What follows belongs to an exercise in optimizing a design on an open flow for small area; a production flow would make more cautious choices. RTL that was checked went through simulation tests only; none was proved equivalent to the original. Not every run is shown, and edits may drop behaviour that the tests do not exercise. For runs 10, 11 and 13, only the layout was checked, not whether the RTL still works.

==> flow/design.v <==
module FFT32_pipeline (
		input clk,
		input i_rst,
		input signed [11-1:0] FFTInRe, 
		input signed [11-1:0] FFTInIm, 
		input in_valid,
		output signed [11-1:0] MDCOutUpRe, 
		output signed [11-1:0] MDCOutUpIm, 
		output signed [11-1:0] MDCOutDownRe, 
		output signed [11-1:0] MDCOutDownIm, 
		output MDC_out_valid,
		output signed [11-1:0] FFTOutRe, 
		output signed [11-1:0] FFTOutIm, 
		output FFT_out_valid
);
reg [4:0] cnt_r, cnt_w;
reg flag_start_cal_r;
reg flag_start_out_r;
reg signed [11-1:0] commutator_UO_re_pipe_r[0:3];
reg signed [11-1:0] commutator_UO_im_pipe_r[0:3];
reg signed [11-1:0] commutator_LO_re_pipe_r[0:3];
reg signed [11-1:0] commutator_LO_im_pipe_r[0:3];
reg signed [11-1:0] butterfly_UO_re_pipe_r[0:3];
reg signed [11-1:0] butterfly_UO_im_pipe_r[0:3];
reg signed [11-1:0] butterfly_LO_re_pipe_r[0:3];
reg signed [11-1:0] butterfly_LO_im_pipe_r[0:3];
reg signed [11-1:0] ROM_re_pipe_r[0:3];
reg signed [11-1:0] ROM_im_pipe_r[0:3];
reg [11-1:0] FFTInRe_FF_r;
reg [11-1:0] FFTInIm_FF_r;
reg in_valid_FF_r;
reg signed [11-1:0] MDCOutUpRe_FF_r; 
reg signed [11-1:0] MDCOutUpIm_FF_r; 
reg signed [11-1:0] MDCOutDownRe_FF_r; 
reg signed [11-1:0] MDCOutDownIm_FF_r; 
reg MDC_out_valid_FF_r;
reg signed [11-1:0] FFTOutRe_FF_r;
reg signed [11-1:0] FFTOutIm_FF_r;
reg FFT_out_valid_FF_r;
wire signed [11-1:0] w_delay_out_re_L_stage[1:4];
wire signed [11-1:0] w_delay_out_im_L_stage[1:4];
wire w_commutator_mode_stage[0:4];  
wire signed [11-1:0] w_commutator_UO_re_stage[0:4];
wire signed [11-1:0] w_commutator_UO_im_stage[0:4];
wire signed [11-1:0] w_commutator_LO_re_stage[0:4];
wire signed [11-1:0] w_commutator_LO_im_stage[0:4];
wire signed [11-1:0] w_delay_out_re_U_stage[0:4]; 
wire signed [11-1:0] w_delay_out_im_U_stage[0:4];
wire signed [11-1:0] w_butterfly_UO_re_stage[0:4];
wire signed [11-1:0] w_butterfly_UO_im_stage[0:4];
wire signed [11-1:0] w_butterfly_LO_re_stage[0:4];
wire signed [11-1:0] w_butterfly_LO_im_stage[0:4];
wire [3:0] w_addr_stage[0:4]; 
wire signed [11-1:0] w_ROM_out_re_stage[0:4];
wire signed [11-1:0] w_ROM_out_im_stage[0:4];
wire signed [11-1:0] w_twiddle_mul_result_re_stage[0:4];
wire signed [11-1:0] w_twiddle_mul_result_im_stage[0:4];
wire [11*2-1:0] w_MemOut;  
wire w_out_valid;
assign MDCOutUpRe = MDCOutUpRe_FF_r;
assign MDCOutUpIm = MDCOutUpIm_FF_r;
assign MDCOutDownRe = MDCOutDownRe_FF_r;  
assign MDCOutDownIm = MDCOutDownIm_FF_r;  
assign MDC_out_valid = MDC_out_valid_FF_r;
assign FFTOutRe = FFTOutRe_FF_r;
assign FFTOutIm = FFTOutIm_FF_r;
assign FFT_out_valid = FFT_out_valid_FF_r;
assign w_commutator_mode_stage[0] = (cnt_r <= 15)? 0: 1;  
assign w_addr_stage[0] = cnt_r[3:0] ;  
assign w_commutator_mode_stage[1] = (cnt_r >= 25 || cnt_r == 0)? 0: 1;  
assign w_addr_stage[1] = cnt_r[2:0] - 2;  
assign w_commutator_mode_stage[2] = (cnt_r == 31 || cnt_r <= 2 || (cnt_r >= 7 && cnt_r <= 10))? 0: 1;  
assign w_addr_stage[2] = cnt_r[1:0] ;  
assign w_commutator_mode_stage[3] = ((cnt_r >= 3 && cnt_r <= 4) || (cnt_r >= 7 && cnt_r <= 8) || (cnt_r >= 11 && cnt_r <= 12) || (cnt_r >= 15 && cnt_r <= 16))? 0: 1;  
assign w_addr_stage[3] = cnt_r[0];  
assign w_commutator_mode_stage[4] = (cnt_r == 16 || cnt_r == 18 || cnt_r == 20 || cnt_r == 6 || cnt_r == 8 || cnt_r == 10 || cnt_r == 12 || cnt_r == 14)? 0: 1;  
commutator commutator_stage1(
		.i_commutator_UI_re(0),
		.i_commutator_UI_im(0),
		.i_commutator_LI_re(FFTInRe_FF_r),
		.i_commutator_LI_im(FFTInIm_FF_r),
		.i_commutator_mode(w_commutator_mode_stage[0]), 
		.o_commutator_UO_re(w_commutator_UO_re_stage[0]),
		.o_commutator_UO_im(w_commutator_UO_im_stage[0]),
		.o_commutator_LO_re(w_commutator_LO_re_stage[0]),
		.o_commutator_LO_im(w_commutator_LO_im_stage[0])
);
delay_element #(16) delay_element_U_stage1(
		.clk(clk),
		.i_rst(i_rst),
		.i_delay_in_re(w_commutator_UO_re_stage[0]), 
		.i_delay_in_im(w_commutator_UO_im_stage[0]),
		.o_delay_out_re(w_delay_out_re_U_stage[0]), 
		.o_delay_out_im(w_delay_out_im_U_stage[0])
);
butterfly_unit butterfly_unit_stage1(
		.i_butterfly_UI_re(w_delay_out_re_U_stage[0]),
		.i_butterfly_UI_im(w_delay_out_im_U_stage[0]),
		.i_butterfly_LI_re(w_commutator_LO_re_stage[0]),
		.i_butterfly_LI_im(w_commutator_LO_im_stage[0]),
		.o_butterfly_UO_re(w_butterfly_UO_re_stage[0]),
		.o_butterfly_UO_im(w_butterfly_UO_im_stage[0]),
		.o_butterfly_LO_re(w_butterfly_LO_re_stage[0]),
		.o_butterfly_LO_im(w_butterfly_LO_im_stage[0])
);
always@(posedge clk or posedge i_rst)begin
	if(i_rst)begin
		butterfly_UO_re_pipe_r[0] <= 0;
		butterfly_UO_im_pipe_r[0] <= 0;
		butterfly_LO_re_pipe_r[0] <= 0;
		butterfly_LO_im_pipe_r[0] <= 0;
	end
	else begin
		butterfly_UO_re_pipe_r[0] <= w_butterfly_UO_re_stage[0];
		butterfly_UO_im_pipe_r[0] <= w_butterfly_UO_im_stage[0];
		butterfly_LO_re_pipe_r[0] <= w_butterfly_LO_re_stage[0];
		butterfly_LO_im_pipe_r[0] <= w_butterfly_LO_im_stage[0];
	end
end
ROM32 ROM32_stage1(
		.i_addr(w_addr_stage[0]),  
		.o_ROM_out_re(w_ROM_out_re_stage[0]),
		.o_ROM_out_im(w_ROM_out_im_stage[0])
);
always@(posedge clk or posedge i_rst)begin
	if(i_rst)begin
		ROM_re_pipe_r[0] <= 0;
		ROM_im_pipe_r[0] <= 0;
	end
	else begin
		ROM_re_pipe_r[0] <= w_ROM_out_re_stage[0];
		ROM_im_pipe_r[0] <= w_ROM_out_im_stage[0];
	end
end
twiddle_mul twiddle_mul_stage1(
		.i_twiddle_factor_re(ROM_re_pipe_r[0]),
		.i_twiddle_factor_im(ROM_im_pipe_r[0]),
		.i_butterfly_LO_re(butterfly_LO_re_pipe_r[0]),
		.i_butterfly_LO_im(butterfly_LO_im_pipe_r[0]),
		.o_twiddle_mul_result_re(w_twiddle_mul_result_re_stage[0]),
		.o_twiddle_mul_result_im(w_twiddle_mul_result_im_stage[0])
);
delay_element #(8) delay_element_L_stage2(
		.clk(clk),
		.i_rst(i_rst),
		.i_delay_in_re(w_twiddle_mul_result_re_stage[0]), 
		.i_delay_in_im(w_twiddle_mul_result_im_stage[0]),
		.o_delay_out_re(w_delay_out_re_L_stage[1]), 
		.o_delay_out_im(w_delay_out_im_L_stage[1])
);
commutator commutator_stage2(
		.i_commutator_UI_re(butterfly_UO_re_pipe_r[0]),
		.i_commutator_UI_im(butterfly_UO_im_pipe_r[0]),
		.i_commutator_LI_re(w_delay_out_re_L_stage[1]),
		.i_commutator_LI_im(w_delay_out_im_L_stage[1]),
		.i_commutator_mode(w_commutator_mode_stage[1]), 
		.o_commutator_UO_re(w_commutator_UO_re_stage[1]),
		.o_commutator_UO_im(w_commutator_UO_im_stage[1]),
		.o_commutator_LO_re(w_commutator_LO_re_stage[1]),
		.o_commutator_LO_im(w_commutator_LO_im_stage[1])
);
always@(posedge clk or posedge i_rst)begin
	if(i_rst)begin
		commutator_UO_re_pipe_r[0] <= 0;
		commutator_UO_im_pipe_r[0] <= 0;
		commutator_LO_re_pipe_r[0] <= 0;
		commutator_LO_im_pipe_r[0] <= 0;
	end
	else begin
		commutator_UO_re_pipe_r[0] <= w_commutator_UO_re_stage[1];
		commutator_UO_im_pipe_r[0] <= w_commutator_UO_im_stage[1];
		commutator_LO_re_pipe_r[0] <= w_commutator_LO_re_stage[1];
		commutator_LO_im_pipe_r[0] <= w_commutator_LO_im_stage[1];
	end
end
delay_element #(8) delay_element_U_stage2(
		.clk(clk),
		.i_rst(i_rst),
		.i_delay_in_re(commutator_UO_re_pipe_r[0]), 
		.i_delay_in_im(commutator_UO_im_pipe_r[0]),
		.o_delay_out_re(w_delay_out_re_U_stage[1]), 
		.o_delay_out_im(w_delay_out_im_U_stage[1])
);
butterfly_unit butterfly_unit_stage2(
		.i_butterfly_UI_re(w_delay_out_re_U_stage[1]),
		.i_butterfly_UI_im(w_delay_out_im_U_stage[1]),
		.i_butterfly_LI_re(commutator_LO_re_pipe_r[0]),
		.i_butterfly_LI_im(commutator_LO_im_pipe_r[0]),
		.o_butterfly_UO_re(w_butterfly_UO_re_stage[1]),
		.o_butterfly_UO_im(w_butterfly_UO_im_stage[1]),
		.o_butterfly_LO_re(w_butterfly_LO_re_stage[1]),
		.o_butterfly_LO_im(w_butterfly_LO_im_stage[1])
);
always@(posedge clk or posedge i_rst)begin
	if(i_rst)begin
		butterfly_UO_re_pipe_r[1] <= 0;
		butterfly_UO_im_pipe_r[1] <= 0;
		butterfly_LO_re_pipe_r[1] <= 0;
		butterfly_LO_im_pipe_r[1] <= 0;
	end
	else begin
		butterfly_UO_re_pipe_r[1] <= w_butterfly_UO_re_stage[1];
		butterfly_UO_im_pipe_r[1] <= w_butterfly_UO_im_stage[1];
		butterfly_LO_re_pipe_r[1] <= w_butterfly_LO_re_stage[1];
		butterfly_LO_im_pipe_r[1] <= w_butterfly_LO_im_stage[1];
	end
end
ROM16 ROM16_stage2(
		.i_addr(w_addr_stage[1]),  
		.o_ROM_out_re(w_ROM_out_re_stage[1]),
		.o_ROM_out_im(w_ROM_out_im_stage[1])
);
always@(posedge clk or posedge i_rst)begin
	if(i_rst)begin
		ROM_re_pipe_r[1] <= 0;
		ROM_im_pipe_r[1] <= 0;
	end
	else begin
		ROM_re_pipe_r[1] <= w_ROM_out_re_stage[1];
		ROM_im_pipe_r[1] <= w_ROM_out_im_stage[1];
	end
end
twiddle_mul twiddle_mul_stage2(
		.i_twiddle_factor_re(ROM_re_pipe_r[1]),
		.i_twiddle_factor_im(ROM_im_pipe_r[1]),
		.i_butterfly_LO_re(butterfly_LO_re_pipe_r[1]),
		.i_butterfly_LO_im(butterfly_LO_im_pipe_r[1]),
		.o_twiddle_mul_result_re(w_twiddle_mul_result_re_stage[1]),
		.o_twiddle_mul_result_im(w_twiddle_mul_result_im_stage[1])
);
delay_element #(4) delay_element_L_stage3(
		.clk(clk),
		.i_rst(i_rst),
		.i_delay_in_re(w_twiddle_mul_result_re_stage[1]), 
		.i_delay_in_im(w_twiddle_mul_result_im_stage[1]),
		.o_delay_out_re(w_delay_out_re_L_stage[2]), 
		.o_delay_out_im(w_delay_out_im_L_stage[2])
);
commutator commutator_stage3(
		.i_commutator_UI_re(butterfly_UO_re_pipe_r[1]),
		.i_commutator_UI_im(butterfly_UO_im_pipe_r[1]),
		.i_commutator_LI_re(w_delay_out_re_L_stage[2]),
		.i_commutator_LI_im(w_delay_out_im_L_stage[2]),
		.i_commutator_mode(w_commutator_mode_stage[2]), 
		.o_commutator_UO_re(w_commutator_UO_re_stage[2]),
		.o_commutator_UO_im(w_commutator_UO_im_stage[2]),
		.o_commutator_LO_re(w_commutator_LO_re_stage[2]),
		.o_commutator_LO_im(w_commutator_LO_im_stage[2])
);
always@(posedge clk or posedge i_rst)begin
	if(i_rst)begin
		commutator_UO_re_pipe_r[1] <= 0;
		commutator_UO_im_pipe_r[1] <= 0;
		commutator_LO_re_pipe_r[1] <= 0;
		commutator_LO_im_pipe_r[1] <= 0;
	end
	else begin
		commutator_UO_re_pipe_r[1] <= w_commutator_UO_re_stage[2];
		commutator_UO_im_pipe_r[1] <= w_commutator_UO_im_stage[2];
		commutator_LO_re_pipe_r[1] <= w_commutator_LO_re_stage[2];
		commutator_LO_im_pipe_r[1] <= w_commutator_LO_im_stage[2];
	end
end
delay_element #(4) delay_element_U_stage3(
		.clk(clk),
		.i_rst(i_rst),
		.i_delay_in_re(commutator_UO_re_pipe_r[1]), 
		.i_delay_in_im(commutator_UO_im_pipe_r[1]),
		.o_delay_out_re(w_delay_out_re_U_stage[2]), 
		.o_delay_out_im(w_delay_out_im_U_stage[2])
);
butterfly_unit butterfly_unit_stage3(
		.i_butterfly_UI_re(w_delay_out_re_U_stage[2]),
		.i_butterfly_UI_im(w_delay_out_im_U_stage[2]),
		.i_butterfly_LI_re(commutator_LO_re_pipe_r[1]),
		.i_butterfly_LI_im(commutator_LO_im_pipe_r[1]),
		.o_butterfly_UO_re(w_butterfly_UO_re_stage[2]),
		.o_butterfly_UO_im(w_butterfly_UO_im_stage[2]),
		.o_butterfly_LO_re(w_butterfly_LO_re_stage[2]),
		.o_butterfly_LO_im(w_butterfly_LO_im_stage[2])
);
always@(posedge clk or posedge i_rst)begin
	if(i_rst)begin
		butterfly_UO_re_pipe_r[2] <= 0;
		butterfly_UO_im_pipe_r[2] <= 0;
		butterfly_LO_re_pipe_r[2] <= 0;
		butterfly_LO_im_pipe_r[2] <= 0;
	end
	else begin
		butterfly_UO_re_pipe_r[2] <= w_butterfly_UO_re_stage[2];
		butterfly_UO_im_pipe_r[2] <= w_butterfly_UO_im_stage[2];
		butterfly_LO_re_pipe_r[2] <= w_butterfly_LO_re_stage[2];
		butterfly_LO_im_pipe_r[2] <= w_butterfly_LO_im_stage[2];
	end
end
ROM8 ROM8_stage3(
		.i_addr(w_addr_stage[2]),  
		.o_ROM_out_re(w_ROM_out_re_stage[2]),
		.o_ROM_out_im(w_ROM_out_im_stage[2])
);
always@(posedge clk or posedge i_rst)begin
	if(i_rst)begin
		ROM_re_pipe_r[2] <= 0;
		ROM_im_pipe_r[2] <= 0;
	end
	else begin
		ROM_re_pipe_r[2] <= w_ROM_out_re_stage[2];
		ROM_im_pipe_r[2] <= w_ROM_out_im_stage[2];
	end
end
twiddle_mul twiddle_mul_stage3(
		.i_twiddle_factor_re(ROM_re_pipe_r[2]),
		.i_twiddle_factor_im(ROM_im_pipe_r[2]),
		.i_butterfly_LO_re(butterfly_LO_re_pipe_r[2]),
		.i_butterfly_LO_im(butterfly_LO_im_pipe_r[2]),
		.o_twiddle_mul_result_re(w_twiddle_mul_result_re_stage[2]),
		.o_twiddle_mul_result_im(w_twiddle_mul_result_im_stage[2])
);
delay_element #(2) delay_element_L_stage4(
		.clk(clk),
		.i_rst(i_rst),
		.i_delay_in_re(w_twiddle_mul_result_re_stage[2]), 
		.i_delay_in_im(w_twiddle_mul_result_im_stage[2]),
		.o_delay_out_re(w_delay_out_re_L_stage[3]), 
		.o_delay_out_im(w_delay_out_im_L_stage[3])
);
commutator commutator_stage4(
		.i_commutator_UI_re(butterfly_UO_re_pipe_r[2]),
		.i_commutator_UI_im(butterfly_UO_im_pipe_r[2]),
		.i_commutator_LI_re(w_delay_out_re_L_stage[3]),
		.i_commutator_LI_im(w_delay_out_im_L_stage[3]),
		.i_commutator_mode(w_commutator_mode_stage[3]), 
		.o_commutator_UO_re(w_commutator_UO_re_stage[3]),
		.o_commutator_UO_im(w_commutator_UO_im_stage[3]),
		.o_commutator_LO_re(w_commutator_LO_re_stage[3]),
		.o_commutator_LO_im(w_commutator_LO_im_stage[3])
);
always@(posedge clk or posedge i_rst)begin
	if(i_rst)begin
		commutator_UO_re_pipe_r[2] <= 0;
		commutator_UO_im_pipe_r[2] <= 0;
		commutator_LO_re_pipe_r[2] <= 0;
		commutator_LO_im_pipe_r[2] <= 0;
	end
	else begin
		commutator_UO_re_pipe_r[2] <= w_commutator_UO_re_stage[3];
		commutator_UO_im_pipe_r[2] <= w_commutator_UO_im_stage[3];
		commutator_LO_re_pipe_r[2] <= w_commutator_LO_re_stage[3];
		commutator_LO_im_pipe_r[2] <= w_commutator_LO_im_stage[3];
	end
end
delay_element #(2) delay_element_U_stage4(
		.clk(clk),
		.i_rst(i_rst),
		.i_delay_in_re(commutator_UO_re_pipe_r[2]), 
		.i_delay_in_im(commutator_UO_im_pipe_r[2]),
		.o_delay_out_re(w_delay_out_re_U_stage[3]), 
		.o_delay_out_im(w_delay_out_im_U_stage[3])
);
butterfly_unit butterfly_unit_stage4(
		.i_butterfly_UI_re(w_delay_out_re_U_stage[3]),
		.i_butterfly_UI_im(w_delay_out_im_U_stage[3]),
		.i_butterfly_LI_re(commutator_LO_re_pipe_r[2]),
		.i_butterfly_LI_im(commutator_LO_im_pipe_r[2]),
		.o_butterfly_UO_re(w_butterfly_UO_re_stage[3]),
		.o_butterfly_UO_im(w_butterfly_UO_im_stage[3]),
		.o_butterfly_LO_re(w_butterfly_LO_re_stage[3]),
		.o_butterfly_LO_im(w_butterfly_LO_im_stage[3])
);
always@(posedge clk or posedge i_rst)begin
	if(i_rst)begin
		butterfly_UO_re_pipe_r[3] <= 0;
		butterfly_UO_im_pipe_r[3] <= 0;
		butterfly_LO_re_pipe_r[3] <= 0;
		butterfly_LO_im_pipe_r[3] <= 0;
	end
	else begin
		butterfly_UO_re_pipe_r[3] <= w_butterfly_UO_re_stage[3];
		butterfly_UO_im_pipe_r[3] <= w_butterfly_UO_im_stage[3];
		butterfly_LO_re_pipe_r[3] <= w_butterfly_LO_re_stage[3];
		butterfly_LO_im_pipe_r[3] <= w_butterfly_LO_im_stage[3];
	end
end
ROM4 ROM4_stage4(
		.i_addr(w_addr_stage[3]),  
		.o_ROM_out_re(w_ROM_out_re_stage[3]),
		.o_ROM_out_im(w_ROM_out_im_stage[3])
);
always@(posedge clk or posedge i_rst)begin
	if(i_rst)begin
		ROM_re_pipe_r[3] <= 0;
		ROM_im_pipe_r[3] <= 0;
	end
	else begin
		ROM_re_pipe_r[3] <= w_ROM_out_re_stage[3];
		ROM_im_pipe_r[3] <= w_ROM_out_im_stage[3];
	end
end
twiddle_mul twiddle_mul_stage4(
		.i_twiddle_factor_re(ROM_re_pipe_r[3]),
		.i_twiddle_factor_im(ROM_im_pipe_r[3]),
		.i_butterfly_LO_re(butterfly_LO_re_pipe_r[3]),
		.i_butterfly_LO_im(butterfly_LO_im_pipe_r[3]),
		.o_twiddle_mul_result_re(w_twiddle_mul_result_re_stage[3]),
		.o_twiddle_mul_result_im(w_twiddle_mul_result_im_stage[3])
);
delay_element #(1) delay_element_L_stage5(
		.clk(clk),
		.i_rst(i_rst),
		.i_delay_in_re(w_twiddle_mul_result_re_stage[3]), 
		.i_delay_in_im(w_twiddle_mul_result_im_stage[3]),
		.o_delay_out_re(w_delay_out_re_L_stage[4]), 
		.o_delay_out_im(w_delay_out_im_L_stage[4])
);
commutator commutator_stage5(
		.i_commutator_UI_re(butterfly_UO_re_pipe_r[3]),
		.i_commutator_UI_im(butterfly_UO_im_pipe_r[3]),
		.i_commutator_LI_re(w_delay_out_re_L_stage[4]),
		.i_commutator_LI_im(w_delay_out_im_L_stage[4]),
		.i_commutator_mode(w_commutator_mode_stage[4]), 
		.o_commutator_UO_re(w_commutator_UO_re_stage[4]),
		.o_commutator_UO_im(w_commutator_UO_im_stage[4]),
		.o_commutator_LO_re(w_commutator_LO_re_stage[4]),
		.o_commutator_LO_im(w_commutator_LO_im_stage[4])
);
always@(posedge clk or posedge i_rst)begin
	if(i_rst)begin
		commutator_UO_re_pipe_r[3] <= 0;
		commutator_UO_im_pipe_r[3] <= 0;
		commutator_LO_re_pipe_r[3] <= 0;
		commutator_LO_im_pipe_r[3] <= 0;
	end
	else begin
		commutator_UO_re_pipe_r[3] <= w_commutator_UO_re_stage[4];
		commutator_UO_im_pipe_r[3] <= w_commutator_UO_im_stage[4];
		commutator_LO_re_pipe_r[3] <= w_commutator_LO_re_stage[4];
		commutator_LO_im_pipe_r[3] <= w_commutator_LO_im_stage[4];
	end
end
delay_element #(1) delay_element_U_stage5(
		.clk(clk),
		.i_rst(i_rst),
		.i_delay_in_re(commutator_UO_re_pipe_r[3]), 
		.i_delay_in_im(commutator_UO_im_pipe_r[3]),
		.o_delay_out_re(w_delay_out_re_U_stage[4]), 
		.o_delay_out_im(w_delay_out_im_U_stage[4])
);
butterfly_unit butterfly_unit_stage5(
		.i_butterfly_UI_re(w_delay_out_re_U_stage[4]),
		.i_butterfly_UI_im(w_delay_out_im_U_stage[4]),
		.i_butterfly_LI_re(commutator_LO_re_pipe_r[3]),
		.i_butterfly_LI_im(commutator_LO_im_pipe_r[3]),
		.o_butterfly_UO_re(w_butterfly_UO_re_stage[4]),
		.o_butterfly_UO_im(w_butterfly_UO_im_stage[4]),
		.o_butterfly_LO_re(w_butterfly_LO_re_stage[4]),
		.o_butterfly_LO_im(w_butterfly_LO_im_stage[4])
);
pin_pon_buffer pin_pon_buffer_u0(
		.clk(clk),
		.i_rst(i_rst),
		.MemInUp({MDCOutUpRe_FF_r, MDCOutUpIm_FF_r}),  
		.MemInDown({MDCOutDownRe_FF_r, MDCOutDownIm_FF_r}),  
		.in_valid(MDC_out_valid_FF_r),
		.MemOut(w_MemOut),  
		.out_valid(w_out_valid)
);
always@(*)begin
	cnt_w = cnt_r;
	if(flag_start_cal_r) cnt_w = cnt_r + 1;
end
always@(posedge clk or posedge i_rst)begin
	if(i_rst)begin
		cnt_r <= 0;
	end
	else begin
		cnt_r <= cnt_w;
	end
end
always@(posedge clk or posedge i_rst)begin
	if(i_rst)begin
		flag_start_cal_r <= 0;
	end
	else if(in_valid)begin
		flag_start_cal_r <= 1;
	end
end
always@(posedge clk or posedge i_rst)begin
	if(i_rst)begin
		flag_start_out_r <= 0;
	end
	else if(cnt_r==31)begin
		flag_start_out_r <= in_valid_FF_r;
	end
end
always@(posedge clk or posedge i_rst)begin
	if(i_rst)begin
		FFTInRe_FF_r <= 0;
		FFTInIm_FF_r <= 0;
		in_valid_FF_r <= 0;
	end
	else begin
		FFTInRe_FF_r <= FFTInRe;
		FFTInIm_FF_r <= FFTInIm;
		in_valid_FF_r <= in_valid;
	end
end
always@(posedge clk or posedge i_rst)begin
	if(i_rst)begin
		MDCOutUpRe_FF_r <= 0;
		MDCOutUpIm_FF_r <= 0;
		MDCOutDownRe_FF_r <= 0;
		MDCOutDownIm_FF_r <= 0;
		MDC_out_valid_FF_r <= 0;
		FFTOutRe_FF_r <= 0;
		FFTOutIm_FF_r <= 0;
		FFT_out_valid_FF_r <= 0;
	end
	else begin
		MDCOutUpRe_FF_r <= w_butterfly_UO_re_stage[4];
		MDCOutUpIm_FF_r <= w_butterfly_UO_im_stage[4];
		MDCOutDownRe_FF_r <= w_butterfly_LO_re_stage[4];
		MDCOutDownIm_FF_r <= w_butterfly_LO_im_stage[4];
		MDC_out_valid_FF_r <= (flag_start_out_r && (cnt_r >= 7 && cnt_r <= 22));
		FFTOutRe_FF_r <= w_MemOut[11*2-1:11];
		FFTOutIm_FF_r <= w_MemOut[11-1:0];
		FFT_out_valid_FF_r <= w_out_valid;
	end
end
endmodule
module commutator (
		input signed [11-1:0] i_commutator_UI_re,
		input signed [11-1:0] i_commutator_UI_im,
		input signed [11-1:0] i_commutator_LI_re,
		input signed [11-1:0] i_commutator_LI_im,
		input i_commutator_mode,  
		output signed [11-1:0] o_commutator_UO_re,
		output signed [11-1:0] o_commutator_UO_im,
		output signed [11-1:0] o_commutator_LO_re,
		output signed [11-1:0] o_commutator_LO_im
);
assign {o_commutator_UO_re, o_commutator_UO_im}  = (i_commutator_mode==0)? {i_commutator_LI_re, i_commutator_LI_im}:{i_commutator_UI_re, i_commutator_UI_im};
assign {o_commutator_LO_re, o_commutator_LO_im}  = (i_commutator_mode==0)? {i_commutator_UI_re, i_commutator_UI_im}:{i_commutator_LI_re, i_commutator_LI_im};
endmodule
module delay_element #(
	parameter DELAY = 16
)(
		input clk,
		input i_rst,
		input signed [11-1:0] i_delay_in_re, 
		input signed [11-1:0] i_delay_in_im,
		output signed[11-1:0] o_delay_out_re, 
		output signed[11-1:0] o_delay_out_im
);
integer i;
reg signed [11-1:0] DFF_re_r [0:DELAY-1];
reg signed [11-1:0] DFF_im_r [0:DELAY-1];
assign o_delay_out_re = DFF_re_r[DELAY-1];
assign o_delay_out_im = DFF_im_r[DELAY-1];
always@(posedge clk or posedge i_rst)begin
	if(i_rst)begin
		for (i = 0; i < DELAY; i = i + 1)begin
			DFF_re_r[i] <= 0;
			DFF_im_r[i] <= 0;
		end
	end
	else begin
		DFF_re_r[0] <= i_delay_in_re;
		DFF_im_r[0] <= i_delay_in_im;
		for (i = 1; i < DELAY; i = i + 1)begin
			DFF_re_r[i] <= DFF_re_r[i - 1];
			DFF_im_r[i] <= DFF_im_r[i - 1];
		end
	end
end
endmodule
module butterfly_unit (
		input signed [11-1:0] i_butterfly_UI_re,
		input signed [11-1:0] i_butterfly_UI_im,
		input signed [11-1:0] i_butterfly_LI_re,
		input signed [11-1:0] i_butterfly_LI_im,
		output signed [11-1:0] o_butterfly_UO_re,
		output signed [11-1:0] o_butterfly_UO_im,
		output signed [11-1:0] o_butterfly_LO_re,
		output signed [11-1:0] o_butterfly_LO_im
);
wire signed[11:0] sum_re = i_butterfly_UI_re + i_butterfly_LI_re;  
wire signed[11:0] sum_im = i_butterfly_UI_im + i_butterfly_LI_im;  
wire signed[11:0] sub_re = i_butterfly_UI_re - i_butterfly_LI_re;  
wire signed[11:0] sub_im = i_butterfly_UI_im - i_butterfly_LI_im;  
assign o_butterfly_UO_re = (sum_re > 1023)? 1023: (sum_re < -1024)? -1024: sum_re[11-1:0];
assign o_butterfly_UO_im = (sum_im > 1023)? 1023: (sum_im < -1024)? -1024: sum_im[11-1:0];
assign o_butterfly_LO_re = (sub_re > 1023)? 1023: (sub_re < -1024)? -1024: sub_re[11-1:0];
assign o_butterfly_LO_im = (sub_im > 1023)? 1023: (sub_im < -1024)? -1024: sub_im[11-1:0];
endmodule
module twiddle_mul (
		input signed [11-1:0] i_twiddle_factor_re,
		input signed [11-1:0] i_twiddle_factor_im,
		input signed [11-1:0] i_butterfly_LO_re,
		input signed [11-1:0] i_butterfly_LO_im,
		output signed [11-1:0] o_twiddle_mul_result_re,
		output signed [11-1:0] o_twiddle_mul_result_im
);
wire signed[11*2 - 1:0] prod_arbr = i_twiddle_factor_re * i_butterfly_LO_re;   
wire signed[11*2 - 1:0] prod_aibi = i_twiddle_factor_im * i_butterfly_LO_im;   
wire signed[11*2 - 1:0] prod_arbi = i_twiddle_factor_re * i_butterfly_LO_im;   
wire signed[11*2 - 1:0] prod_aibr = i_twiddle_factor_im * i_butterfly_LO_re;   
wire signed[11*2:0] result_re = prod_arbr - prod_aibi;  
wire signed[11*2:0] result_im = prod_arbi + prod_aibr;  
wire signed[11*2 - 10:0] result_re_round = result_re[11*2:10] + result_re[9];  
wire signed[11*2 - 10:0] result_im_round = result_im[11*2:10] + result_im[9];  
assign o_twiddle_mul_result_re = (result_re_round > 1023)? 1023: (result_re_round < -1024)? -1024: result_re_round[11 - 1:0];  
assign o_twiddle_mul_result_im = (result_im_round > 1023)? 1023: (result_im_round < -1024)? -1024: result_im_round[11 - 1:0];  
endmodule
module ROM32 (
		input [3:0] i_addr,  
		output signed[11-1:0] o_ROM_out_re,
		output signed[11-1:0] o_ROM_out_im
);
wire signed [11-1:0] W_re [0:8];
wire signed [11-1:0] W_im [0:8];
assign W_re[0] = 'b01111111111;  assign W_im[0] = 'b00000000000;   
assign W_re[1] = 'b01111101100;  assign W_im[1] = 'b11100111000;   
assign W_re[2] = 'b01110110010;  assign W_im[2] = 'b11001111000;   
assign W_re[3] = 'b01101010011;  assign W_im[3] = 'b10111000111;   
assign W_re[4] = 'b01011010100;  assign W_im[4] = 'b10100101100;   
assign W_re[5] = 'b01000111001;  assign W_im[5] = 'b10010101101;   
assign W_re[6] = 'b00110001000;  assign W_im[6] = 'b10001001110;   
assign W_re[7] = 'b00011001000;  assign W_im[7] = 'b10000010100;   
assign W_re[8] = 'b00000000000;  assign W_im[8] = 'b10000000000;   
wire [3:0] mux_sel = (i_addr > 4'd8)? 16 - i_addr:i_addr;
wire signed [11-1:0] mux_out_re = W_re[mux_sel];
wire signed [11-1:0] mux_out_im = W_im[mux_sel];
assign o_ROM_out_re = (i_addr > 4'd8)? (~mux_out_re) + 1'b1:mux_out_re;
assign o_ROM_out_im = mux_out_im;
endmodule
module ROM16 (
		input [2:0] i_addr,  
		output signed[11-1:0] o_ROM_out_re,
		output signed[11-1:0] o_ROM_out_im
);
wire signed [11-1:0] W_re [0:4];
wire signed [11-1:0] W_im [0:4];
assign W_re[0] = 'b01111111111;  assign W_im[0] = 'b00000000000;   
assign W_re[1] = 'b01110110010;  assign W_im[1] = 'b11001111000;   
assign W_re[2] = 'b01011010100;  assign W_im[2] = 'b10100101100;   
assign W_re[3] = 'b00110001000;  assign W_im[3] = 'b10001001110;   
assign W_re[4] = 'b00000000000;  assign W_im[4] = 'b10000000000;   
wire [2:0] mux_sel = (i_addr > 4'd4)? 8 - i_addr:i_addr;
wire signed [11-1:0] mux_out_re = W_re[mux_sel];
wire signed [11-1:0] mux_out_im = W_im[mux_sel];
assign o_ROM_out_re = (i_addr > 4'd4)? (~mux_out_re) + 1'b1:mux_out_re;
assign o_ROM_out_im = mux_out_im;
endmodule
module ROM8 (
		input [1:0] i_addr,  
		output signed[11-1:0] o_ROM_out_re,
		output signed[11-1:0] o_ROM_out_im
);
wire signed [11-1:0] W_re [0:2];
wire signed [11-1:0] W_im [0:2];
assign W_re[0] = 'b01111111111;  assign W_im[0] = 'b00000000000;   
assign W_re[1] = 'b01011010100;  assign W_im[1] = 'b10100101100;   
assign W_re[2] = 'b00000000000;  assign W_im[2] = 'b10000000000;   
wire [1:0] mux_sel = (i_addr > 4'd2)? 4 - i_addr:i_addr;
wire signed [11-1:0] mux_out_re = W_re[mux_sel];
wire signed [11-1:0] mux_out_im = W_im[mux_sel];
assign o_ROM_out_re = (i_addr > 4'd2)? (~mux_out_re) + 1'b1:mux_out_re;
assign o_ROM_out_im = mux_out_im;
endmodule
module ROM4 (
		input  i_addr,  
		output signed[11-1:0] o_ROM_out_re,
		output signed[11-1:0] o_ROM_out_im
);
wire signed [11-1:0] W_re [0:1];
wire signed [11-1:0] W_im [0:1];
assign W_re[0] = 'b01111111111;  assign W_im[0] = 'b00000000000;   
assign W_re[1] = 'b00000000000;  assign W_im[1] = 'b10000000000;   
assign o_ROM_out_re = W_re[i_addr];
assign o_ROM_out_im = W_im[i_addr];
endmodule
module pin_pon_buffer (
		input clk,
		input i_rst,
		input [11*2-1:0] MemInUp,  
		input [11*2-1:0] MemInDown,  
		input in_valid,
		output [11*2-1:0] MemOut,  
		output out_valid
);
integer i;
localparam IDLE = 0, OUTPUT_STATE = 1;
reg st, nst;
reg [3:0] sub_cnt_r, sub_cnt_w;  
reg  in_bank_id_r, in_bank_id_w;  
reg  out_bank_id_r, out_bank_id_w;  
reg [4:0] main_cnt_r, main_cnt_w;  
reg [11*2-1:0] bank_A_regfile_r [0:31];
reg [11*2-1:0] bank_A_regfile_w [0:31];
reg [11*2-1:0] bank_B_regfile_r [0:31];
reg [11*2-1:0] bank_B_regfile_w [0:31];
assign out_valid = (st == OUTPUT_STATE);
assign MemOut = (out_bank_id_r==0)? bank_A_regfile_r[main_cnt_r]:bank_B_regfile_r[main_cnt_r];
always@(*)begin
	case(st)
		IDLE: nst = (sub_cnt_r==15)? OUTPUT_STATE:IDLE;
		OUTPUT_STATE: begin
			if(main_cnt_r==31 && sub_cnt_r!=15) nst = IDLE;
			else nst = OUTPUT_STATE;
		end
	endcase
end
always@(posedge clk or posedge i_rst)begin
	if(i_rst)begin
		st <= IDLE;
	end
	else begin
		st <= nst;
	end
end
always@(*)begin
	sub_cnt_w = sub_cnt_r;
	if(in_valid)begin
		sub_cnt_w = sub_cnt_r + 1;
	end
end
always@(posedge clk or posedge i_rst)begin
	if(i_rst)begin
		sub_cnt_r <= 0;
	end
	else begin
		sub_cnt_r <= sub_cnt_w;
	end
end
always@(*)begin
	main_cnt_w = main_cnt_r;
	if(st == IDLE)begin
		main_cnt_w = 0;
	end
	else if(st == OUTPUT_STATE)begin
		main_cnt_w = main_cnt_r + 1;
	end
end
always@(posedge clk or posedge i_rst)begin
	if(i_rst)begin
		main_cnt_r <= 0;
	end
	else begin
		main_cnt_r <= main_cnt_w;
	end
end
always@(*)begin
	in_bank_id_w = in_bank_id_r;
	out_bank_id_w = out_bank_id_r;
	if(sub_cnt_r == 15)begin  
		in_bank_id_w = ~in_bank_id_r;
	end
	if(main_cnt_r == 31)begin  
		out_bank_id_w = ~out_bank_id_r;
	end
end
always@(posedge clk or posedge i_rst)begin
	if(i_rst)begin
		in_bank_id_r <= 0;
		out_bank_id_r <= 0;
	end
	else begin
		in_bank_id_r <= in_bank_id_w;
		out_bank_id_r <= out_bank_id_w;
	end
end
wire [4:0]sub_cnt_x2 = {sub_cnt_r, 1'b0};
wire [4:0]sub_cnt_x2_plus1 = {sub_cnt_r, 1'b1};
wire [4:0]sub_cnt_x2_reverse = {sub_cnt_x2[0], sub_cnt_x2[1],sub_cnt_x2[2],sub_cnt_x2[3],sub_cnt_x2[4]};
wire [4:0]sub_cnt_x2_plus1_reverse = {sub_cnt_x2_plus1[0], sub_cnt_x2_plus1[1],sub_cnt_x2_plus1[2],sub_cnt_x2_plus1[3],sub_cnt_x2_plus1[4]};
always@(*)begin
	for (i = 0; i < 32; i = i + 1)begin
		bank_A_regfile_w[i] = bank_A_regfile_r[i];
		bank_B_regfile_w[i] = bank_B_regfile_r[i];
	end
	if(in_valid)begin
		if (in_bank_id_r==0)begin  
			bank_A_regfile_w[sub_cnt_x2_reverse] = MemInUp;
			bank_A_regfile_w[sub_cnt_x2_plus1_reverse] = MemInDown;
		end
		else begin  
			bank_B_regfile_w[sub_cnt_x2_reverse] = MemInUp;
			bank_B_regfile_w[sub_cnt_x2_plus1_reverse] = MemInDown;
		end	
	end
end
always@(posedge clk or posedge i_rst)begin
	if(i_rst)begin
		for (i = 0; i < 32; i = i + 1)begin
			bank_A_regfile_r[i] <= 0;
			bank_B_regfile_r[i] <= 0;
		end
	end
	else begin
		for (i = 0; i < 32; i = i + 1)begin
			bank_A_regfile_r[i] <= bank_A_regfile_w[i];
			bank_B_regfile_r[i] <= bank_B_regfile_w[i];
		end
	end
end
endmodule
==> flow/run.sh <==
#!/bin/bash
# synth_recipe.tcl (not shown) runs the flow's synth.tcl, then flattens the netlist and writes it again
# the make line also repeats each setting of config.mk as NAME=value (left out here)
make -C /OpenROAD-flow-scripts/flow DESIGN_CONFIG=/design/flow/config.mk WORK_HOME=/design/flow/orfs CLKGATE_MAP_FILE= SYNTH_SCRIPT=/design/flow/synth_recipe.tcl finish
==> flow/config.mk <==
export PLATFORM = sky130hd
export DESIGN_NAME = FFT32_pipeline
export DESIGN_NICKNAME = FFT32_pipeline
export VERILOG_FILES = /design/flow/design.v
export SDC_FILE = /design/flow/constraint.sdc
export NUM_CORES = 8
export LEC_CHECK = 0
export CAP_MARGIN = 20
export CORE_MARGIN = 2
export CORE_UTILIZATION = 40
export SLEW_MARGIN = 20
==> flow/constraint.sdc <==
create_clock -name core_clock -period 9.0 [get_ports {clk}]
set_input_delay 1.8000 -clock core_clock [delete_from_list [all_inputs] [get_ports {clk}]]
set_output_delay 1.8000 -clock core_clock [all_outputs]
set_load 0.01 [all_outputs]
Fig. 1: run 1, routing congestion
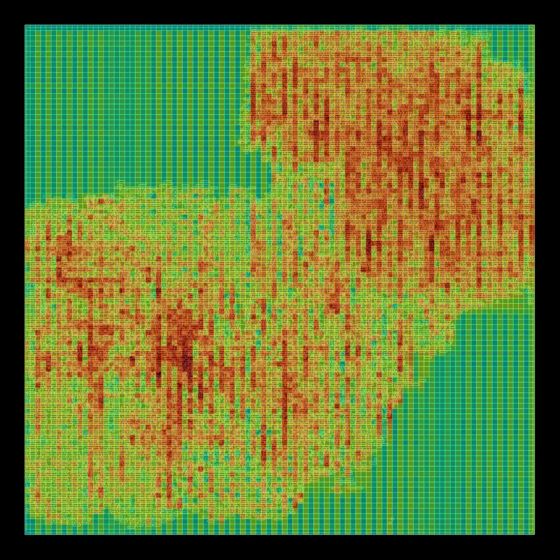
total track usage: 20.7%
GR peak layer: met2
fin util: 44.5%
met3 usage: 2.77%
met1 usage: 27.6%

Fig. 2: run 1, flops by top-level scope
Other sequential cells in the stronger gray, the rest of the logic in the fainter gray.
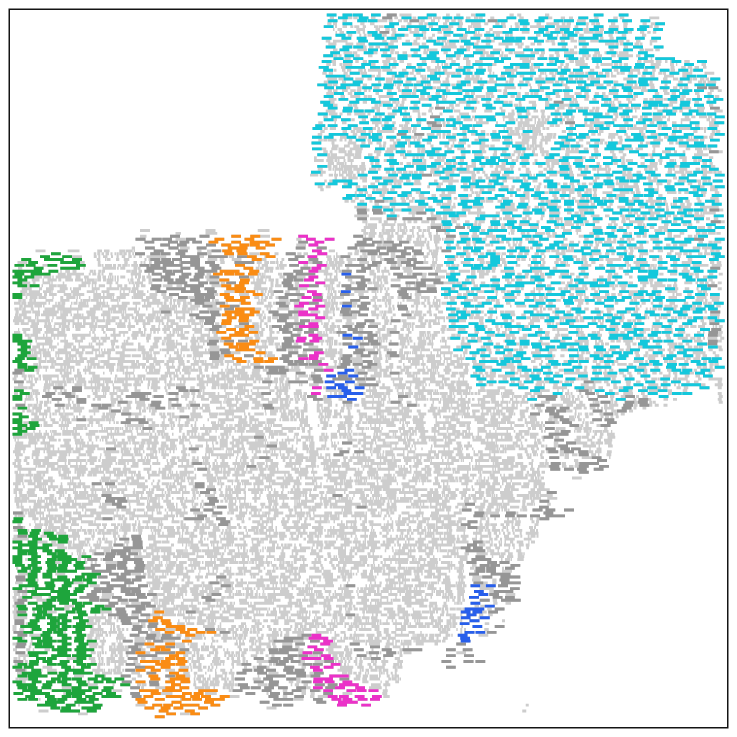
legend:
  magenta:
    scope: `delay_element_U_stage3`
    flops: 88
    where: a column down the middle
  green:
    scope: `delay_element_U_stage1`
    flops: 352
  cyan:
    scope: `pin_pon_buffer_u0`
    flops: 1420
  orange:
    scope: `delay_element_U_stage2`
    flops: 176
  blue:
    scope: `delay_element_L_stage4`
    flops: 44

==> run summary, run 1 <==
Post-Route WL = 462 mm
TritonCTS Buffers = 316
global route overflow = 0
Die Area = 448000 sq um
postcts setup bufs = 0
crit-path max FO = 22
outcome = no timing/DRC/antenna violations
DRC Markers = 0
CTS tree = yes
CTS max path bufs = 4
die height = 670 microns
Port Buffers = 92
HP Class = reg -> reg
row count = 244
DR vias/cell = 5.23
P&R area growth vs syn = 10.9%
drt first pass iters = 8
fin crit period = 8560 ps
Slowest cell on crit path = fa_1
CP Launch Type = flip-flop
clk slew on worst S/H paths = 70 ps
Rel. slew slack = 18.8%
initial antenna violation count = 26
Setup crit end kind = flip-flop
Root Buffer = clkbuf_16
Fig. 3: run 1, signal metal coverage by tile
Bar = 200 microns. 33 x 33 tiles, from dark blue (low) to red (high), scaled to the fullest tile. Values are wire area over tile area, all layers added.
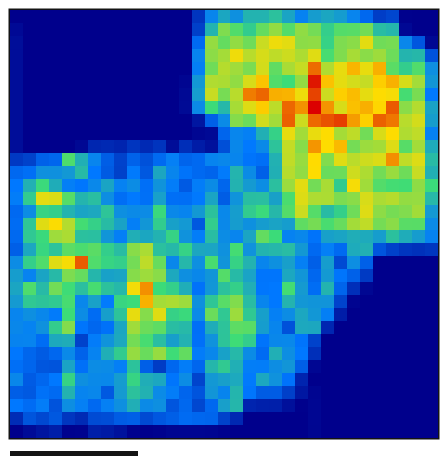
tiles over half the peak: 25%
nearly empty tiles: 26%
fullest tile: 0.54
densest ninth of the die: upper right

[run 1: registers in the layout (all words and copies together) (netlist names), 88 cells and up]
register	count
pin_pon_buffer_u0.bank_A_regfile_r	704
pin_pon_buffer_u0.bank_B_regfile_r	704
delay_element_U_stage1.DFF_im_r	176
delay_element_U_stage1.DFF_re_r	176
delay_element_L_stage2.DFF_im_r	88
delay_element_L_stage2.DFF_re_r	88
delay_element_U_stage2.DFF_im_r	88
delay_element_U_stage2.DFF_re_r	88
[run 1: layout by cell type (no fill, tap or decap), types with 90 or more instances in the layout]
cell type	n
dfrtp_1	2918
inv_1	2442
fa_1	1668
mux2_2	1545
ha_1	980
nand2_1	760
and2_1	562
o21ai_0	370
a21oi_1	361
xnor2_1	356
clkbuf_16	323
nor2_1	266
a22oi_1	249
buf_4	224
a221oi_1	171
xor2_1	115
nand4_1	109
nand3_1	101
clkdlybuf4s50_1	92
nor2b_1	90
[run 1: final timing paths]
kind	cells past startpoint	from	to	slack [ps]
max	25	ROM_im_pipe_r[2][10]	delay_element_L_stage4.DFF_re_r[0][0]	440
min	0	delay_element_U_stage3.DFF_re_r[2][10]	delay_element_U_stage3.DFF_re_r[3][10]	230
max reg2reg	25	ROM_im_pipe_r[2][10]	delay_element_L_stage4.DFF_re_r[0][0]	440
min reg2reg	0	delay_element_U_stage3.DFF_re_r[2][10]	delay_element_U_stage3.DFF_re_r[3][10]	230
max in group asynchronous	4	i_rst	delay_element_L_stage2.DFF_re_r[7][8]	5520
min in group asynchronous	2	i_rst	butterfly_UO_im_pipe_r[2][10]	1450
[run 1: cell type report]
| class | instances | area (sq um) | area share (%) |
|---|---|---|---|
| Antenna cell | 8 | 20.0 | 0.0102 |
| Clock buffer | 445 | 9160 | 4.66 |
| Clock inverter | 124 | 1640 | 0.833 |
| Inverter | 2446 | 9190 | 4.67 |
| Multi-Input combinational cell | 8866 | 92900 | 47.3 |
| Sequential cell | 2928 | 73300 | 37.3 |
| Tap cell | 5904 | 7390 | 3.76 |
| Timing Repair Buffer | 336 | 3000 | 1.52 |
[run 1: stage by stage]
stage	hold slack (ps)	util [%]	area [sq um]
after global routing	264	44.5	197000
after detailed placement	335	42.1	186000
after floorplan	331	-	177000
after CTS	249	44.5	196000
final	233	44.5	197000
after global placement	331	42.1	186000
[run 1: repair_timing]
action                     4_1_cts  5_1_grt
hold buffers                     0        0
setup endpoints to repair        0       26
gates resized for setup          0        9
[run 1: logic make-up after synthesis]
| group | count (synthesis) | share of synthesized area (%) |
|---|---|---|
| buf+inv | 3122 | 6.62 |
| fa+ha+maj | 2683 | 26.0 |
| compound gates | 1854 | 7.18 |
| mux | 1625 | 10.3 |
| simple gates | 2230 | 6.31 |
| other cells | 1 | 0.00212 |
| xor+xnor | 471 | 2.33 |
| flops | 2928 | 41.3 |
[run 1: layer usage]
metal  GRT usage, %  vias up  part of all wire [%]
met5              0        -                0.0089
li1               -    48500                     -
met4           6.90        6                   3.7
met1           27.6    57500                    42
met2           35.1     3134                    49
met3           2.77      850                   5.8
[run 1: critical path: cells and delay by family (launching register included)]
family / cells / cell delay (ps)
XOR/XNOR: 1 / 570
adder cells (fa/ha/maj): 8 / 4330
AO/OA/AOI/OAI: 8 / 1690
flip-flops: 1 / 630
AND/OR/NAND/NOR: 2 / 550
buffers and inverters: 5 / 340
multiplexers: 1 / 190
Fig. 4: run 1, placed standard cells
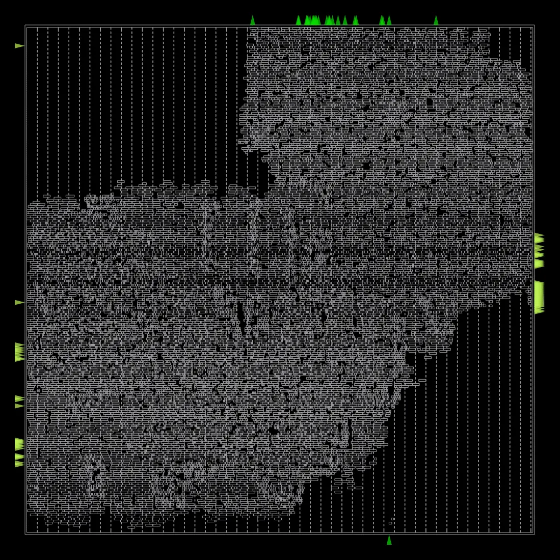

==> run 2: a larger rewrite; changed files in full <==
==> flow/design.v <==
module FFT32_pipeline (
    input clk,
    input i_rst,
    input signed [10:0] FFTInRe,
    input signed [10:0] FFTInIm,
    input in_valid,
    output signed [10:0] MDCOutUpRe,
    output signed [10:0] MDCOutUpIm,
    output signed [10:0] MDCOutDownRe,
    output signed [10:0] MDCOutDownIm,
    output MDC_out_valid,
    output signed [10:0] FFTOutRe,
    output signed [10:0] FFTOutIm,
    output FFT_out_valid
);
reg run;
reg [4:0] cnt;
reg vf1, vf2;    
always @(posedge clk or posedge i_rst) begin
    if (i_rst) begin
        run <= 1'b0; cnt <= 5'd0; vf1 <= 1'b0; vf2 <= 1'b0;
    end else begin
        if (in_valid) run <= 1'b1;
        if (run | in_valid) cnt <= cnt + 5'd1;
        if (cnt == 5'd31) begin vf1 <= in_valid; vf2 <= vf1; end
    end
end
wire [4:0] p1 = cnt;
wire [4:0] p2 = cnt - 5'd17;
wire [4:0] p3 = cnt - 5'd26;
wire [4:0] p4 = cnt - 5'd31;
wire [4:0] p5 = cnt - 5'd2;
wire [21:0] o1, o2, o3, o4, o5;
reg  [21:0] r1, r2, r3, r4;
wire [21:0] up5, dn5;
sdf_stage #(.S(16), .LOGS(4), .TSH(0)) st1 (.clk(clk), .pos(p1), .din({FFTInRe, FFTInIm}), .dout(o1), .bsum(), .bdiff());
always @(posedge clk) r1 <= o1;
sdf_stage #(.S(8), .LOGS(3), .TSH(1)) st2 (.clk(clk), .pos(p2), .din(r1), .dout(o2), .bsum(), .bdiff());
always @(posedge clk) r2 <= o2;
sdf_stage #(.S(4), .LOGS(2), .TSH(2)) st3 (.clk(clk), .pos(p3), .din(r2), .dout(o3), .bsum(), .bdiff());
always @(posedge clk) r3 <= o3;
sdf_stage #(.S(2), .LOGS(1), .TSH(3)) st4 (.clk(clk), .pos(p4), .din(r3), .dout(o4), .bsum(), .bdiff());
always @(posedge clk) r4 <= o4;
sdf_stage #(.S(1), .LOGS(0), .TSH(4)) st5 (.clk(clk), .pos(p5), .din(r4), .dout(o5), .bsum(up5), .bdiff(dn5));
assign {MDCOutUpRe, MDCOutUpIm} = up5;
assign {MDCOutDownRe, MDCOutDownIm} = dn5;
assign MDC_out_valid = cnt[0] & ((cnt == 5'd1) ? vf2 : vf1);
wire [21:0] br1, br2;
bitswap #(.L(6), .P(3), .Q(1)) bs1 (.clk(clk), .pos(cnt - 5'd3), .din(o5), .dout(br1));
bitswap #(.L(15), .P(4), .Q(0)) bs2 (.clk(clk), .pos(cnt - 5'd9), .din(br1), .dout(br2));
assign {FFTOutRe, FFTOutIm} = br2;
assign FFT_out_valid = (cnt >= 5'd24) ? vf1 : vf2;
endmodule
module sdf_stage #(parameter S = 16, parameter LOGS = 4, parameter TSH = 0) (
    input clk,
    input [4:0] pos,
    input [21:0] din,
    output [21:0] dout,
    output [21:0] bsum,
    output [21:0] bdiff
);
reg [21:0] D [0:S-1];
wire b = pos[LOGS];
wire [21:0] dl = D[S-1];
butterfly_unit bf (.u(dl), .l(din), .s(bsum), .d(bdiff));
assign dout = b ? bsum : dl;
always @(posedge clk) D[0] <= b ? bdiff : din;
generate if (S > 1) begin : g_rot
    wire [4:0] pp = pos - 5'd1;
    wire isdiff = pp[LOGS];
    wire [3:0] k = (pp[3:0] << TSH) & 4'hf;
    wire [21:0] rot;
    twiddle_mul tm (.k(k), .x(D[0]), .y(rot));
    always @(posedge clk) D[1] <= isdiff ? rot : D[0];
    genvar j;
    for (j = 2; j < S; j = j + 1) begin : g_d
        always @(posedge clk) D[j] <= D[j-1];
    end
end endgenerate
endmodule
module butterfly_unit (
    input [21:0] u,
    input [21:0] l,
    output [21:0] s,
    output [21:0] d
);
wire signed [10:0] ur = u[21:11], ui = u[10:0], lr = l[21:11], li = l[10:0];
wire signed [11:0] sr = ur + lr, si = ui + li, dr = ur - lr, di = ui - li;
function [10:0] sat12(input [11:0] v);
    sat12 = (v[11] != v[10]) ? {v[11], {10{~v[11]}}} : v[10:0];
endfunction
assign s = {sat12(sr), sat12(si)};
assign d = {sat12(dr), sat12(di)};
endmodule
module twiddle_mul (
    input [3:0] k,
    input [21:0] x,
    output [21:0] y
);
reg signed [10:0] wr, wi;
always @(*) case (k)
    4'd0: begin wr = 11'sd1023; wi = 11'sd0; end
    4'd1: begin wr = 11'sd1004; wi = -11'sd200; end
    4'd2: begin wr = 11'sd946; wi = -11'sd392; end
    4'd3: begin wr = 11'sd851; wi = -11'sd569; end
    4'd4: begin wr = 11'sd724; wi = -11'sd724; end
    4'd5: begin wr = 11'sd569; wi = -11'sd851; end
    4'd6: begin wr = 11'sd392; wi = -11'sd946; end
    4'd7: begin wr = 11'sd200; wi = -11'sd1004; end
    4'd8: begin wr = 11'sd0; wi = -11'sd1024; end
    4'd9: begin wr = -11'sd200; wi = -11'sd1004; end
    4'd10: begin wr = -11'sd392; wi = -11'sd946; end
    4'd11: begin wr = -11'sd569; wi = -11'sd851; end
    4'd12: begin wr = -11'sd724; wi = -11'sd724; end
    4'd13: begin wr = -11'sd851; wi = -11'sd569; end
    4'd14: begin wr = -11'sd946; wi = -11'sd392; end
    default: begin wr = -11'sd1004; wi = -11'sd200; end
endcase
wire signed [10:0] xr = x[21:11], xi = x[10:0];
wire signed [22:0] pre = wr * xr - wi * xi;
wire signed [22:0] pim = wr * xi + wi * xr;
wire signed [12:0] rr = pre[22:10] + pre[9];
wire signed [12:0] ri = pim[22:10] + pim[9];
assign y[21:11] = (rr > 13'sd1023) ? 11'sd1023 : (rr < -13'sd1024) ? -11'sd1024 : rr[10:0];
assign y[10:0]  = (ri > 13'sd1023) ? 11'sd1023 : (ri < -13'sd1024) ? -11'sd1024 : ri[10:0];
endmodule
module bitswap #(parameter L = 6, parameter P = 3, parameter Q = 1) (
    input clk,
    input [4:0] pos,
    input [21:0] din,
    output [21:0] dout
);
reg [21:0] D [0:L-1];
wire s = pos[P] & ~pos[Q];
assign dout = s ? din : D[L-1];
always @(posedge clk) D[0] <= s ? D[L-1] : din;
genvar j;
generate for (j = 1; j < L; j = j + 1) begin : g_d
    always @(posedge clk) D[j] <= D[j-1];
end endgenerate
endmodule
Fig. 5: run 2, placed standard cells
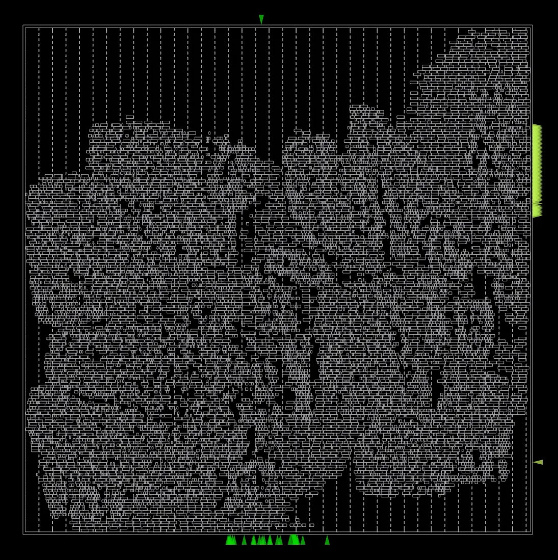
Tapcell Cnt: 3533
Core Area: 265000 sq um
Fillers: 24900
sequential cell count: 1240
sequential share of cell area: 20.1%

==> run summary, run 2 <==
outcome = failed layout checks
SO Viols = negative setup slack
max-slew violation count = 0
# setup viols final = 18
drt first pass iters = 8
Rel. slew slack = 20.9%
unrepaired setup endpoints after global routing = true
HP Class = reg -> reg
Post-Route WL = 286 mm
Root Buffer = clkbuf_16
P&R area growth vs syn = 16.3%
IO Count = 93
fin crit period = 9070 ps
most used cell, CP = fa_1
row count = 189
TritonCTS Buffers = 121
initial antenna violation count = 9
CP Launch Type = flip-flop
DR vias/cell = 4.93
CTS tree = yes
Clk Latency, worst-skew pair = 830 ps
Slowest cell on crit path = fa_1
Setup crit end kind = flip-flop
CTS max path bufs = 3
setup ws final = -67.5 ps
clk slew on worst S/H paths = 60 ps
commonest non-fill, non-tap cell in the layout = inv_1
max FFs per register = 352
most used cells in the layout excluding fill and tap cells = 2346 x inv_1, 1652 x fa_1, 1232 x dfxtp_1
final hold vios = 0
die height = 520 microns
hpwl dp = 236 mm
top flop regs = st1.D (352), bs2.D (330), st2.D (176)
critical path arrival = 9720 ps
Port Buffers = 92
Top reg by flops = st1.D
Post-synth top cells = 2364 x inv_1, 1666 x fa_1, 1232 x dfxtp_1, 991 x ha_1, 734 x nand2_1
Hold-fix buffers, CTS = 0
DRC Markers = 0
crit-path max FO = 12
cell with the most instances after synthesis = inv_1
global route overflow = 0
Die Area = 270000 sq um
total track usage = 21.5%
Hold WS = 235 ps
Fig. 6: run 2, routing congestion
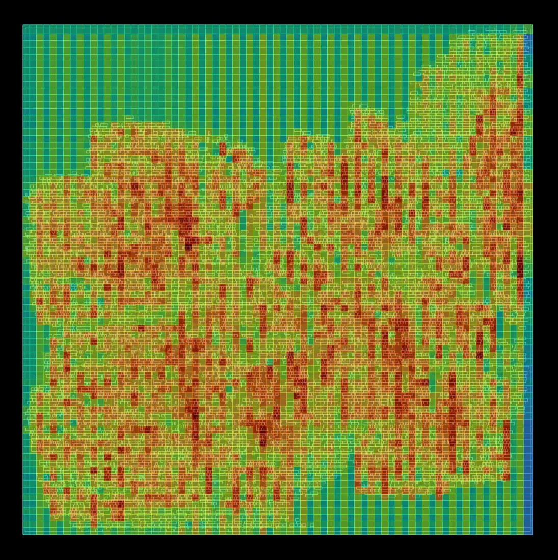
met3 usage: 2.20%
wire length per cell: 18.7 microns
fin util: 46.7%
met1 usage: 29.5%

==> run 2: cell count changes after synthesis, moves of 158 or more <==
| cell | before | now |
|---|---|---|
| a221oi_1 | 171 | 13 |
| a22oi_1 | 249 | 15 |
| clkbuf_1 | 639 | 316 |
| dfrtp_1 | 2928 | 8 |
| dfxtp_1 | 0 | 1232 |
| mux2_2 | 1545 | 22 |
| nor2_1 | 285 | 487 |
==> run 2: routing by layer <==
metal,wire length [microns],global-route usage [%]
met2,137000,36.1
met1,129000,29.5
met3,12600,2.20
met4,7830,5.72
met5,0,0
==> run 2: cell families after synthesis <==
logic type	after synthesis	share of synthesized area, %
AO/OA/AOI/OAI	1460	9.05
buffers and inverters	2724	9.63
XOR/XNOR	408	3.38
other	2	0.00706
multiplexers	60	0.602
AND/OR/NAND/NOR	2316	10.7
flip-flops	1240	23.4
adder cells (fa/ha/maj)	2678	43.2
==> run 2: cell type report <==
class                   instances  area, sq um  share of cell area, %
multi-input cells            6928        72900                   59.0
inverters                    2368         8900                   7.20
diodes                          6         15.0                 0.0121
well taps                    3533         4420                   3.57
clock buffers                 165         3470                   2.81
clock inverters                64          963                  0.779
flip-flops and latches       1240        24900                   20.1
repair buffers                955         8110                   6.56
==> run 2: final timing paths <==
check                             start      endpoint  slack, ps  cells after the start
setup / recovery                 cnt[1]  st1.D[1][16]        -70                     37
hold / removal             bs2.D[11][1]  bs2.D[12][1]        240                      0
setup reg to reg                 cnt[1]  st1.D[1][16]        -70                     37
hold reg to reg            bs2.D[11][1]  bs2.D[12][1]        240                      0
max in group asynchronous         i_rst        cnt[0]       7050                      2
min in group asynchronous         i_rst        cnt[4]       1540                      2
==> run 2: metrics by stage <==
stage	cells	setup TNS, ps	instance area, sq um	worst slack (ps)
floorplan	10900	-11220	107000	-447
global placement	15000	-8350	118000	-742
detailed placement	15000	-12190	118000	-836
CTS	15200	-33.9	123000	-13.1
global route	15300	-17440	124000	-429
finish	15300	-474	124000	-67.5
==> run 2: repair_timing <==
item,CTS,global route
buffers inserted,40,17
gates resized for setup,121,126
cloned,6,2
pin swaps,69,52
endpoints found under the setup margin,58,85
==> run 2: worst max-delay path: cells and delay by family (launching register included) <==
kind                       cells  cell delay, ps
and+or+nand+nor                6             620
adders and majority gates      9            3960
buffers and inverters         13            1750
AOI/OAI and AO/OA              9            2190
DFF                            1             370
Fig. 7: run 2, signal metal coverage by tile
Bar = 200 microns. 26 x 26 tiles, from dark blue (low) to red (high), scaled to the fullest tile. Values are wire area over tile area, all layers added.
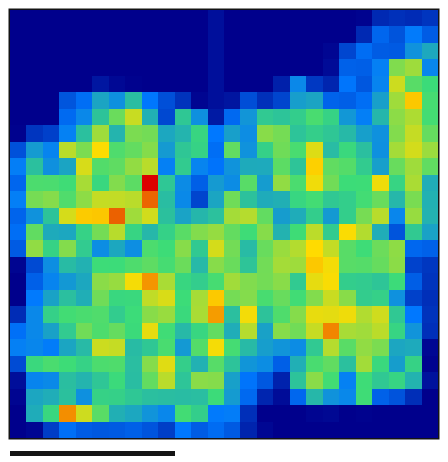

==> run 3: too many edits to list; what changed since run 2 <==
flow/design.v: 141 -> 1442 lines; modules unchanged: 1
  FFT32_pipeline: edited, 53 -> 76 lines
  sdf_stage1: new, 25 lines
  sdf_stage2: new, 21 lines
  sdf_stage3: new, 36 lines
  addsub12: new, 19 lines
  sdf_stage4: new, 18 lines
  sdf_stage5: new, 13 lines
  fa_cell: new, 4 lines
  ha_cell: new, 4 lines
  addsat11: new, 18 lines
  butterfly_unit: edited, 14 -> 11 lines
  twiddle_rot: new, 1007 lines
  m724g: new, 141 lines
  triv_rot: new, 34 lines
  removed: sdf_stage, twiddle_mul
==> module butterfly_unit as of run 3 <==
module butterfly_unit (
    input [21:0] u,
    input [21:0] l,
    output [21:0] s,
    output [21:0] d
);
addsat11 #(.SUB(0)) a0 (.a(u[21:11]), .b(l[21:11]), .y(s[21:11]));
addsat11 #(.SUB(0)) a1 (.a(u[10:0]),  .b(l[10:0]),  .y(s[10:0]));
addsat11 #(.SUB(1)) a2 (.a(u[21:11]), .b(l[21:11]), .y(d[21:11]));
addsat11 #(.SUB(1)) a3 (.a(u[10:0]),  .b(l[10:0]),  .y(d[10:0]));
endmodule
==> module ha_cell as of run 3 <==
module ha_cell (input a, input b, output s, output co);
assign s = a ^ b;
assign co = a & b;
endmodule
==> module sdf_stage1 as of run 3 <==
module sdf_stage1 (
    input clk,
    input b,
    input [21:0] din,
    input [21:0] rot,
    input we3,
    input we11,
    output [21:0] tap1,
    output [21:0] tap9,
    output [21:0] dout
);
reg [21:0] D [0:15];
wire [21:0] bs, bd;
butterfly_unit bf (.u(D[15]), .l(din), .s(bs), .d(bd));
assign dout = b ? bs : D[15];
assign tap1 = D[1];
assign tap9 = D[9];
integer j;
always @(posedge clk) begin
    D[0] <= b ? bd : din;
    for (j = 1; j < 16; j = j + 1) D[j] <= D[j-1];
    if (we3) D[3] <= rot;
    if (we11) D[11] <= rot;
end
endmodule
==> module addsub12 as of run 3 <==
module addsub12 (
    input [10:0] a,
    input [10:0] b,
    input sub,
    output [11:0] y
);
wire [11:0] ae = {a[10], a};
wire [11:0] be = {b[10], b} ^ {12{sub}};
wire [12:0] c;
assign c[0] = sub;
genvar i;
generate for (i = 0; i < 12; i = i + 1) begin : g
    if (i < 11) begin : f
        fa_cell u (.a(ae[i]), .b(be[i]), .c(c[i]), .s(y[i]), .co(c[i+1]));
    end else begin : l
        assign y[i] = ae[i] ^ be[i] ^ c[i];
    end
end endgenerate
endmodule
==> module sdf_stage4 as of run 3 <==
module sdf_stage4 (
    input clk,
    input b,
    input [21:0] din,
    input m0,
    input w8,
    output [21:0] dout
);
reg [21:0] D0, D1;
wire [21:0] bs, bd, tv;
butterfly_unit bf (.u(D1), .l(din), .s(bs), .d(bd));
assign dout = b ? bs : D1;
triv_rot tr (.x(D0), .w8(w8), .y(tv));
always @(posedge clk) begin
    D0 <= b ? bd : din;
    D1 <= m0 ? tv : D0;
end
endmodule
==> module m724g as of run 3 <==
module m724g (input [11:0] a, input ng, output [10:0] y);
wire m724g_n1, m724g_n2;
fa_cell m724g_n1_fa (.a(a[0]), .b(a[2]), .c(ng), .s(m724g_n1), .co(m724g_n2));
wire m724g_n3, m724g_n4;
fa_cell m724g_n3_fa (.a(a[1]), .b(a[3]), .c(ng), .s(m724g_n3), .co(m724g_n4));
wire m724g_n5, m724g_n6;
fa_cell m724g_n5_fa (.a(a[0]), .b(a[2]), .c(a[4]), .s(m724g_n5), .co(m724g_n6));
wire m724g_n7, m724g_n8;
fa_cell m724g_n7_fa (.a(ng), .b(m724g_n4), .c(m724g_n5), .s(m724g_n7), .co(m724g_n8));
wire m724g_n9, m724g_n10;
fa_cell m724g_n9_fa (.a(a[0]), .b(a[1]), .c(a[3]), .s(m724g_n9), .co(m724g_n10));
wire m724g_n11, m724g_n12;
fa_cell m724g_n11_fa (.a(a[5]), .b(ng), .c(m724g_n6), .s(m724g_n11), .co(m724g_n12));
wire m724g_n13, m724g_n14;
fa_cell m724g_n13_fa (.a(m724g_n9), .b(m724g_n8), .c(m724g_n11), .s(m724g_n13), .co(m724g_n14));
wire m724g_n15, m724g_n16;
fa_cell m724g_n15_fa (.a(a[1]), .b(a[2]), .c(a[4]), .s(m724g_n15), .co(m724g_n16));
wire m724g_n17, m724g_n18;
fa_cell m724g_n17_fa (.a(a[6]), .b(ng), .c(m724g_n10), .s(m724g_n17), .co(m724g_n18));
wire m724g_n19, m724g_n20;
fa_cell m724g_n19_fa (.a(m724g_n15), .b(m724g_n12), .c(m724g_n17), .s(m724g_n19), .co(m724g_n20));
wire m724g_n21, m724g_n22;
fa_cell m724g_n21_fa (.a(a[0]), .b(a[2]), .c(a[3]), .s(m724g_n21), .co(m724g_n22));
wire m724g_n23, m724g_n24;
fa_cell m724g_n23_fa (.a(a[5]), .b(a[7]), .c(~ng), .s(m724g_n23), .co(m724g_n24));
wire m724g_n25, m724g_n26;
fa_cell m724g_n25_fa (.a(m724g_n16), .b(m724g_n21), .c(m724g_n23), .s(m724g_n25), .co(m724g_n26));
wire m724g_n27, m724g_n28;
fa_cell m724g_n27_fa (.a(m724g_n18), .b(m724g_n25), .c(m724g_n20), .s(m724g_n27), .co(m724g_n28));
wire m724g_n29, m724g_n30;
fa_cell m724g_n29_fa (.a(a[1]), .b(a[3]), .c(a[4]), .s(m724g_n29), .co(m724g_n30));
wire m724g_n31, m724g_n32;
fa_cell m724g_n31_fa (.a(a[6]), .b(a[8]), .c(ng), .s(m724g_n31), .co(m724g_n32));
wire m724g_n33, m724g_n34;
fa_cell m724g_n33_fa (.a(m724g_n22), .b(m724g_n24), .c(m724g_n29), .s(m724g_n33), .co(m724g_n34));
wire m724g_n35, m724g_n36;
fa_cell m724g_n35_fa (.a(m724g_n31), .b(m724g_n26), .c(m724g_n33), .s(m724g_n35), .co(m724g_n36));
wire m724g_n37, m724g_n38;
fa_cell m724g_n37_fa (.a(a[2]), .b(a[4]), .c(a[5]), .s(m724g_n37), .co(m724g_n38));
wire m724g_n39, m724g_n40;
fa_cell m724g_n39_fa (.a(a[7]), .b(a[9]), .c(ng), .s(m724g_n39), .co(m724g_n40));
wire m724g_n41, m724g_n42;
fa_cell m724g_n41_fa (.a(m724g_n30), .b(m724g_n32), .c(m724g_n37), .s(m724g_n41), .co(m724g_n42));
wire m724g_n43, m724g_n44;
fa_cell m724g_n43_fa (.a(m724g_n39), .b(m724g_n34), .c(m724g_n41), .s(m724g_n43), .co(m724g_n44));
wire m724g_n45, m724g_n46;
fa_cell m724g_n45_fa (.a(a[3]), .b(a[5]), .c(a[6]), .s(m724g_n45), .co(m724g_n46));
wire m724g_n47, m724g_n48;
fa_cell m724g_n47_fa (.a(a[8]), .b(a[10]), .c(ng), .s(m724g_n47), .co(m724g_n48));
wire m724g_n49, m724g_n50;
fa_cell m724g_n49_fa (.a(m724g_n38), .b(m724g_n40), .c(m724g_n45), .s(m724g_n49), .co(m724g_n50));
wire m724g_n51, m724g_n52;
fa_cell m724g_n51_fa (.a(m724g_n47), .b(m724g_n42), .c(m724g_n49), .s(m724g_n51), .co(m724g_n52));
wire m724g_n53, m724g_n54;
fa_cell m724g_n53_fa (.a(a[4]), .b(a[6]), .c(a[7]), .s(m724g_n53), .co(m724g_n54));
wire m724g_n55, m724g_n56;
fa_cell m724g_n55_fa (.a(a[9]), .b(~a[11]), .c(~ng), .s(m724g_n55), .co(m724g_n56));
wire m724g_n57, m724g_n58;
fa_cell m724g_n57_fa (.a(m724g_n46), .b(m724g_n48), .c(m724g_n53), .s(m724g_n57), .co(m724g_n58));
wire m724g_n59, m724g_n60;
fa_cell m724g_n59_fa (.a(m724g_n55), .b(m724g_n50), .c(m724g_n57), .s(m724g_n59), .co(m724g_n60));
wire m724g_n61 = ~(a[5] ^ a[7]);
wire m724g_n62 = a[5] | a[7];
wire m724g_n63, m724g_n64;
fa_cell m724g_n63_fa (.a(a[8]), .b(a[10]), .c(m724g_n54), .s(m724g_n63), .co(m724g_n64));
wire m724g_n65, m724g_n66;
fa_cell m724g_n65_fa (.a(m724g_n56), .b(m724g_n61), .c(m724g_n58), .s(m724g_n65), .co(m724g_n66));
wire m724g_n67, m724g_n68;
fa_cell m724g_n67_fa (.a(m724g_n63), .b(m724g_n60), .c(m724g_n65), .s(m724g_n67), .co(m724g_n68));
wire m724g_n69, m724g_n70;
fa_cell m724g_n69_fa (.a(a[6]), .b(a[8]), .c(a[9]), .s(m724g_n69), .co(m724g_n70));
wire m724g_n71, m724g_n72;
fa_cell m724g_n71_fa (.a(~a[11]), .b(m724g_n62), .c(m724g_n69), .s(m724g_n71), .co(m724g_n72));
wire m724g_n73, m724g_n74;
fa_cell m724g_n73_fa (.a(m724g_n64), .b(m724g_n71), .c(m724g_n66), .s(m724g_n73), .co(m724g_n74));
wire m724g_n75 = ~(a[7] ^ a[9]);
wire m724g_n76 = a[7] | a[9];
wire m724g_n77, m724g_n78;
fa_cell m724g_n77_fa (.a(a[10]), .b(m724g_n70), .c(m724g_n75), .s(m724g_n77), .co(m724g_n78));
wire m724g_n79, m724g_n80;
fa_cell m724g_n79_fa (.a(m724g_n72), .b(m724g_n77), .c(m724g_n74), .s(m724g_n79), .co(m724g_n80));
wire m724g_n81, m724g_n82;
fa_cell m724g_n81_fa (.a(a[8]), .b(a[10]), .c(~a[11]), .s(m724g_n81), .co(m724g_n82));
wire m724g_n83, m724g_n84;
fa_cell m724g_n83_fa (.a(m724g_n76), .b(m724g_n81), .c(m724g_n78), .s(m724g_n83), .co(m724g_n84));
wire m724g_n85, m724g_n86;
fa_cell m724g_n85_fa (.a(a[9]), .b(~a[11]), .c(m724g_n82), .s(m724g_n85), .co(m724g_n86));
wire m724g_n87 = ~(a[10] ^ m724g_n86);
wire m724g_n88 = a[10] | m724g_n86;
wire m724g_n89 = a[0] & ng;
wire m724g_n90 = (a[1] & ng) | (m724g_n89 & (a[1] | ng));
wire m724g_n91 = m724g_n1 & m724g_n90;
wire m724g_n92 = (m724g_n2 & m724g_n3) | (m724g_n91 & (m724g_n2 | m724g_n3));
wire m724g_n93 = m724g_n7 & m724g_n92;
wire m724g_n94 = m724g_n13 & m724g_n93;
wire m724g_n95 = (m724g_n14 & m724g_n19) | (m724g_n94 & (m724g_n14 | m724g_n19));
wire m724g_n96 = m724g_n27 & m724g_n95;
wire m724g_n97, m724g_n98;
fa_cell m724g_n97_fa (.a(m724g_n28), .b(m724g_n35), .c(m724g_n96), .s(m724g_n97), .co(m724g_n98));
wire m724g_n99, m724g_n100;
fa_cell m724g_n99_fa (.a(m724g_n36), .b(m724g_n43), .c(m724g_n98), .s(m724g_n99), .co(m724g_n100));
wire m724g_n101, m724g_n102;
fa_cell m724g_n101_fa (.a(m724g_n44), .b(m724g_n51), .c(m724g_n100), .s(m724g_n101), .co(m724g_n102));
wire m724g_n103, m724g_n104;
fa_cell m724g_n103_fa (.a(m724g_n52), .b(m724g_n59), .c(m724g_n102), .s(m724g_n103), .co(m724g_n104));
wire m724g_n105, m724g_n106;
ha_cell m724g_n105_ha (.a(m724g_n67), .b(m724g_n104), .s(m724g_n105), .co(m724g_n106));
wire m724g_n107, m724g_n108;
fa_cell m724g_n107_fa (.a(m724g_n68), .b(m724g_n73), .c(m724g_n106), .s(m724g_n107), .co(m724g_n108));
wire m724g_n109, m724g_n110;
ha_cell m724g_n109_ha (.a(m724g_n80), .b(m724g_n83), .s(m724g_n109), .co(m724g_n110));
wire m724g_n111, m724g_n112;
fa_cell m724g_n111_fa (.a(m724g_n84), .b(m724g_n85), .c(m724g_n110), .s(m724g_n111), .co(m724g_n112));
wire m724g_n113, m724g_n114;
ha_cell m724g_n113_ha (.a(m724g_n87), .b(m724g_n112), .s(m724g_n113), .co(m724g_n114));
wire m724g_n115, m724g_n116;
fa_cell m724g_n115_fa (.a(~a[11]), .b(m724g_n88), .c(m724g_n114), .s(m724g_n115), .co(m724g_n116));
wire m724g_n117 = ~m724g_n116;
wire m724g_n118 = 1'b1 ^ m724g_n116;
wire m724g_n119 = ~m724g_n79;
wire m724g_n120, m724g_n121;
fa_cell m724g_n120_fa (.a(m724g_n80), .b(m724g_n83), .c(m724g_n79), .s(m724g_n120), .co(m724g_n121));
wire m724g_n122, m724g_n123;
fa_cell m724g_n122_fa (.a(m724g_n84), .b(m724g_n85), .c(m724g_n121), .s(m724g_n122), .co(m724g_n123));
wire m724g_n124, m724g_n125;
ha_cell m724g_n124_ha (.a(m724g_n87), .b(m724g_n123), .s(m724g_n124), .co(m724g_n125));
wire m724g_n126, m724g_n127;
fa_cell m724g_n126_fa (.a(~a[11]), .b(m724g_n88), .c(m724g_n125), .s(m724g_n126), .co(m724g_n127));
wire m724g_n128 = ~m724g_n127;
wire m724g_n129 = 1'b1 ^ m724g_n127;
wire m724g_n130 = m724g_n108 ? m724g_n119 : m724g_n79;
wire m724g_n131 = m724g_n108 ? m724g_n120 : m724g_n109;
wire m724g_n132 = m724g_n108 ? m724g_n122 : m724g_n111;
wire m724g_n133 = m724g_n108 ? m724g_n124 : m724g_n113;
wire m724g_n134 = m724g_n108 ? m724g_n126 : m724g_n115;
wire m724g_n135 = m724g_n108 ? m724g_n128 : m724g_n117;
wire m724g_n136 = m724g_n108 ? m724g_n129 : m724g_n118;
wire [12:0] q = {m724g_n136,m724g_n135,m724g_n134,m724g_n133,m724g_n132,m724g_n131,m724g_n130,m724g_n107,m724g_n105,m724g_n103,m724g_n101,m724g_n99,m724g_n97};
wire [12:0] z = q ^ {13{ng}};
assign y = (z[12] != z[10] || z[11] != z[10]) ? {z[12], {10{~z[12]}}} : z[10:0];
endmodule
==> module sdf_stage3 as of run 3 <==
module sdf_stage3 (
    input clk,
    input b,
    input [21:0] din,
    input m0,       
    input [1:0] n0,  
    input m1,       
    input w4_1,     
    input m2,       
    output [21:0] dout
);
reg [21:0] D0, D3;
reg [23:0] D1;
reg [22:0] D2;
wire [21:0] bs, bd;
butterfly_unit bf (.u(D3), .l(din), .s(bs), .d(bd));
assign dout = b ? bs : D3;
wire [21:0] tv;
triv_rot tr (.x(D0), .w8(n0[1]), .y(tv));
wire w4_0 = ~n0[1];    
wire [11:0] f1, f2;
addsub12 p1 (.a(D0[21:11]), .b(D0[10:0]), .sub(~w4_0), .y(f1));
addsub12 p2 (.a(D0[21:11]), .b(D0[10:0]), .sub(w4_0), .y(f2));
wire [11:0] ma = m1 ? D1[23:12] : D2[11:0];
wire mng = m1 ? ~w4_1 : 1'b1;
wire [10:0] my;
m724g mul (.a(ma), .ng(mng), .y(my));
always @(posedge clk) begin
    D0 <= b ? bd : din;
    if (m0 & n0[0]) D1 <= {f1, f2};
    else if (m0) D1 <= {2'b00, tv};
    else D1 <= {2'b00, D0};
    D2 <= m1 ? {my, D1[11:0]} : {1'b0, D1[21:0]};
    D3 <= m2 ? {D2[22:12], my} : D2[21:0];
end
endmodule
==> module sdf_stage5 as of run 3 <==
module sdf_stage5 (
    input clk,
    input b,
    input [21:0] din,
    output [21:0] up,
    output [21:0] dn,
    output [21:0] dout
);
reg [21:0] D0;
butterfly_unit bf (.u(D0), .l(din), .s(up), .d(dn));
assign dout = b ? up : D0;
always @(posedge clk) D0 <= b ? dn : din;
endmodule
==> module fa_cell as of run 3 <==
module fa_cell (input a, input b, input c, output s, output co);
assign s = a ^ b ^ c;
assign co = (a & b) | (a & c) | (b & c);
endmodule
==> module addsat11 as of run 3 <==
module addsat11 #(parameter SUB = 0) (
    input [10:0] a,
    input [10:0] b,
    output [10:0] y
);
wire [10:0] bb = SUB ? ~b : b;
wire [11:0] c;
wire [10:0] s;
assign s[0] = SUB ? ~(a[0] ^ bb[0]) : (a[0] ^ bb[0]);
assign c[1] = SUB ? (a[0] | bb[0]) : (a[0] & bb[0]);
assign c[0] = 1'b0;
genvar i;
generate for (i = 1; i < 11; i = i + 1) begin : g
    fa_cell u (.a(a[i]), .b(bb[i]), .c(c[i]), .s(s[i]), .co(c[i+1]));
end endgenerate
wire ovf = c[11] ^ c[10];
assign y = ovf ? {a[10], {10{~a[10]}}} : s;
endmodule
==> module triv_rot as of run 3 <==
module triv_rot (
    input [21:0] x,
    input w8,
    output [21:0] y
);
wire [10:0] xr = x[21:11], xi = x[10:0];
function [10:0] w0f(input [10:0] v);
    reg inc, dec, an, nr;
    integer i;
    begin
        inc = v[10] & (~v[9] | (v[8:0] == 9'd0));
        dec = ~v[10] & v[9] & (v[8:0] != 9'd0);
        an = 1'b1; nr = 1'b1;
        for (i = 0; i < 11; i = i + 1) begin
            w0f[i] = v[i] ^ ((inc & an) | (dec & nr));
            an = an & v[i];
            nr = nr & ~v[i];
        end
    end
endfunction
function [10:0] negsat(input [10:0] v);
    reg nr, lim;
    integer i;
    begin
        lim = v[10] & (v[9:0] == 10'd0);
        nr = 1'b1;
        for (i = 0; i < 11; i = i + 1) begin
            negsat[i] = ~v[i] ^ (nr & ~lim);
            nr = nr & ~v[i];
        end
    end
endfunction
assign y = w8 ? {xi, negsat(xr)} : {w0f(xr), w0f(xi)};
endmodule
==> module sdf_stage2 as of run 3 <==
module sdf_stage2 (
    input clk,
    input b,
    input [21:0] din,
    input [21:0] rot,
    input we2,
    output [21:0] tap0,
    output [21:0] dout
);
reg [21:0] D [0:7];
wire [21:0] bs, bd;
butterfly_unit bf (.u(D[7]), .l(din), .s(bs), .d(bd));
assign dout = b ? bs : D[7];
assign tap0 = D[0];
integer j;
always @(posedge clk) begin
    D[0] <= b ? bd : din;
    for (j = 1; j < 8; j = j + 1) D[j] <= D[j-1];
    if (we2) D[2] <= rot;
end
endmodule
--- a/flow/config.mk
+++ b/flow/config.mk
@@ -6,6 +6,8 @@
 export NUM_CORES = 8
 export LEC_CHECK = 0
-export CAP_MARGIN = 20
+export CAP_MARGIN = 0
 export CORE_MARGIN = 2
-export CORE_UTILIZATION = 40
-export SLEW_MARGIN = 20
+export CORE_UTILIZATION = 70
+export CTS_BUF_LIST = sky130_fd_sc_hd__clkbuf_2 sky130_fd_sc_hd__clkbuf_4 sky130_fd_sc_hd__clkbuf_8
+export SLEW_MARGIN = 0
+export SYNTH_HIERARCHICAL = 1
Fig. 8: run 3, signal metal coverage by tile
Bar = 100 microns. 29 x 29 tiles, from dark blue (low) to red (high), scaled to the fullest tile. Values are wire area over tile area, all layers added.
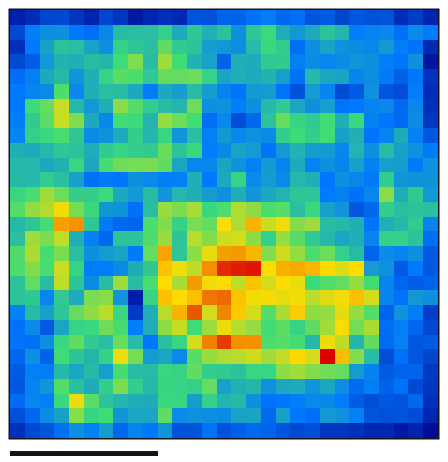
fullest tile: 0.82
emptiest ninth of the die: upper right
densest ninth of the die: center
tiles over half the peak: 26%
mean over tiles: 0.33

Fig. 9: run 3, placed standard cells
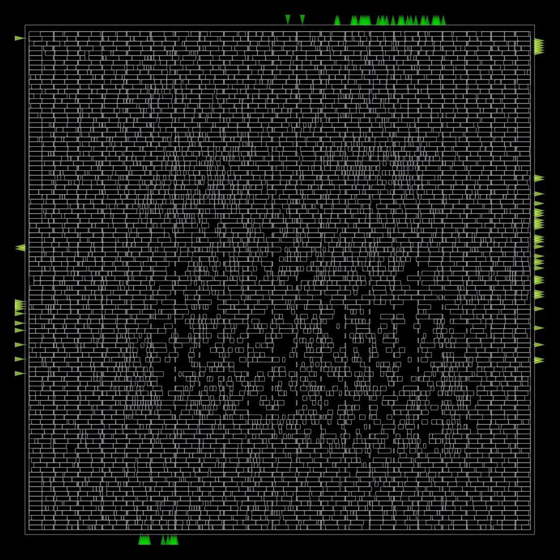
sequential share of cell area: 40.4%
row count: 104
sequential cell count: 1276
fin cells: 5960

==> run summary, run 3 <==
outcome = no timing/DRC/antenna violations
CP Launch Type = flip-flop
Top reg by flops = st1.D
DRC Markers = 0
drt first pass iters = 6
critical path arrival = 9650 ps
clk slew on worst S/H paths = 70 ps
Post-Route WL = 164 mm
Core Area = 80500 sq um
HP Start = bs2.D[3][17]
Setup crit end kind = flip-flop
Clk Latency, worst-skew pair = 900 ps
CTS tree = yes
hpwl dp = 112 mm
CTS max path bufs = 3
max FFs per register = 352
CP startpoint = cnt[1]
total track usage = 39.4%
HP Class = reg -> reg
commonest non-fill, non-tap cell in the layout = dfxtp_1
TritonCTS Buffers = 182
DR vias/cell = 6.14
most used cells in the layout excluding fill and tap cells = 1267 x dfxtp_1, 480 x fa_1, 380 x inv_1
hold depth = 0
R2R Path Start = cnt[1]
P&R area growth vs syn = 11.2%
crit-path max FO = 23
IO Count = 93
Placed Instance Area = 58700 sq um
fin area = 63400 sq um
-- run 3: path summary, 6_finish.rpt --
| path | endpoint |
|---|---|
| max | rot.t1_lo_q[5] |
| min | bs2.D[4][17] |
| max reg2reg | rot.t1_lo_q[5] |
| min reg2reg | bs2.D[4][17] |
| max in group asynchronous | cnt[0] |
| min in group asynchronous | cnt[1] |
-- run 3: worst max-delay path, stage by stage (launching register included) --
cell and delay (ps):
dfrtp_1 380, inv_1 180, ha_1 310, nor2b_4 300, o31a_2 180, a2bb2oi_2 80
buf_4 170, a221o_2 530, buf_4 280, or3b_1 440, nand2_1 430, nor2_1 110
buf_4 230, a211oi_1 630, fa_1 570, fa_1 450, fa_1 430, and4_1 220
maj3_1 390, o2111ai_1 200, nand3_1 140, ha_1 220, fa_1 380, fa_1 430
fa_1 380, ha_1 200, fa_1 450
-- run 3: stage by stage --
| stage | setup WS, ps | hold slack [ps] | setup TNS, ps |
|---|---|---|---|
| after detailed placement | -56.7 | 312 | -61.9 |
| after global placement | 57.7 | 310 | 0 |
| after global routing | -27.8 | 300 | -33.7 |
| after CTS | 6.10 | 289 | 0 |
| after floorplan | 397 | 310 | 0 |
| final | 119 | 300 | 0 |
-- run 3: repair_timing --
| item | in CTS | in global routing |
|---|---|---|
| endpoints found under the setup margin | 24 | 28 |
| gates cloned | 1 | 2 |
| buffers inserted | 9 | 8 |
| gates resized for setup | 43 | 19 |
| pin swaps | 5 | 3 |
-- run 3: metal layers --
metal | track usage, % | share of wire, % | vias to the layer above
li1 | - | - | 15800
met1 | 52.0 | 40 | 18400
met2 | 59.7 | 45 | 1930
met3 | 9.98 | 9.2 | 465
met4 | 22.2 | 5.6 | 6
met5 | 0.284 | 0.027 | -
-- run 3: cell type report --
cell class | instances | area, sq um | area share [%]
clock buffers | 280 | 3600 | 5.68
multi-input cells | 2616 | 28300 | 44.6
inverters | 385 | 1450 | 2.28
diodes | 3 | 7.51 | 0.0118
well taps | 1060 | 1330 | 2.09
clock inverters | 59 | 746 | 1.18
flip-flops and latches | 1276 | 25600 | 40.4
repair buffers | 281 | 2370 | 3.75
Fig. 10: run 3, routing congestion
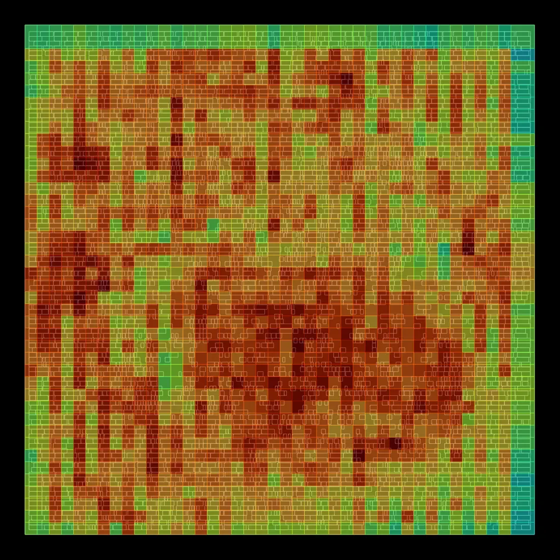

==> run 3 -> run 4 <==
==> flow/config.mk (replaced) <==
export PLATFORM = sky130hd
export DESIGN_NAME = FFT32_pipeline
export DESIGN_NICKNAME = FFT32_pipeline
export VERILOG_FILES = /design/flow/design.v
export SDC_FILE = /design/flow/constraint.sdc
export NUM_CORES = 8
export LEC_CHECK = 0
export CAP_MARGIN = 20
export CORE_MARGIN = 2
export CORE_UTILIZATION = 40
export SLEW_MARGIN = 20
export SYNTH_HIERARCHICAL = 1
Fig. 11: run 4, routing congestion
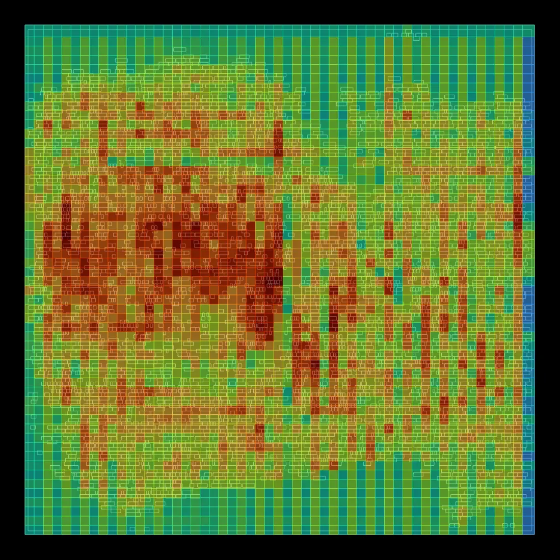
wire length per cell: 22.8 microns
met1 usage: 28.3%

Fig. 12: run 4, flops by top-level scope
Other sequential cells in the stronger gray, the rest of the logic in the fainter gray.
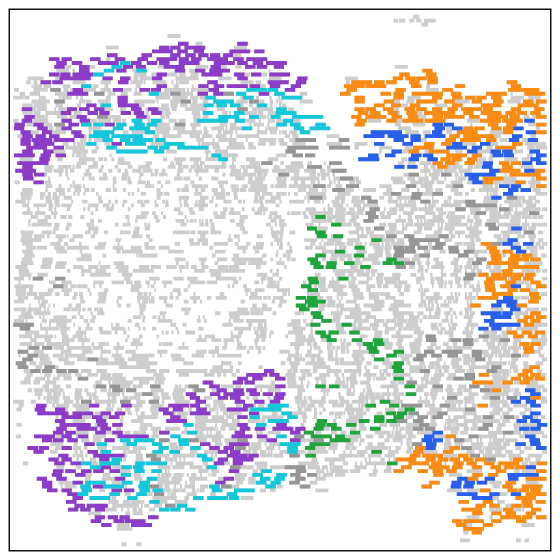
legend:
  cyan:
    scope: `st2`
    flops: 176
  blue:
    scope: `bs1`
    flops: 132
    where: a column on the right
  purple:
    scope: `st1`
    flops: 352
  orange:
    scope: `bs2`
    flops: 330
    where: a column on the right
  green:
    scope: `st3`
    flops: 91
not colored: 195

==> run summary, run 4 <==
Fillers = 12800
hpwl dp = 115 mm
fin nets = 5334
Root Buffer = clkbuf_16
DR vias/cell = 5.09
CTS max path bufs = 3
initial antenna violation count = 0
Placed Cells incl. Taps = 6485
most used cells in the layout excluding fill and tap cells = 1265 x dfxtp_1, 481 x fa_1, 379 x inv_1
Rel. slew slack = 24.8%
outcome = no timing/DRC/antenna violations
clk slew on worst S/H paths = 60 ps
CP Launch Type = flip-flop
Clk Latency, worst-skew pair = 760 ps
top flop regs = st1.D (352), bs2.D (330), st2.D (176)
CTS tree = yes
fin crit period = 8820 ps
IO Count = 93
Clock Sink Count = 1276
Hold-fix buffers, CTS = 0
drt first pass iters = 6
crit-path max FO = 4
HP Class = reg -> reg
die height = 382 microns
TritonCTS Buffers = 132
final setup TNS = 0 ps
Die Area = 146000 sq um
max-slew violation count = 0
vias in the first global route = 35100
Synth Cell Area = 57000 sq um
final hold vios = 0
Top reg by flops = st1.D
share of cells above drive strength 1 = 22.2%
global route overflow = 0
Setup crit end kind = output pin
commonest non-fill, non-tap cell in the layout = dfxtp_1
max FFs per register = 352
total track usage = 21.1%
Port Buffers = 92
P&R area growth vs syn = 14.4%
Setup CP Type = reg -> out
row count = 138
fin cells = 6738
vias = 34300
Synth Area per Inst = 12.6 sq um
critical path arrival = 7020 ps
Post-Route WL = 154 mm
# setup viols final = 0
post-place setup slack = 169 ps
setup ws final = 180 ps
DRC Markers = 0
Core Area = 142000 sq um
## run 4: worst paths after layout
path / from / endpoint / slack, ps / cells past startpoint
max: r4[0] / FFTOutIm[5] / 180 / 18
max reg2reg: cnt[0] / rot.t1_lo_q[5] / 330 / 28
min: st2.D[5][12] / st2.D[6][12] / 300 / 0
max in group asynchronous: i_rst / cnt[0] / 7140 / 2
min in group asynchronous: i_rst / cnt[3] / 1570 / 2
min reg2reg: st2.D[5][12] / st2.D[6][12] / 300 / 0
## run 4: critical path: stages (launching register included)
cell             delay [ps]
dfxtp_1                 340
ha_1                    200
fa_1                    380
fa_1                    390
fa_1                    400
fa_2                    360
fa_2                    360
fa_2                    350
fa_1                    380
fa_1                    400
fa_2                    390
fa_2                    380
xor2_2                  240
buf_4                   190
mux2i_1                 130
mux2_4                  360
mux2_4                  260
mux2_4                  260
clkdlybuf4s50_1         480
## run 4: layout make-up
class,instances,area [sq um],share of cell area [%]
antenna,1,2.50,0.00384
clock buffer,167,3620,5.56
clock inverter,70,998,1.53
inverter,385,1450,2.22
multi-input combinational,2614,28200,43.3
sequential,1276,25600,39.3
tap,1890,2360,3.63
timing repair buffer,335,2930,4.49
## run 4: metal layers
metal,GRT usage [%],vias up,wire length [microns]
met5,0,-,0
met4,10.1,0,7930
met3,3.63,306,8240
met2,33.2,1104,70000
met1,28.3,17200,67500
li1,-,15700,-
## run 4: per-stage QoR
step / hold WS (ps) / area [sq um] / util [%]
CTS: 300 / 65000 / 45.9
global route: 301 / 65200 / 46.1
finish: 301 / 65200 / 46.1
floorplan: 310 / 57000 / -
detailed placement: 312 / 60300 / 42.6
global placement: 310 / 60300 / 42.6
## run 4: what timing repair did
action	CTS	global route
setup buffers	6	7
pin swaps	1	2
gates resized for setup	18	27
setup endpoints to repair	22	28
gates cloned	1	1
Fig. 13: run 4, logic cells by family
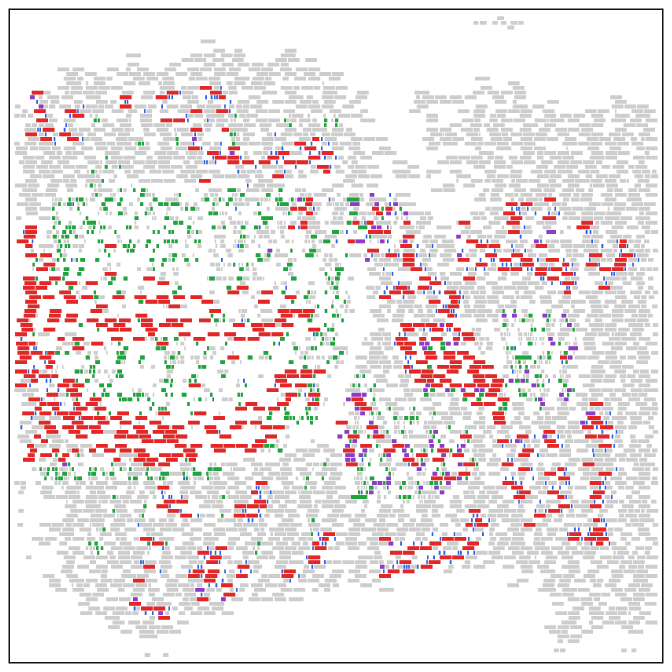

==> run 4 -> run 5 <==
--- a/flow/config.mk
+++ b/flow/config.mk
@@ -7,6 +7,7 @@
 export LEC_CHECK = 0
 export CAP_MARGIN = 20
 export CORE_MARGIN = 2
-export CORE_UTILIZATION = 40
+export CORE_UTILIZATION = 60
+export CTS_BUF_LIST = sky130_fd_sc_hd__clkbuf_4 sky130_fd_sc_hd__clkbuf_8
 export SLEW_MARGIN = 20
 export SYNTH_HIERARCHICAL = 1
Fig. 14: run 5, logic cells by family
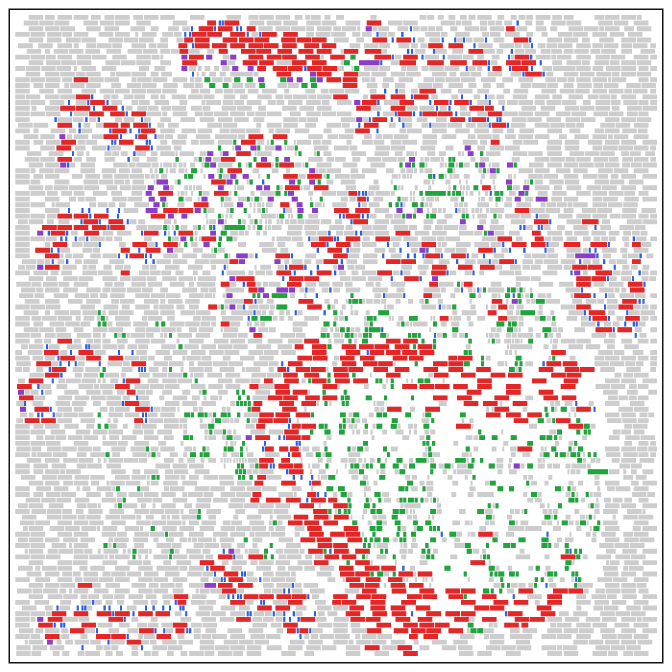
legend:
  red:
    family: adder and majority cells
    cells: 566
    most_used: fa_1
    where: all over the die
  green:
    family: inverting AOI/OAI gates
    cells: 553
    most_used: o21ai_0
  blue:
    family: inverters
    cells: 385
    most_used: inv_1
    where: all over the die
  purple:
    family: XOR/XNOR gates
    cells: 106
    most_used: xor2_1

==> run summary, run 5 <==
outcome = no timing/DRC/antenna violations
max-slew violation count = 0
hold endpoint = st2.D[3][14]
Top reg by flops = st1.D
IO Count = 93
die height = 312 microns
top flop regs = st1.D (352), bs2.D (330), st2.D (176)
vias in the first global route = 35800
met3 usage = 6.08%
post-place setup slack = 36.6 ps
Synth Cell Area = 57000 sq um
HP Start = st2.D[2][14]
fin crit period = 8780 ps
initial antenna violation count = 6
row count = 113
Post-Route WL = 147 mm
Hold-fix buffers, CTS = 0
GR peak layer = met2
global route overflow = 0
# setup viols final = 0
drt first pass iters = 6
CTS max path bufs = 3
M2 GR Usage = 46.0%
Setup crit end kind = output pin
Port Buffers = 92
worst reg2reg path depth = 24
HP Class = reg -> reg
DR vias/cell = 5.60
vias = 34800
Fillers = 6966
TritonCTS Buffers = 189
share of cells above drive strength 1 = 23.9%
Root Buffer = clkbuf_8
final hold vios = 0
critical path arrival = 6980 ps
Fig. 15: run 5, signal metal coverage by tile
Bar = 100 microns. 31 x 31 tiles, from dark blue (low) to red (high), scaled to the fullest tile. Values are wire area over tile area, all layers added.
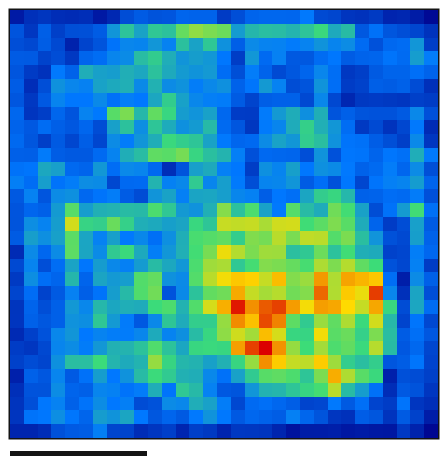
mean over tiles: 0.25
fullest tile: 0.76
nearly empty tiles: 0.20%
tiles over half the peak: 16%

## run 5: metrics by stage
step                      cell area [sq um]  utilization (%)  setup TNS, ps  hold WS [ps]  instances
final                                 63700             67.4              0           297       6202
after global routing                  63700             67.4          -2.55           282       6200
after CTS                             63600             67.3              0           291       6192
after detailed placement              59300             62.7              0           312       5842
after global placement                59300             62.7              0           310       5842
after floorplan                       57000                -              0           310       4531
## run 5: routing by layer
| layer | vias up | wire [microns] |
|---|---|---|
| met5 | - | 42 |
| met4 | 6 | 7060 |
| met3 | 364 | 9340 |
| met2 | 1240 | 65100 |
| met1 | 17300 | 65000 |
| li1 | 15800 | - |
## run 5: worst max path at each step
stage,from,slack [ps],endpoint,depth (start not counted)
after floorplan,cnt[1],400,rot.t2_lo_q[5],30
after global placement,cnt[0],160,rot.t2_h20_0,24
after detailed placement,cnt[0],40,rot.t2_h20_0,24
after CTS,st5.D0[0],0.8,FFTOutIm[6],19
after global routing,cnt[0],-3,rot.t2_lo_q[5],29
final,st5.D0[0],220,FFTOutIm[6],19
## run 5: area by class of cell
cell class                      instances  area, sq um  share of cell area [%]
Inverter                              385         1450                    2.27
Clock inverter                         51          532                   0.834
Tap cell                             1265         1580                    2.48
Antenna cell                            3         7.51                  0.0118
Clock buffer                          288         3610                    5.66
Sequential cell                      1276        25600                    40.1
Timing Repair Buffer                  320         2730                    4.28
Multi-Input combinational cell       2614        28300                    44.3
## run 5: critical path, stage by stage (launching register included)
cell           delay, ps
dfxtp_1              330
ha_1                 230
fa_2                 340
fa_1                 380
fa_2                 360
fa_1                 390
fa_2                 350
fa_2                 350
fa_2                 350
fa_2                 360
fa_2                 380
fa_2                 390
xor2_4               190
buf_6                150
buf_4                130
mux2i_1              140
mux2_4               390
mux2_4               280
mux2_4               300
dlygate4sd2_1        300
## run 5: what timing repair did
| item | CTS | global route |
|---|---|---|
| cloned | 2 | 0 |
| resized for setup | 47 | 17 |
| pin swaps | 4 | 4 |
| endpoints found under the setup margin | 22 | 27 |
| buffers inserted | 9 | 7 |
Fig. 16: run 5, flops by top-level scope
Other sequential cells in the stronger gray, the rest of the logic in the fainter gray.
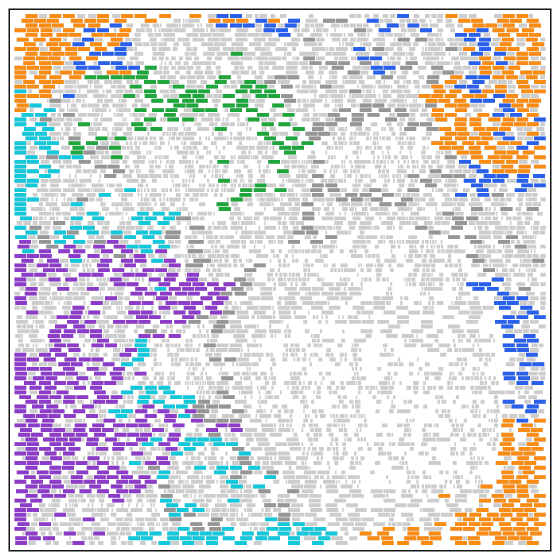

==> run 5 -> run 6 <==
--- a/flow/config.mk
+++ b/flow/config.mk
@@ -8,6 +8,8 @@
 export CAP_MARGIN = 20
 export CORE_MARGIN = 2
 export CORE_UTILIZATION = 60
-export CTS_BUF_LIST = sky130_fd_sc_hd__clkbuf_4 sky130_fd_sc_hd__clkbuf_8
+export CTS_BUF_LIST = sky130_fd_sc_hd__clkbuf_4 sky130_fd_sc_hd__clkbuf_8 sky130_fd_sc_hd__clkbuf_16
+export CTS_CLUSTER_DIAMETER = 60
+export CTS_CLUSTER_SIZE = 20
 export SLEW_MARGIN = 20
 export SYNTH_HIERARCHICAL = 1
Fig. 17: run 6, flops by top-level scope
Other sequential cells in the stronger gray, the rest of the logic in the fainter gray.
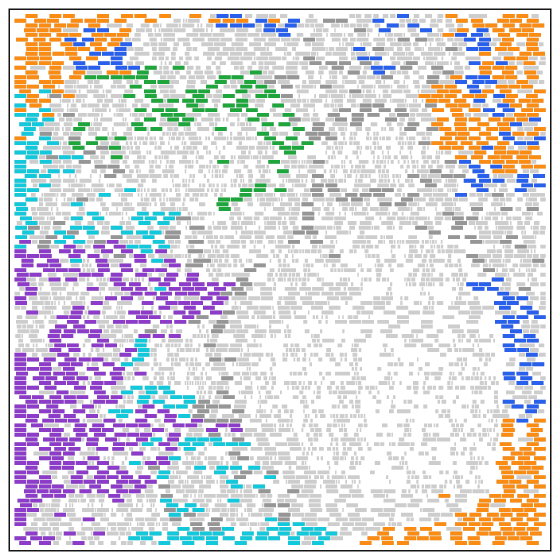
fin cells: 6000
fin util: 66.2%
Die Area: 97500 sq um

Fig. 18: run 6, a small window of the routed layout
Window x 131 to 181, y 131 to 181 microns. Cells in gray, sequential cells in the stronger gray; small squares are vias.
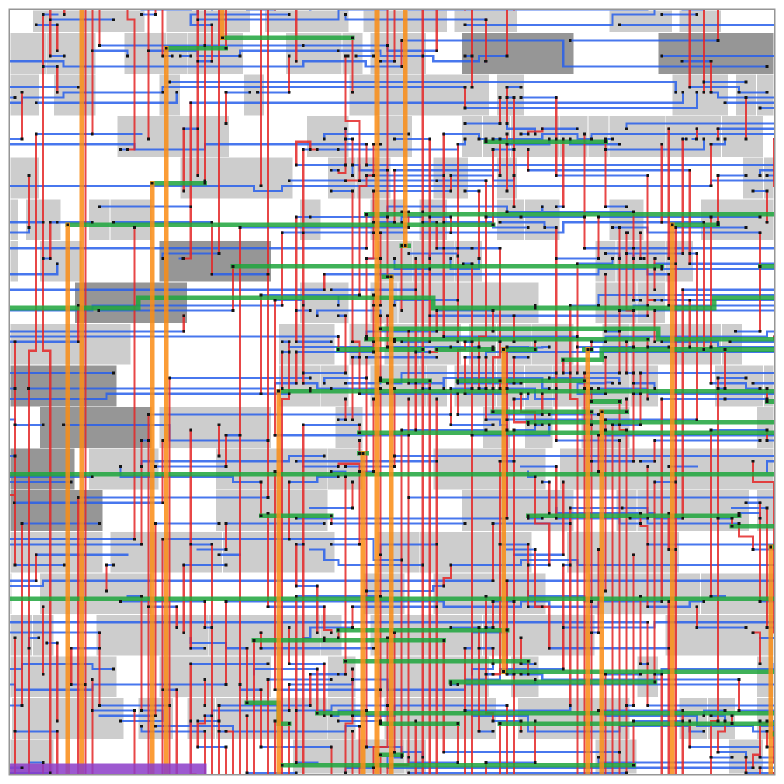
legend:
  orange:
    layer: met4
  red:
    layer: met2
  purple:
    layer: met5
  green:
    layer: met3
  blue:
    layer: met1
most frequent: fa_1 (32), o21ai_0 (13), buf_4 (11)
netlist names of flops here include: `rot.t2_lo_q` (2)
sequential cells in the window: 8
cells with their middle in the window: 143

==> run summary, run 6 <==
outcome = no timing/DRC/antenna violations
Clk Latency, worst-skew pair = 690 ps
delay-heaviest family, CP = adder cells
fin nets = 5275
CP Launch Type = flip-flop
most used cell, CP = fa_1
global route overflow = 0
final hold vios = 0
initial antenna violation count = 5
HP Class = reg -> reg
vias = 34100
Setup CP Type = reg -> out
commonest non-fill, non-tap cell in the layout = dfxtp_1
HP Start = st2.D[5][20]
Post-Route WL = 146 mm
DRC Markers = 0
total track usage = 30.0%
share of cells above drive strength 1 = 20.4%
Top reg by flops = st1.D
Core Area = 94600 sq um
clk slew on worst S/H paths = 80 ps
DR vias/cell = 5.69
fin crit period = 8830 ps
Hold-fix buffers, CTS = 0
max-slew violation count = 0
Rel. slew slack = 23.7%
Slowest cell on crit path = clkdlybuf4s50_1
max FFs per register = 352
Synth Area per Inst = 12.6 sq um
## run 6: layout make-up
class / instances / area (sq um) / area share (%)
multi-input combinational: 2614 / 28200 / 45.0
clock buffer: 98 / 2390 / 3.83
sequential: 1276 / 25600 / 40.9
tap: 1265 / 1580 / 2.53
timing repair buffer: 317 / 2730 / 4.36
antenna: 1 / 2.50 / 0.00400
clock inverter: 44 / 661 / 1.06
inverter: 385 / 1450 / 2.31
## run 6: worst paths after layout
check | to | slack, ps | depth (start not counted)
max | FFTOutRe[3] | 170 | 18
min | st2.D[6][20] | 310 | 0
max reg2reg | rot.t2_h20_0 | 250 | 23
min reg2reg | st2.D[6][20] | 310 | 0
max in group asynchronous | cnt[0] | 7220 | 2
min in group asynchronous | vf1 | 1520 | 2
## run 6: stage by stage
stage	TNS [ps]	area [sq um]	hold WS, ps	setup slack (ps)
after floorplan	0	57000	310	397
after global placement	0	59300	310	157
after detailed placement	0	59300	312	36.6
after CTS	-20.8	62400	319	-14.5
after global routing	-38.0	62600	319	-10.7
final	0	62600	313	173
## run 6: per-layer routing
metal,track usage [%],up-vias,share of wire [%]
li1,-,15500,-
met2,46.0,1156,45
met5,0,-,0.025
met1,42.4,17100,45
met4,12.5,6,4.5
met3,4.90,331,6.2
## run 6: what timing repair did
item	in CTS	in global routing
cloned	0	1
setup buffers	2	12
resized for setup	7	27
setup endpoints to repair	19	28
Fig. 19: run 6, signal metal coverage by tile
Bar = 100 microns. 31 x 31 tiles, from dark blue (low) to red (high), scaled to the fullest tile. Values are wire area over tile area, all layers added.
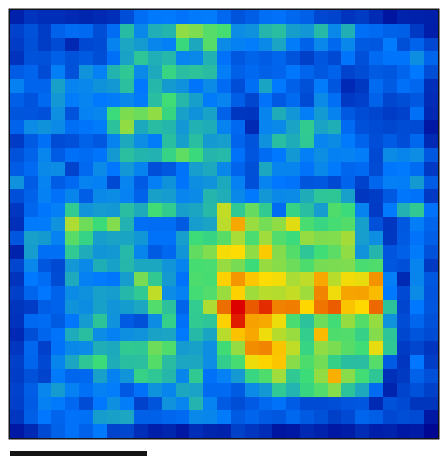

==> run 6 -> run 7 <==
--- a/flow/design.v
+++ b/flow/design.v
@@ -86,9 +86,12 @@
     output [21:0] dout
 );
 reg [21:0] D [0:15];
-wire [21:0] bs, bd;
-butterfly_unit bf (.u(D[15]), .l(din), .s(bs), .d(bd));
-assign dout = b ? bs : D[15];
+wire [21:0] u = D[15];
+wire [21:0] sr, dr;
+wire [1:0] so, dov;
+bfly_raw bf (.u(u), .l(din), .g(b), .s(sr), .so(so), .d(dr), .dov(dov));
+assign dout = {so[1] ? {u[21], {10{~u[21]}}} : sr[21:11], so[0] ? {u[10], {10{~u[10]}}} : sr[10:0]};
+wire [21:0] bd = {dov[1] ? {u[21], {10{~u[21]}}} : dr[21:11], dov[0] ? {u[10], {10{~u[10]}}} : dr[10:0]};
 assign tap1 = D[1];
 assign tap9 = D[9];
 integer j;
@@ -109,9 +112,12 @@
     output [21:0] dout
 );
 reg [21:0] D [0:7];
-wire [21:0] bs, bd;
-butterfly_unit bf (.u(D[7]), .l(din), .s(bs), .d(bd));
-assign dout = b ? bs : D[7];
+wire [21:0] u = D[7];
+wire [21:0] sr, dr;
+wire [1:0] so, dov;
+bfly_raw bf (.u(u), .l(din), .g(b), .s(sr), .so(so), .d(dr), .dov(dov));
+assign dout = {so[1] ? {u[21], {10{~u[21]}}} : sr[21:11], so[0] ? {u[10], {10{~u[10]}}} : sr[10:0]};
+wire [21:0] bd = {dov[1] ? {u[21], {10{~u[21]}}} : dr[21:11], dov[0] ? {u[10], {10{~u[10]}}} : dr[10:0]};
 assign tap0 = D[0];
 integer j;
 always @(posedge clk) begin
@@ -134,9 +140,12 @@
 reg [21:0] D0, D3;
 reg [23:0] D1;
 reg [22:0] D2;
-wire [21:0] bs, bd;
-butterfly_unit bf (.u(D3), .l(din), .s(bs), .d(bd));
-assign dout = b ? bs : D3;
+wire [21:0] u = D3;
+wire [21:0] sr, dr;
+wire [1:0] so, dov;
+bfly_raw bf (.u(u), .l(din), .g(b), .s(sr), .so(so), .d(dr), .dov(dov));
+assign dout = {so[1] ? {u[21], {10{~u[21]}}} : sr[21:11], so[0] ? {u[10], {10{~u[10]}}} : sr[10:0]};
+wire [21:0] bd = {dov[1] ? {u[21], {10{~u[21]}}} : dr[21:11], dov[0] ? {u[10], {10{~u[10]}}} : dr[10:0]};
 wire [21:0] tv;
 triv_rot tr (.x(D0), .w8(n0[1]), .y(tv));
 wire w4_0 = ~n0[1];    
@@ -184,9 +193,12 @@
     output [21:0] dout
 );
 reg [21:0] D0, D1;
-wire [21:0] bs, bd, tv;
-butterfly_unit bf (.u(D1), .l(din), .s(bs), .d(bd));
-assign dout = b ? bs : D1;
+wire [21:0] u = D1;
+wire [21:0] sr, dr, tv;
+wire [1:0] so, dov;
+bfly_raw bf (.u(u), .l(din), .g(b), .s(sr), .so(so), .d(dr), .dov(dov));
+assign dout = {so[1] ? {u[21], {10{~u[21]}}} : sr[21:11], so[0] ? {u[10], {10{~u[10]}}} : sr[10:0]};
+wire [21:0] bd = {dov[1] ? {u[21], {10{~u[21]}}} : dr[21:11], dov[0] ? {u[10], {10{~u[10]}}} : dr[10:0]};
 triv_rot tr (.x(D0), .w8(w8), .y(tv));
 always @(posedge clk) begin
     D0 <= b ? bd : din;
@@ -202,8 +214,13 @@
     output [21:0] dout
 );
 reg [21:0] D0;
-butterfly_unit bf (.u(D0), .l(din), .s(up), .d(dn));
-assign dout = b ? up : D0;
+wire [21:0] u = D0;
+wire [21:0] sr, dr;
+wire [1:0] so, dov;
+bfly_raw bf (.u(u), .l(din), .g(b), .s(sr), .so(so), .d(dr), .dov(dov));
+assign up = {so[1] ? {u[21], {10{~u[21]}}} : sr[21:11], so[0] ? {u[10], {10{~u[10]}}} : sr[10:0]};
+assign dn = {dov[1] ? {u[21], {10{~u[21]}}} : dr[21:11], dov[0] ? {u[10], {10{~u[10]}}} : dr[10:0]};
+assign dout = up;
 always @(posedge clk) D0 <= b ? dn : din;
 endmodule
 module fa_cell (input a, input b, input c, output s, output co);
@@ -214,14 +231,14 @@
 assign s = a ^ b;
 assign co = a & b;
 endmodule
-module addsat11 #(parameter SUB = 0) (
+module rca11 #(parameter SUB = 0) (
     input [10:0] a,
     input [10:0] b,
-    output [10:0] y
+    output [10:0] s,
+    output ovf
 );
 wire [10:0] bb = SUB ? ~b : b;
 wire [11:0] c;
-wire [10:0] s;
 assign s[0] = SUB ? ~(a[0] ^ bb[0]) : (a[0] ^ bb[0]);
 assign c[1] = SUB ? (a[0] | bb[0]) : (a[0] & bb[0]);
 assign c[0] = 1'b0;
@@ -229,19 +246,22 @@
 generate for (i = 1; i < 11; i = i + 1) begin : g
     fa_cell u (.a(a[i]), .b(bb[i]), .c(c[i]), .s(s[i]), .co(c[i+1]));
 end endgenerate
-wire ovf = c[11] ^ c[10];
-assign y = ovf ? {a[10], {10{~a[10]}}} : s;
+assign ovf = c[11] ^ c[10];
 endmodule
-module butterfly_unit (
+module bfly_raw (
     input [21:0] u,
     input [21:0] l,
+    input g,
     output [21:0] s,
-    output [21:0] d
+    output [1:0] so,
+    output [21:0] d,
+    output [1:0] dov
 );
-addsat11 #(.SUB(0)) a0 (.a(u[21:11]), .b(l[21:11]), .y(s[21:11]));
-addsat11 #(.SUB(0)) a1 (.a(u[10:0]),  .b(l[10:0]),  .y(s[10:0]));
-addsat11 #(.SUB(1)) a2 (.a(u[21:11]), .b(l[21:11]), .y(d[21:11]));
-addsat11 #(.SUB(1)) a3 (.a(u[10:0]),  .b(l[10:0]),  .y(d[10:0]));
+wire [21:0] lg = l & {22{g}};
+rca11 #(.SUB(0)) a0 (.a(u[21:11]), .b(lg[21:11]), .s(s[21:11]), .ovf(so[1]));
+rca11 #(.SUB(0)) a1 (.a(u[10:0]),  .b(lg[10:0]),  .s(s[10:0]),  .ovf(so[0]));
+rca11 #(.SUB(1)) a2 (.a(u[21:11]), .b(l[21:11]),  .s(d[21:11]), .ovf(dov[1]));
+rca11 #(.SUB(1)) a3 (.a(u[10:0]),  .b(l[10:0]),   .s(d[10:0]),  .ovf(dov[0]));
 endmodule
 module twiddle_rot (input clk, input [3:0] k, input [21:0] x, output [21:0] y);
 wire swi = ((k >= 4'd5) & (k <= 4'd7)) | (k >= 4'd13);
@@ -1397,33 +1417,30 @@
     output [21:0] y
 );
 wire [10:0] xr = x[21:11], xi = x[10:0];
-function [10:0] w0f(input [10:0] v);
-    reg inc, dec, an, nr;
-    integer i;
-    begin
-        inc = v[10] & (~v[9] | (v[8:0] == 9'd0));
-        dec = ~v[10] & v[9] & (v[8:0] != 9'd0);
-        an = 1'b1; nr = 1'b1;
-        for (i = 0; i < 11; i = i + 1) begin
-            w0f[i] = v[i] ^ ((inc & an) | (dec & nr));
-            an = an & v[i];
-            nr = nr & ~v[i];
-        end
-    end
-endfunction
-function [10:0] negsat(input [10:0] v);
-    reg nr, lim;
-    integer i;
-    begin
-        lim = v[10] & (v[9:0] == 10'd0);
-        nr = 1'b1;
-        for (i = 0; i < 11; i = i + 1) begin
-            negsat[i] = ~v[i] ^ (nr & ~lim);
-            nr = nr & ~v[i];
-        end
-    end
-endfunction
-assign y = w8 ? {xi, negsat(xr)} : {w0f(xr), w0f(xi)};
+wire inc_r = xr[10] & (~xr[9] | (xr[8:0] == 9'd0));
+wire dec_r = ~xr[10] & xr[9] & (xr[8:0] != 9'd0);
+wire inc_i = xi[10] & (~xi[9] | (xi[8:0] == 9'd0));
+wire dec_i = ~xi[10] & xi[9] & (xi[8:0] != 9'd0);
+wire nz_r = ~(xr[10] & (xr[9:0] == 10'd0));
+wire [9:0] ar = w8 ? xi[9:0] : xr[9:0];
+wire br = dec_r & ~w8;
+wire cr = inc_r & ~w8;
+wire [9:0] ai = w8 ? ~xr[9:0] : xi[9:0];
+wire bi = dec_i & ~w8;
+wire ci = w8 ? nz_r : inc_i;
+wire [10:0] c1, c2;
+assign c1[0] = cr; assign c2[0] = ci;
+wire [9:0] sr, si;
+genvar i;
+generate for (i = 0; i < 10; i = i + 1) begin : g
+    fa_cell f1 (.a(ar[i]), .b(br), .c(c1[i]), .s(sr[i]), .co(c1[i+1]));
+    fa_cell f2 (.a(ai[i]), .b(bi), .c(c2[i]), .s(si[i]), .co(c2[i+1]));
+end endgenerate
+wire ti10 = ~xr[10] ^ (c2[10] & ~bi);
+assign y[21] = w8 ? xi[10] : xr[10];
+assign y[20:11] = sr;
+assign y[10] = w8 ? (~xr[10] ^ c2[10]) : xi[10];
+assign y[9:0] = si;
 endmodule
 module bitswap #(parameter L = 6, parameter P = 3, parameter Q = 1) (
     input clk,
==> flow/config.mk (replaced) <==
export PLATFORM = sky130hd
export DESIGN_NAME = FFT32_pipeline
export DESIGN_NICKNAME = FFT32_pipeline
export VERILOG_FILES = /design/flow/design.v
export SDC_FILE = /design/flow/constraint.sdc
export NUM_CORES = 8
export LEC_CHECK = 0
export CAP_MARGIN = 20
export CORE_MARGIN = 2
export CORE_UTILIZATION = 65
export CTS_BUF_LIST = sky130_fd_sc_hd__clkbuf_16
export CTS_CLUSTER_DIAMETER = 60
export CTS_CLUSTER_SIZE = 24
export SLEW_MARGIN = 20
export SYNTH_HIERARCHICAL = 1
Fig. 20: run 7, signal metal coverage by tile
Bar = 100 microns. 29 x 29 tiles, from dark blue (low) to red (high), scaled to the fullest tile. Values are wire area over tile area, all layers added.
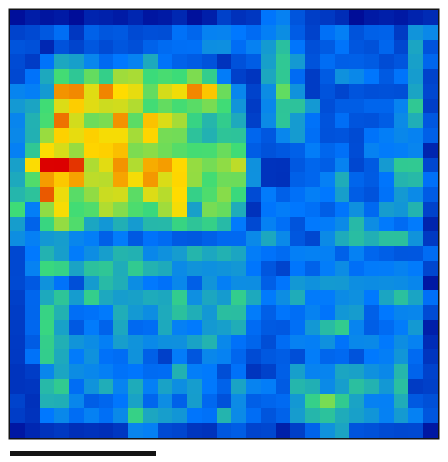
emptiest ninth of the die: upper right
mean over tiles: 0.27
fullest tile: 0.84
densest ninth of the die: middle left
tiles over half the peak: 15%

==> run summary, run 7 <==
TritonCTS Buffers = 74
die height = 292 microns
Fillers = 5704
Synth Cell Area = 54100 sq um
DR vias/cell = 5.89
CP Buf/Inv Count = 3
CTS max path bufs = 3
drt first pass iters = 8
Port Buffers = 92
initial antenna violation count = 2
fin area = 58800 sq um
Slowest cell on crit path = dfrtp_2
Reg area = 25600 sq um
vias = 33100
outcome = no timing/DRC/antenna violations
Root Buffer = clkbuf_16
fin crit period = 8840 ps
Ys Warns = 19
P&R area growth vs syn = 8.82%
row count = 105
Setup crit end kind = output pin
multi-input combinational cell area = 26000 sq um
critical path's largest stage delay = 430 ps
max-slew violation count = 0
final hold vios = 0
share of cells above drive strength 1 = 17.4%
Placed Instance Area = 56000 sq um
most used cells in the layout excluding fill and tap cells = 1267 x dfxtp_1, 522 x fa_1, 294 x inv_1
HP Class = reg -> reg
Core Area = 82200 sq um
vias in the first global route = 33900
crit-path max FO = 22
top flop regs = st1.D (352), bs2.D (330), st2.D (176)
CP Launch Type = flip-flop
CTS tree = yes
fin nets = 5151
Rel. slew slack = 31.2%
most used cell, CP = fa_2
max FFs per register = 352
commonest non-fill, non-tap cell in the layout = dfxtp_1
global route overflow = 0
Top reg by flops = st1.D
fin util = 71.6%
IO Count = 93
CP cell instances = buf_12, and2_2, ha_1, fa_1, fa_2, fa_1, fa_1, fa_1, fa_2, fa_2, fa_2, fa_2, fa_2, xor2_4, buf_4, mux2_4, mux2_2, mux2_2, dlygate4sd2_1
Hold-fix buffers, CTS = 0
critical path arrival = 7040 ps
delay-heaviest family, CP = adder cells
Setup CP Type = reg -> out
DRC Markers = 0
Antenna Cells = 0
Fig. 21: run 7, a small window of the routed layout
Window x 121 to 171, y 121 to 171 microns. Cells in gray, sequential cells in the stronger gray; small squares are vias.
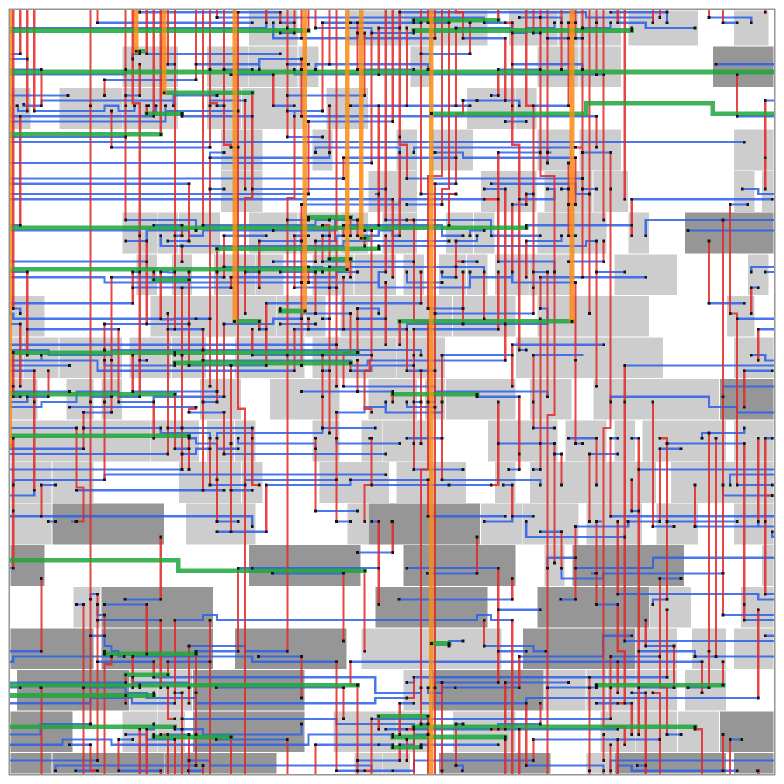
legend:
  blue:
    layer: met1
  red:
    layer: met2
  orange:
    layer: met4
  green:
    layer: met3
cells with their middle in the window: 162
netlist names of flops here include: `st1.D` (16), `st2.D` (3)
most frequent: buf_4 (26), dfxtp_1 (21), nor2_1 (14)
sequential cells in the window: 22

[run 7: stage by stage]
stage / setup TNS (ps) / worst slack (ps) / hold WS (ps) / std cells
4_1_cts: 0 / 18.4 / 298 / 5607
2_1_floorplan: 0 / 361 / 310 / 4429
5_1_grt: -44.2 / -14.0 / 301 / 5627
6_report: 0 / 164 / 301 / 5627
3_5_place_dp: 0 / 208 / 312 / 5492
3_3_place_gp: 0 / 328 / 310 / 5492
[run 7: what timing repair did]
action,4_1_cts,5_1_grt
pin swaps,1,4
resized for setup,48,27
buffers inserted,3,19
endpoints found under the setup margin,25,29
gates cloned,2,1
[run 7: area by class of cell]
class,instances,share of cell area (%)
multi-input combinational,2592,44.1
sequential,1276,43.5
timing repair buffer,280,4.09
clock buffer,74,3.15
tap,1070,2.27
inverter,299,1.91
clock inverter,36,0.961
[run 7: per-layer routing]
layer / up-vias / wire length (microns) / track usage (%)
li1: 14900 / - / -
met1: 16500 / 57800 / 44.5
met2: 1423 / 64400 / 52.4
met3: 320 / 9660 / 5.67
met4: 2 / 6940 / 15.0
met5: - / 8 / 0
[run 7: final timing paths]
| kind | startpoint | to | slack [ps] | depth (start not counted) |
|---|---|---|---|---|
| worst max-delay path | cnt[0] | FFTOutRe[10] | 160 | 19 |
| worst min-delay path | st1.D[4][15] | st1.D[5][15] | 300 | 0 |
| worst max register to register | cnt[0] | rot.t1_lo_q[5] | 370 | 27 |
| worst min register to register | st1.D[4][15] | st1.D[5][15] | 300 | 0 |
| max in group asynchronous | i_rst | cnt[4] | 7180 | 2 |
| min in group asynchronous | i_rst | cnt[2] | 1560 | 2 |
[run 7: worst reg2reg max path, delay by kind of cell (launching register included)]
kind,cells,cell delay [ps]
flops,1,430
simple gates,3,570
buf+inv,3,470
mux,4,1020
fa+ha+maj,13,4690
compound gates,4,1320
Fig. 22: run 7, flops by top-level scope
Other sequential cells in the stronger gray, the rest of the logic in the fainter gray.
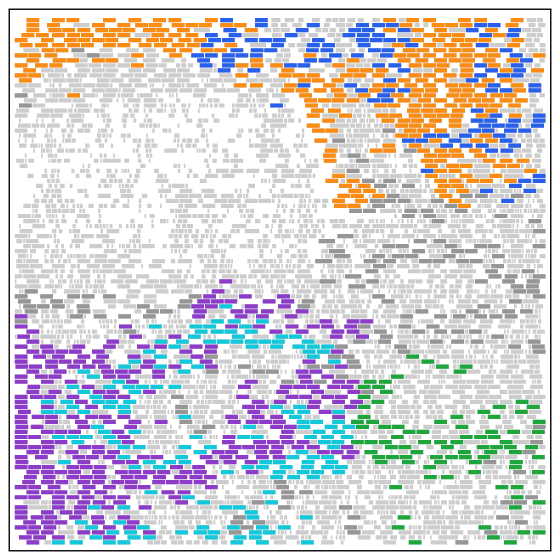

==> run 7 -> run 8 <==
--- a/flow/config.mk
+++ b/flow/config.mk
@@ -8,8 +8,9 @@
 export CAP_MARGIN = 20
 export CORE_MARGIN = 2
 export CORE_UTILIZATION = 65
-export CTS_BUF_LIST = sky130_fd_sc_hd__clkbuf_16
-export CTS_CLUSTER_DIAMETER = 60
-export CTS_CLUSTER_SIZE = 24
+export CTS_BUF_LIST = sky130_fd_sc_hd__clkbuf_8
+export CTS_CLUSTER_DIAMETER = 50
+export CTS_CLUSTER_SIZE = 16
+export GPL_TIMING_DRIVEN = 0
 export SLEW_MARGIN = 20
 export SYNTH_HIERARCHICAL = 1
Fig. 23: run 8, flops by top-level scope
Other sequential cells in the stronger gray, the rest of the logic in the fainter gray.
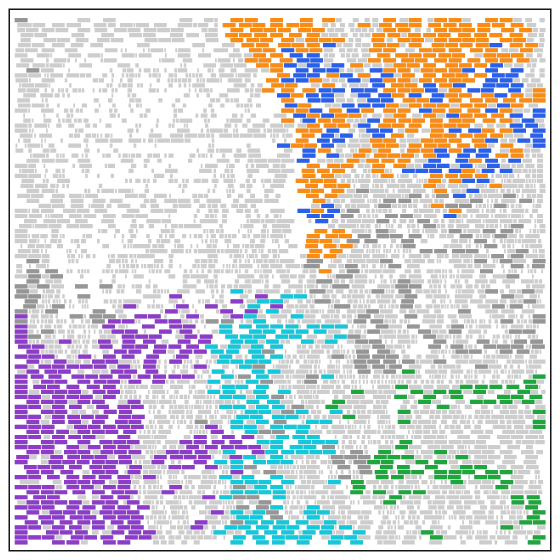
legend:
  blue:
    scope: `bs1`
    flops: 132
  cyan:
    scope: `st2`
    flops: 176
  green:
    scope: `st3`
    flops: 91
    where: lower right
  orange:
    scope: `bs2`
    flops: 330
  purple:
    scope: `st1`
    flops: 352
    where: lower left
not colored: 195

Fig. 24: run 8, placed standard cells
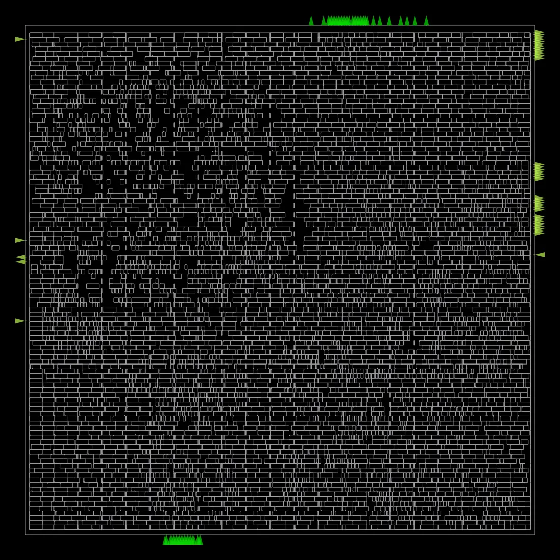
Tapcell Cnt: 1070
row count: 105

==> run summary, run 8 <==
wire length per cell = 25.1 microns
unrepaired setup endpoints after global routing = true
multi-input combinational cell area = 26700 sq um
Root Buffer = clkbuf_8
most used cell, CP = fa_1
Fillers = 5511
Post-Route WL = 146 mm
Clk Latency, worst-skew pair = 800 ps
Synth Cell Area = 54100 sq um
initial antenna violation count = 3
DRC Markers = 0
Setup crit end kind = flip-flop
share of cells above drive strength 1 = 21.3%
Core Area = 82200 sq um
R2R Path Start = cnt[0]
critical path arrival = 9500 ps
fin crit period = 8840 ps
vias = 34400
TritonCTS Buffers = 108
global route overflow = 0
vias in the first global route = 35400
Rel. slew slack = 26.6%
outcome = no timing/DRC/antenna violations
Synth Area per Inst = 12.2 sq um
Slowest cell on crit path = fa_1
top flop regs = st1.D (352), bs2.D (330), st2.D (176)
CTS tree = yes
Reg-to-Reg End = rot.t2_lo_q[5]
hpwl dp = 111 mm
Ys Warns = 19
die height = 292 microns
Hold-fix buffers, CTS = 0
drt first pass iters = 7
crit-path max FO = 10
worst reg2reg path depth = 29
critical path's largest stage delay = 520 ps
max-slew violation count = 0
IO Count = 93
fin nets = 5307
max FFs per register = 352
Die Area = 85500 sq um
CTS max path bufs = 3
P&R area growth vs syn = 10.8%
# setup viols final = 0
commonest non-fill, non-tap cell in the layout = dfxtp_1
fin area = 59900 sq um
final hold vios = 0
CP Launch Type = flip-flop
Placed Instance Area = 56400 sq um
clk slew on worst S/H paths = 100 ps
hold endpoint = st2.D[3][4]
HP Start = st2.D[2][4]
final setup TNS = 0 ps
total track usage = 34.7%
hold depth = 0
==> run 8: how the worst max path moves through the flow <==
stage	cells after the start	slack, ps	startpoint	endpoint
6_report	29	160	cnt[0]	rot.t2_lo_q[5]
4_1_cts	21	0.4	cnt[0]	FFTOutRe[3]
3_5_place_dp	25	-1970	cnt[0]	rot.t1_h20_0
2_1_floorplan	31	360	cnt[0]	rot.t2_lo_q[5]
5_1_grt	28	-30	cnt[0]	rot.t1_lo_q[5]
3_3_place_gp	25	-1930	cnt[0]	rot.t1_h20_0
==> run 8: timing repair <==
item | 4_1_cts | 5_1_grt
gates resized for setup | 191 | 142
buffers inserted | 29 | 19
cloned | 2 | 0
endpoints found under the setup margin | 70 | 39
pin swaps | 16 | 26
==> run 8: metrics by stage <==
stage | hold WS (ps) | setup slack (ps) | instances | utilization (%)
floorplan | 310 | 361 | 4429 | -
global placement | 310 | -1930 | 5591 | 68.5
detailed placement | 312 | -1970 | 5595 | 68.6
CTS | 278 | 0.415 | 5779 | 72.0
global route | 289 | -31.7 | 5803 | 72.9
finish | 279 | 160 | 5805 | 72.9
==> run 8: critical path: cells and delay by family (launching register included) <==
kind                     cells  cell delay (ps)
multiplexers                 1              320
AND/OR/NAND/NOR              6             1310
adder cells (fa/ha/maj)     13             4710
buffers and inverters        4              810
AO/OA/AOI/OAI                5             1140
flip-flops                   1              410
==> run 8: area by class of cell <==
| type | instances | share of cell area, % |
|---|---|---|
| multi-input combinational | 2592 | 44.5 |
| sequential | 1276 | 42.7 |
| buffer | 255 | 2.98 |
| clock buffer | 112 | 2.57 |
| tap | 1070 | 2.23 |
| timing repair buffer | 147 | 2.20 |
| inverter | 299 | 1.89 |
| clock inverter | 47 | 0.873 |
| antenna | 7 | 0.0292 |
==> run 8: routing by layer <==
metal / vias up / global-route usage [%] / share of wire [%]
met1: 17000 / 46.0 / 40
li1: 15200 / - / -
met4: 2 / 18.0 / 6.1
met3: 456 / 6.68 / 7.9
met2: 1690 / 54.7 / 45
met5: - / 0 / 0.082
Fig. 25: run 8, signal metal coverage by tile
Bar = 100 microns. 29 x 29 tiles, from dark blue (low) to red (high), scaled to the fullest tile. Values are wire area over tile area, all layers added.
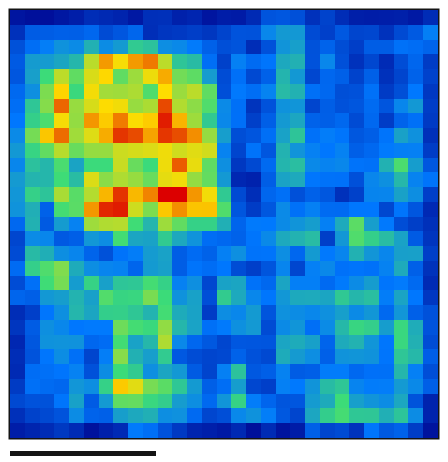

==> run 8 -> run 9 <==
--- a/flow/config.mk
+++ b/flow/config.mk
@@ -11,6 +11,5 @@
 export CTS_BUF_LIST = sky130_fd_sc_hd__clkbuf_8
 export CTS_CLUSTER_DIAMETER = 50
 export CTS_CLUSTER_SIZE = 16
-export GPL_TIMING_DRIVEN = 0
 export SLEW_MARGIN = 20
 export SYNTH_HIERARCHICAL = 1
Fig. 26: run 9, signal metal coverage by tile
Bar = 100 microns. 29 x 29 tiles, from dark blue (low) to red (high), scaled to the fullest tile. Values are wire area over tile area, all layers added.
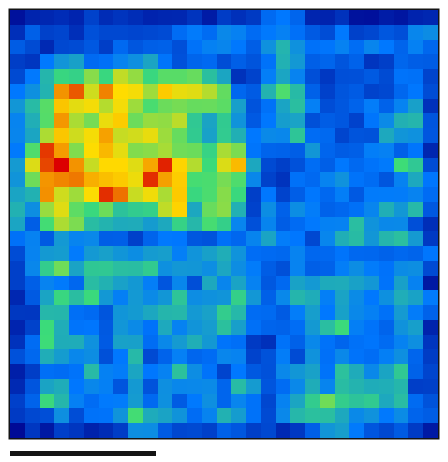
mean over tiles: 0.26
tiles over half the peak: 15%
emptiest ninth of the die: upper right
fullest tile: 0.82
densest ninth of the die: middle left

==> run summary, run 9 <==
Clk Latency, worst-skew pair = 780 ps
P&R area growth vs syn = 7.91%
CP startpoint = cnt[0]
reg2reg setup slack = 320 ps
hold endpoint = bs2.D[8][3]
max FFs per register = 352
total track usage = 32.4%
Hold-fix buffers, CTS = 0
Rel. slew slack = 27.9%
unrepaired setup endpoints after global routing = true
Post-Route WL = 136 mm
Die Area = 85500 sq um
Hold WS = 296 ps
Reg-to-Reg End = rot.t1_lo_q[5]
worst reg2reg path depth = 27
outcome = no timing/DRC/antenna violations
drt first pass iters = 6
Core Area = 82200 sq um
vias in the first global route = 33700
TritonCTS Buffers = 105
HP Class = reg -> reg
vias = 33100
initial antenna violation count = 4
final hold vios = 0
DR vias/cell = 5.84
Top reg by flops = st1.D
HP Start = bs2.D[7][3]
critical path arrival = 7020 ps
R2R Path Start = cnt[0]
crit-path max FO = 22
Placed Instance Area = 56000 sq um
max-slew violation count = 0
Synth Area per Inst = 12.2 sq um
IO Count = 93
CTS max path bufs = 3
Setup crit end kind = output pin
hold depth = 0
Fig. 27: run 9, placed standard cells
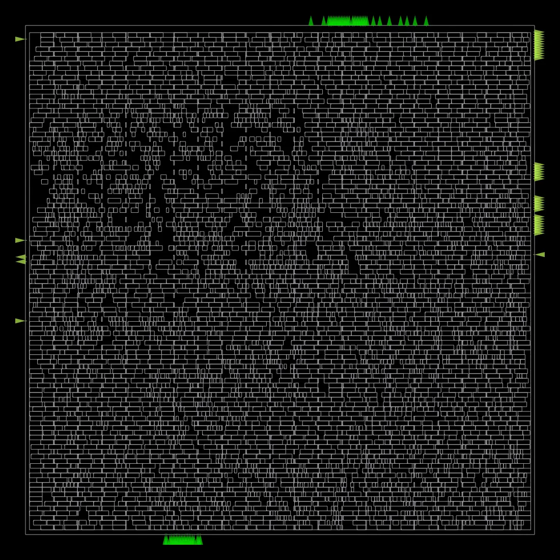
Fillers: 5849
fin util: 71.0%
fin cells: 5666

-- run 9: metrics by stage --
| step | setup TNS [ps] | std cells |
|---|---|---|
| after floorplan | 0 | 4429 |
| after global placement | 0 | 5492 |
| after detailed placement | 0 | 5492 |
| after CTS | 0 | 5648 |
| after global routing | -71.3 | 5665 |
| final | 0 | 5666 |
-- run 9: final cells by class --
class                      count  area [sq um]  area share (%)
antenna                        2          5.00         0.00858
clock buffer                 111          1530            2.62
clock inverter                38           440           0.755
inverter                     299          1130            1.93
multi-input combinational   2592         26000            44.5
sequential                  1276         25600            43.8
tap                         1070          1340            2.29
timing repair buffer         278          2370            4.07
-- run 9: worst max-delay path by stage --
stage / cells past startpoint / slack [ps] / end
6_report: 19 / 180 / FFTOutRe[4]
3_3_place_gp: 25 / 330 / rot.t1_lo_q[5]
2_1_floorplan: 31 / 360 / rot.t2_lo_q[5]
5_1_grt: 19 / -30 / FFTOutRe[10]
4_1_cts: 20 / 8 / FFTOutIm[3]
3_5_place_dp: 19 / 210 / FFTOutRe[4]
-- run 9: routing by layer --
layer	vias up	GRT usage (%)
met2	1320	50.6
met5	-	0
met4	2	15.9
met3	325	5.53
met1	16500	44.1
li1	14900	-
-- run 9: what timing repair did --
item	in CTS	in global routing
pin swaps	5	3
buffers inserted	6	15
gates cloned	1	1
setup endpoints to repair	42	36
endpoints found under the hold margin	0	0
gates resized for setup	60	28
-- run 9: worst max-delay path, stage by stage, from the launching register on --
cell,delay (ps)
dfrtp_2,430
buf_12,160
and2_2,170
ha_1,180
fa_1,390
fa_2,360
fa_1,390
fa_2,360
fa_2,360
fa_2,370
fa_2,360
fa_2,360
fa_2,390
fa_2,390
xor2_4,230
buf_6,160
o21ai_2,120
mux2_4,280
mux2_4,260
clkdlybuf4s50_1,490
Fig. 28: run 9, routing congestion
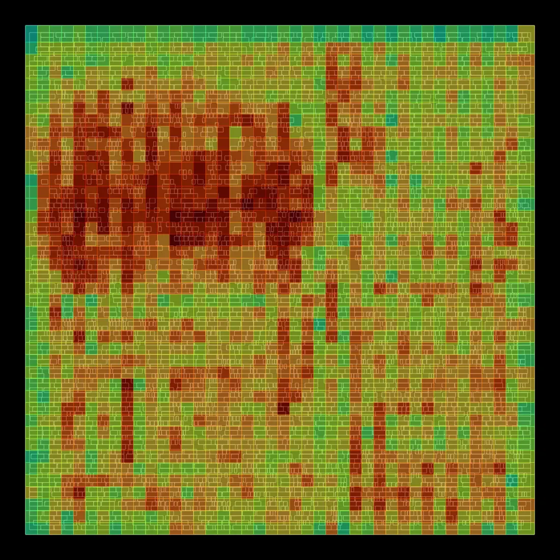

--- run 10: outline of the changes from run 9 ---
flow/design.v: 1459 -> 1722 lines; modules unchanged: 2
  FFT32_pipeline: edited, 76 -> 1714 lines
  removed: sdf_stage1, sdf_stage2, sdf_stage3, addsub12, sdf_stage4, sdf_stage5, rca11, bfly_raw, twiddle_rot, m724g, triv_rot, bitswap
Fig. 29: run 10, routing congestion
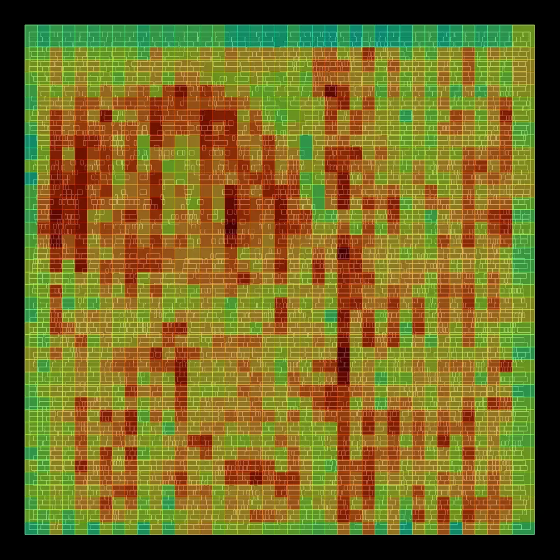
total track usage: 31.4%
fin util: 72.9%
M2 GR Usage: 52.2%
met1 usage: 41.8%

Fig. 30: run 10, placed standard cells
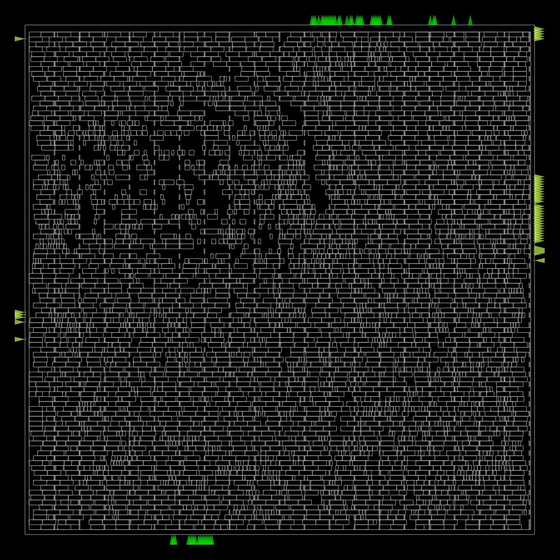
sequential cell count: 1284
fin cells: 5301
row count: 101

==> run summary, run 10 <==
outcome = no timing/DRC/antenna violations
Core Area = 76100 sq um
vias in the first global route = 32000
Setup CP Type = reg -> out
DRC Markers = 0
cell with the most instances after synthesis = dfxtp_1
final hold vios = 0
Slowest cell on crit path = dfrtp_4
hpwl dp = 91.1 mm
Root Buffer = clkbuf_8
Top reg by flops = D1
CP Launch Type = flip-flop
global route overflow = 0
# setup viols final = 0
vias = 30100
clk slew on worst S/H paths = 100 ps
drt first pass iters = 5
CP cell instances = buf_4, and2_1, ha_1, fa_2, fa_2, fa_1, fa_2, fa_2, fa_1, fa_1, fa_2, fa_2, fa_2, xnor2_2, buf_6, buf_12, a21oi_4, o21ai_2, mux2_2, clkdlybuf4s50_1
TritonCTS Buffers = 107
wire length per cell = 22.9 microns
CTS max path bufs = 3
P&R area growth vs syn = 10.9%
crit path to = FFTOutIm[8]
commonest non-fill, non-tap cell in the layout = dfxtp_1
CP startpoint = cnt[0]
Synth Area per Inst = 12.4 sq um
IO Count = 93
Synth Cell Area = 50000 sq um
DR vias/cell = 5.67
max FFs per register = 352
## run 10: changes by cell type in the layout (fill, tap and decap cells not counted), moves of 29 or more
cell      delta
nor2_1     +165
a21oi_1    +147
o21ai_0    -137
nand2b_1   -112
a31oi_1    -110
nand2_1    +108
inv_1      -102
a21o_1      +92
and2_2      -86
and2_1      -53
mux2_4      -47
nand3_1     -46
a211oi_1    +34
mux2_2      -29
## run 10: worst min-delay path by stage
stage,startpoint,to,slack (ps),depth (start not counted)
4_1_cts,E15[2][10],E15[3][10],290,0
3_3_place_gp,E15[9][20],E15[10][20],310,0
5_1_grt,E15[2][10],E15[3][10],310,0
3_5_place_dp,E15[9][0],E15[10][0],310,0
2_1_floorplan,D1[11][0],D1[12][0],310,0
6_report,D1[4][0],D1[5][0],310,0
## run 10: critical path, delay by kind of cell, from the launching register on
family	cells	cell delay, ps
AOI/OAI and AO/OA	2	300
muxes	1	300
xor gates and xnor gates	1	150
DFF	1	510
buffers and inverters	4	960
and+or+nand+nor	1	150
adders and majority gates	11	3860
## run 10: metal layers
layer / up-vias / share of wire [%] / global-route usage (%)
met1: 15200 / 42 / 41.8
met4: 2 / 4.2 / 12.8
met2: 1029 / 49 / 52.2
met3: 277 / 5.2 / 4.51
met5: - / 0.0083 / 0
li1: 13600 / - / -
## run 10: per-stage QoR
step                hold WS [ps]  setup WS, ps  cells  area, sq um
floorplan                    310          22.3   4033        50100
global placement             310           167   5113        52600
detailed placement           312         -61.0   5113        52600
CTS                          291          -147   5285        55100
global route                 307         -22.5   5301        55400
finish                       313           206   5301        55400
## run 10: kinds of logic after synthesis
kind of cell               count (synthesis)  share of synthesized area (%)
buffers and inverters                    380                           3.10
AOI/OAI and AO/OA                        729                           9.05
and+or+nand+nor                          683                           5.49
muxes                                    276                           6.20
xor gates and xnor gates                  79                           1.38
DFF                                     1284                           51.5
adders and majority gates                602                           23.3
## run 10: per-module statistics from Yosys, one instance, submodules excluded
module          cells inside  copies in the design  area (sq um)  flops+latches
ha_cell                    1                     8          12.5              0
FFT32_pipeline          3477                     1         38900           1284
fa_cell                    1                   548          20.0              0
## run 10: what timing repair did
action                     CTS  global route
cloned                       2             0
pin swaps                    7             9
setup buffers               13            14
setup endpoints to repair   45            39
resized for setup           80            63
## run 10: cell type report
class / count / area share, %
flip-flops and latches: 1284 / 46.5
multi-input cells: 2370 / 42.0
repair buffers: 264 / 4.19
clock buffers: 107 / 2.66
well taps: 1030 / 2.32
inverters: 195 / 1.33
clock inverters: 50 / 1.05
diodes: 1 / 0.00451
Fig. 31: run 10, signal metal coverage by tile
Bar = 100 microns. 28 x 28 tiles, from dark blue (low) to red (high), scaled to the fullest tile. Values are wire area over tile area, all layers added.
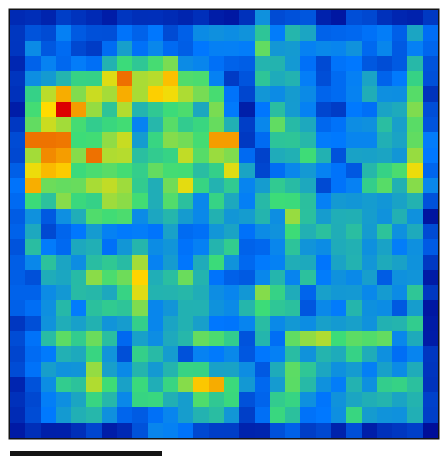

## Run 11: large edit since run 10, in outline
flow/design.v: 1722 -> 1724 lines; modules unchanged: 2
  FFT32_pipeline: edited, 1714 -> 1716 lines
Fig. 32: run 11, signal metal coverage by tile
Bar = 100 microns. 29 x 29 tiles, from dark blue (low) to red (high), scaled to the fullest tile. Values are wire area over tile area, all layers added.
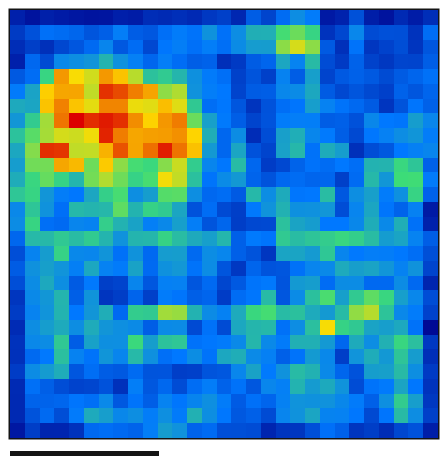
mean over tiles: 0.23
emptiest ninth of the die: upper right
fullest tile: 0.75

Fig. 33: run 11, routing congestion
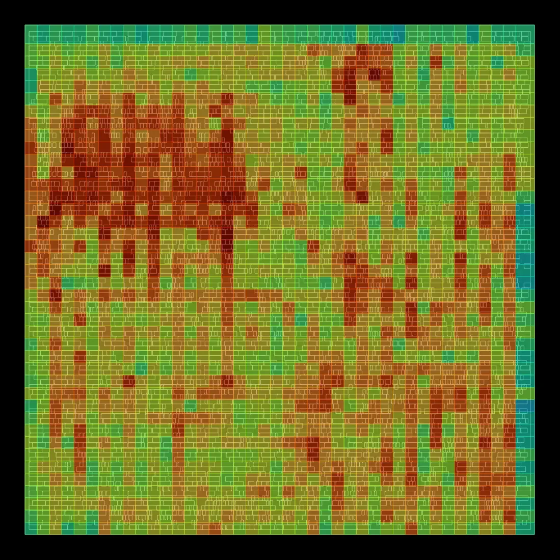
met3 usage: 4.62%
M2 GR Usage: 46.5%
met1 usage: 40.5%
fin util: 71.3%
total track usage: 29.3%

==> run summary, run 11 <==
Hold-fix buffers, CTS = 0
CTS tree = yes
# setup viols final = 0
Placed Instance Area = 54000 sq um
Slowest cell on crit path = clkdlybuf4s50_1
HP Start = D2[4][14]
worst reg2reg path depth = 22
Post-Route WL = 118 mm
Reg-to-Reg End = rot_t1_lo_q[5]
CP Buf/Inv Count = 2
reg2reg setup slack = 890 ps
Ys Warns = 11
die height = 287 microns
IO Count = 93
crit-path max FO = 6
initial antenna violation count = 5
delay-heaviest family, CP = adder cells
Setup crit end kind = output pin
GR peak layer = met2
R2R Path Start = rk[0]
CP cell instances = and2_1, ha_1, fa_1, fa_1, fa_1, fa_1, fa_1, fa_1, fa_1, fa_1, fa_2, fa_2, xnor2_4, buf_6, mux2i_4, o21ai_0, mux2_2, clkdlybuf4s50_1
Port Buffers = 92
hold endpoint = D2[5][14]
TritonCTS Buffers = 103
wire length per cell = 21.0 microns
outcome = no timing/DRC/antenna violations
share of cells above drive strength 1 = 10.9%
row count = 103
DR vias/cell = 5.61
fin nets = 5159
unrepaired setup endpoints after global routing = true
Post-synth top cells = 1294 x dfxtp_1, 533 x fa_1, 391 x nor2_1, 365 x nand2_1, 288 x a21oi_1
CP Launch Type = flip-flop
final hold vios = 0
HP Class = reg -> reg
Synth Cell Area = 51900 sq um
critical path arrival = 7040 ps
critical path's largest stage delay = 480 ps
most used cell, CP = fa_1
Clk Latency, worst-skew pair = 770 ps
fin area = 56400 sq um
vias in the first global route = 31500
Core Area = 79000 sq um
global route overflow = 0
Die Area = 82100 sq um
Clock Sink Count = 1302
clk slew on worst S/H paths = 90 ps
commonest non-fill, non-tap cell in the layout = dfxtp_1
## run 11: changes by cell type after synthesis, moves of 21 or more
cell	previous run	this run
a21oi_1	251	288
and2_1	9	33
clkbuf_1	126	168
ha_1	53	74
inv_1	190	221
mux2i_1	69	102
nand2_1	227	365
o21ai_0	154	249
## run 11: layout make-up
type                    count  area (sq um)
well taps                1050          1310
inverters                 227           852
flip-flops and latches   1302         26100
repair buffers            196          1740
multi-input cells        2697         24300
clock buffers             108          1490
fillers                  5793         22600
clock inverters            38           483
diodes                      3          7.51
## run 11: what timing repair did
| action | 4_1_cts | 5_1_grt |
|---|---|---|
| setup buffers | 0 | 5 |
| endpoints found under the setup margin | 22 | 31 |
| pin swaps | 1 | 3 |
| cloned | 1 | 2 |
| gates resized for setup | 12 | 57 |
## run 11: metal layers
| metal | share of wire (%) | routed length [microns] |
|---|---|---|
| met1 | 43 | 50800 |
| met2 | 46 | 54600 |
| met3 | 6.2 | 7300 |
| met4 | 4.5 | 5300 |
| met5 | 0 | 0 |
## run 11: how the worst max path moves through the flow
stage / from / endpoint / slack, ps / cells past startpoint
after global placement: cnt[0] / FFTOutIm[0] / 590 / 18
after detailed placement: cnt[0] / FFTOutIm[0] / 490 / 18
after CTS: cnt[0] / FFTOutIm[7] / -40 / 18
after global routing: cnt[0] / FFTOutIm[1] / -20 / 18
final: cnt[0] / FFTOutRe[10] / 160 / 18
after floorplan: cnt[0] / FFTOutRe[9] / 860 / 21
## run 11: kinds of logic after synthesis
family / synth area share [%]
AO/OA/AOI/OAI: 10.1
buffers and inverters: 3.38
adder cells (fa/ha/maj): 22.5
multiplexers: 5.75
AND/OR/NAND/NOR: 6.67
flip-flops: 50.3
XOR/XNOR: 1.35
## run 11: per-stage QoR
stage	hold slack [ps]	cells	setup TNS, ps
after floorplan	310	4444	0
after detailed placement	312	5464	0
after global placement	310	5464	0
final	312	5621	0
after CTS	295	5611	-142
after global routing	316	5620	-154
## run 11: modules after synthesis, one instance, submodules excluded
module | copies in the design | area [sq um] | flip-flops and latches
ha_cell | 18 | 12.5 | 0
fa_cell | 533 | 20.0 | 0
FFT32_pipeline | 1 | 41000 | 1302
Fig. 34: run 11, local utilization
Bar = 100 microns. 29 x 29 tiles, from dark blue (low) to red (high), 0 to 100% covered.
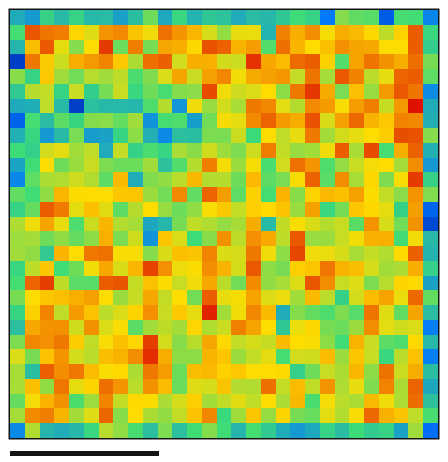

==> run 11 -> run 12 <==
--- a/flow/design.v
+++ b/flow/design.v
@@ -35,20 +35,14 @@
 wire [4:0] p4 = cnt - 5'd31;
 wire [4:0] p4a = p4 - 5'd1;
 wire [4:0] p5 = cnt - 5'd2;
-wire [4:0] cnt_n = (run | in_valid) ? cnt + 5'd1 : cnt;
-wire w1a_n = (cnt_n >= 5'd18) & (cnt_n <= 5'd25);
-wire w1b_n = (cnt_n >= 5'd2) & (cnt_n <= 5'd9);
-wire [4:0] q1a = cnt_n - 5'd18;
-wire [4:0] q1b = cnt_n + 5'd6;
-wire [4:0] q2a = cnt_n - 5'd26;
-wire [4:0] q2b = cnt_n - 5'd10;
-reg w1a, w1b;
-reg [3:0] rk;
-always @(posedge clk) begin
-    w1a <= w1a_n; w1b <= w1b_n;
-    rk <= w1a_n ? q1a[3:0] : w1b_n ? q1b[3:0] :
-          (cnt_n[4:3] == 2'b01 || cnt_n == 5'd16 || cnt_n == 5'd17) ? {q2b[2:0], 1'b0} : {q2a[2:0], 1'b0};
-end
+wire w1a = (cnt >= 5'd18) & (cnt <= 5'd25);
+wire w1b = (cnt >= 5'd2) & (cnt <= 5'd9);
+wire [4:0] q1a = cnt - 5'd18;
+wire [4:0] q1b = cnt + 5'd6;
+wire [4:0] q2a = cnt - 5'd26;
+wire [4:0] q2b = cnt - 5'd10;
+wire [3:0] rk = w1a ? q1a[3:0] : w1b ? q1b[3:0] :
+                (cnt[4:3] == 2'b01 || cnt == 5'd16 || cnt == 5'd17) ? {q2b[2:0], 1'b0} : {q2a[2:0], 1'b0};
 reg we3, we11, we2;
 always @(posedge clk) begin
     we3 <= w1a; we11 <= w1b; we2 <= ~(w1a | w1b);
Fig. 35: run 12, local utilization
Bar = 100 microns. 28 x 28 tiles, from dark blue (low) to red (high), 0 to 100% covered.
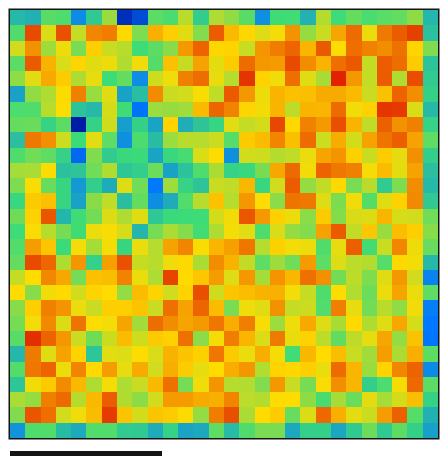
tiles over 75% full: 37%
fullest tile: 96%
mean over tiles: 68%

==> run summary, run 12 <==
max-slew violation count = 0
Post-Synth Simple-Gate Area = 5.38%
DR vias/cell = 5.63
vias = 30100
GR peak layer = met2
most used cell, CP = fa_1
global route overflow = 0
Hold-fix buffers, CTS = 0
met1 usage = 40.4%
Clk Latency, worst-skew pair = 760 ps
Synth Area per Inst = 12.3 sq um
CP cell instances = inv_2, buf_8, nor2_1, fa_1, fa_1, fa_1, fa_1, fa_1, fa_1, fa_1, fa_1, fa_2, fa_2, xnor2_4, nor2_4, a21oi_2, o21ai_1, mux2_2, clkdlybuf4s50_1
Top reg by flops = D1
Ys Warns = 11
IO Count = 93
Rel. slew slack = 29.3%
Root Buffer = clkbuf_8
Post-Route WL = 116 mm
die height = 282 microns
# setup viols final = 0
HP Class = reg -> reg
worst reg2reg path depth = 32
vias in the first global route = 30700
Post-synth top cells = 1268 x dfxtp_1, 533 x fa_1, 313 x nor2_1, 238 x nand2_1, 236 x a21oi_1
Setup CP Type = reg -> out
drt first pass iters = 9
row count = 102
Clock Sink Count = 1276
Fillers = 5437
CTS max path bufs = 3
DRC Markers = 0
met3 usage = 5.76%
mux cell area share after synthesis = 6.28%
share of cells above drive strength 1 = 14.0%
Synth Cell Area = 50400 sq um
crit-path max FO = 16
CTS tree = yes
Post-Synth XOR/XNOR Area = 1.36%
Setup crit end kind = output pin
top flop regs = D1 (352), E15 (330), D2 (176)
outcome = no timing/DRC/antenna violations
final hold vios = 0
HP Start = E15[7][9]
Die Area = 79800 sq um
initial antenna violation count = 7
Fig. 36: run 12, signal metal coverage by tile
Bar = 100 microns. 28 x 28 tiles, from dark blue (low) to red (high), scaled to the fullest tile. Values are wire area over tile area, all layers added.
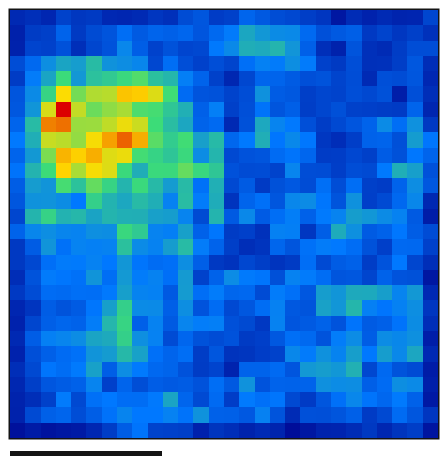
fullest tile: 0.96
tiles over half the peak: 6.1%
emptiest ninth of the die: upper right
mean over tiles: 0.24
densest ninth of the die: upper left

==> run 12: cell types whose count changed after synthesis, sizes merged, moves of 21 or more <==
cell   delta
a21oi    -51
dfxtp    -26
mux2     +21
nand2   -128
nor2     -79
o21ai    -98
o22a     +25
==> run 12: cell families (layout without fill, tap and decap cells) <==
| group | Yosys count | after routing |
|---|---|---|
| DFF | 1276 | 1276 |
| AOI/OAI and AO/OA | 782 | 782 |
| and+or+nand+nor | 657 | 659 |
| adders and majority gates | 612 | 612 |
| buffers and inverters | 414 | 607 |
| muxes | 288 | 288 |
| xor gates and xnor gates | 78 | 78 |
| other | 0 | 3 |
==> run 12: layout make-up <==
cell class	instances	area (sq um)	area share, %
sequential	1276	25600	46.1
clock inverter	41	498	0.898
tap	1040	1300	2.35
inverter	215	817	1.47
timing repair buffer	238	2080	3.74
multi-input combinational	2419	23600	42.6
clock buffer	113	1560	2.80
antenna	3	7.51	0.0135
==> run 12: worst max-delay path, delay by kind of cell (launching register included) <==
kind                     cells  cell delay, ps
flip-flops                   1             530
XOR/XNOR                     1             300
adder cells (fa/ha/maj)     10            3960
buffers and inverters        3             740
AND/OR/NAND/NOR              2             200
multiplexers                 1             300
AO/OA/AOI/OAI                2             290
==> run 12: per-layer routing <==
metal	vias to the layer above	wire length (microns)	share of wire (%)
met5	-	52	0.045
met4	8	5960	5.2
met3	348	7240	6.3
met2	1037	52900	46
met1	14800	49400	43
li1	13900	-	-
==> run 12: per-stage QoR <==
stage               setup WS (ps)  setup TNS (ps)  cell area [sq um]
global placement              188               0              53000
global route                 -134            -652              55500
CTS                         -18.4           -18.4              55300
floorplan                    8.30               0              50500
detailed placement            139               0              53000
finish                        125               0              55500
==> run 12: final timing paths <==
check / to / slack [ps]
max: FFTOutIm[1] / 130
min: E15[8][9] / 310
max reg2reg: rot_t1_lo_q[5] / 300
min reg2reg: E15[8][9] / 310
max in group asynchronous: cnt[0] / 7380
min in group asynchronous: vf2 / 1300
==> run 12: repair_timing <==
| item | CTS | global route |
|---|---|---|
| cloned | 3 | 0 |
| resized for setup | 63 | 44 |
| setup endpoints to repair | 43 | 25 |
| pin swaps | 5 | 7 |
| buffers inserted | 4 | 7 |
==> run 12: per-module statistics from Yosys (local to each module, per instance) <==
module / times used / cells inside / flops+latches / area, sq um
FFT32_pipeline: 1 / 3556 / 1276 / 39500
fa_cell: 533 / 1 / 0 / 20.0
ha_cell: 18 / 1 / 0 / 12.5
Fig. 37: run 12, placed standard cells
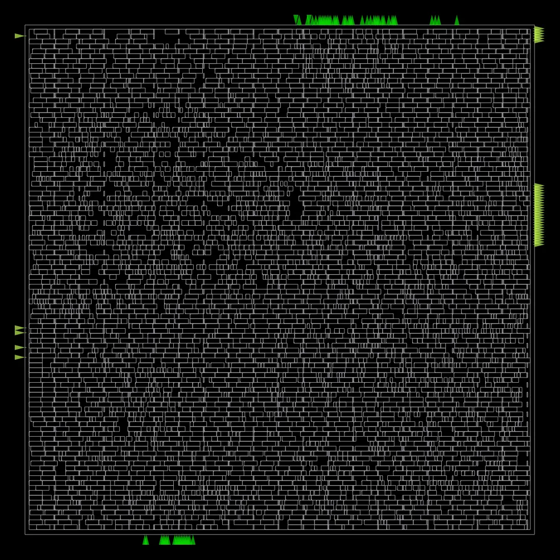

==> run 12 -> run 13 <==
--- a/flow/design.v
+++ b/flow/design.v
@@ -1139,9 +1139,9 @@
     if (we3) D1[3] <= rot_out;
     if (we11) D1[11] <= rot_out;
 end
-always @(posedge clk) r1 <= o1;
+always @(posedge clk) r1 <= ~o1;    
 reg [21:0] D2 [0:7];
-wire [21:0] b2_lg = r1 & {22{p2[3]}};
+wire [21:0] b2_lg = ~r1 & {22{p2[3]}};
 wire [10:0] b2_ur = D2[7][21:11], b2_ui = D2[7][10:0];
 wire [10:0] b2_lgr = b2_lg[21:11], b2_lgi = b2_lg[10:0];
 wire [10:0] b2_lr = r1[21:11], b2_li = r1[10:0];
@@ -1176,7 +1176,7 @@
 fa_cell b2_a1_f10 (.a(b2_ui[10]), .b(b2_a1_b[10]), .c(b2_a1_c[10]), .s(b2_a1_s[10]), .co(b2_a1_c[11]));
 assign b2_a1_o = b2_a1_c[11] ^ b2_a1_c[10];
 wire [10:0] b2_a2_s; wire [11:0] b2_a2_c; wire b2_a2_o;
-wire [10:0] b2_a2_b = ~b2_lr;
+wire [10:0] b2_a2_b = b2_lr;
 assign b2_a2_s[0] = ~(b2_ur[0] ^ b2_a2_b[0]); assign b2_a2_c[1] = b2_ur[0] | b2_a2_b[0];
 assign b2_a2_c[0] = 1'b0;
 fa_cell b2_a2_f1 (.a(b2_ur[1]), .b(b2_a2_b[1]), .c(b2_a2_c[1]), .s(b2_a2_s[1]), .co(b2_a2_c[2]));
@@ -1191,7 +1191,7 @@
 fa_cell b2_a2_f10 (.a(b2_ur[10]), .b(b2_a2_b[10]), .c(b2_a2_c[10]), .s(b2_a2_s[10]), .co(b2_a2_c[11]));
 assign b2_a2_o = b2_a2_c[11] ^ b2_a2_c[10];
 wire [10:0] b2_a3_s; wire [11:0] b2_a3_c; wire b2_a3_o;
-wire [10:0] b2_a3_b = ~b2_li;
+wire [10:0] b2_a3_b = b2_li;
 assign b2_a3_s[0] = ~(b2_ui[0] ^ b2_a3_b[0]); assign b2_a3_c[1] = b2_ui[0] | b2_a3_b[0];
 assign b2_a3_c[0] = 1'b0;
 fa_cell b2_a3_f1 (.a(b2_ui[1]), .b(b2_a3_b[1]), .c(b2_a3_c[1]), .s(b2_a3_s[1]), .co(b2_a3_c[2]));
@@ -1209,16 +1209,16 @@
 wire [21:0] b2_dif = {(b2_a2_o ? {D2[7][21], {10{~D2[7][21]}}} : b2_a2_s), (b2_a3_o ? {D2[7][10], {10{~D2[7][10]}}} : b2_a3_s)};
 integer j2;
 always @(posedge clk) begin
-    D2[0] <= p2[3] ? b2_dif : r1;
+    D2[0] <= p2[3] ? b2_dif : ~r1;
     for (j2 = 1; j2 < 8; j2 = j2 + 1) D2[j2] <= D2[j2-1];
     if (we2) D2[2] <= rot_out;
 end
-always @(posedge clk) r2 <= b2_sum;
+always @(posedge clk) r2 <= ~b2_sum;
 assign rot_in = w1a ? D1[1] : w1b ? D1[9] : D2[0];
 reg [21:0] D3_0, D3_3;
 reg [23:0] D3_1;
 reg [22:0] D3_2;
-wire [21:0] b3_lg = r2 & {22{p3[2]}};
+wire [21:0] b3_lg = ~r2 & {22{p3[2]}};
 wire [10:0] b3_ur = D3_3[21:11], b3_ui = D3_3[10:0];
 wire [10:0] b3_lgr = b3_lg[21:11], b3_lgi = b3_lg[10:0];
 wire [10:0] b3_lr = r2[21:11], b3_li = r2[10:0];
@@ -1253,7 +1253,7 @@
 fa_cell b3_a1_f10 (.a(b3_ui[10]), .b(b3_a1_b[10]), .c(b3_a1_c[10]), .s(b3_a1_s[10]), .co(b3_a1_c[11]));
 assign b3_a1_o = b3_a1_c[11] ^ b3_a1_c[10];
 wire [10:0] b3_a2_s; wire [11:0] b3_a2_c; wire b3_a2_o;
-wire [10:0] b3_a2_b = ~b3_lr;
+wire [10:0] b3_a2_b = b3_lr;
 assign b3_a2_s[0] = ~(b3_ur[0] ^ b3_a2_b[0]); assign b3_a2_c[1] = b3_ur[0] | b3_a2_b[0];
 assign b3_a2_c[0] = 1'b0;
 fa_cell b3_a2_f1 (.a(b3_ur[1]), .b(b3_a2_b[1]), .c(b3_a2_c[1]), .s(b3_a2_s[1]), .co(b3_a2_c[2]));
@@ -1268,7 +1268,7 @@
 fa_cell b3_a2_f10 (.a(b3_ur[10]), .b(b3_a2_b[10]), .c(b3_a2_c[10]), .s(b3_a2_s[10]), .co(b3_a2_c[11]));
 assign b3_a2_o = b3_a2_c[11] ^ b3_a2_c[10];
 wire [10:0] b3_a3_s; wire [11:0] b3_a3_c; wire b3_a3_o;
-wire [10:0] b3_a3_b = ~b3_li;
+wire [10:0] b3_a3_b = b3_li;
 assign b3_a3_s[0] = ~(b3_ui[0] ^ b3_a3_b[0]); assign b3_a3_c[1] = b3_ui[0] | b3_a3_b[0];
 assign b3_a3_c[0] = 1'b0;
 fa_cell b3_a3_f1 (.a(b3_ui[1]), .b(b3_a3_b[1]), .c(b3_a3_c[1]), .s(b3_a3_s[1]), .co(b3_a3_c[2]));
@@ -1503,16 +1503,16 @@
 wire [12:0] m7_z = m7_q ^ {13{m7_ng}};
 assign m7_y = (m7_z[12] != m7_z[10] || m7_z[11] != m7_z[10]) ? {m7_z[12], {10{~m7_z[12]}}} : m7_z[10:0];
 always @(posedge clk) begin
-    D3_0 <= p3[2] ? b3_dif : r2;
+    D3_0 <= p3[2] ? b3_dif : ~r2;
     if (p3a[2] & p3a[0]) D3_1 <= {f1_y, f2_y};
     else if (p3a[2]) D3_1 <= {2'b00, t3_y};
     else D3_1 <= {2'b00, D3_0};
     D3_2 <= m3_1 ? {my, D3_1[11:0]} : {1'b0, D3_1[21:0]};
     D3_3 <= m3_2 ? {D3_2[22:12], my} : D3_2[21:0];
 end
-always @(posedge clk) r3 <= b3_sum;
+always @(posedge clk) r3 <= ~b3_sum;
 reg [21:0] D4_0, D4_1;
-wire [21:0] b4_lg = r3 & {22{p4[1]}};
+wire [21:0] b4_lg = ~r3 & {22{p4[1]}};
 wire [10:0] b4_ur = D4_1[21:11], b4_ui = D4_1[10:0];
 wire [10:0] b4_lgr = b4_lg[21:11], b4_lgi = b4_lg[10:0];
 wire [10:0] b4_lr = r3[21:11], b4_li = r3[10:0];
@@ -1547,7 +1547,7 @@
 fa_cell b4_a1_f10 (.a(b4_ui[10]), .b(b4_a1_b[10]), .c(b4_a1_c[10]), .s(b4_a1_s[10]), .co(b4_a1_c[11]));
 assign b4_a1_o = b4_a1_c[11] ^ b4_a1_c[10];
 wire [10:0] b4_a2_s; wire [11:0] b4_a2_c; wire b4_a2_o;
-wire [10:0] b4_a2_b = ~b4_lr;
+wire [10:0] b4_a2_b = b4_lr;
 assign b4_a2_s[0] = ~(b4_ur[0] ^ b4_a2_b[0]); assign b4_a2_c[1] = b4_ur[0] | b4_a2_b[0];
 assign b4_a2_c[0] = 1'b0;
 fa_cell b4_a2_f1 (.a(b4_ur[1]), .b(b4_a2_b[1]), .c(b4_a2_c[1]), .s(b4_a2_s[1]), .co(b4_a2_c[2]));
@@ -1562,7 +1562,7 @@
 fa_cell b4_a2_f10 (.a(b4_ur[10]), .b(b4_a2_b[10]), .c(b4_a2_c[10]), .s(b4_a2_s[10]), .co(b4_a2_c[11]));
 assign b4_a2_o = b4_a2_c[11] ^ b4_a2_c[10];
 wire [10:0] b4_a3_s; wire [11:0] b4_a3_c; wire b4_a3_o;
-wire [10:0] b4_a3_b = ~b4_li;
+wire [10:0] b4_a3_b = b4_li;
 assign b4_a3_s[0] = ~(b4_ui[0] ^ b4_a3_b[0]); assign b4_a3_c[1] = b4_ui[0] | b4_a3_b[0];
 assign b4_a3_c[0] = 1'b0;
 fa_cell b4_a3_f1 (.a(b4_ui[1]), .b(b4_a3_b[1]), .c(b4_a3_c[1]), .s(b4_a3_s[1]), .co(b4_a3_c[2]));
@@ -1614,12 +1614,12 @@
 fa_cell t4_g9 (.a(t4_ai[9]), .b(t4_bi), .c(t4_c2[9]), .s(t4_si[9]), .co(t4_c2[10]));
 wire [21:0] t4_y = {p4a[0] ? t4_xi[10] : t4_xr[10], t4_sr, p4a[0] ? (~t4_xr[10] ^ t4_c2[10]) : t4_xi[10], t4_si};
 always @(posedge clk) begin
-    D4_0 <= p4[1] ? b4_dif : r3;
+    D4_0 <= p4[1] ? b4_dif : ~r3;
     D4_1 <= p4a[1] ? t4_y : D4_0;
 end
-always @(posedge clk) r4 <= b4_sum;
+always @(posedge clk) r4 <= ~b4_sum;
 reg [21:0] D5;
-wire [21:0] b5_lg = r4 & {22{p5[0]}};
+wire [21:0] b5_lg = ~r4 & {22{p5[0]}};
 wire [10:0] b5_ur = D5[21:11], b5_ui = D5[10:0];
 wire [10:0] b5_lgr = b5_lg[21:11], b5_lgi = b5_lg[10:0];
 wire [10:0] b5_lr = r4[21:11], b5_li = r4[10:0];
@@ -1654,7 +1654,7 @@
 fa_cell b5_a1_f10 (.a(b5_ui[10]), .b(b5_a1_b[10]), .c(b5_a1_c[10]), .s(b5_a1_s[10]), .co(b5_a1_c[11]));
 assign b5_a1_o = b5_a1_c[11] ^ b5_a1_c[10];
 wire [10:0] b5_a2_s; wire [11:0] b5_a2_c; wire b5_a2_o;
-wire [10:0] b5_a2_b = ~b5_lr;
+wire [10:0] b5_a2_b = b5_lr;
 assign b5_a2_s[0] = ~(b5_ur[0] ^ b5_a2_b[0]); assign b5_a2_c[1] = b5_ur[0] | b5_a2_b[0];
 assign b5_a2_c[0] = 1'b0;
 fa_cell b5_a2_f1 (.a(b5_ur[1]), .b(b5_a2_b[1]), .c(b5_a2_c[1]), .s(b5_a2_s[1]), .co(b5_a2_c[2]));
@@ -1669,7 +1669,7 @@
 fa_cell b5_a2_f10 (.a(b5_ur[10]), .b(b5_a2_b[10]), .c(b5_a2_c[10]), .s(b5_a2_s[10]), .co(b5_a2_c[11]));
 assign b5_a2_o = b5_a2_c[11] ^ b5_a2_c[10];
 wire [10:0] b5_a3_s; wire [11:0] b5_a3_c; wire b5_a3_o;
-wire [10:0] b5_a3_b = ~b5_li;
+wire [10:0] b5_a3_b = b5_li;
 assign b5_a3_s[0] = ~(b5_ui[0] ^ b5_a3_b[0]); assign b5_a3_c[1] = b5_ui[0] | b5_a3_b[0];
 assign b5_a3_c[0] = 1'b0;
 fa_cell b5_a3_f1 (.a(b5_ui[1]), .b(b5_a3_b[1]), .c(b5_a3_c[1]), .s(b5_a3_s[1]), .co(b5_a3_c[2]));
@@ -1685,7 +1685,7 @@
 assign b5_a3_o = b5_a3_c[11] ^ b5_a3_c[10];
 wire [21:0] b5_sum = {(b5_a0_o ? {D5[21], {10{~D5[21]}}} : b5_a0_s), (b5_a1_o ? {D5[10], {10{~D5[10]}}} : b5_a1_s)};
 wire [21:0] b5_dif = {(b5_a2_o ? {D5[21], {10{~D5[21]}}} : b5_a2_s), (b5_a3_o ? {D5[10], {10{~D5[10]}}} : b5_a3_s)};
-always @(posedge clk) D5 <= p5[0] ? b5_dif : r4;
+always @(posedge clk) D5 <= p5[0] ? b5_dif : ~r4;
 assign {MDCOutUpRe, MDCOutUpIm} = b5_sum;
 assign {MDCOutDownRe, MDCOutDownIm} = b5_dif;
 assign MDC_out_valid = cnt[0] & ((cnt == 5'd1) ? vf2 : vf1);
==> flow/flow/run.sh (new file) <==
#!/bin/bash
# Layout flow: the standard ORFS flow (standard.sh), with two changes:
#  - the port buffers are sky130_fd_sc_hd__buf_2 cells instead of the
#    delay-buffer cells buffer_ports picks by itself;
#  - clock tree synthesis inserts no dummy loads.
# Every tool's output goes to standard.log.
set -euo pipefail
export BUFFER_PORTS_ARGS="-buffer_cell sky130_fd_sc_hd__buf_2"
export CTS_ARGS="-sink_clustering_enable -repair_clock_nets -sink_clustering_size 16 -sink_clustering_max_diameter 50 -buf_list sky130_fd_sc_hd__clkbuf_8 -dont_use_dummy_load"
bash standard.sh > standard.log 2>&1
==> flow/standard.sh (new file) <==
#!/bin/bash
# synth_recipe.tcl (not shown) runs the flow's synth.tcl, then flattens the netlist and writes it again
# the make line also repeats each setting of config.mk as NAME=value (left out here)
make -C /OpenROAD-flow-scripts/flow DESIGN_CONFIG=/design/flow/config.mk WORK_HOME=/design/flow/orfs CLKGATE_MAP_FILE= SYNTH_SCRIPT=/design/flow/synth_recipe.tcl "${@:-finish}"
removed: flow/run.sh
Fig. 38: run 13, placed standard cells
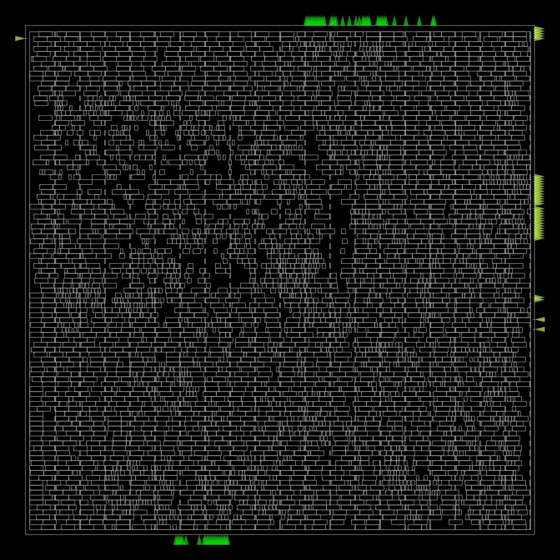
fin util: 70.9%
sequential cell count: 1276
Tapcell Cnt: 1030
Fillers: 5185
sequential share of cell area: 47.5%

Fig. 39: run 13, routing congestion
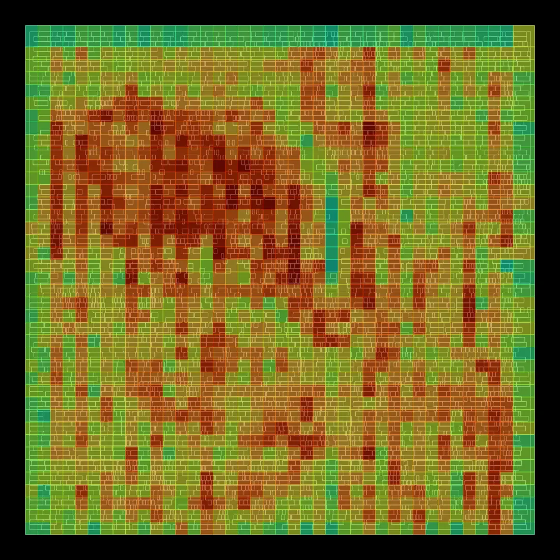
total track usage: 31.8%
met1 usage: 42.9%
wire length per cell: 23.7 microns
M2 GR Usage: 51.6%
met3 usage: 4.95%

==> run summary, run 13 <==
outcome = no timing/DRC/antenna violations
most used cell, CP = fa_1
vias in the first global route = 32000
Root Buffer = clkbuf_8
crit-path max FO = 11
vias = 30400
share of cells above drive strength 1 = 15.0%
IO Count = 93
cell with the most instances after synthesis = dfxtp_1
critical path arrival = 7020 ps
row count = 101
Setup crit end kind = output pin
final setup TNS = 0 ps
Core Area = 75900 sq um
fin crit period = 8820 ps
initial antenna violation count = 5
drt first pass iters = 8
TritonCTS Buffers = 101
final hold vios = 0
Ys Warns = 11
HP Class = reg -> reg
die height = 281 microns
CP Launch Type = flip-flop
Hold WS = 248 ps
commonest non-fill, non-tap cell in the layout = dfxtp_1
global route overflow = 0
hold depth = 0
Synth Area per Inst = 12.4 sq um
Hold-fix buffers, CTS = 0
worst reg2reg path depth = 33
critical path's largest stage delay = 460 ps
CP cell instances = inv_6, buf_16, nor2_1, ha_1, fa_1, fa_1, fa_1, fa_1, fa_1, fa_1, fa_1, fa_1, fa_2, fa_2, xnor2_4, buf_6, mux2i_4, o21ai_1, mux2_2, buf_2
P&R area growth vs syn = 8.08%
hpwl dp = 91.4 mm
CTS tree = yes
Synth Cell Area = 49800 sq um
DR vias/cell = 5.84
DRC Markers = 0
Setup CP Type = reg -> out
max-slew violation count = 0
fin nets = 4797
clk slew on worst S/H paths = 90 ps
Slowest cell on crit path = dfrtp_2
Die Area = 78900 sq um
Clk Latency, worst-skew pair = 730 ps
most used cells in the layout excluding fill and tap cells = 1266 x dfxtp_1, 516 x fa_1, 303 x nor2_1
# setup viols final = 0
Clock Sink Count = 1276
Top reg by flops = D1
-- run 13: final cells by class --
| cell class | instances | area, sq um |
|---|---|---|
| fill | 5185 | 22100 |
| clock buffer | 101 | 1390 |
| sequential | 1276 | 25600 |
| antenna | 8 | 20.0 |
| tap | 1030 | 1290 |
| multi-input combinational | 2400 | 23300 |
| timing repair buffer | 238 | 1680 |
| inverter | 148 | 569 |
-- run 13: final timing paths --
path | from | to | slack, ps
max | cnt[0] | FFTOutIm[10] | 180
min reg2reg | D1[7][8] | D1[8][8] | 250
min in group asynchronous | i_rst | cnt[1] | 1050
min | D1[7][8] | D1[8][8] | 250
max in group asynchronous | i_rst | vf1 | 7600
max reg2reg | cnt[1] | rot_t1_lo_q[5] | 240
-- run 13: modules after synthesis, one instance, submodules excluded --
module | cells | times used | flip-flops and latches | cell area [sq um]
ha_cell | 1 | 18 | 0 | 12.5
fa_cell | 1 | 533 | 0 | 20.0
FFT32_pipeline | 3471 | 1 | 1276 | 38900
-- run 13: what timing repair did --
action | CTS | global route
endpoints found under the setup margin | 25 | 37
pin swaps | 1 | 6
setup buffers | 2 | 12
resized for setup | 22 | 42
gates cloned | 3 | 2
-- run 13: worst max-delay path: cells and delay by family, from the launching register on --
kind	cells	cell delay, ps
xor gates and xnor gates	1	260
adders and majority gates	11	4170
DFF	1	460
muxes	2	610
AOI/OAI and AO/OA	1	120
buffers and inverters	4	600
and+or+nand+nor	1	60
-- run 13: cells by family (layout without fill, tap and decap cells) --
logic type               Yosys count  count (layout)  share of synthesized area (%)
AO/OA/AOI/OAI                    788             788                           9.71
XOR/XNOR                          81              81                           1.42
adder cells (fa/ha/maj)          612             612                           23.4
buffers and inverters            346             487                           2.78
flip-flops                      1276            1276                           51.3
multiplexers                     283             283                           6.16
other                              0               8                              0
AND/OR/NAND/NOR                  636             636                           5.22
-- run 13: per-layer routing --
| metal | global-route usage (%) | share of wire, % | up-vias | wire (microns) |
|---|---|---|---|---|
| met3 | 4.95 | 6.3 | 309 | 7780 |
| met1 | 42.9 | 42 | 15300 | 51400 |
| met2 | 51.6 | 47 | 1177 | 58400 |
| met5 | 0 | 0 | - | 0 |
| met4 | 13.3 | 4.5 | 0 | 5550 |
| li1 | - | - | 13600 | - |
-- run 13: metrics by stage --
step	util [%]	instances	cell area, sq um	worst slack, ps
floorplan	-	4022	50000	-66.4
global placement	68.4	5071	51900	255
detailed placement	68.4	5071	51900	52.1
CTS	70.5	5177	53500	-6.26
global route	70.9	5197	53900	-51.4
finish	70.9	5201	53900	178
Fig. 40: run 13, logic cells by family
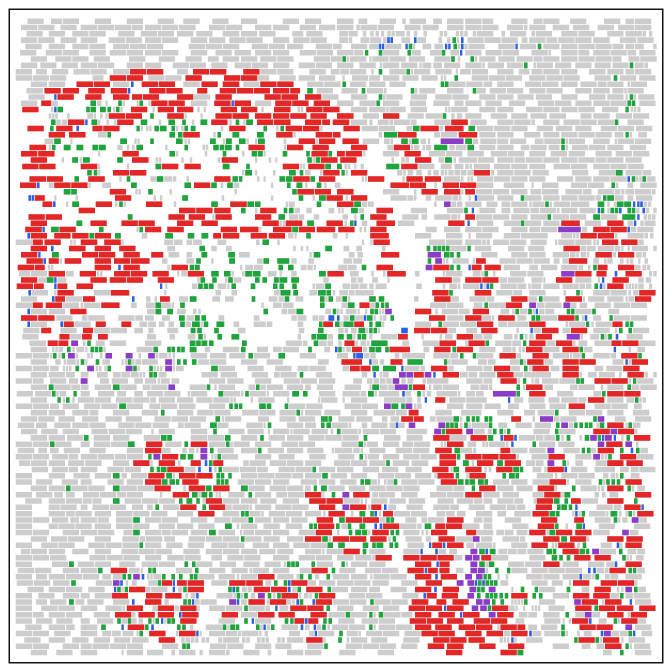

## Run 14: large edit since run 13, in outline
flow/design.v: 1718 -> 1761 lines; modules unchanged: 2
  FFT32_pipeline: edited, 1710 -> 1753 lines
==> flow/run.sh (new file) <==
#!/bin/bash
# synth_recipe.tcl (not shown) runs the flow's synth.tcl, then flattens the netlist and writes it again
# the make line also repeats each setting of config.mk as NAME=value (left out here)
make -C /OpenROAD-flow-scripts/flow DESIGN_CONFIG=/design/flow/config.mk WORK_HOME=/design/flow/orfs CLKGATE_MAP_FILE= SYNTH_SCRIPT=/design/flow/synth_recipe.tcl finish
removed: flow/flow/run.sh
removed: flow/standard.sh
Fig. 41: run 14, logic cells by family
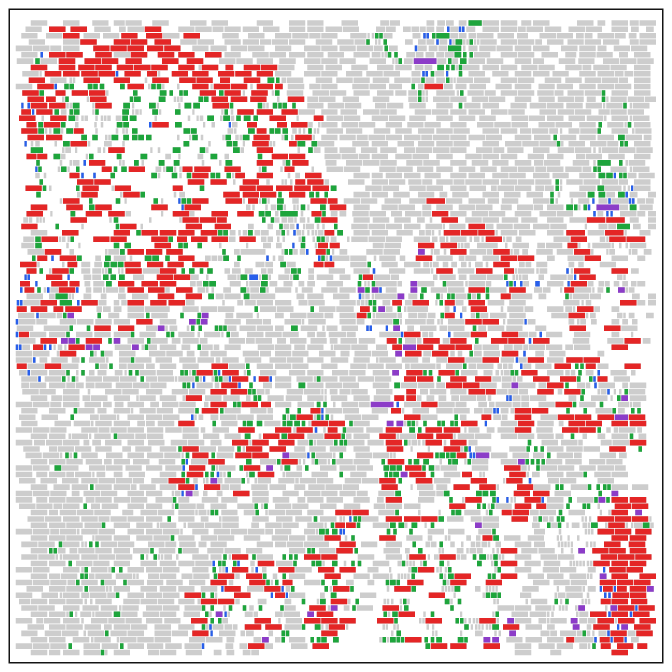
legend:
  blue:
    family: inverters
    cells: 151
    most_used: inv_1
    where: all over the die
  red:
    family: adder and majority cells
    cells: 589
    most_used: fa_1
    where: all over the die
  green:
    family: inverting AOI/OAI gates
    cells: 701
    most_used: a21oi_1
    where: all over the die
  purple:
    family: XOR/XNOR gates
    cells: 58
    most_used: xnor2_1

Fig. 42: run 14, routing congestion
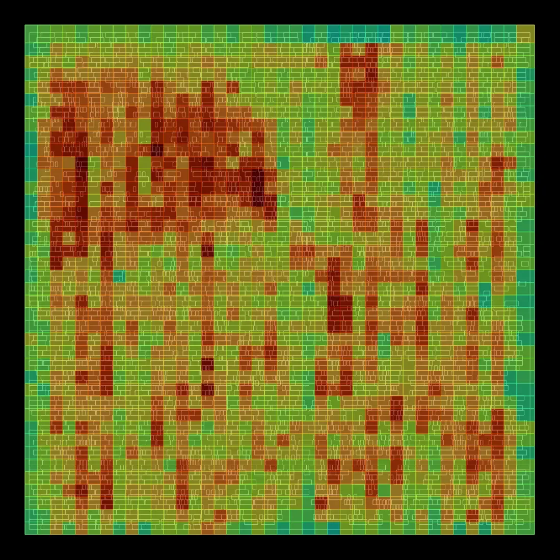
met3 usage: 4.43%
M2 GR Usage: 47.7%
fin util: 71.7%

==> run summary, run 14 <==
outcome = no timing/DRC/antenna violations
clk slew on worst S/H paths = 90 ps
CTS max path bufs = 3
row count = 100
most used cells in the layout excluding fill and tap cells = 1284 x dfxtp_1, 495 x fa_1, 374 x nor2_1
Top reg by flops = D1
commonest non-fill, non-tap cell in the layout = dfxtp_1
fin nets = 4717
P&R area growth vs syn = 8.84%
Synth Area in Compound Gates = 9.37%
mux cell area share after synthesis = 4.83%
fin crit period = 8890 ps
main combinational cell family by area after synthesis = adder cells
HP Class = reg -> reg
Core Area = 74600 sq um
vias = 29600
top flop regs = D1 (352), E15 (330), D2 (176)
DR vias/cell = 5.78
fin cells = 5124
CTS tree = yes
Root Buffer = clkbuf_8
Hold-fix buffers, CTS = 0
setup ws final = 113 ps
Clock Sink Count = 1296
max FFs per register = 352
IO Count = 93
Port Buffers = 92
drt first pass iters = 6
final hold vios = 0
max-slew violation count = 0
Setup CP Type = reg -> out
Ys Warns = 11
Placed Cells incl. Taps = 4958
crit-path max FO = 6
Post-Route WL = 114 mm
Post-synth top cells = 1288 x dfxtp_1, 502 x fa_1, 376 x nor2_1, 361 x a21oi_1, 236 x nand2_1
Synth Area in Adders = 22.7%
post-place setup slack = 452 ps
wire length per cell = 22.2 microns
TritonCTS Buffers = 104
DRC Markers = 0
share of cells above drive strength 1 = 9.98%
global route overflow = 0
cell with the most instances after synthesis = dfxtp_1
total track usage = 29.6%
vias in the first global route = 30700
CP Launch Type = flip-flop
Post-Synth XOR/XNOR Area = 1.03%
==> run 14: changes by cell type after synthesis, sizes merged, moves of 14 or more <==
cell,change
buf,+15
nor2,+69
dfxtp,+20
mux2,-74
xnor2,-14
fa,-31
a2bb2oi,-18
a21oi,+63
o21ai,-44
clkbuf,-19
nor2b,+24
o22ai,-29
==> run 14: what timing repair did <==
item                                    CTS  global route
setup buffers                             0             7
hold endpoints to repair                  0             0
resized for setup                        29            45
cloned                                    0             5
pin swaps                                 1             7
endpoints found under the setup margin   22            22
==> run 14: kinds of logic after synthesis <==
family	Yosys count
flip-flops	1296
AO/OA/AOI/OAI	763
AND/OR/NAND/NOR	741
adder cells (fa/ha/maj)	589
buffers and inverters	345
multiplexers	220
XOR/XNOR	58
==> run 14: modules after synthesis, one instance, submodules excluded <==
module,flops+latches,cell area (sq um)
FFT32_pipeline,1296,38700
fa_cell,0,20.0
ha_cell,0,12.5
==> run 14: through the flow <==
| step | setup TNS, ps | hold WS (ps) | cell area (sq um) |
|---|---|---|---|
| floorplan | 0 | 310 | 49100 |
| global placement | 0 | 310 | 51000 |
| detailed placement | 0 | 312 | 51000 |
| CTS | -81.1 | 278 | 53200 |
| global route | -863 | 275 | 53500 |
| finish | 0 | 280 | 53500 |
==> run 14: layer usage <==
metal	wire length (microns)	global-route usage [%]
met1	47700	40.4
met2	53500	47.7
met3	7410	4.43
met4	5090	12.4
met5	10	0
==> run 14: critical path: stages, from the launching register on <==
cell             delay (ps)
dfrtp_1                 420
inv_4                   100
nor2_1                   50
ha_1                    190
fa_1                    390
fa_1                    390
fa_1                    390
fa_1                    380
fa_1                    380
fa_1                    390
fa_1                    390
fa_1                    390
fa_2                    400
fa_2                    420
xnor2_4                 190
buf_4                   160
buf_4                   170
a21oi_2                 200
o21ai_0                 120
mux2_2                  300
clkdlybuf4s50_1         480
==> run 14: layout make-up <==
class                   instances  area [sq um]
diodes                          5          12.5
flip-flops and latches       1296         26000
inverters                     151           577
fillers                      5022         21100
repair buffers                181          1650
clock inverters                40           517
well taps                     969          1210
multi-input cells            2373         22000
clock buffers                 109          1500
==> run 14: worst paths after layout <==
kind / from / endpoint / slack, ps / cells past startpoint
worst max-delay path: cnt[0] / FFTOutRe[4] / 110 / 20
worst max register to register: cnt[1] / D3_3[4] / 1020 / 19
min in group asynchronous: i_rst / cnt[0] / 1360 / 2
worst min-delay path: E6[2][21] / E6[3][21] / 280 / 0
max in group asynchronous: i_rst / cnt[4] / 7300 / 2
worst min register to register: E6[2][21] / E6[3][21] / 280 / 0
Fig. 43: run 14, local utilization
Bar = 100 microns. 28 x 28 tiles, from dark blue (low) to red (high), 0 to 100% covered.
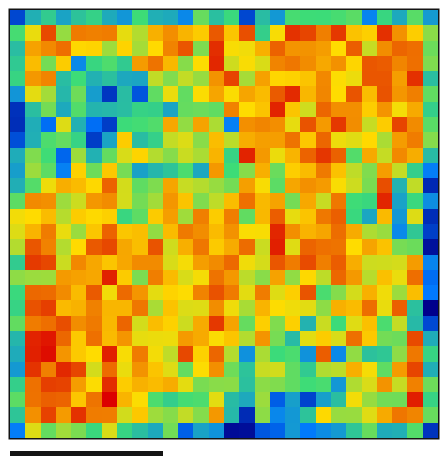

==> run 14 -> run 15 <==
==> flow/flow/run.sh (new file) <==
#!/bin/bash
# Layout flow: the standard ORFS flow (standard.sh), with two changes:
#  - the port buffers are sky130_fd_sc_hd__buf_2 cells instead of the
#    delay-buffer cells buffer_ports picks by itself;
#  - clock tree synthesis inserts no dummy loads.
# Every tool's output goes to standard.log.
set -euo pipefail
export BUFFER_PORTS_ARGS="-buffer_cell sky130_fd_sc_hd__buf_2"
export CTS_ARGS="-sink_clustering_enable -repair_clock_nets -sink_clustering_size 16 -sink_clustering_max_diameter 50 -buf_list sky130_fd_sc_hd__clkbuf_8 -dont_use_dummy_load"
bash standard.sh > standard.log 2>&1
==> flow/standard.sh (new file) <==
#!/bin/bash
# synth_recipe.tcl (not shown) runs the flow's synth.tcl, then flattens the netlist and writes it again
# the make line also repeats each setting of config.mk as NAME=value (left out here)
make -C /OpenROAD-flow-scripts/flow DESIGN_CONFIG=/design/flow/config.mk WORK_HOME=/design/flow/orfs CLKGATE_MAP_FILE= SYNTH_SCRIPT=/design/flow/synth_recipe.tcl "${@:-finish}"
==> flow/config.mk (replaced) <==
export PLATFORM = sky130hd
export DESIGN_NAME = FFT32_pipeline
export DESIGN_NICKNAME = FFT32_pipeline
export VERILOG_FILES = /design/flow/design.v
export SDC_FILE = /design/flow/constraint.sdc
export NUM_CORES = 8
export LEC_CHECK = 0
export CAP_MARGIN = 0
export CORE_MARGIN = 2
export CORE_UTILIZATION = 65
export SLEW_MARGIN = 0
export SYNTH_HIERARCHICAL = 1
removed: flow/run.sh
Fig. 44: run 15, local utilization
Bar = 100 microns. 28 x 28 tiles, from dark blue (low) to red (high), 0 to 100% covered.
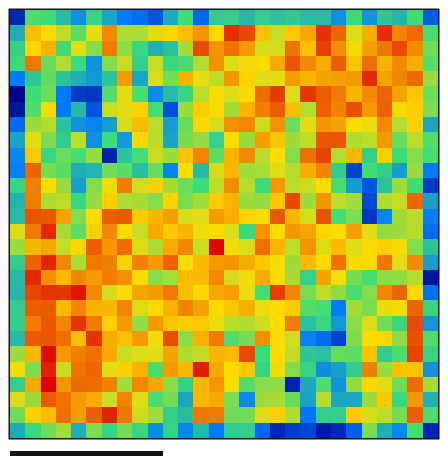
tiles over 75% full: 40%
mean over tiles: 65%
nearly empty tiles: 0.10%

Fig. 45: run 15, placed standard cells
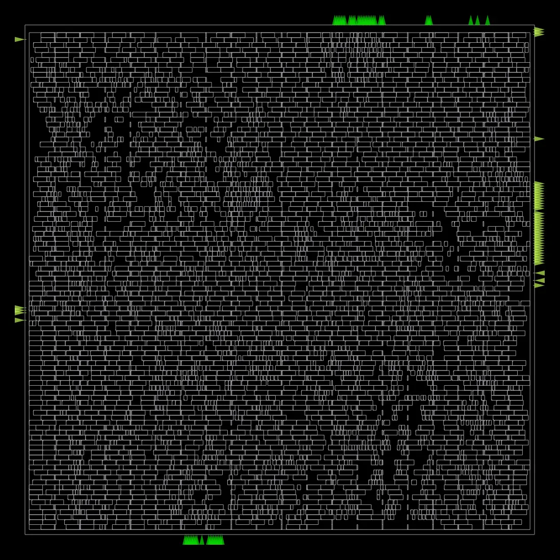
fin cells: 5064
sequential share of cell area: 49.9%
fin util: 69.9%
Tapcell Cnt: 969

==> run summary, run 15 <==
Die Area = 77800 sq um
fin area = 52100 sq um
fin crit period = 8700 ps
postcts setup bufs = 0
P&R area growth vs syn = 6.08%
max FFs per register = 352
Placed Instance Area = 50600 sq um
TritonCTS Buffers = 106
DRC Markers = 0
Fillers = 5236
HP Start = E6[2][10]
CP startpoint = cnt[0]
# setup viols final = 0
max-slew violation count = 0
worst reg2reg path depth = 23
Synth Cell Area = 49100 sq um
Setup crit end kind = output pin
Ys Warns = 11
Reg-to-Reg End = rot_t2_lo_q[3]
fin nets = 4706
hold endpoint = E6[3][10]
Core Area = 74600 sq um
CP Launch Type = flip-flop
HP Class = reg -> reg
Post-Route WL = 112 mm
IO Count = 93
reg2reg setup slack = 1130 ps
outcome = no timing/DRC/antenna violations
CTS tree = yes
critical path arrival = 6900 ps
initial antenna violation count = 11
commonest non-fill, non-tap cell in the layout = dfxtp_1
hold depth = 0
Synth Area per Inst = 12.2 sq um
Top reg by flops = D1
-- run 15: cells by family after synthesis --
kind of cell / share of synthesized area (%)
buffers and inverters: 2.92
AOI/OAI and AO/OA: 9.37
and+or+nand+nor: 6.29
adders and majority gates: 22.7
xor gates and xnor gates: 1.03
muxes: 4.83
DFF: 52.9
-- run 15: layer usage --
| layer | up-vias | share of wire [%] | global-route usage [%] | routed length, microns |
|---|---|---|---|---|
| met2 | 1091 | 47 | 47.7 | 52300 |
| met4 | 2 | 4.5 | 12.4 | 5040 |
| li1 | 13400 | - | - | - |
| met1 | 14400 | 43 | 39.7 | 47600 |
| met3 | 277 | 6.2 | 4.64 | 6910 |
| met5 | - | 0.012 | 0 | 13 |
-- run 15: worst max-delay path: stages, from the launching register on --
cell and delay [ps]:
dfrtp_1 390, inv_2 120, buf_6 230, nor2_1 100, fa_1 420, fa_1 400
fa_1 390, fa_1 380, fa_1 380, fa_1 400, fa_1 400, fa_1 400
fa_1 440, fa_1 410, xnor2_1 210, buf_6 230, nor2_4 110, a21oi_1 250
o21ai_0 140, mux2_2 280, buf_2 140
-- run 15: final cells by class --
| cell class | instances | area [sq um] | area share (%) |
|---|---|---|---|
| multi-input cells | 2371 | 21800 | 41.9 |
| repair buffers | 170 | 1060 | 2.03 |
| flip-flops and latches | 1296 | 26000 | 49.9 |
| diodes | 1 | 2.50 | 0.00480 |
| inverters | 151 | 574 | 1.10 |
| well taps | 969 | 1210 | 2.33 |
| clock buffers | 106 | 1460 | 2.80 |
-- run 15: timing repair --
item,4_1_cts,5_1_grt
endpoints found under the setup margin,12,20
hold buffers,0,0
resized for setup,3,17
endpoints found under the hold margin,0,0
-- run 15: worst max path at each step --
stage             endpoint  slack, ps  cells past startpoint
2_1_floorplan  FFTOutRe[9]        910                     20
3_3_place_gp   FFTOutIm[0]        650                     20
3_5_place_dp   FFTOutIm[0]        450                     20
4_1_cts        FFTOutIm[0]         50                     20
5_1_grt        FFTOutIm[4]        -10                     20
6_report       FFTOutRe[0]        300                     20
-- run 15: per-module statistics from Yosys, one instance, submodules excluded --
module | cells inside | times used | flops+latches
FFT32_pipeline | 3481 | 1 | 1296
ha_cell | 1 | 29 | 0
fa_cell | 1 | 502 | 0
-- run 15: stage by stage --
| step | setup WS, ps | TNS (ps) |
|---|---|---|
| 2_1_floorplan | 909 | 0 |
| 6_report | 304 | 0 |
| 5_1_grt | -12.3 | -12.9 |
| 3_5_place_dp | 451 | 0 |
| 3_3_place_gp | 647 | 0 |
| 4_1_cts | 47.4 | 0 |
Fig. 46: run 15, a small window of the routed layout
Window x 114 to 164, y 114 to 164 microns. Cells in gray, sequential cells in the stronger gray; small squares are vias.
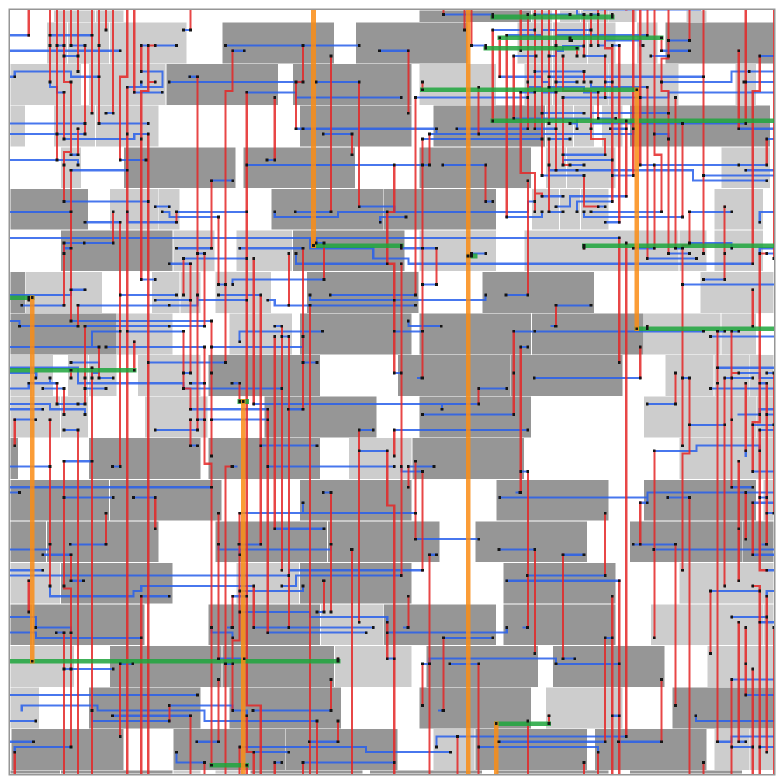

==> run 15 -> run 16 <==
--- a/flow/config.mk
+++ b/flow/config.mk
@@ -5,8 +5,9 @@
 export SDC_FILE = /design/flow/constraint.sdc
 export NUM_CORES = 8
 export LEC_CHECK = 0
-export CAP_MARGIN = 0
+export ABC_AREA = 1
+export CAP_MARGIN = 20
 export CORE_MARGIN = 2
 export CORE_UTILIZATION = 65
-export SLEW_MARGIN = 0
+export SLEW_MARGIN = 20
 export SYNTH_HIERARCHICAL = 1
Fig. 47: run 16, a small window of the routed layout
Window x 114 to 164, y 114 to 164 microns. Cells in gray, sequential cells in the stronger gray; small squares are vias.
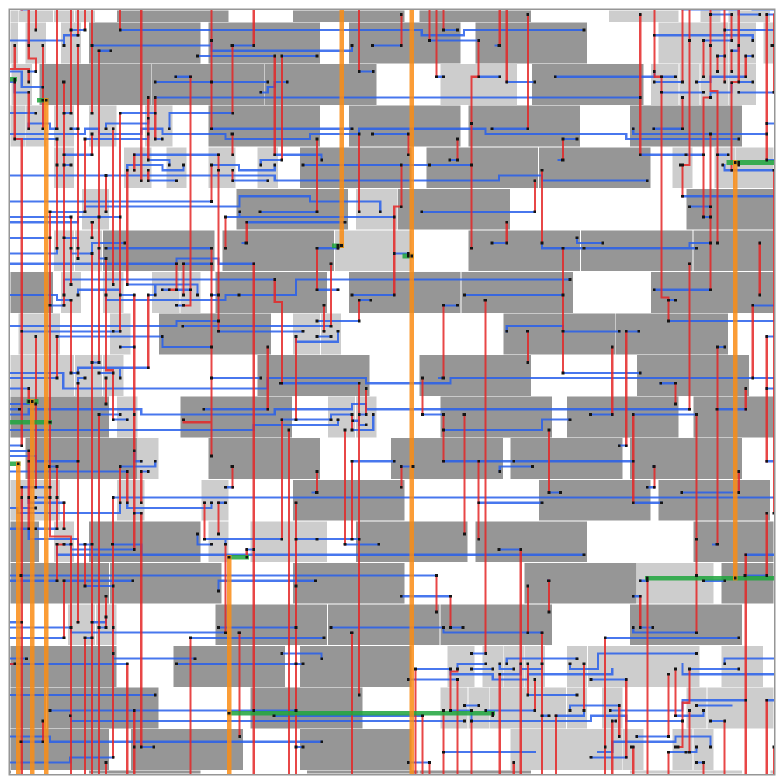
legend:
  orange:
    layer: met4
  green:
    layer: met3
  blue:
    layer: met1
  red:
    layer: met2
sequential cells in the window: 66
netlist names of flops here include: `D2` (35), `D1` (25), `cnt` (3)
cells with their middle in the window: 138
most frequent: dfxtp_1 (63), nand2_1 (24), o21ai_0 (12)

==> run summary, run 16 <==
most used cell, CP = fa_1
DR vias/cell = 5.43
Port Buffers = 92
Rel. slew slack = 36.4%
Post-synth top cells = 1288 x dfxtp_1, 769 x nand2_1, 502 x fa_1, 436 x o21ai_0, 293 x inv_1
Setup crit end kind = output pin
DRC Markers = 0
initial antenna violation count = 4
Clk Latency, worst-skew pair = 750 ps
P&R area growth vs syn = 5.98%
row count = 100
critical path's largest stage delay = 450 ps
critical path arrival = 6840 ps
clk slew on worst S/H paths = 90 ps
Core Area = 74300 sq um
CTS max path bufs = 3
total track usage = 27.7%
cell with the most instances after synthesis = dfxtp_1
max-slew violation count = 0
Post-Route WL = 104 mm
Die Area = 77100 sq um
Top reg by flops = D1
global route overflow = 0
# setup viols final = 0
vias in the first global route = 29700
fin nets = 5083
Synth Area per Inst = 11.1 sq um
IO Count = 93
final hold vios = 0
CTS tree = yes
final setup TNS = 0 ps
CP cell instances = clkinvlp_4, nor2_1, ha_1, fa_1, fa_1, fa_1, fa_1, fa_1, fa_1, fa_1, fa_1, fa_1, fa_1, xnor2_1, buf_4, nor2_1, inv_2, nand2_1, o21ai_0, o21ai_0, buf_2
outcome = no timing/DRC/antenna violations
Slowest cell on crit path = dfrtp_2
drt first pass iters = 8
hpwl dp = 78.1 mm
Fig. 48: run 16, routing congestion
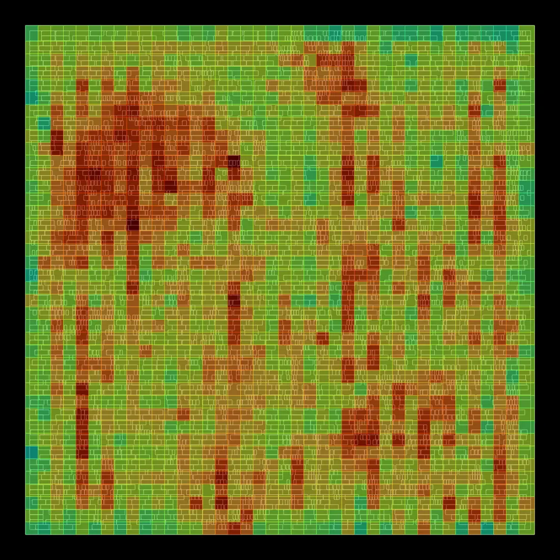
met3 usage: 4.40%
fin util: 69.4%
wire length per cell: 19.1 microns
met1 usage: 39.0%

run 16: cell types whose count changed in the layout (fill, tap and decap cells not counted), sizes merged, moves of 36 or more:
cell / before / now
inv: 150 / 330
mux2: 109 / 0
nor2: 378 / 262
a211oi: 55 / 3
nand2: 237 / 775
a21oi: 365 / 204
mux2i: 110 / 5
o21ai: 101 / 455
and2: 36 / 0
run 16: worst max-delay path, delay by kind of cell, from the launching register on:
family	cells	cell delay, ps
fa+ha+maj	11	4180
flops	1	450
compound gates	2	420
simple gates	3	350
xor+xnor	1	130
buf+inv	4	630
run 16: metrics by stage:
step	instance area, sq um	std cells	hold WS [ps]
final	51600	5444	225
after global routing	51600	5442	207
after detailed placement	50000	5325	312
after CTS	51500	5435	211
after floorplan	48700	4390	310
after global placement	50000	5325	310
run 16: path summary, 6_finish.rpt:
path,startpoint,endpoint,cells past startpoint
max,cnt[0],FFTOutIm[0],21
min,E6[2][21],E6[3][21],0
max reg2reg,cnt[1],D3_2[16],27
min reg2reg,E6[2][21],E6[3][21],0
max in group asynchronous,i_rst,cnt[0],2
min in group asynchronous,i_rst,cnt[3],2
run 16: per-layer routing:
| metal | share of wire, % | vias to the layer above | GRT usage (%) | wire, microns |
|---|---|---|---|---|
| met3 | 6.0 | 267 | 4.40 | 6210 |
| met1 | 44 | 14200 | 39.0 | 46100 |
| li1 | - | 14100 | - | - |
| met5 | 0 | - | 0 | 0 |
| met2 | 45 | 1030 | 43.4 | 47200 |
| met4 | 4.3 | 0 | 11.2 | 4490 |
run 16: modules after synthesis, one instance, submodules excluded:
| module | area [sq um] | flops+latches |
|---|---|---|
| fa_cell | 20.0 | 0 |
| FFT32_pipeline | 38300 | 1296 |
| ha_cell | 12.5 | 0 |
run 16: area by class of cell:
| type | instances | area (sq um) |
|---|---|---|
| Sequential cell | 1296 | 26000 |
| Fill cell | 5674 | 22700 |
| Multi-Input combinational cell | 2575 | 20700 |
| Clock buffer | 110 | 1510 |
| Inverter | 338 | 1270 |
| Tap cell | 969 | 1210 |
| Timing Repair Buffer | 151 | 903 |
| Antenna cell | 4 | 10.0 |
| Timing Repair inverter | 1 | 5.00 |
run 16: logic make-up (layout without fill, tap and decap cells):
| group | Yosys count | after routing | share of synthesized area [%] |
|---|---|---|---|
| multiplexers | 5 | 5 | 0.129 |
| AO/OA/AOI/OAI | 832 | 832 | 9.53 |
| XOR/XNOR | 61 | 61 | 1.15 |
| AND/OR/NAND/NOR | 1092 | 1092 | 8.85 |
| other | 0 | 4 | 0 |
| adder cells (fa/ha/maj) | 585 | 585 | 22.8 |
| flip-flops | 1296 | 1296 | 53.4 |
| buffers and inverters | 519 | 600 | 4.18 |
run 16: repair_timing:
| item | CTS | global route |
|---|---|---|
| endpoints found under the setup margin | 1 | 9 |
| buffers inserted | 0 | 4 |
| resized for setup | 1 | 1 |
| gates cloned | 0 | 1 |
Fig. 49: run 16, placed standard cells
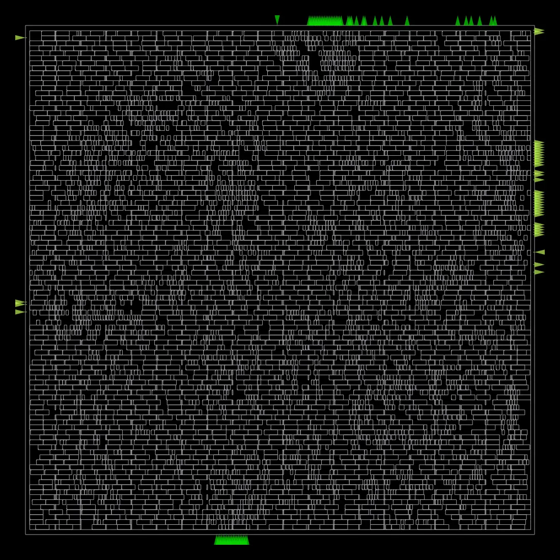

==> run 16 -> run 17 <==
--- a/flow/config.mk
+++ b/flow/config.mk
@@ -5,9 +5,11 @@
 export SDC_FILE = /design/flow/constraint.sdc
 export NUM_CORES = 8
 export LEC_CHECK = 0
-export ABC_AREA = 1
 export CAP_MARGIN = 20
 export CORE_MARGIN = 2
 export CORE_UTILIZATION = 65
+export CTS_BUF_LIST = sky130_fd_sc_hd__clkbuf_8
+export CTS_CLUSTER_DIAMETER = 50
+export CTS_CLUSTER_SIZE = 16
 export SLEW_MARGIN = 20
 export SYNTH_HIERARCHICAL = 1
Fig. 50: run 17, placed standard cells
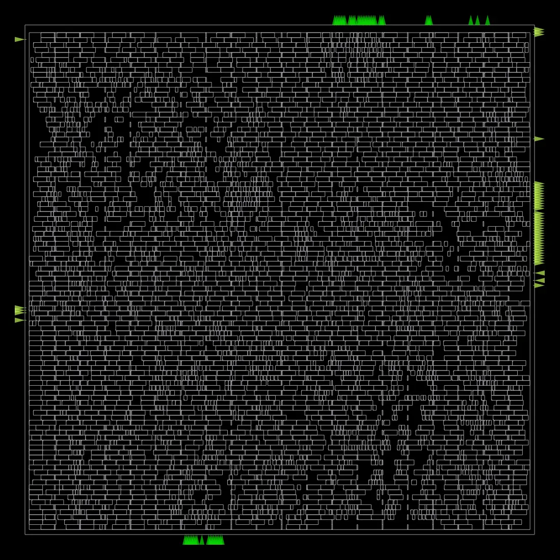
Fillers: 5229
sequential share of cell area: 49.9%

==> run summary, run 17 <==
wire length per cell = 22.1 microns
top flop regs = D1 (352), E15 (330), D2 (176)
fin util = 69.9%
reg2reg setup slack = 1120 ps
drt first pass iters = 6
Hold-fix buffers, CTS = 0
Clock Sink Count = 1296
crit-path max FO = 30
row count = 100
final hold vios = 0
Post-Route WL = 112 mm
CP startpoint = cnt[0]
unrepaired setup endpoints after global routing = true
Clk Latency, worst-skew pair = 770 ps
Slowest cell on crit path = fa_1
post-place setup slack = 451 ps
global route overflow = 0
DR vias/cell = 5.78
fin nets = 4706
vias = 29300
Port Buffers = 92
IO Count = 93
max-slew violation count = 0
commonest non-fill, non-tap cell in the layout = dfxtp_1
P&R area growth vs syn = 6.13%
Post-synth top cells = 1288 x dfxtp_1, 502 x fa_1, 376 x nor2_1, 361 x a21oi_1, 236 x nand2_1
Root Buffer = clkbuf_8
critical path arrival = 6890 ps
TritonCTS Buffers = 106
outcome = no timing/DRC/antenna violations
Synth Area per Inst = 12.2 sq um
Setup crit end kind = output pin
share of cells above drive strength 1 = 10.7%
HP Start = E6[0][18]
CTS max path bufs = 3
critical path's largest stage delay = 440 ps
total track usage = 29.4%
# setup viols final = 0
Synth Cell Area = 49100 sq um
Fig. 51: run 17, a small window of the routed layout
Window x 114 to 164, y 114 to 164 microns. Cells in gray, sequential cells in the stronger gray; small squares are vias.
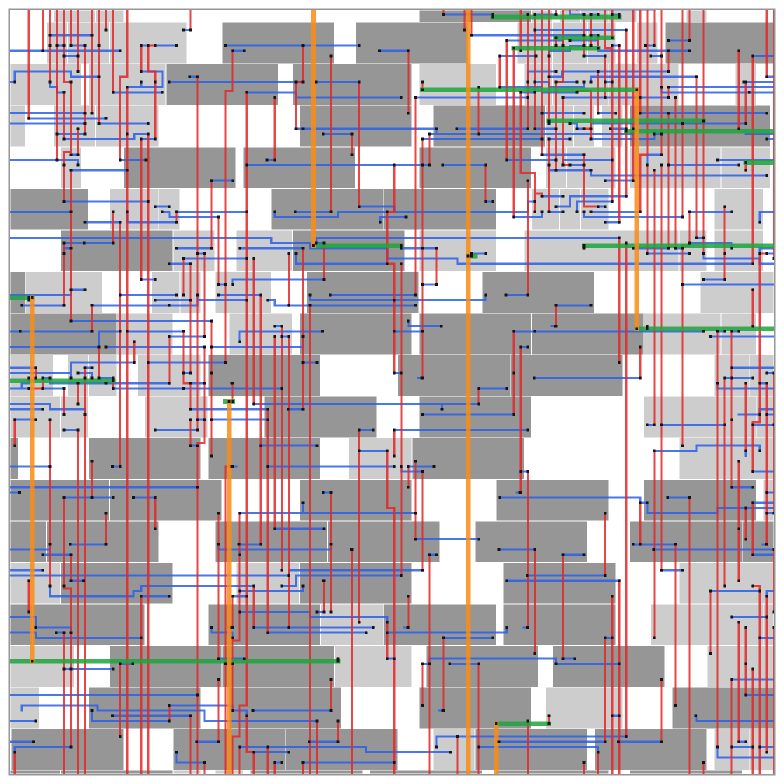
legend:
  red:
    layer: met2
  blue:
    layer: met1
  orange:
    layer: met4
  green:
    layer: met3
cells with their middle in the window: 127
most frequent: dfxtp_1 (56), mux2_2 (9)
netlist names of flops here include: `D1` (26), `D2` (25), `D4_1` (2)
sequential cells in the window: 60

## run 17: through the flow
step | setup TNS, ps | instance area (sq um) | std cells
global placement | 0 | 50600 | 4957
finish | 0 | 52100 | 5065
CTS | 0 | 52000 | 5063
global route | -12.9 | 52100 | 5064
floorplan | 0 | 49100 | 4012
detailed placement | 0 | 50600 | 4957
## run 17: final timing paths
kind,end,depth (start not counted)
max,FFTOutRe[0],20
min,E6[1][18],0
max reg2reg,rot_t2_lo_q[3],23
min reg2reg,E6[1][18],0
max in group asynchronous,cnt[0],2
min in group asynchronous,cnt[2],2
## run 17: what timing repair did
| item | in CTS | in global routing |
|---|---|---|
| setup endpoints to repair | 12 | 20 |
| endpoints found under the hold margin | 0 | 0 |
| resized for setup | 3 | 17 |
| buffers inserted | 0 | 0 |
| pin swaps | 0 | 0 |
## run 17: kinds of logic after synthesis
family	count (synthesis)	share of synthesized area [%]
compound gates	763	9.37
xor+xnor	58	1.03
fa+ha+maj	589	22.7
buf+inv	345	2.92
flops	1296	52.9
mux	220	4.83
simple gates	741	6.29
## run 17: cell type report
class	count	area [sq um]	area share, %
sequential	1296	26000	49.9
multi-input combinational	2371	21800	41.9
clock buffer	106	1460	2.80
tap	969	1210	2.33
timing repair buffer	170	1060	2.03
inverter	151	574	1.10
antenna	2	5.00	0.00960
## run 17: per-module statistics from Yosys, one instance, submodules excluded
module	flip-flops and latches	copies in the design
ha_cell	0	29
FFT32_pipeline	1296	1
fa_cell	0	502
## run 17: worst max-delay path, delay by kind of cell (launching register included)
| kind | cells | cell delay (ps) |
|---|---|---|
| AO/OA/AOI/OAI | 2 | 390 |
| flip-flops | 1 | 390 |
| adder cells (fa/ha/maj) | 10 | 4010 |
| multiplexers | 1 | 280 |
| XOR/XNOR | 1 | 210 |
| AND/OR/NAND/NOR | 2 | 210 |
| buffers and inverters | 4 | 710 |
## run 17: layer usage
layer  GRT usage, %  share of wire [%]  routed length, microns  vias up
met3           4.64                6.0                    6690      308
li1               -                  -                       -    13400
met2           47.7                 47                   52100     1086
met4           12.4                4.7                    5250        2
met1           39.7                 43                   47800    14500
met5              0              0.012                      13        -
Fig. 52: run 17, local utilization
Bar = 100 microns. 28 x 28 tiles, from dark blue (low) to red (high), 0 to 100% covered.
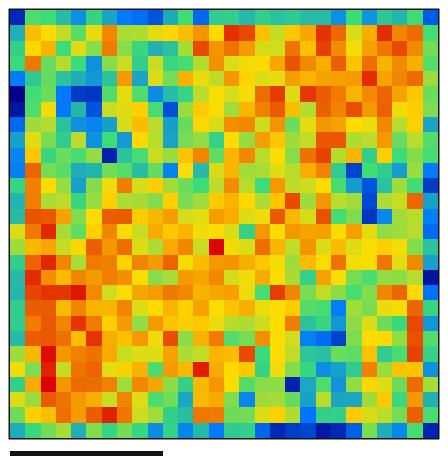

==> run 17 -> run 18 <==
--- a/flow/flow/run.sh
+++ b/flow/flow/run.sh
@@ -6,5 +6,5 @@
 # Every tool's output goes to standard.log.
 set -euo pipefail
 export BUFFER_PORTS_ARGS="-buffer_cell sky130_fd_sc_hd__buf_2"
-export CTS_ARGS="-sink_clustering_enable -repair_clock_nets -sink_clustering_size 16 -sink_clustering_max_diameter 50 -buf_list sky130_fd_sc_hd__clkbuf_8 -dont_use_dummy_load"
+export CTS_ARGS="-sink_clustering_enable -repair_clock_nets -sink_clustering_size 20 -sink_clustering_max_diameter 60 -buf_list sky130_fd_sc_hd__clkbuf_8 -dont_use_dummy_load"
 bash standard.sh > standard.log 2>&1
==> flow/config.mk (replaced) <==
export PLATFORM = sky130hd
export DESIGN_NAME = FFT32_pipeline
export DESIGN_NICKNAME = FFT32_pipeline
export VERILOG_FILES = /design/flow/design.v
export SDC_FILE = /design/flow/constraint.sdc
export NUM_CORES = 8
export LEC_CHECK = 0
export CAP_MARGIN = 0
export CORE_MARGIN = 2
export CORE_UTILIZATION = 65
export SLEW_MARGIN = 0
export SYNTH_HIERARCHICAL = 1
Fig. 53: run 18, local utilization
Bar = 100 microns. 28 x 28 tiles, from dark blue (low) to red (high), 0 to 100% covered.
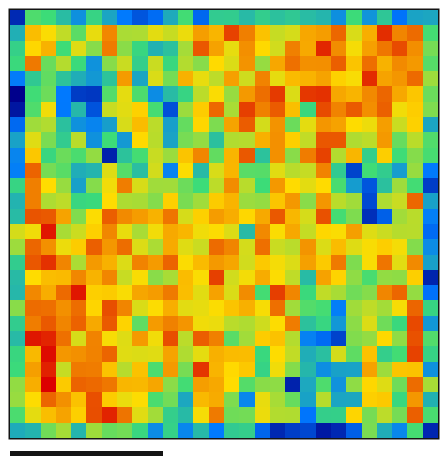
mean over tiles: 65%
tiles over 75% full: 38%
fullest tile: 100%
nearly empty tiles: 0.10%

==> run summary, run 18 <==
Post-Route WL = 111 mm
IO Count = 93
drt first pass iters = 8
row count = 100
die height = 279 microns
Placed Instance Area = 50600 sq um
Setup CP Type = reg -> out
DR vias/cell = 5.76
HP Class = reg -> reg
outcome = no timing/DRC/antenna violations
TritonCTS Buffers = 84
Reg area = 26000 sq um
DRC Markers = 0
commonest non-fill, non-tap cell in the layout = dfxtp_1
CTS tree = yes
P&R area growth vs syn = 5.45%
Port Buffers = 92
Top reg by flops = D1
vias in the first global route = 30500
Reg-to-Reg End = rot_t2_lo_q[3]
clk slew on worst S/H paths = 110 ps
hpwl dp = 82.6 mm
top flop regs = D1 (352), E15 (330), D2 (176)
final setup TNS = 0 ps
wire length per cell = 22.0 microns
Post-synth top cells = 1288 x dfxtp_1, 502 x fa_1, 376 x nor2_1, 361 x a21oi_1, 236 x nand2_1
global route overflow = 0
share of cells above drive strength 1 = 10.1%
CTS max path bufs = 3
Synth Cell Area = 49100 sq um
Fig. 54: run 18, routing congestion
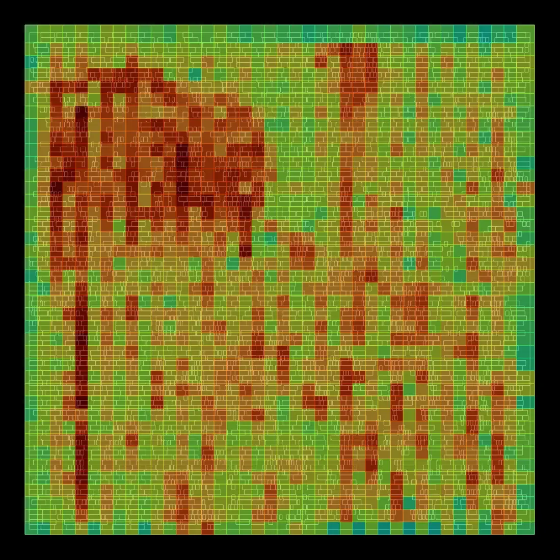
met1 usage: 39.8%
total track usage: 29.2%

run 18: cell counts after synthesis:
Identical to the previous run, type by type.
run 18: repair_timing:
item / CTS / global route
buffers inserted: 0 / 0
endpoints found under the setup margin: 9 / 20
hold buffers: 0 / 0
resized for setup: 3 / 15
pin swaps: 0 / 0
run 18: layout make-up:
| type | instances | share of cell area [%] |
|---|---|---|
| multi-input cells | 2371 | 42.1 |
| inverters | 151 | 1.11 |
| well taps | 969 | 2.34 |
| flip-flops and latches | 1296 | 50.2 |
| repair buffers | 170 | 2.04 |
| clock buffers | 84 | 2.23 |
| diodes | 2 | 0.00966 |
run 18: per-module statistics from Yosys (local to each module, per instance):
module	cells	copies in the design	area [sq um]	flops+latches
FFT32_pipeline	3481	1	38700	1296
fa_cell	1	502	20.0	0
ha_cell	1	29	12.5	0
run 18: worst min path at each step:
stage               depth (start not counted)    endpoint  startpoint  slack (ps)
floorplan                                   0   D1[12][0]   D1[11][0]         310
global placement                            0  E15[1][14]  E15[0][14]         310
detailed placement                          0   D1[4][19]   D1[3][19]         310
CTS                                         0   E6[3][10]   E6[2][10]         230
global route                                0   E6[3][10]   E6[2][10]         230
finish                                      0   E6[3][10]   E6[2][10]         230
run 18: stage by stage:
| stage | utilization, % | setup slack (ps) | instances |
|---|---|---|---|
| after floorplan | - | 909 | 4012 |
| after global placement | 67.8 | 647 | 4957 |
| after detailed placement | 67.8 | 451 | 4957 |
| after CTS | 69.4 | 63.8 | 5041 |
| after global routing | 69.5 | -66.3 | 5042 |
| final | 69.5 | 309 | 5043 |
run 18: routing by layer:
layer  vias up  global-route usage, %  wire (microns)
met3       284                   4.47            6530
met5         -                      0              14
met1     14400                   39.8           47600
met2      1093                   47.0           51500
met4         2                   12.3            5100
li1      13300                      -               -
run 18: critical path: stages (launching register included):
cell and delay (ps):
dfrtp_1 390, inv_2 120, buf_6 230, nor2_1 100, fa_1 420, fa_1 400, fa_1 390, fa_1 380
fa_1 380, fa_1 400, fa_1 400, fa_1 400, fa_1 440, fa_1 410, xnor2_1 200, buf_6 220
nor2_4 100, a21oi_1 260, o21ai_0 160, mux2_2 290, buf_2 140
run 18: logic make-up after synthesis:
| family | count (synthesis) | synth area share (%) |
|---|---|---|
| mux | 220 | 4.83 |
| flops | 1296 | 52.9 |
| simple gates | 741 | 6.29 |
| fa+ha+maj | 589 | 22.7 |
| buf+inv | 345 | 2.92 |
| compound gates | 763 | 9.37 |
| xor+xnor | 58 | 1.03 |
Fig. 55: run 18, a small window of the routed layout
Window x 114 to 164, y 114 to 164 microns. Cells in gray, sequential cells in the stronger gray; small squares are vias.
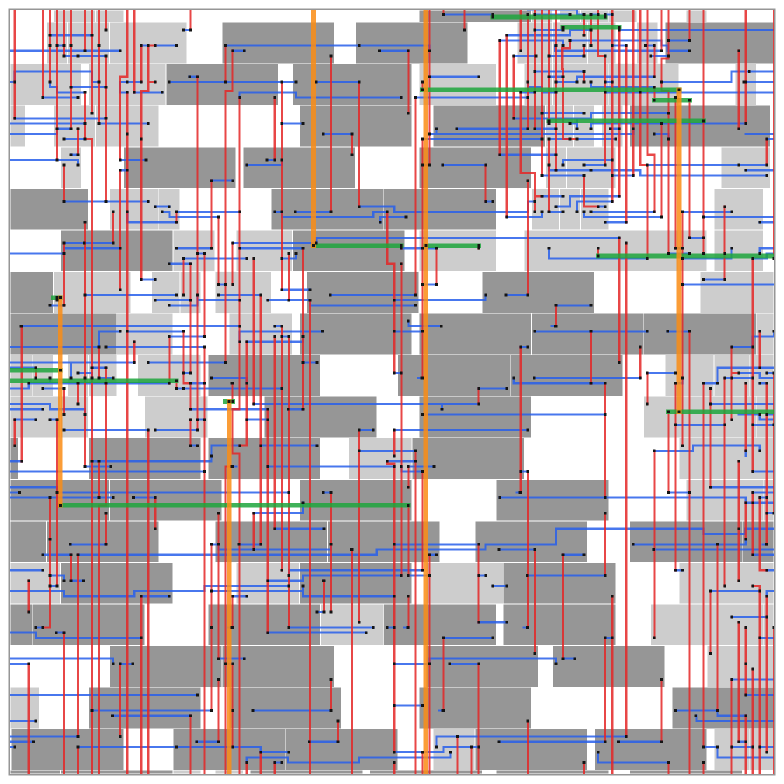

==> run 18 -> run 19 <==
--- a/flow/flow/run.sh
+++ b/flow/flow/run.sh
@@ -6,5 +6,5 @@
 # Every tool's output goes to standard.log.
 set -euo pipefail
 export BUFFER_PORTS_ARGS="-buffer_cell sky130_fd_sc_hd__buf_2"
-export CTS_ARGS="-sink_clustering_enable -repair_clock_nets -sink_clustering_size 20 -sink_clustering_max_diameter 60 -buf_list sky130_fd_sc_hd__clkbuf_8 -dont_use_dummy_load"
+export CTS_ARGS="-sink_clustering_enable -repair_clock_nets -sink_clustering_size 18 -sink_clustering_max_diameter 50 -buf_list sky130_fd_sc_hd__clkbuf_8 -dont_use_dummy_load"
 bash standard.sh > standard.log 2>&1
Fig. 56: run 19, a small window of the routed layout
Window x 114 to 164, y 114 to 164 microns. Cells in gray, sequential cells in the stronger gray; small squares are vias.
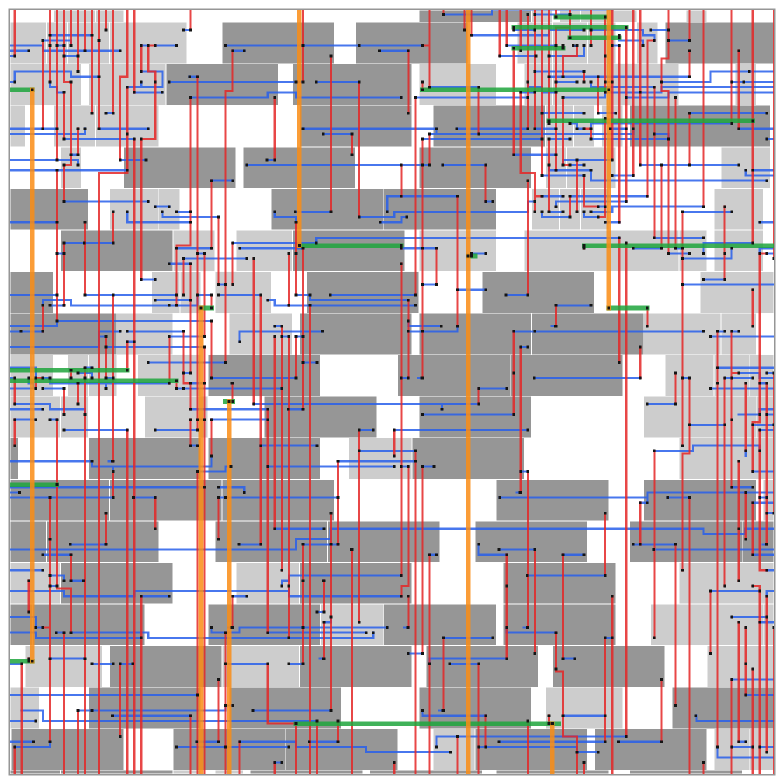
legend:
  green:
    layer: met3
  blue:
    layer: met1
  orange:
    layer: met4
  red:
    layer: met2
sequential cells in the window: 60
most frequent: dfxtp_1 (56), mux2_2 (9), nor2_1 (7)
cells with their middle in the window: 126
netlist names of flops here include: `D1` (26), `D2` (25), `D4_1` (2)

Fig. 57: run 19, logic cells by family
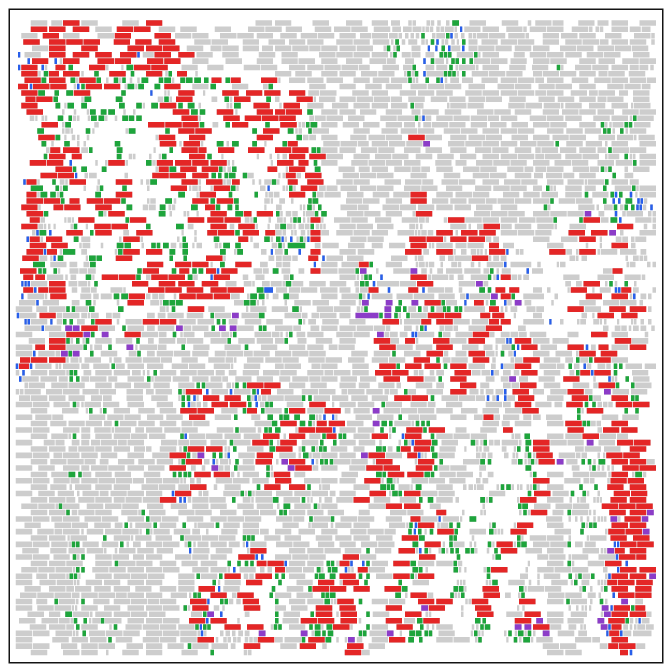
legend:
  red:
    family: adder and majority cells
    cells: 589
    most_used: fa_1
    where: all over the die
  purple:
    family: XOR/XNOR gates
    cells: 58
    most_used: xnor2_1
  green:
    family: inverting AOI/OAI gates
    cells: 701
    most_used: a21oi_1
    where: all over the die
  blue:
    family: inverters
    cells: 151
    most_used: inv_1
    where: all over the die

==> run summary, run 19 <==
CTS tree = yes
final setup TNS = 0 ps
vias = 29100
commonest non-fill, non-tap cell in the layout = dfxtp_1
HP Class = reg -> reg
vias in the first global route = 30900
Synth Cell Area = 49100 sq um
wire length per cell = 21.9 microns
Root Buffer = clkbuf_8
Placed Instance Area = 50600 sq um
worst reg2reg path depth = 23
hpwl dp = 82.6 mm
outcome = no timing/DRC/antenna violations
hold endpoint = E15[9][10]
share of cells above drive strength 1 = 10.3%
DR vias/cell = 5.76
HP Start = E15[8][10]
die height = 279 microns
fin util = 69.8%
Ys Warns = 11
final hold vios = 0
Port Buffers = 92
Reg-to-Reg End = rot_t2_lo_q[3]
P&R area growth vs syn = 5.89%
fin area = 52000 sq um
run 19: cell counts after synthesis:
No cell type changed its count.
run 19: critical path, stage by stage (launching register included):
cell	delay (ps)
dfrtp_1	390
inv_2	120
buf_6	230
nor2_1	100
fa_1	420
fa_1	400
fa_1	390
fa_1	380
fa_1	380
fa_1	400
fa_1	400
fa_1	400
fa_1	440
fa_1	410
xnor2_1	180
buf_4	240
nor2_4	90
a21oi_1	280
o21ai_0	170
mux2_2	300
buf_2	140
run 19: how the worst max path moves through the flow:
stage	startpoint	to	slack, ps	depth (start not counted)
after global routing	cnt[0]	FFTOutRe[8]	-20	20
after detailed placement	cnt[0]	FFTOutIm[0]	450	20
after global placement	cnt[0]	FFTOutIm[0]	650	20
after floorplan	cnt[0]	FFTOutRe[9]	910	20
after CTS	cnt[0]	FFTOutIm[0]	80	20
final	cnt[0]	FFTOutRe[5]	300	20
run 19: area by class of cell:
type                       instances  area, sq um
sequential                      1296        26000
fill                            5255        22600
multi-input combinational       2371        21800
clock buffer                     102         1400
tap                              969         1210
timing repair buffer             170         1050
inverter                         151          574
antenna                            1         2.50
run 19: metal layers:
metal | up-vias | track usage [%] | wire length [microns]
met1 | 14400 | 39.8 | 47600
li1 | 13300 | - | -
met2 | 1070 | 47.3 | 51600
met3 | 308 | 4.41 | 6730
met5 | - | 0 | 13
met4 | 2 | 12.1 | 5000
run 19: logic make-up (layout without fill, tap and decap cells):
group | after synthesis | count (layout) | synth area share (%)
flops | 1296 | 1296 | 52.9
compound gates | 763 | 763 | 9.37
simple gates | 741 | 741 | 6.29
fa+ha+maj | 589 | 589 | 22.7
buf+inv | 345 | 423 | 2.92
mux | 220 | 220 | 4.83
xor+xnor | 58 | 58 | 1.03
other cells | 0 | 1 | 0
run 19: modules after synthesis, one instance, submodules excluded:
| module | times used | cells | cell area [sq um] | flip-flops and latches |
|---|---|---|---|---|
| fa_cell | 502 | 1 | 20.0 | 0 |
| ha_cell | 29 | 1 | 12.5 | 0 |
| FFT32_pipeline | 1 | 3481 | 38700 | 1296 |
run 19: stage by stage:
step / setup slack (ps) / instances
final: 301 / 5060
after CTS: 79.5 / 5059
after global routing: -15.5 / 5060
after global placement: 647 / 4957
after floorplan: 909 / 4012
after detailed placement: 451 / 4957
run 19: what timing repair did:
item | in CTS | in global routing
endpoints found under the setup margin | 6 | 20
cloned | 0 | 0
gates resized for setup | 3 | 7
Fig. 58: run 19, placed standard cells
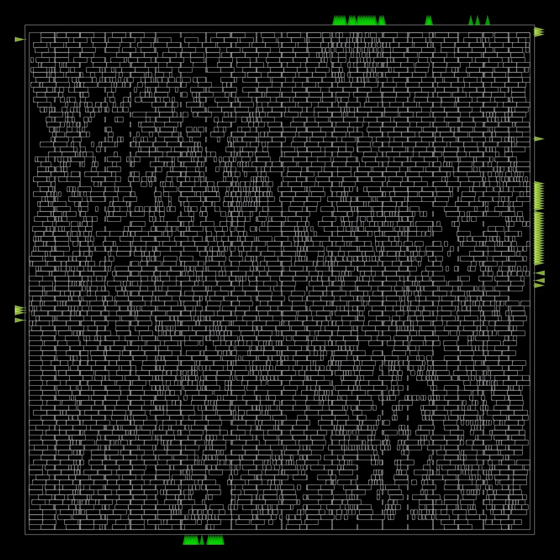

==> run 19 -> run 20 <==
--- a/flow/flow/run.sh
+++ b/flow/flow/run.sh
@@ -6,5 +6,5 @@
 # Every tool's output goes to standard.log.
 set -euo pipefail
 export BUFFER_PORTS_ARGS="-buffer_cell sky130_fd_sc_hd__buf_2"
-export CTS_ARGS="-sink_clustering_enable -repair_clock_nets -sink_clustering_size 18 -sink_clustering_max_diameter 50 -buf_list sky130_fd_sc_hd__clkbuf_8 -dont_use_dummy_load"
+export CTS_ARGS="-sink_clustering_enable -repair_clock_nets -sink_clustering_size 20 -sink_clustering_max_diameter 50 -buf_list sky130_fd_sc_hd__clkbuf_8 -dont_use_dummy_load"
 bash standard.sh > standard.log 2>&1
--- a/flow/config.mk
+++ b/flow/config.mk
@@ -5,8 +5,8 @@
 export SDC_FILE = /design/flow/constraint.sdc
 export NUM_CORES = 8
 export LEC_CHECK = 0
-export CAP_MARGIN = 0
+export CAP_MARGIN = 20
 export CORE_MARGIN = 2
 export CORE_UTILIZATION = 65
-export SLEW_MARGIN = 0
+export SLEW_MARGIN = 20
 export SYNTH_HIERARCHICAL = 1
Fig. 59: run 20, placed standard cells
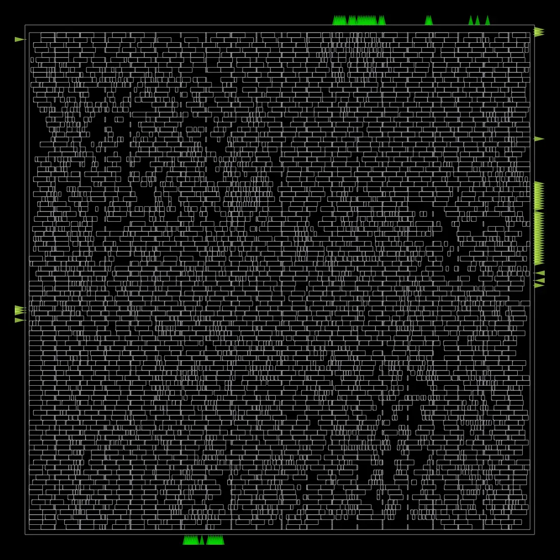
fin util: 69.8%
sequential share of cell area: 50.0%

Fig. 60: run 20, a small window of the routed layout
Window x 114 to 164, y 114 to 164 microns. Cells in gray, sequential cells in the stronger gray; small squares are vias.
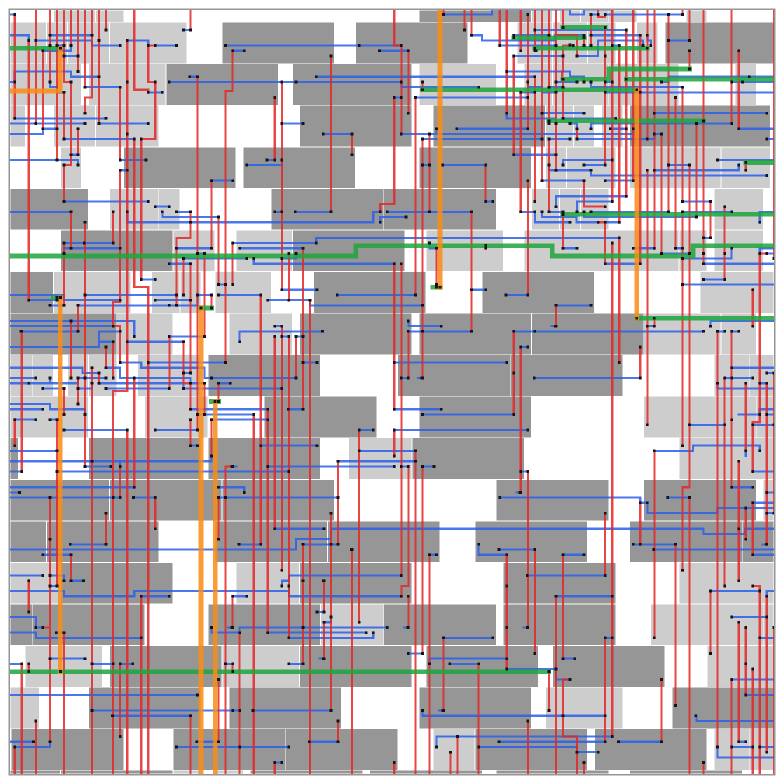

==> run summary, run 20 <==
Ys Warns = 11
R2R Path Start = rk[1]
Reg-to-Reg End = rot_t2_lo_q[3]
delay-heaviest family, CP = adder cells
critical path's largest stage delay = 430 ps
max-slew violation count = 0
hpwl dp = 82.6 mm
Placed Cells incl. Taps = 4957
most used cell, CP = fa_1
worst reg2reg path depth = 23
Core Area = 74600 sq um
CP Launch Type = flip-flop
fin nets = 4697
vias in the first global route = 30700
fin area = 52000 sq um
total track usage = 29.3%
postcts setup bufs = 0
row count = 100
CP cell instances = inv_2, buf_6, nor2_1, fa_1, fa_1, fa_1, fa_1, fa_1, fa_1, fa_1, fa_1, fa_1, fa_1, xnor2_1, buf_4, nor2_4, a21oi_2, o21ai_1, mux2_2, buf_2
Hold WS = 234 ps
clk slew on worst S/H paths = 110 ps
Port Buffers = 92
Synth Cell Area = 49100 sq um
P&R area growth vs syn = 5.90%
hold depth = 0
unrepaired setup endpoints after global routing = true
Setup CP Type = reg -> out
Post-synth top cells = 1288 x dfxtp_1, 502 x fa_1, 376 x nor2_1, 361 x a21oi_1, 236 x nand2_1
outcome = no timing/DRC/antenna violations
Slowest cell on crit path = fa_1
Setup crit end kind = output pin
reg2reg setup slack = 1110 ps
Top reg by flops = D1
max FFs per register = 352
Placed Instance Area = 50600 sq um
CP Buf/Inv Count = 4
HP Class = reg -> reg
wire length per cell = 22.0 microns
drt first pass iters = 6
final hold vios = 0
# setup viols final = 0
CTS tree = yes
[run 20: cell count changes in the layout (fill, tap and decap cells not counted), moves of 2 or more]
cell,change
xnor2_2,+2
a21oi_2,+12
a21oi_1,-12
xnor2_1,-2
clkbuf_8,-5
diode_2,+2
[run 20: cells by family after synthesis]
kind of cell	Yosys count	share of synthesized area, %
flops	1296	52.9
compound gates	763	9.37
simple gates	741	6.29
fa+ha+maj	589	22.7
buf+inv	345	2.92
mux	220	4.83
xor+xnor	58	1.03
[run 20: timing repair]
item | in CTS | in global routing
hold endpoints to repair | 0 | 0
cloned | 0 | 0
hold buffers | 0 | 0
setup endpoints to repair | 17 | 21
gates resized for setup | 3 | 20
[run 20: area by class of cell]
| cell class | instances | area (sq um) |
|---|---|---|
| diodes | 3 | 7.51 |
| fillers | 5256 | 22600 |
| repair buffers | 170 | 1060 |
| inverters | 151 | 574 |
| clock buffers | 97 | 1340 |
| well taps | 969 | 1210 |
| flip-flops and latches | 1296 | 26000 |
| multi-input cells | 2371 | 21800 |
[run 20: Yosys stat by module, one instance, submodules excluded]
module | cells | cell area, sq um | times used
ha_cell | 1 | 12.5 | 29
fa_cell | 1 | 20.0 | 502
FFT32_pipeline | 3481 | 38700 | 1
[run 20: worst max path at each step]
stage               startpoint          end  cells past startpoint
floorplan               cnt[0]  FFTOutRe[9]                     20
global placement        cnt[0]  FFTOutIm[0]                     20
detailed placement      cnt[0]  FFTOutIm[0]                     20
CTS                     cnt[0]  FFTOutIm[0]                     20
global route            cnt[0]  FFTOutIm[4]                     20
finish                  cnt[0]  FFTOutIm[0]                     20
[run 20: stage by stage]
step,setup TNS [ps],setup slack [ps]
final,0,204
after global routing,-528,-76.2
after CTS,0,7.35
after detailed placement,0,451
after global placement,0,647
after floorplan,0,909
[run 20: metal layers]
metal / global-route usage, % / routed length [microns]
met1: 39.7 / 47800
met2: 47.0 / 51600
met3: 4.45 / 6600
met4: 13.2 / 5470
met5: 0 / 13
Fig. 61: run 20, local utilization
Bar = 100 microns. 28 x 28 tiles, from dark blue (low) to red (high), 0 to 100% covered.
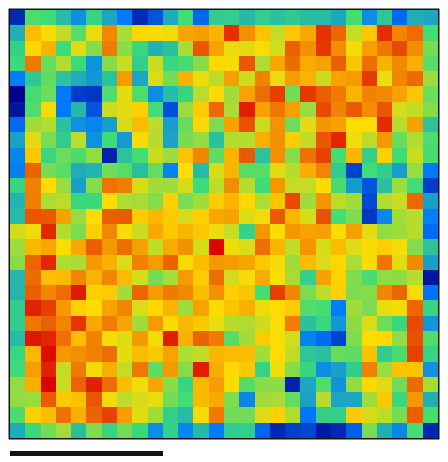

==> run 20 -> run 21 <==
--- a/flow/flow/run.sh
+++ b/flow/flow/run.sh
@@ -6,5 +6,5 @@
 # Every tool's output goes to standard.log.
 set -euo pipefail
 export BUFFER_PORTS_ARGS="-buffer_cell sky130_fd_sc_hd__buf_2"
-export CTS_ARGS="-sink_clustering_enable -repair_clock_nets -sink_clustering_size 20 -sink_clustering_max_diameter 50 -buf_list sky130_fd_sc_hd__clkbuf_8 -dont_use_dummy_load"
+export CTS_ARGS="-sink_clustering_enable -repair_clock_nets -sink_clustering_size 18 -sink_clustering_max_diameter 60 -buf_list sky130_fd_sc_hd__clkbuf_8 -dont_use_dummy_load"
 bash standard.sh > standard.log 2>&1
Fig. 62: run 21, local utilization
Bar = 100 microns. 28 x 28 tiles, from dark blue (low) to red (high), 0 to 100% covered.
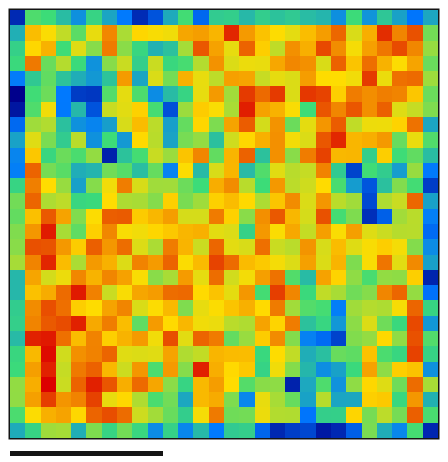
fin util: 69.6%
initial core utilization: 65.9%

==> run summary, run 21 <==
outcome = no timing/DRC/antenna violations
CTS max path bufs = 3
share of cells above drive strength 1 = 10.2%
Rel. slew slack = 16.4%
Synth Cell Area = 49100 sq um
final setup TNS = 0 ps
IO Count = 93
wire length per cell = 22.0 microns
global route overflow = 0
crit-path max FO = 23
Root Buffer = clkbuf_8
Detail Route Antenna Nets = 0
Highest Signal Layer = met5
Core Area = 74600 sq um
Setup crit end kind = output pin
Setup CP Type = reg -> out
CTS tree = yes
final hold vios = 0
routed wire length on met3 = 6.94 mm
TritonCTS Buffers = 90
HP Class = reg -> reg
Post-Route WL = 111 mm
most used cells in the layout excluding fill and tap cells = 1284 x dfxtp_1, 502 x fa_1, 374 x nor2_1
top flop regs = D1 (352), E15 (330), D2 (176)
fin nets = 4690
Clock Sink Count = 1296
Post-synth top cells = 1288 x dfxtp_1, 502 x fa_1, 376 x nor2_1, 361 x a21oi_1, 236 x nand2_1
max FFs per register = 352
postcts setup bufs = 0
Ys Warns = 11
row count = 100
Clk Latency, worst-skew pair = 750 ps
post-place setup slack = 451 ps
Die Area = 77800 sq um
max-slew violation count = 0
setup ws final = 290 ps
clk slew on worst S/H paths = 100 ps
wire length on met1 = 47.4 mm
total track usage = 29.2%
met2 routed WL = 51.9 mm
Placed Instance Area = 50600 sq um
initial antenna violation count = 11
critical path arrival = 6910 ps
vias = 29200
hpwl dp = 82.6 mm
commonest non-fill, non-tap cell in the layout = dfxtp_1
Hold WS = 242 ps
Fillers = 5271
P&R area growth vs syn = 5.61%
cell with the most instances after synthesis = dfxtp_1
Top reg by flops = D1
DRC Markers = 0
# setup viols final = 0
CP Launch Type = flip-flop
Fig. 63: run 21, signal metal coverage by tile
Bar = 100 microns. 28 x 28 tiles, from dark blue (low) to red (high), scaled to the fullest tile. Values are wire area over tile area, all layers added.
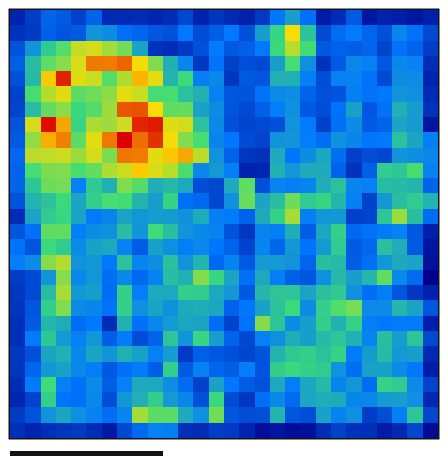
emptiest ninth of the die: upper right
nearly empty tiles: 0.10%
fullest tile: 0.71

run 21: cell types whose count changed in the layout (fill, tap and decap cells not counted), sizes merged:
cell,delta
clkbuf,-7
diode,-1
run 21: path summary, 6_finish.rpt:
path	slack (ps)	startpoint	endpoint	cells past startpoint
setup / recovery	290	cnt[0]	FFTOutIm[0]	20
hold / removal	240	E15[11][19]	E15[12][19]	0
setup reg to reg	1120	rk[1]	rot_t2_lo_q[3]	23
hold reg to reg	240	E15[11][19]	E15[12][19]	0
max in group asynchronous	7550	i_rst	cnt[4]	2
min in group asynchronous	1090	i_rst	run	2
run 21: metal layers:
layer | global-route usage [%] | vias to the layer above
li1 | - | 13300
met1 | 39.8 | 14400
met2 | 47.2 | 1133
met3 | 4.38 | 285
met4 | 12.1 | 2
met5 | 0 | -
run 21: cell families after synthesis:
| logic type | count (synthesis) | share of synthesized area, % |
|---|---|---|
| AO/OA/AOI/OAI | 763 | 9.37 |
| XOR/XNOR | 58 | 1.03 |
| adder cells (fa/ha/maj) | 589 | 22.7 |
| buffers and inverters | 345 | 2.92 |
| flip-flops | 1296 | 52.9 |
| multiplexers | 220 | 4.83 |
| AND/OR/NAND/NOR | 741 | 6.29 |
run 21: per-module statistics from Yosys, one instance, submodules excluded:
module | cells inside | area, sq um | flops+latches | times used
ha_cell | 1 | 12.5 | 0 | 29
FFT32_pipeline | 3481 | 38700 | 1296 | 1
fa_cell | 1 | 20.0 | 0 | 502
run 21: final cells by class:
| cell class | instances | area [sq um] | share of cell area [%] |
|---|---|---|---|
| diodes | 2 | 5.00 | 0.00965 |
| clock buffers | 90 | 1240 | 2.39 |
| inverters | 151 | 574 | 1.11 |
| multi-input cells | 2371 | 21800 | 42.0 |
| flip-flops and latches | 1296 | 26000 | 50.1 |
| well taps | 969 | 1210 | 2.34 |
| repair buffers | 170 | 1050 | 2.02 |
run 21: per-stage QoR:
stage,utilization (%),std cells
2_1_floorplan,-,4012
5_1_grt,69.6,5048
6_report,69.6,5049
4_1_cts,69.5,5047
3_3_place_gp,67.8,4957
3_5_place_dp,67.8,4957
run 21: what timing repair did:
item,in CTS,in global routing
endpoints found under the setup margin,3,17
gates resized for setup,3,8
hold buffers,0,0
endpoints found under the hold margin,0,0
pin swaps,0,0
run 21: worst max-delay path, stage by stage, from the launching register on:
cell,delay [ps]
dfrtp_1,390
inv_2,110
buf_4,260
nor2_1,100
fa_1,420
fa_1,390
fa_1,380
fa_1,390
fa_1,400
fa_1,400
fa_1,400
fa_1,400
fa_1,430
fa_1,390
xnor2_1,130
buf_4,190
nor2_4,250
a21oi_2,100
o21ai_1,330
mux2_2,270
buf_2,140
Fig. 64: run 21, placed standard cells
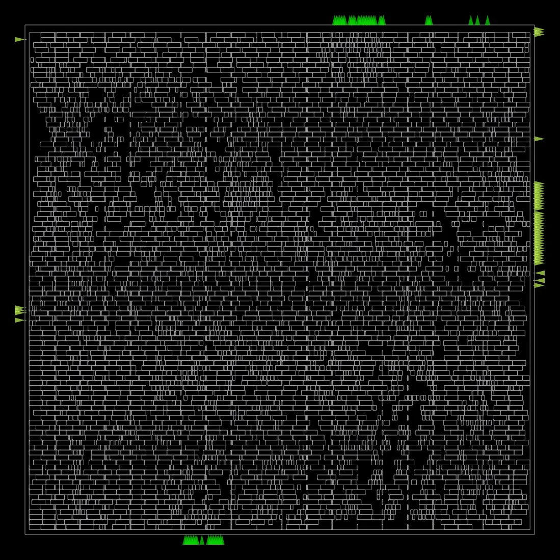

==> run 21 -> run 22 <==
--- a/flow/config.mk
+++ b/flow/config.mk
@@ -5,6 +5,7 @@
 export SDC_FILE = /design/flow/constraint.sdc
 export NUM_CORES = 8
 export LEC_CHECK = 0
+export ABC_AREA = 1
 export CAP_MARGIN = 20
 export CORE_MARGIN = 2
 export CORE_UTILIZATION = 65
Fig. 65: run 22, placed standard cells
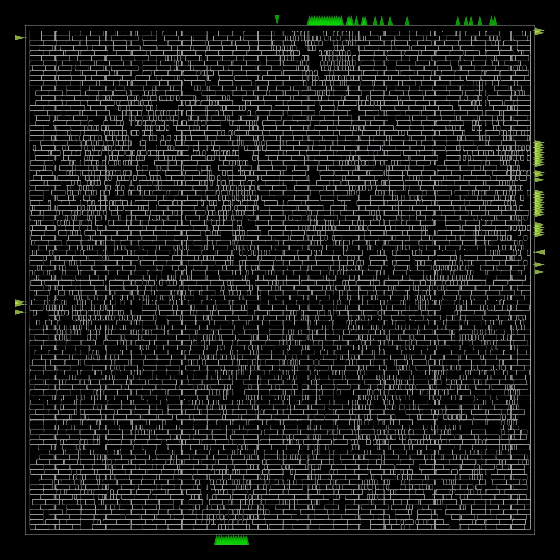
sequential share of cell area: 50.7%
row count: 100

==> run summary, run 22 <==
outcome = no timing/DRC/antenna violations
multi-input combinational cell area = 20700 sq um
hpwl dp = 78.1 mm
die height = 278 microns
Clock Sink Count = 1296
fin nets = 5061
clk slew on worst S/H paths = 110 ps
commonest non-fill, non-tap cell in the layout = dfxtp_1
most used cells in the layout excluding fill and tap cells = 1288 x dfxtp_1, 769 x nand2_1, 502 x fa_1
# setup viols final = 0
fin util = 69.0%
Top reg by flops = D1
Post-synth top cells = 1288 x dfxtp_1, 769 x nand2_1, 502 x fa_1, 436 x o21ai_0, 293 x inv_1
Core Area = 74300 sq um
Setup CP Type = reg -> out
Reg area = 26000 sq um
drt first pass iters = 6
Detail Route Antenna Nets = 0
Root Buffer = clkbuf_8
Synth Area in Compound Gates = 9.53%
Synth Cell Area = 48700 sq um
Synth Area in Adders = 22.8%
share of cells above drive strength 1 = 7.39%
Highest Signal Layer = met4
DRC Markers = 0
vias in the first global route = 29400
max FFs per register = 352
global route overflow = 0
final hold vios = 0
P&R area growth vs syn = 5.36%
CP Buf/Inv Count = 4
post-place setup slack = 753 ps
crit-path max FO = 12
CTS max path bufs = 3
Clk Latency, worst-skew pair = 740 ps
mux cell area share after synthesis = 0.129%
Synth Area per Inst = 11.1 sq um
DR vias/cell = 5.43
Rel. slew slack = 36.3%
Fig. 66: run 22, signal metal coverage by tile
Bar = 100 microns. 28 x 28 tiles, from dark blue (low) to red (high), scaled to the fullest tile. Values are wire area over tile area, all layers added.
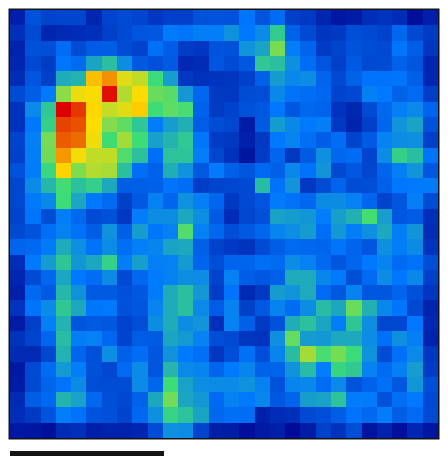
wire length per cell: 19.1 microns
vias: 29500
total track usage: 27.6%
Post-Route WL: 104 mm

run 22: changes by cell type after synthesis, sizes merged, moves of 15 or more:
cell	previous run	this run
o211ai	23	38
mux2i	110	5
nor2b	31	0
a211oi	55	3
a21oi	365	204
inv	150	331
o21ai	101	455
o21a	26	2
nand2	237	775
and2	36	0
nor2	378	262
a21o	22	1
mux2	109	0
run 22: area by class of cell:
| class | count | share of cell area [%] |
|---|---|---|
| Antenna cell | 5 | 0.0244 |
| Clock buffer | 88 | 2.36 |
| Inverter | 338 | 2.48 |
| Multi-Input combinational cell | 2575 | 40.3 |
| Sequential cell | 1296 | 50.7 |
| Tap cell | 969 | 2.36 |
| Timing Repair Buffer | 151 | 1.76 |
| Timing Repair inverter | 1 | 0.00976 |
run 22: through the flow:
| stage | instances | area [sq um] |
|---|---|---|
| global placement | 5325 | 50000 |
| floorplan | 4390 | 48700 |
| finish | 5423 | 51300 |
| global route | 5420 | 51300 |
| CTS | 5413 | 51200 |
| detailed placement | 5325 | 50000 |
run 22: cell families after synthesis:
group,after synthesis
buffers and inverters,519
multiplexers,5
AND/OR/NAND/NOR,1092
adder cells (fa/ha/maj),585
XOR/XNOR,61
flip-flops,1296
AO/OA/AOI/OAI,832
run 22: timing repair:
| item | CTS | global route |
|---|---|---|
| gates cloned | 0 | 1 |
| resized for setup | 1 | 1 |
| pin swaps | 0 | 0 |
| setup endpoints to repair | 1 | 11 |
| buffers inserted | 0 | 4 |
| hold buffers | 0 | 0 |
run 22: worst paths after layout:
| kind | from | endpoint | depth (start not counted) |
|---|---|---|---|
| hold / removal | D1[4][16] | D1[5][16] | 0 |
| hold reg to reg | D1[4][16] | D1[5][16] | 0 |
| min in group asynchronous | i_rst | vf1 | 2 |
| max in group asynchronous | i_rst | cnt[0] | 2 |
| setup reg to reg | cnt[1] | D3_2[16] | 26 |
| setup / recovery | cnt[0] | FFTOutIm[0] | 21 |
run 22: worst reg2reg max path: stages (launching register included):
cell	delay [ps]
dfrtp_1	520
inv_2	190
ha_1	390
inv_2	90
nand2_2	80
nand3_4	280
o21ai_0	530
inv_1	260
fa_1	490
fa_1	480
fa_1	410
fa_1	450
o21ai_0	80
a21oi_1	70
fa_1	380
fa_1	390
fa_1	380
fa_1	370
ha_1	200
fa_1	560
mux2i_4	290
xnor2_4	240
nand2b_4	200
nand2_8	200
o21ai_2	80
nand2_1	60
nand2_1	50
run 22: routing by layer:
layer,global-route usage (%),vias to the layer above
met2,43.3,1028
met5,0,-
li1,-,14000
met1,39.3,14200
met4,10.9,0
met3,3.94,251
run 22: per-module statistics from Yosys (local to each module, per instance):
module	cells inside	area, sq um	flip-flops and latches
ha_cell	1	12.5	0
fa_cell	1	20.0	0
FFT32_pipeline	3859	38300	1296

==> notes/layouts.md <==
Pictures saved along the way, in no particular order.

Placed standard cells.
image #1
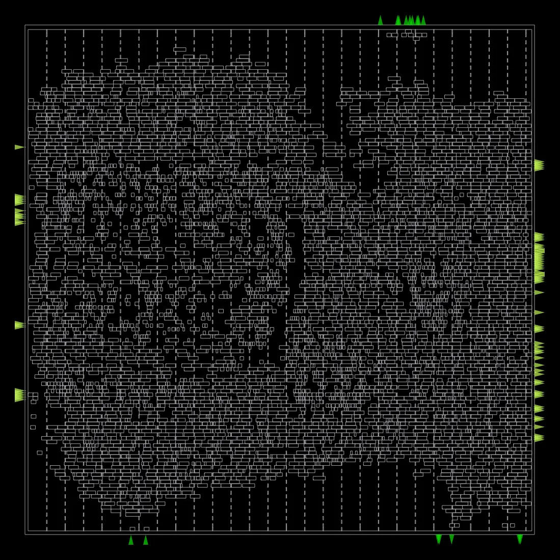
image #2
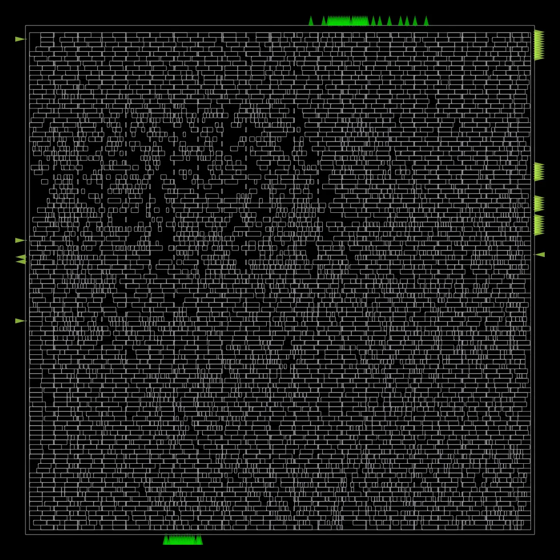
image #3
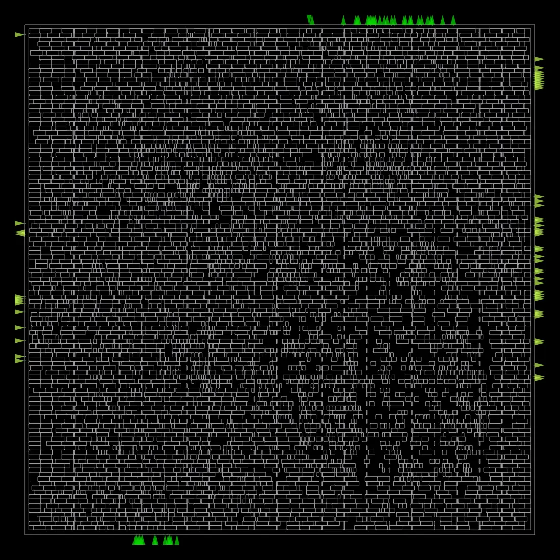
Run 6 is image #3.
Run 4 is image #1.
Run 7 is image #2.
- lowest utilization: image #1


==> gallery <==
Signal metal coverage by tile.
Plate I
Bar = 100 microns. 28 x 28 tiles, from dark blue (low) to red (high), scaled to the fullest tile. Values are wire area over tile area, all layers added.
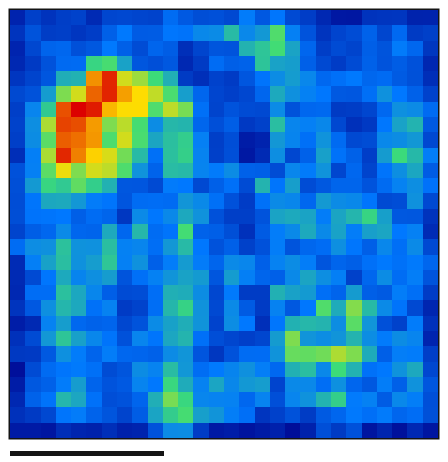
Plate II
Bar = 100 microns. 28 x 28 tiles, from dark blue (low) to red (high), scaled to the fullest tile. Values are wire area over tile area, all layers added.
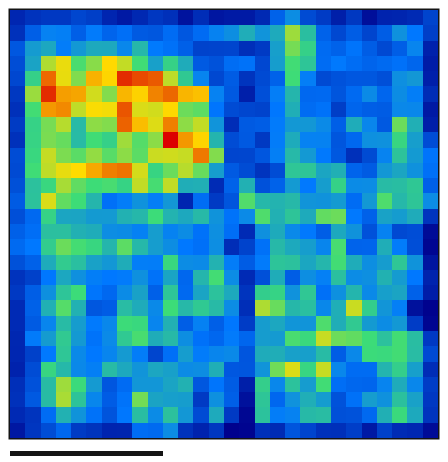
Plate III
Bar = 100 microns. 28 x 28 tiles, from dark blue (low) to red (high), scaled to the fullest tile. Values are wire area over tile area, all layers added.
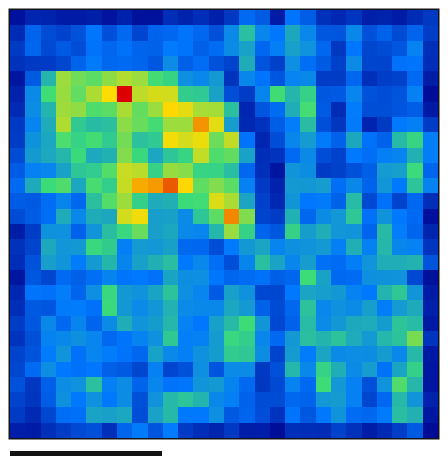
Plate IV
Bar = 100 microns. 38 x 38 tiles, from dark blue (low) to red (high), scaled to the fullest tile. Values are wire area over tile area, all layers added.
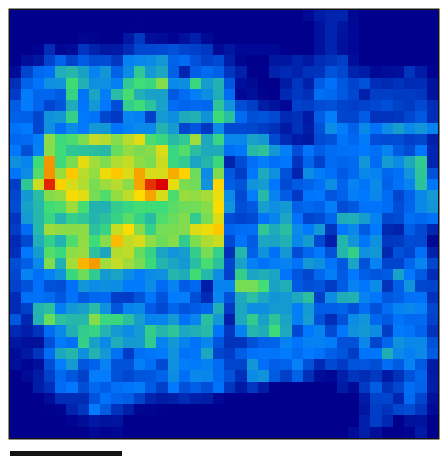
For run 4, see Plate IV.
For run 13, see Plate III.
For run 14, see Plate II.
For run 16, see Plate I.
The one with the largest die is Plate IV.

Key to Plate I:
mean over tiles: 0.22
densest ninth of the die: upper left
fullest tile: 0.81
tiles over half the peak: 8.0%

re-timing with driven ports:
The flow's constraints put no driver on any port. The routed layouts listed below were extracted and timed again, unchanged, in two steps. Step 1 sets driving cells, clkbuf_16 on the clock port and buf_2 on the other inputs (assumed; they add their load-dependent delay and slew). Step 2 times the ports against the registers' clock, not the clock port: input delays grow and output delays shrink by t, the midpoint of the rising clock arrivals with the driver on. a / b / c = ideal ports / drivers / drivers and shift; a / b = the first two.
| run | t, ns | slack for setup (ns) | worst slew at a driven data input, ns |
|---|---|---|---|
| run 1 | 1.023 | 0.442 / 0.442 / 0.442 | 0.10 |
| run 2 | 0.874 | -0.068 / -0.068 / -0.068 | 0.22 |
| run 3 | 0.944 | 0.119 / 0.071 / 0.119 | 0.12 |
| run 4 | 0.821 | 0.180 / 0.106 / 0.329 | 0.09 |
| run 5 | 0.952 | 0.217 / 0.147 / 0.265 | 0.09 |
| run 6 | 0.750 | 0.173 / 0.101 / 0.249 | 0.07 |
| run 7 | 0.712 | 0.164 / 0.097 / 0.368 | 0.06 |
| run 8 | 0.853 | 0.160 / 0.110 / 0.160 | 0.17 |
| run 9 | 0.819 | 0.181 / 0.113 / 0.317 | 0.06 |
| run 10 | 0.821 | 0.206 / 0.143 / 0.307 | 0.09 |
| run 11 | 0.816 | 0.156 / 0.085 / 0.892 | 0.09 |
| run 12 | 0.801 | 0.125 / 0.059 / 0.299 | 0.06 |
| run 13 | 0.750 | 0.178 / 0.110 / 0.245 | 0.09 |
| run 14 | 0.820 | 0.113 / 0.046 / 0.866 | 0.11 |
| run 15 | 0.772 | 0.304 / 0.241 / 1.013 | 0.10 |
| run 16 | 0.769 | 0.361 / 0.301 / 1.071 | 0.09 |
| run 17 | 0.775 | 0.309 / 0.246 / 1.021 | 0.10 |
| run 18 | 0.756 | 0.309 / 0.247 / 1.003 | 0.09 |
| run 19 | 0.730 | 0.301 / 0.240 / 0.969 | 0.10 |
| run 20 | 0.763 | 0.204 / 0.142 / 0.906 | 0.09 |
| run 21 | 0.723 | 0.290 / 0.229 / 0.952 | 0.10 |
| run 22 | 0.745 | 0.385 / 0.323 / 1.068 | 0.09 |
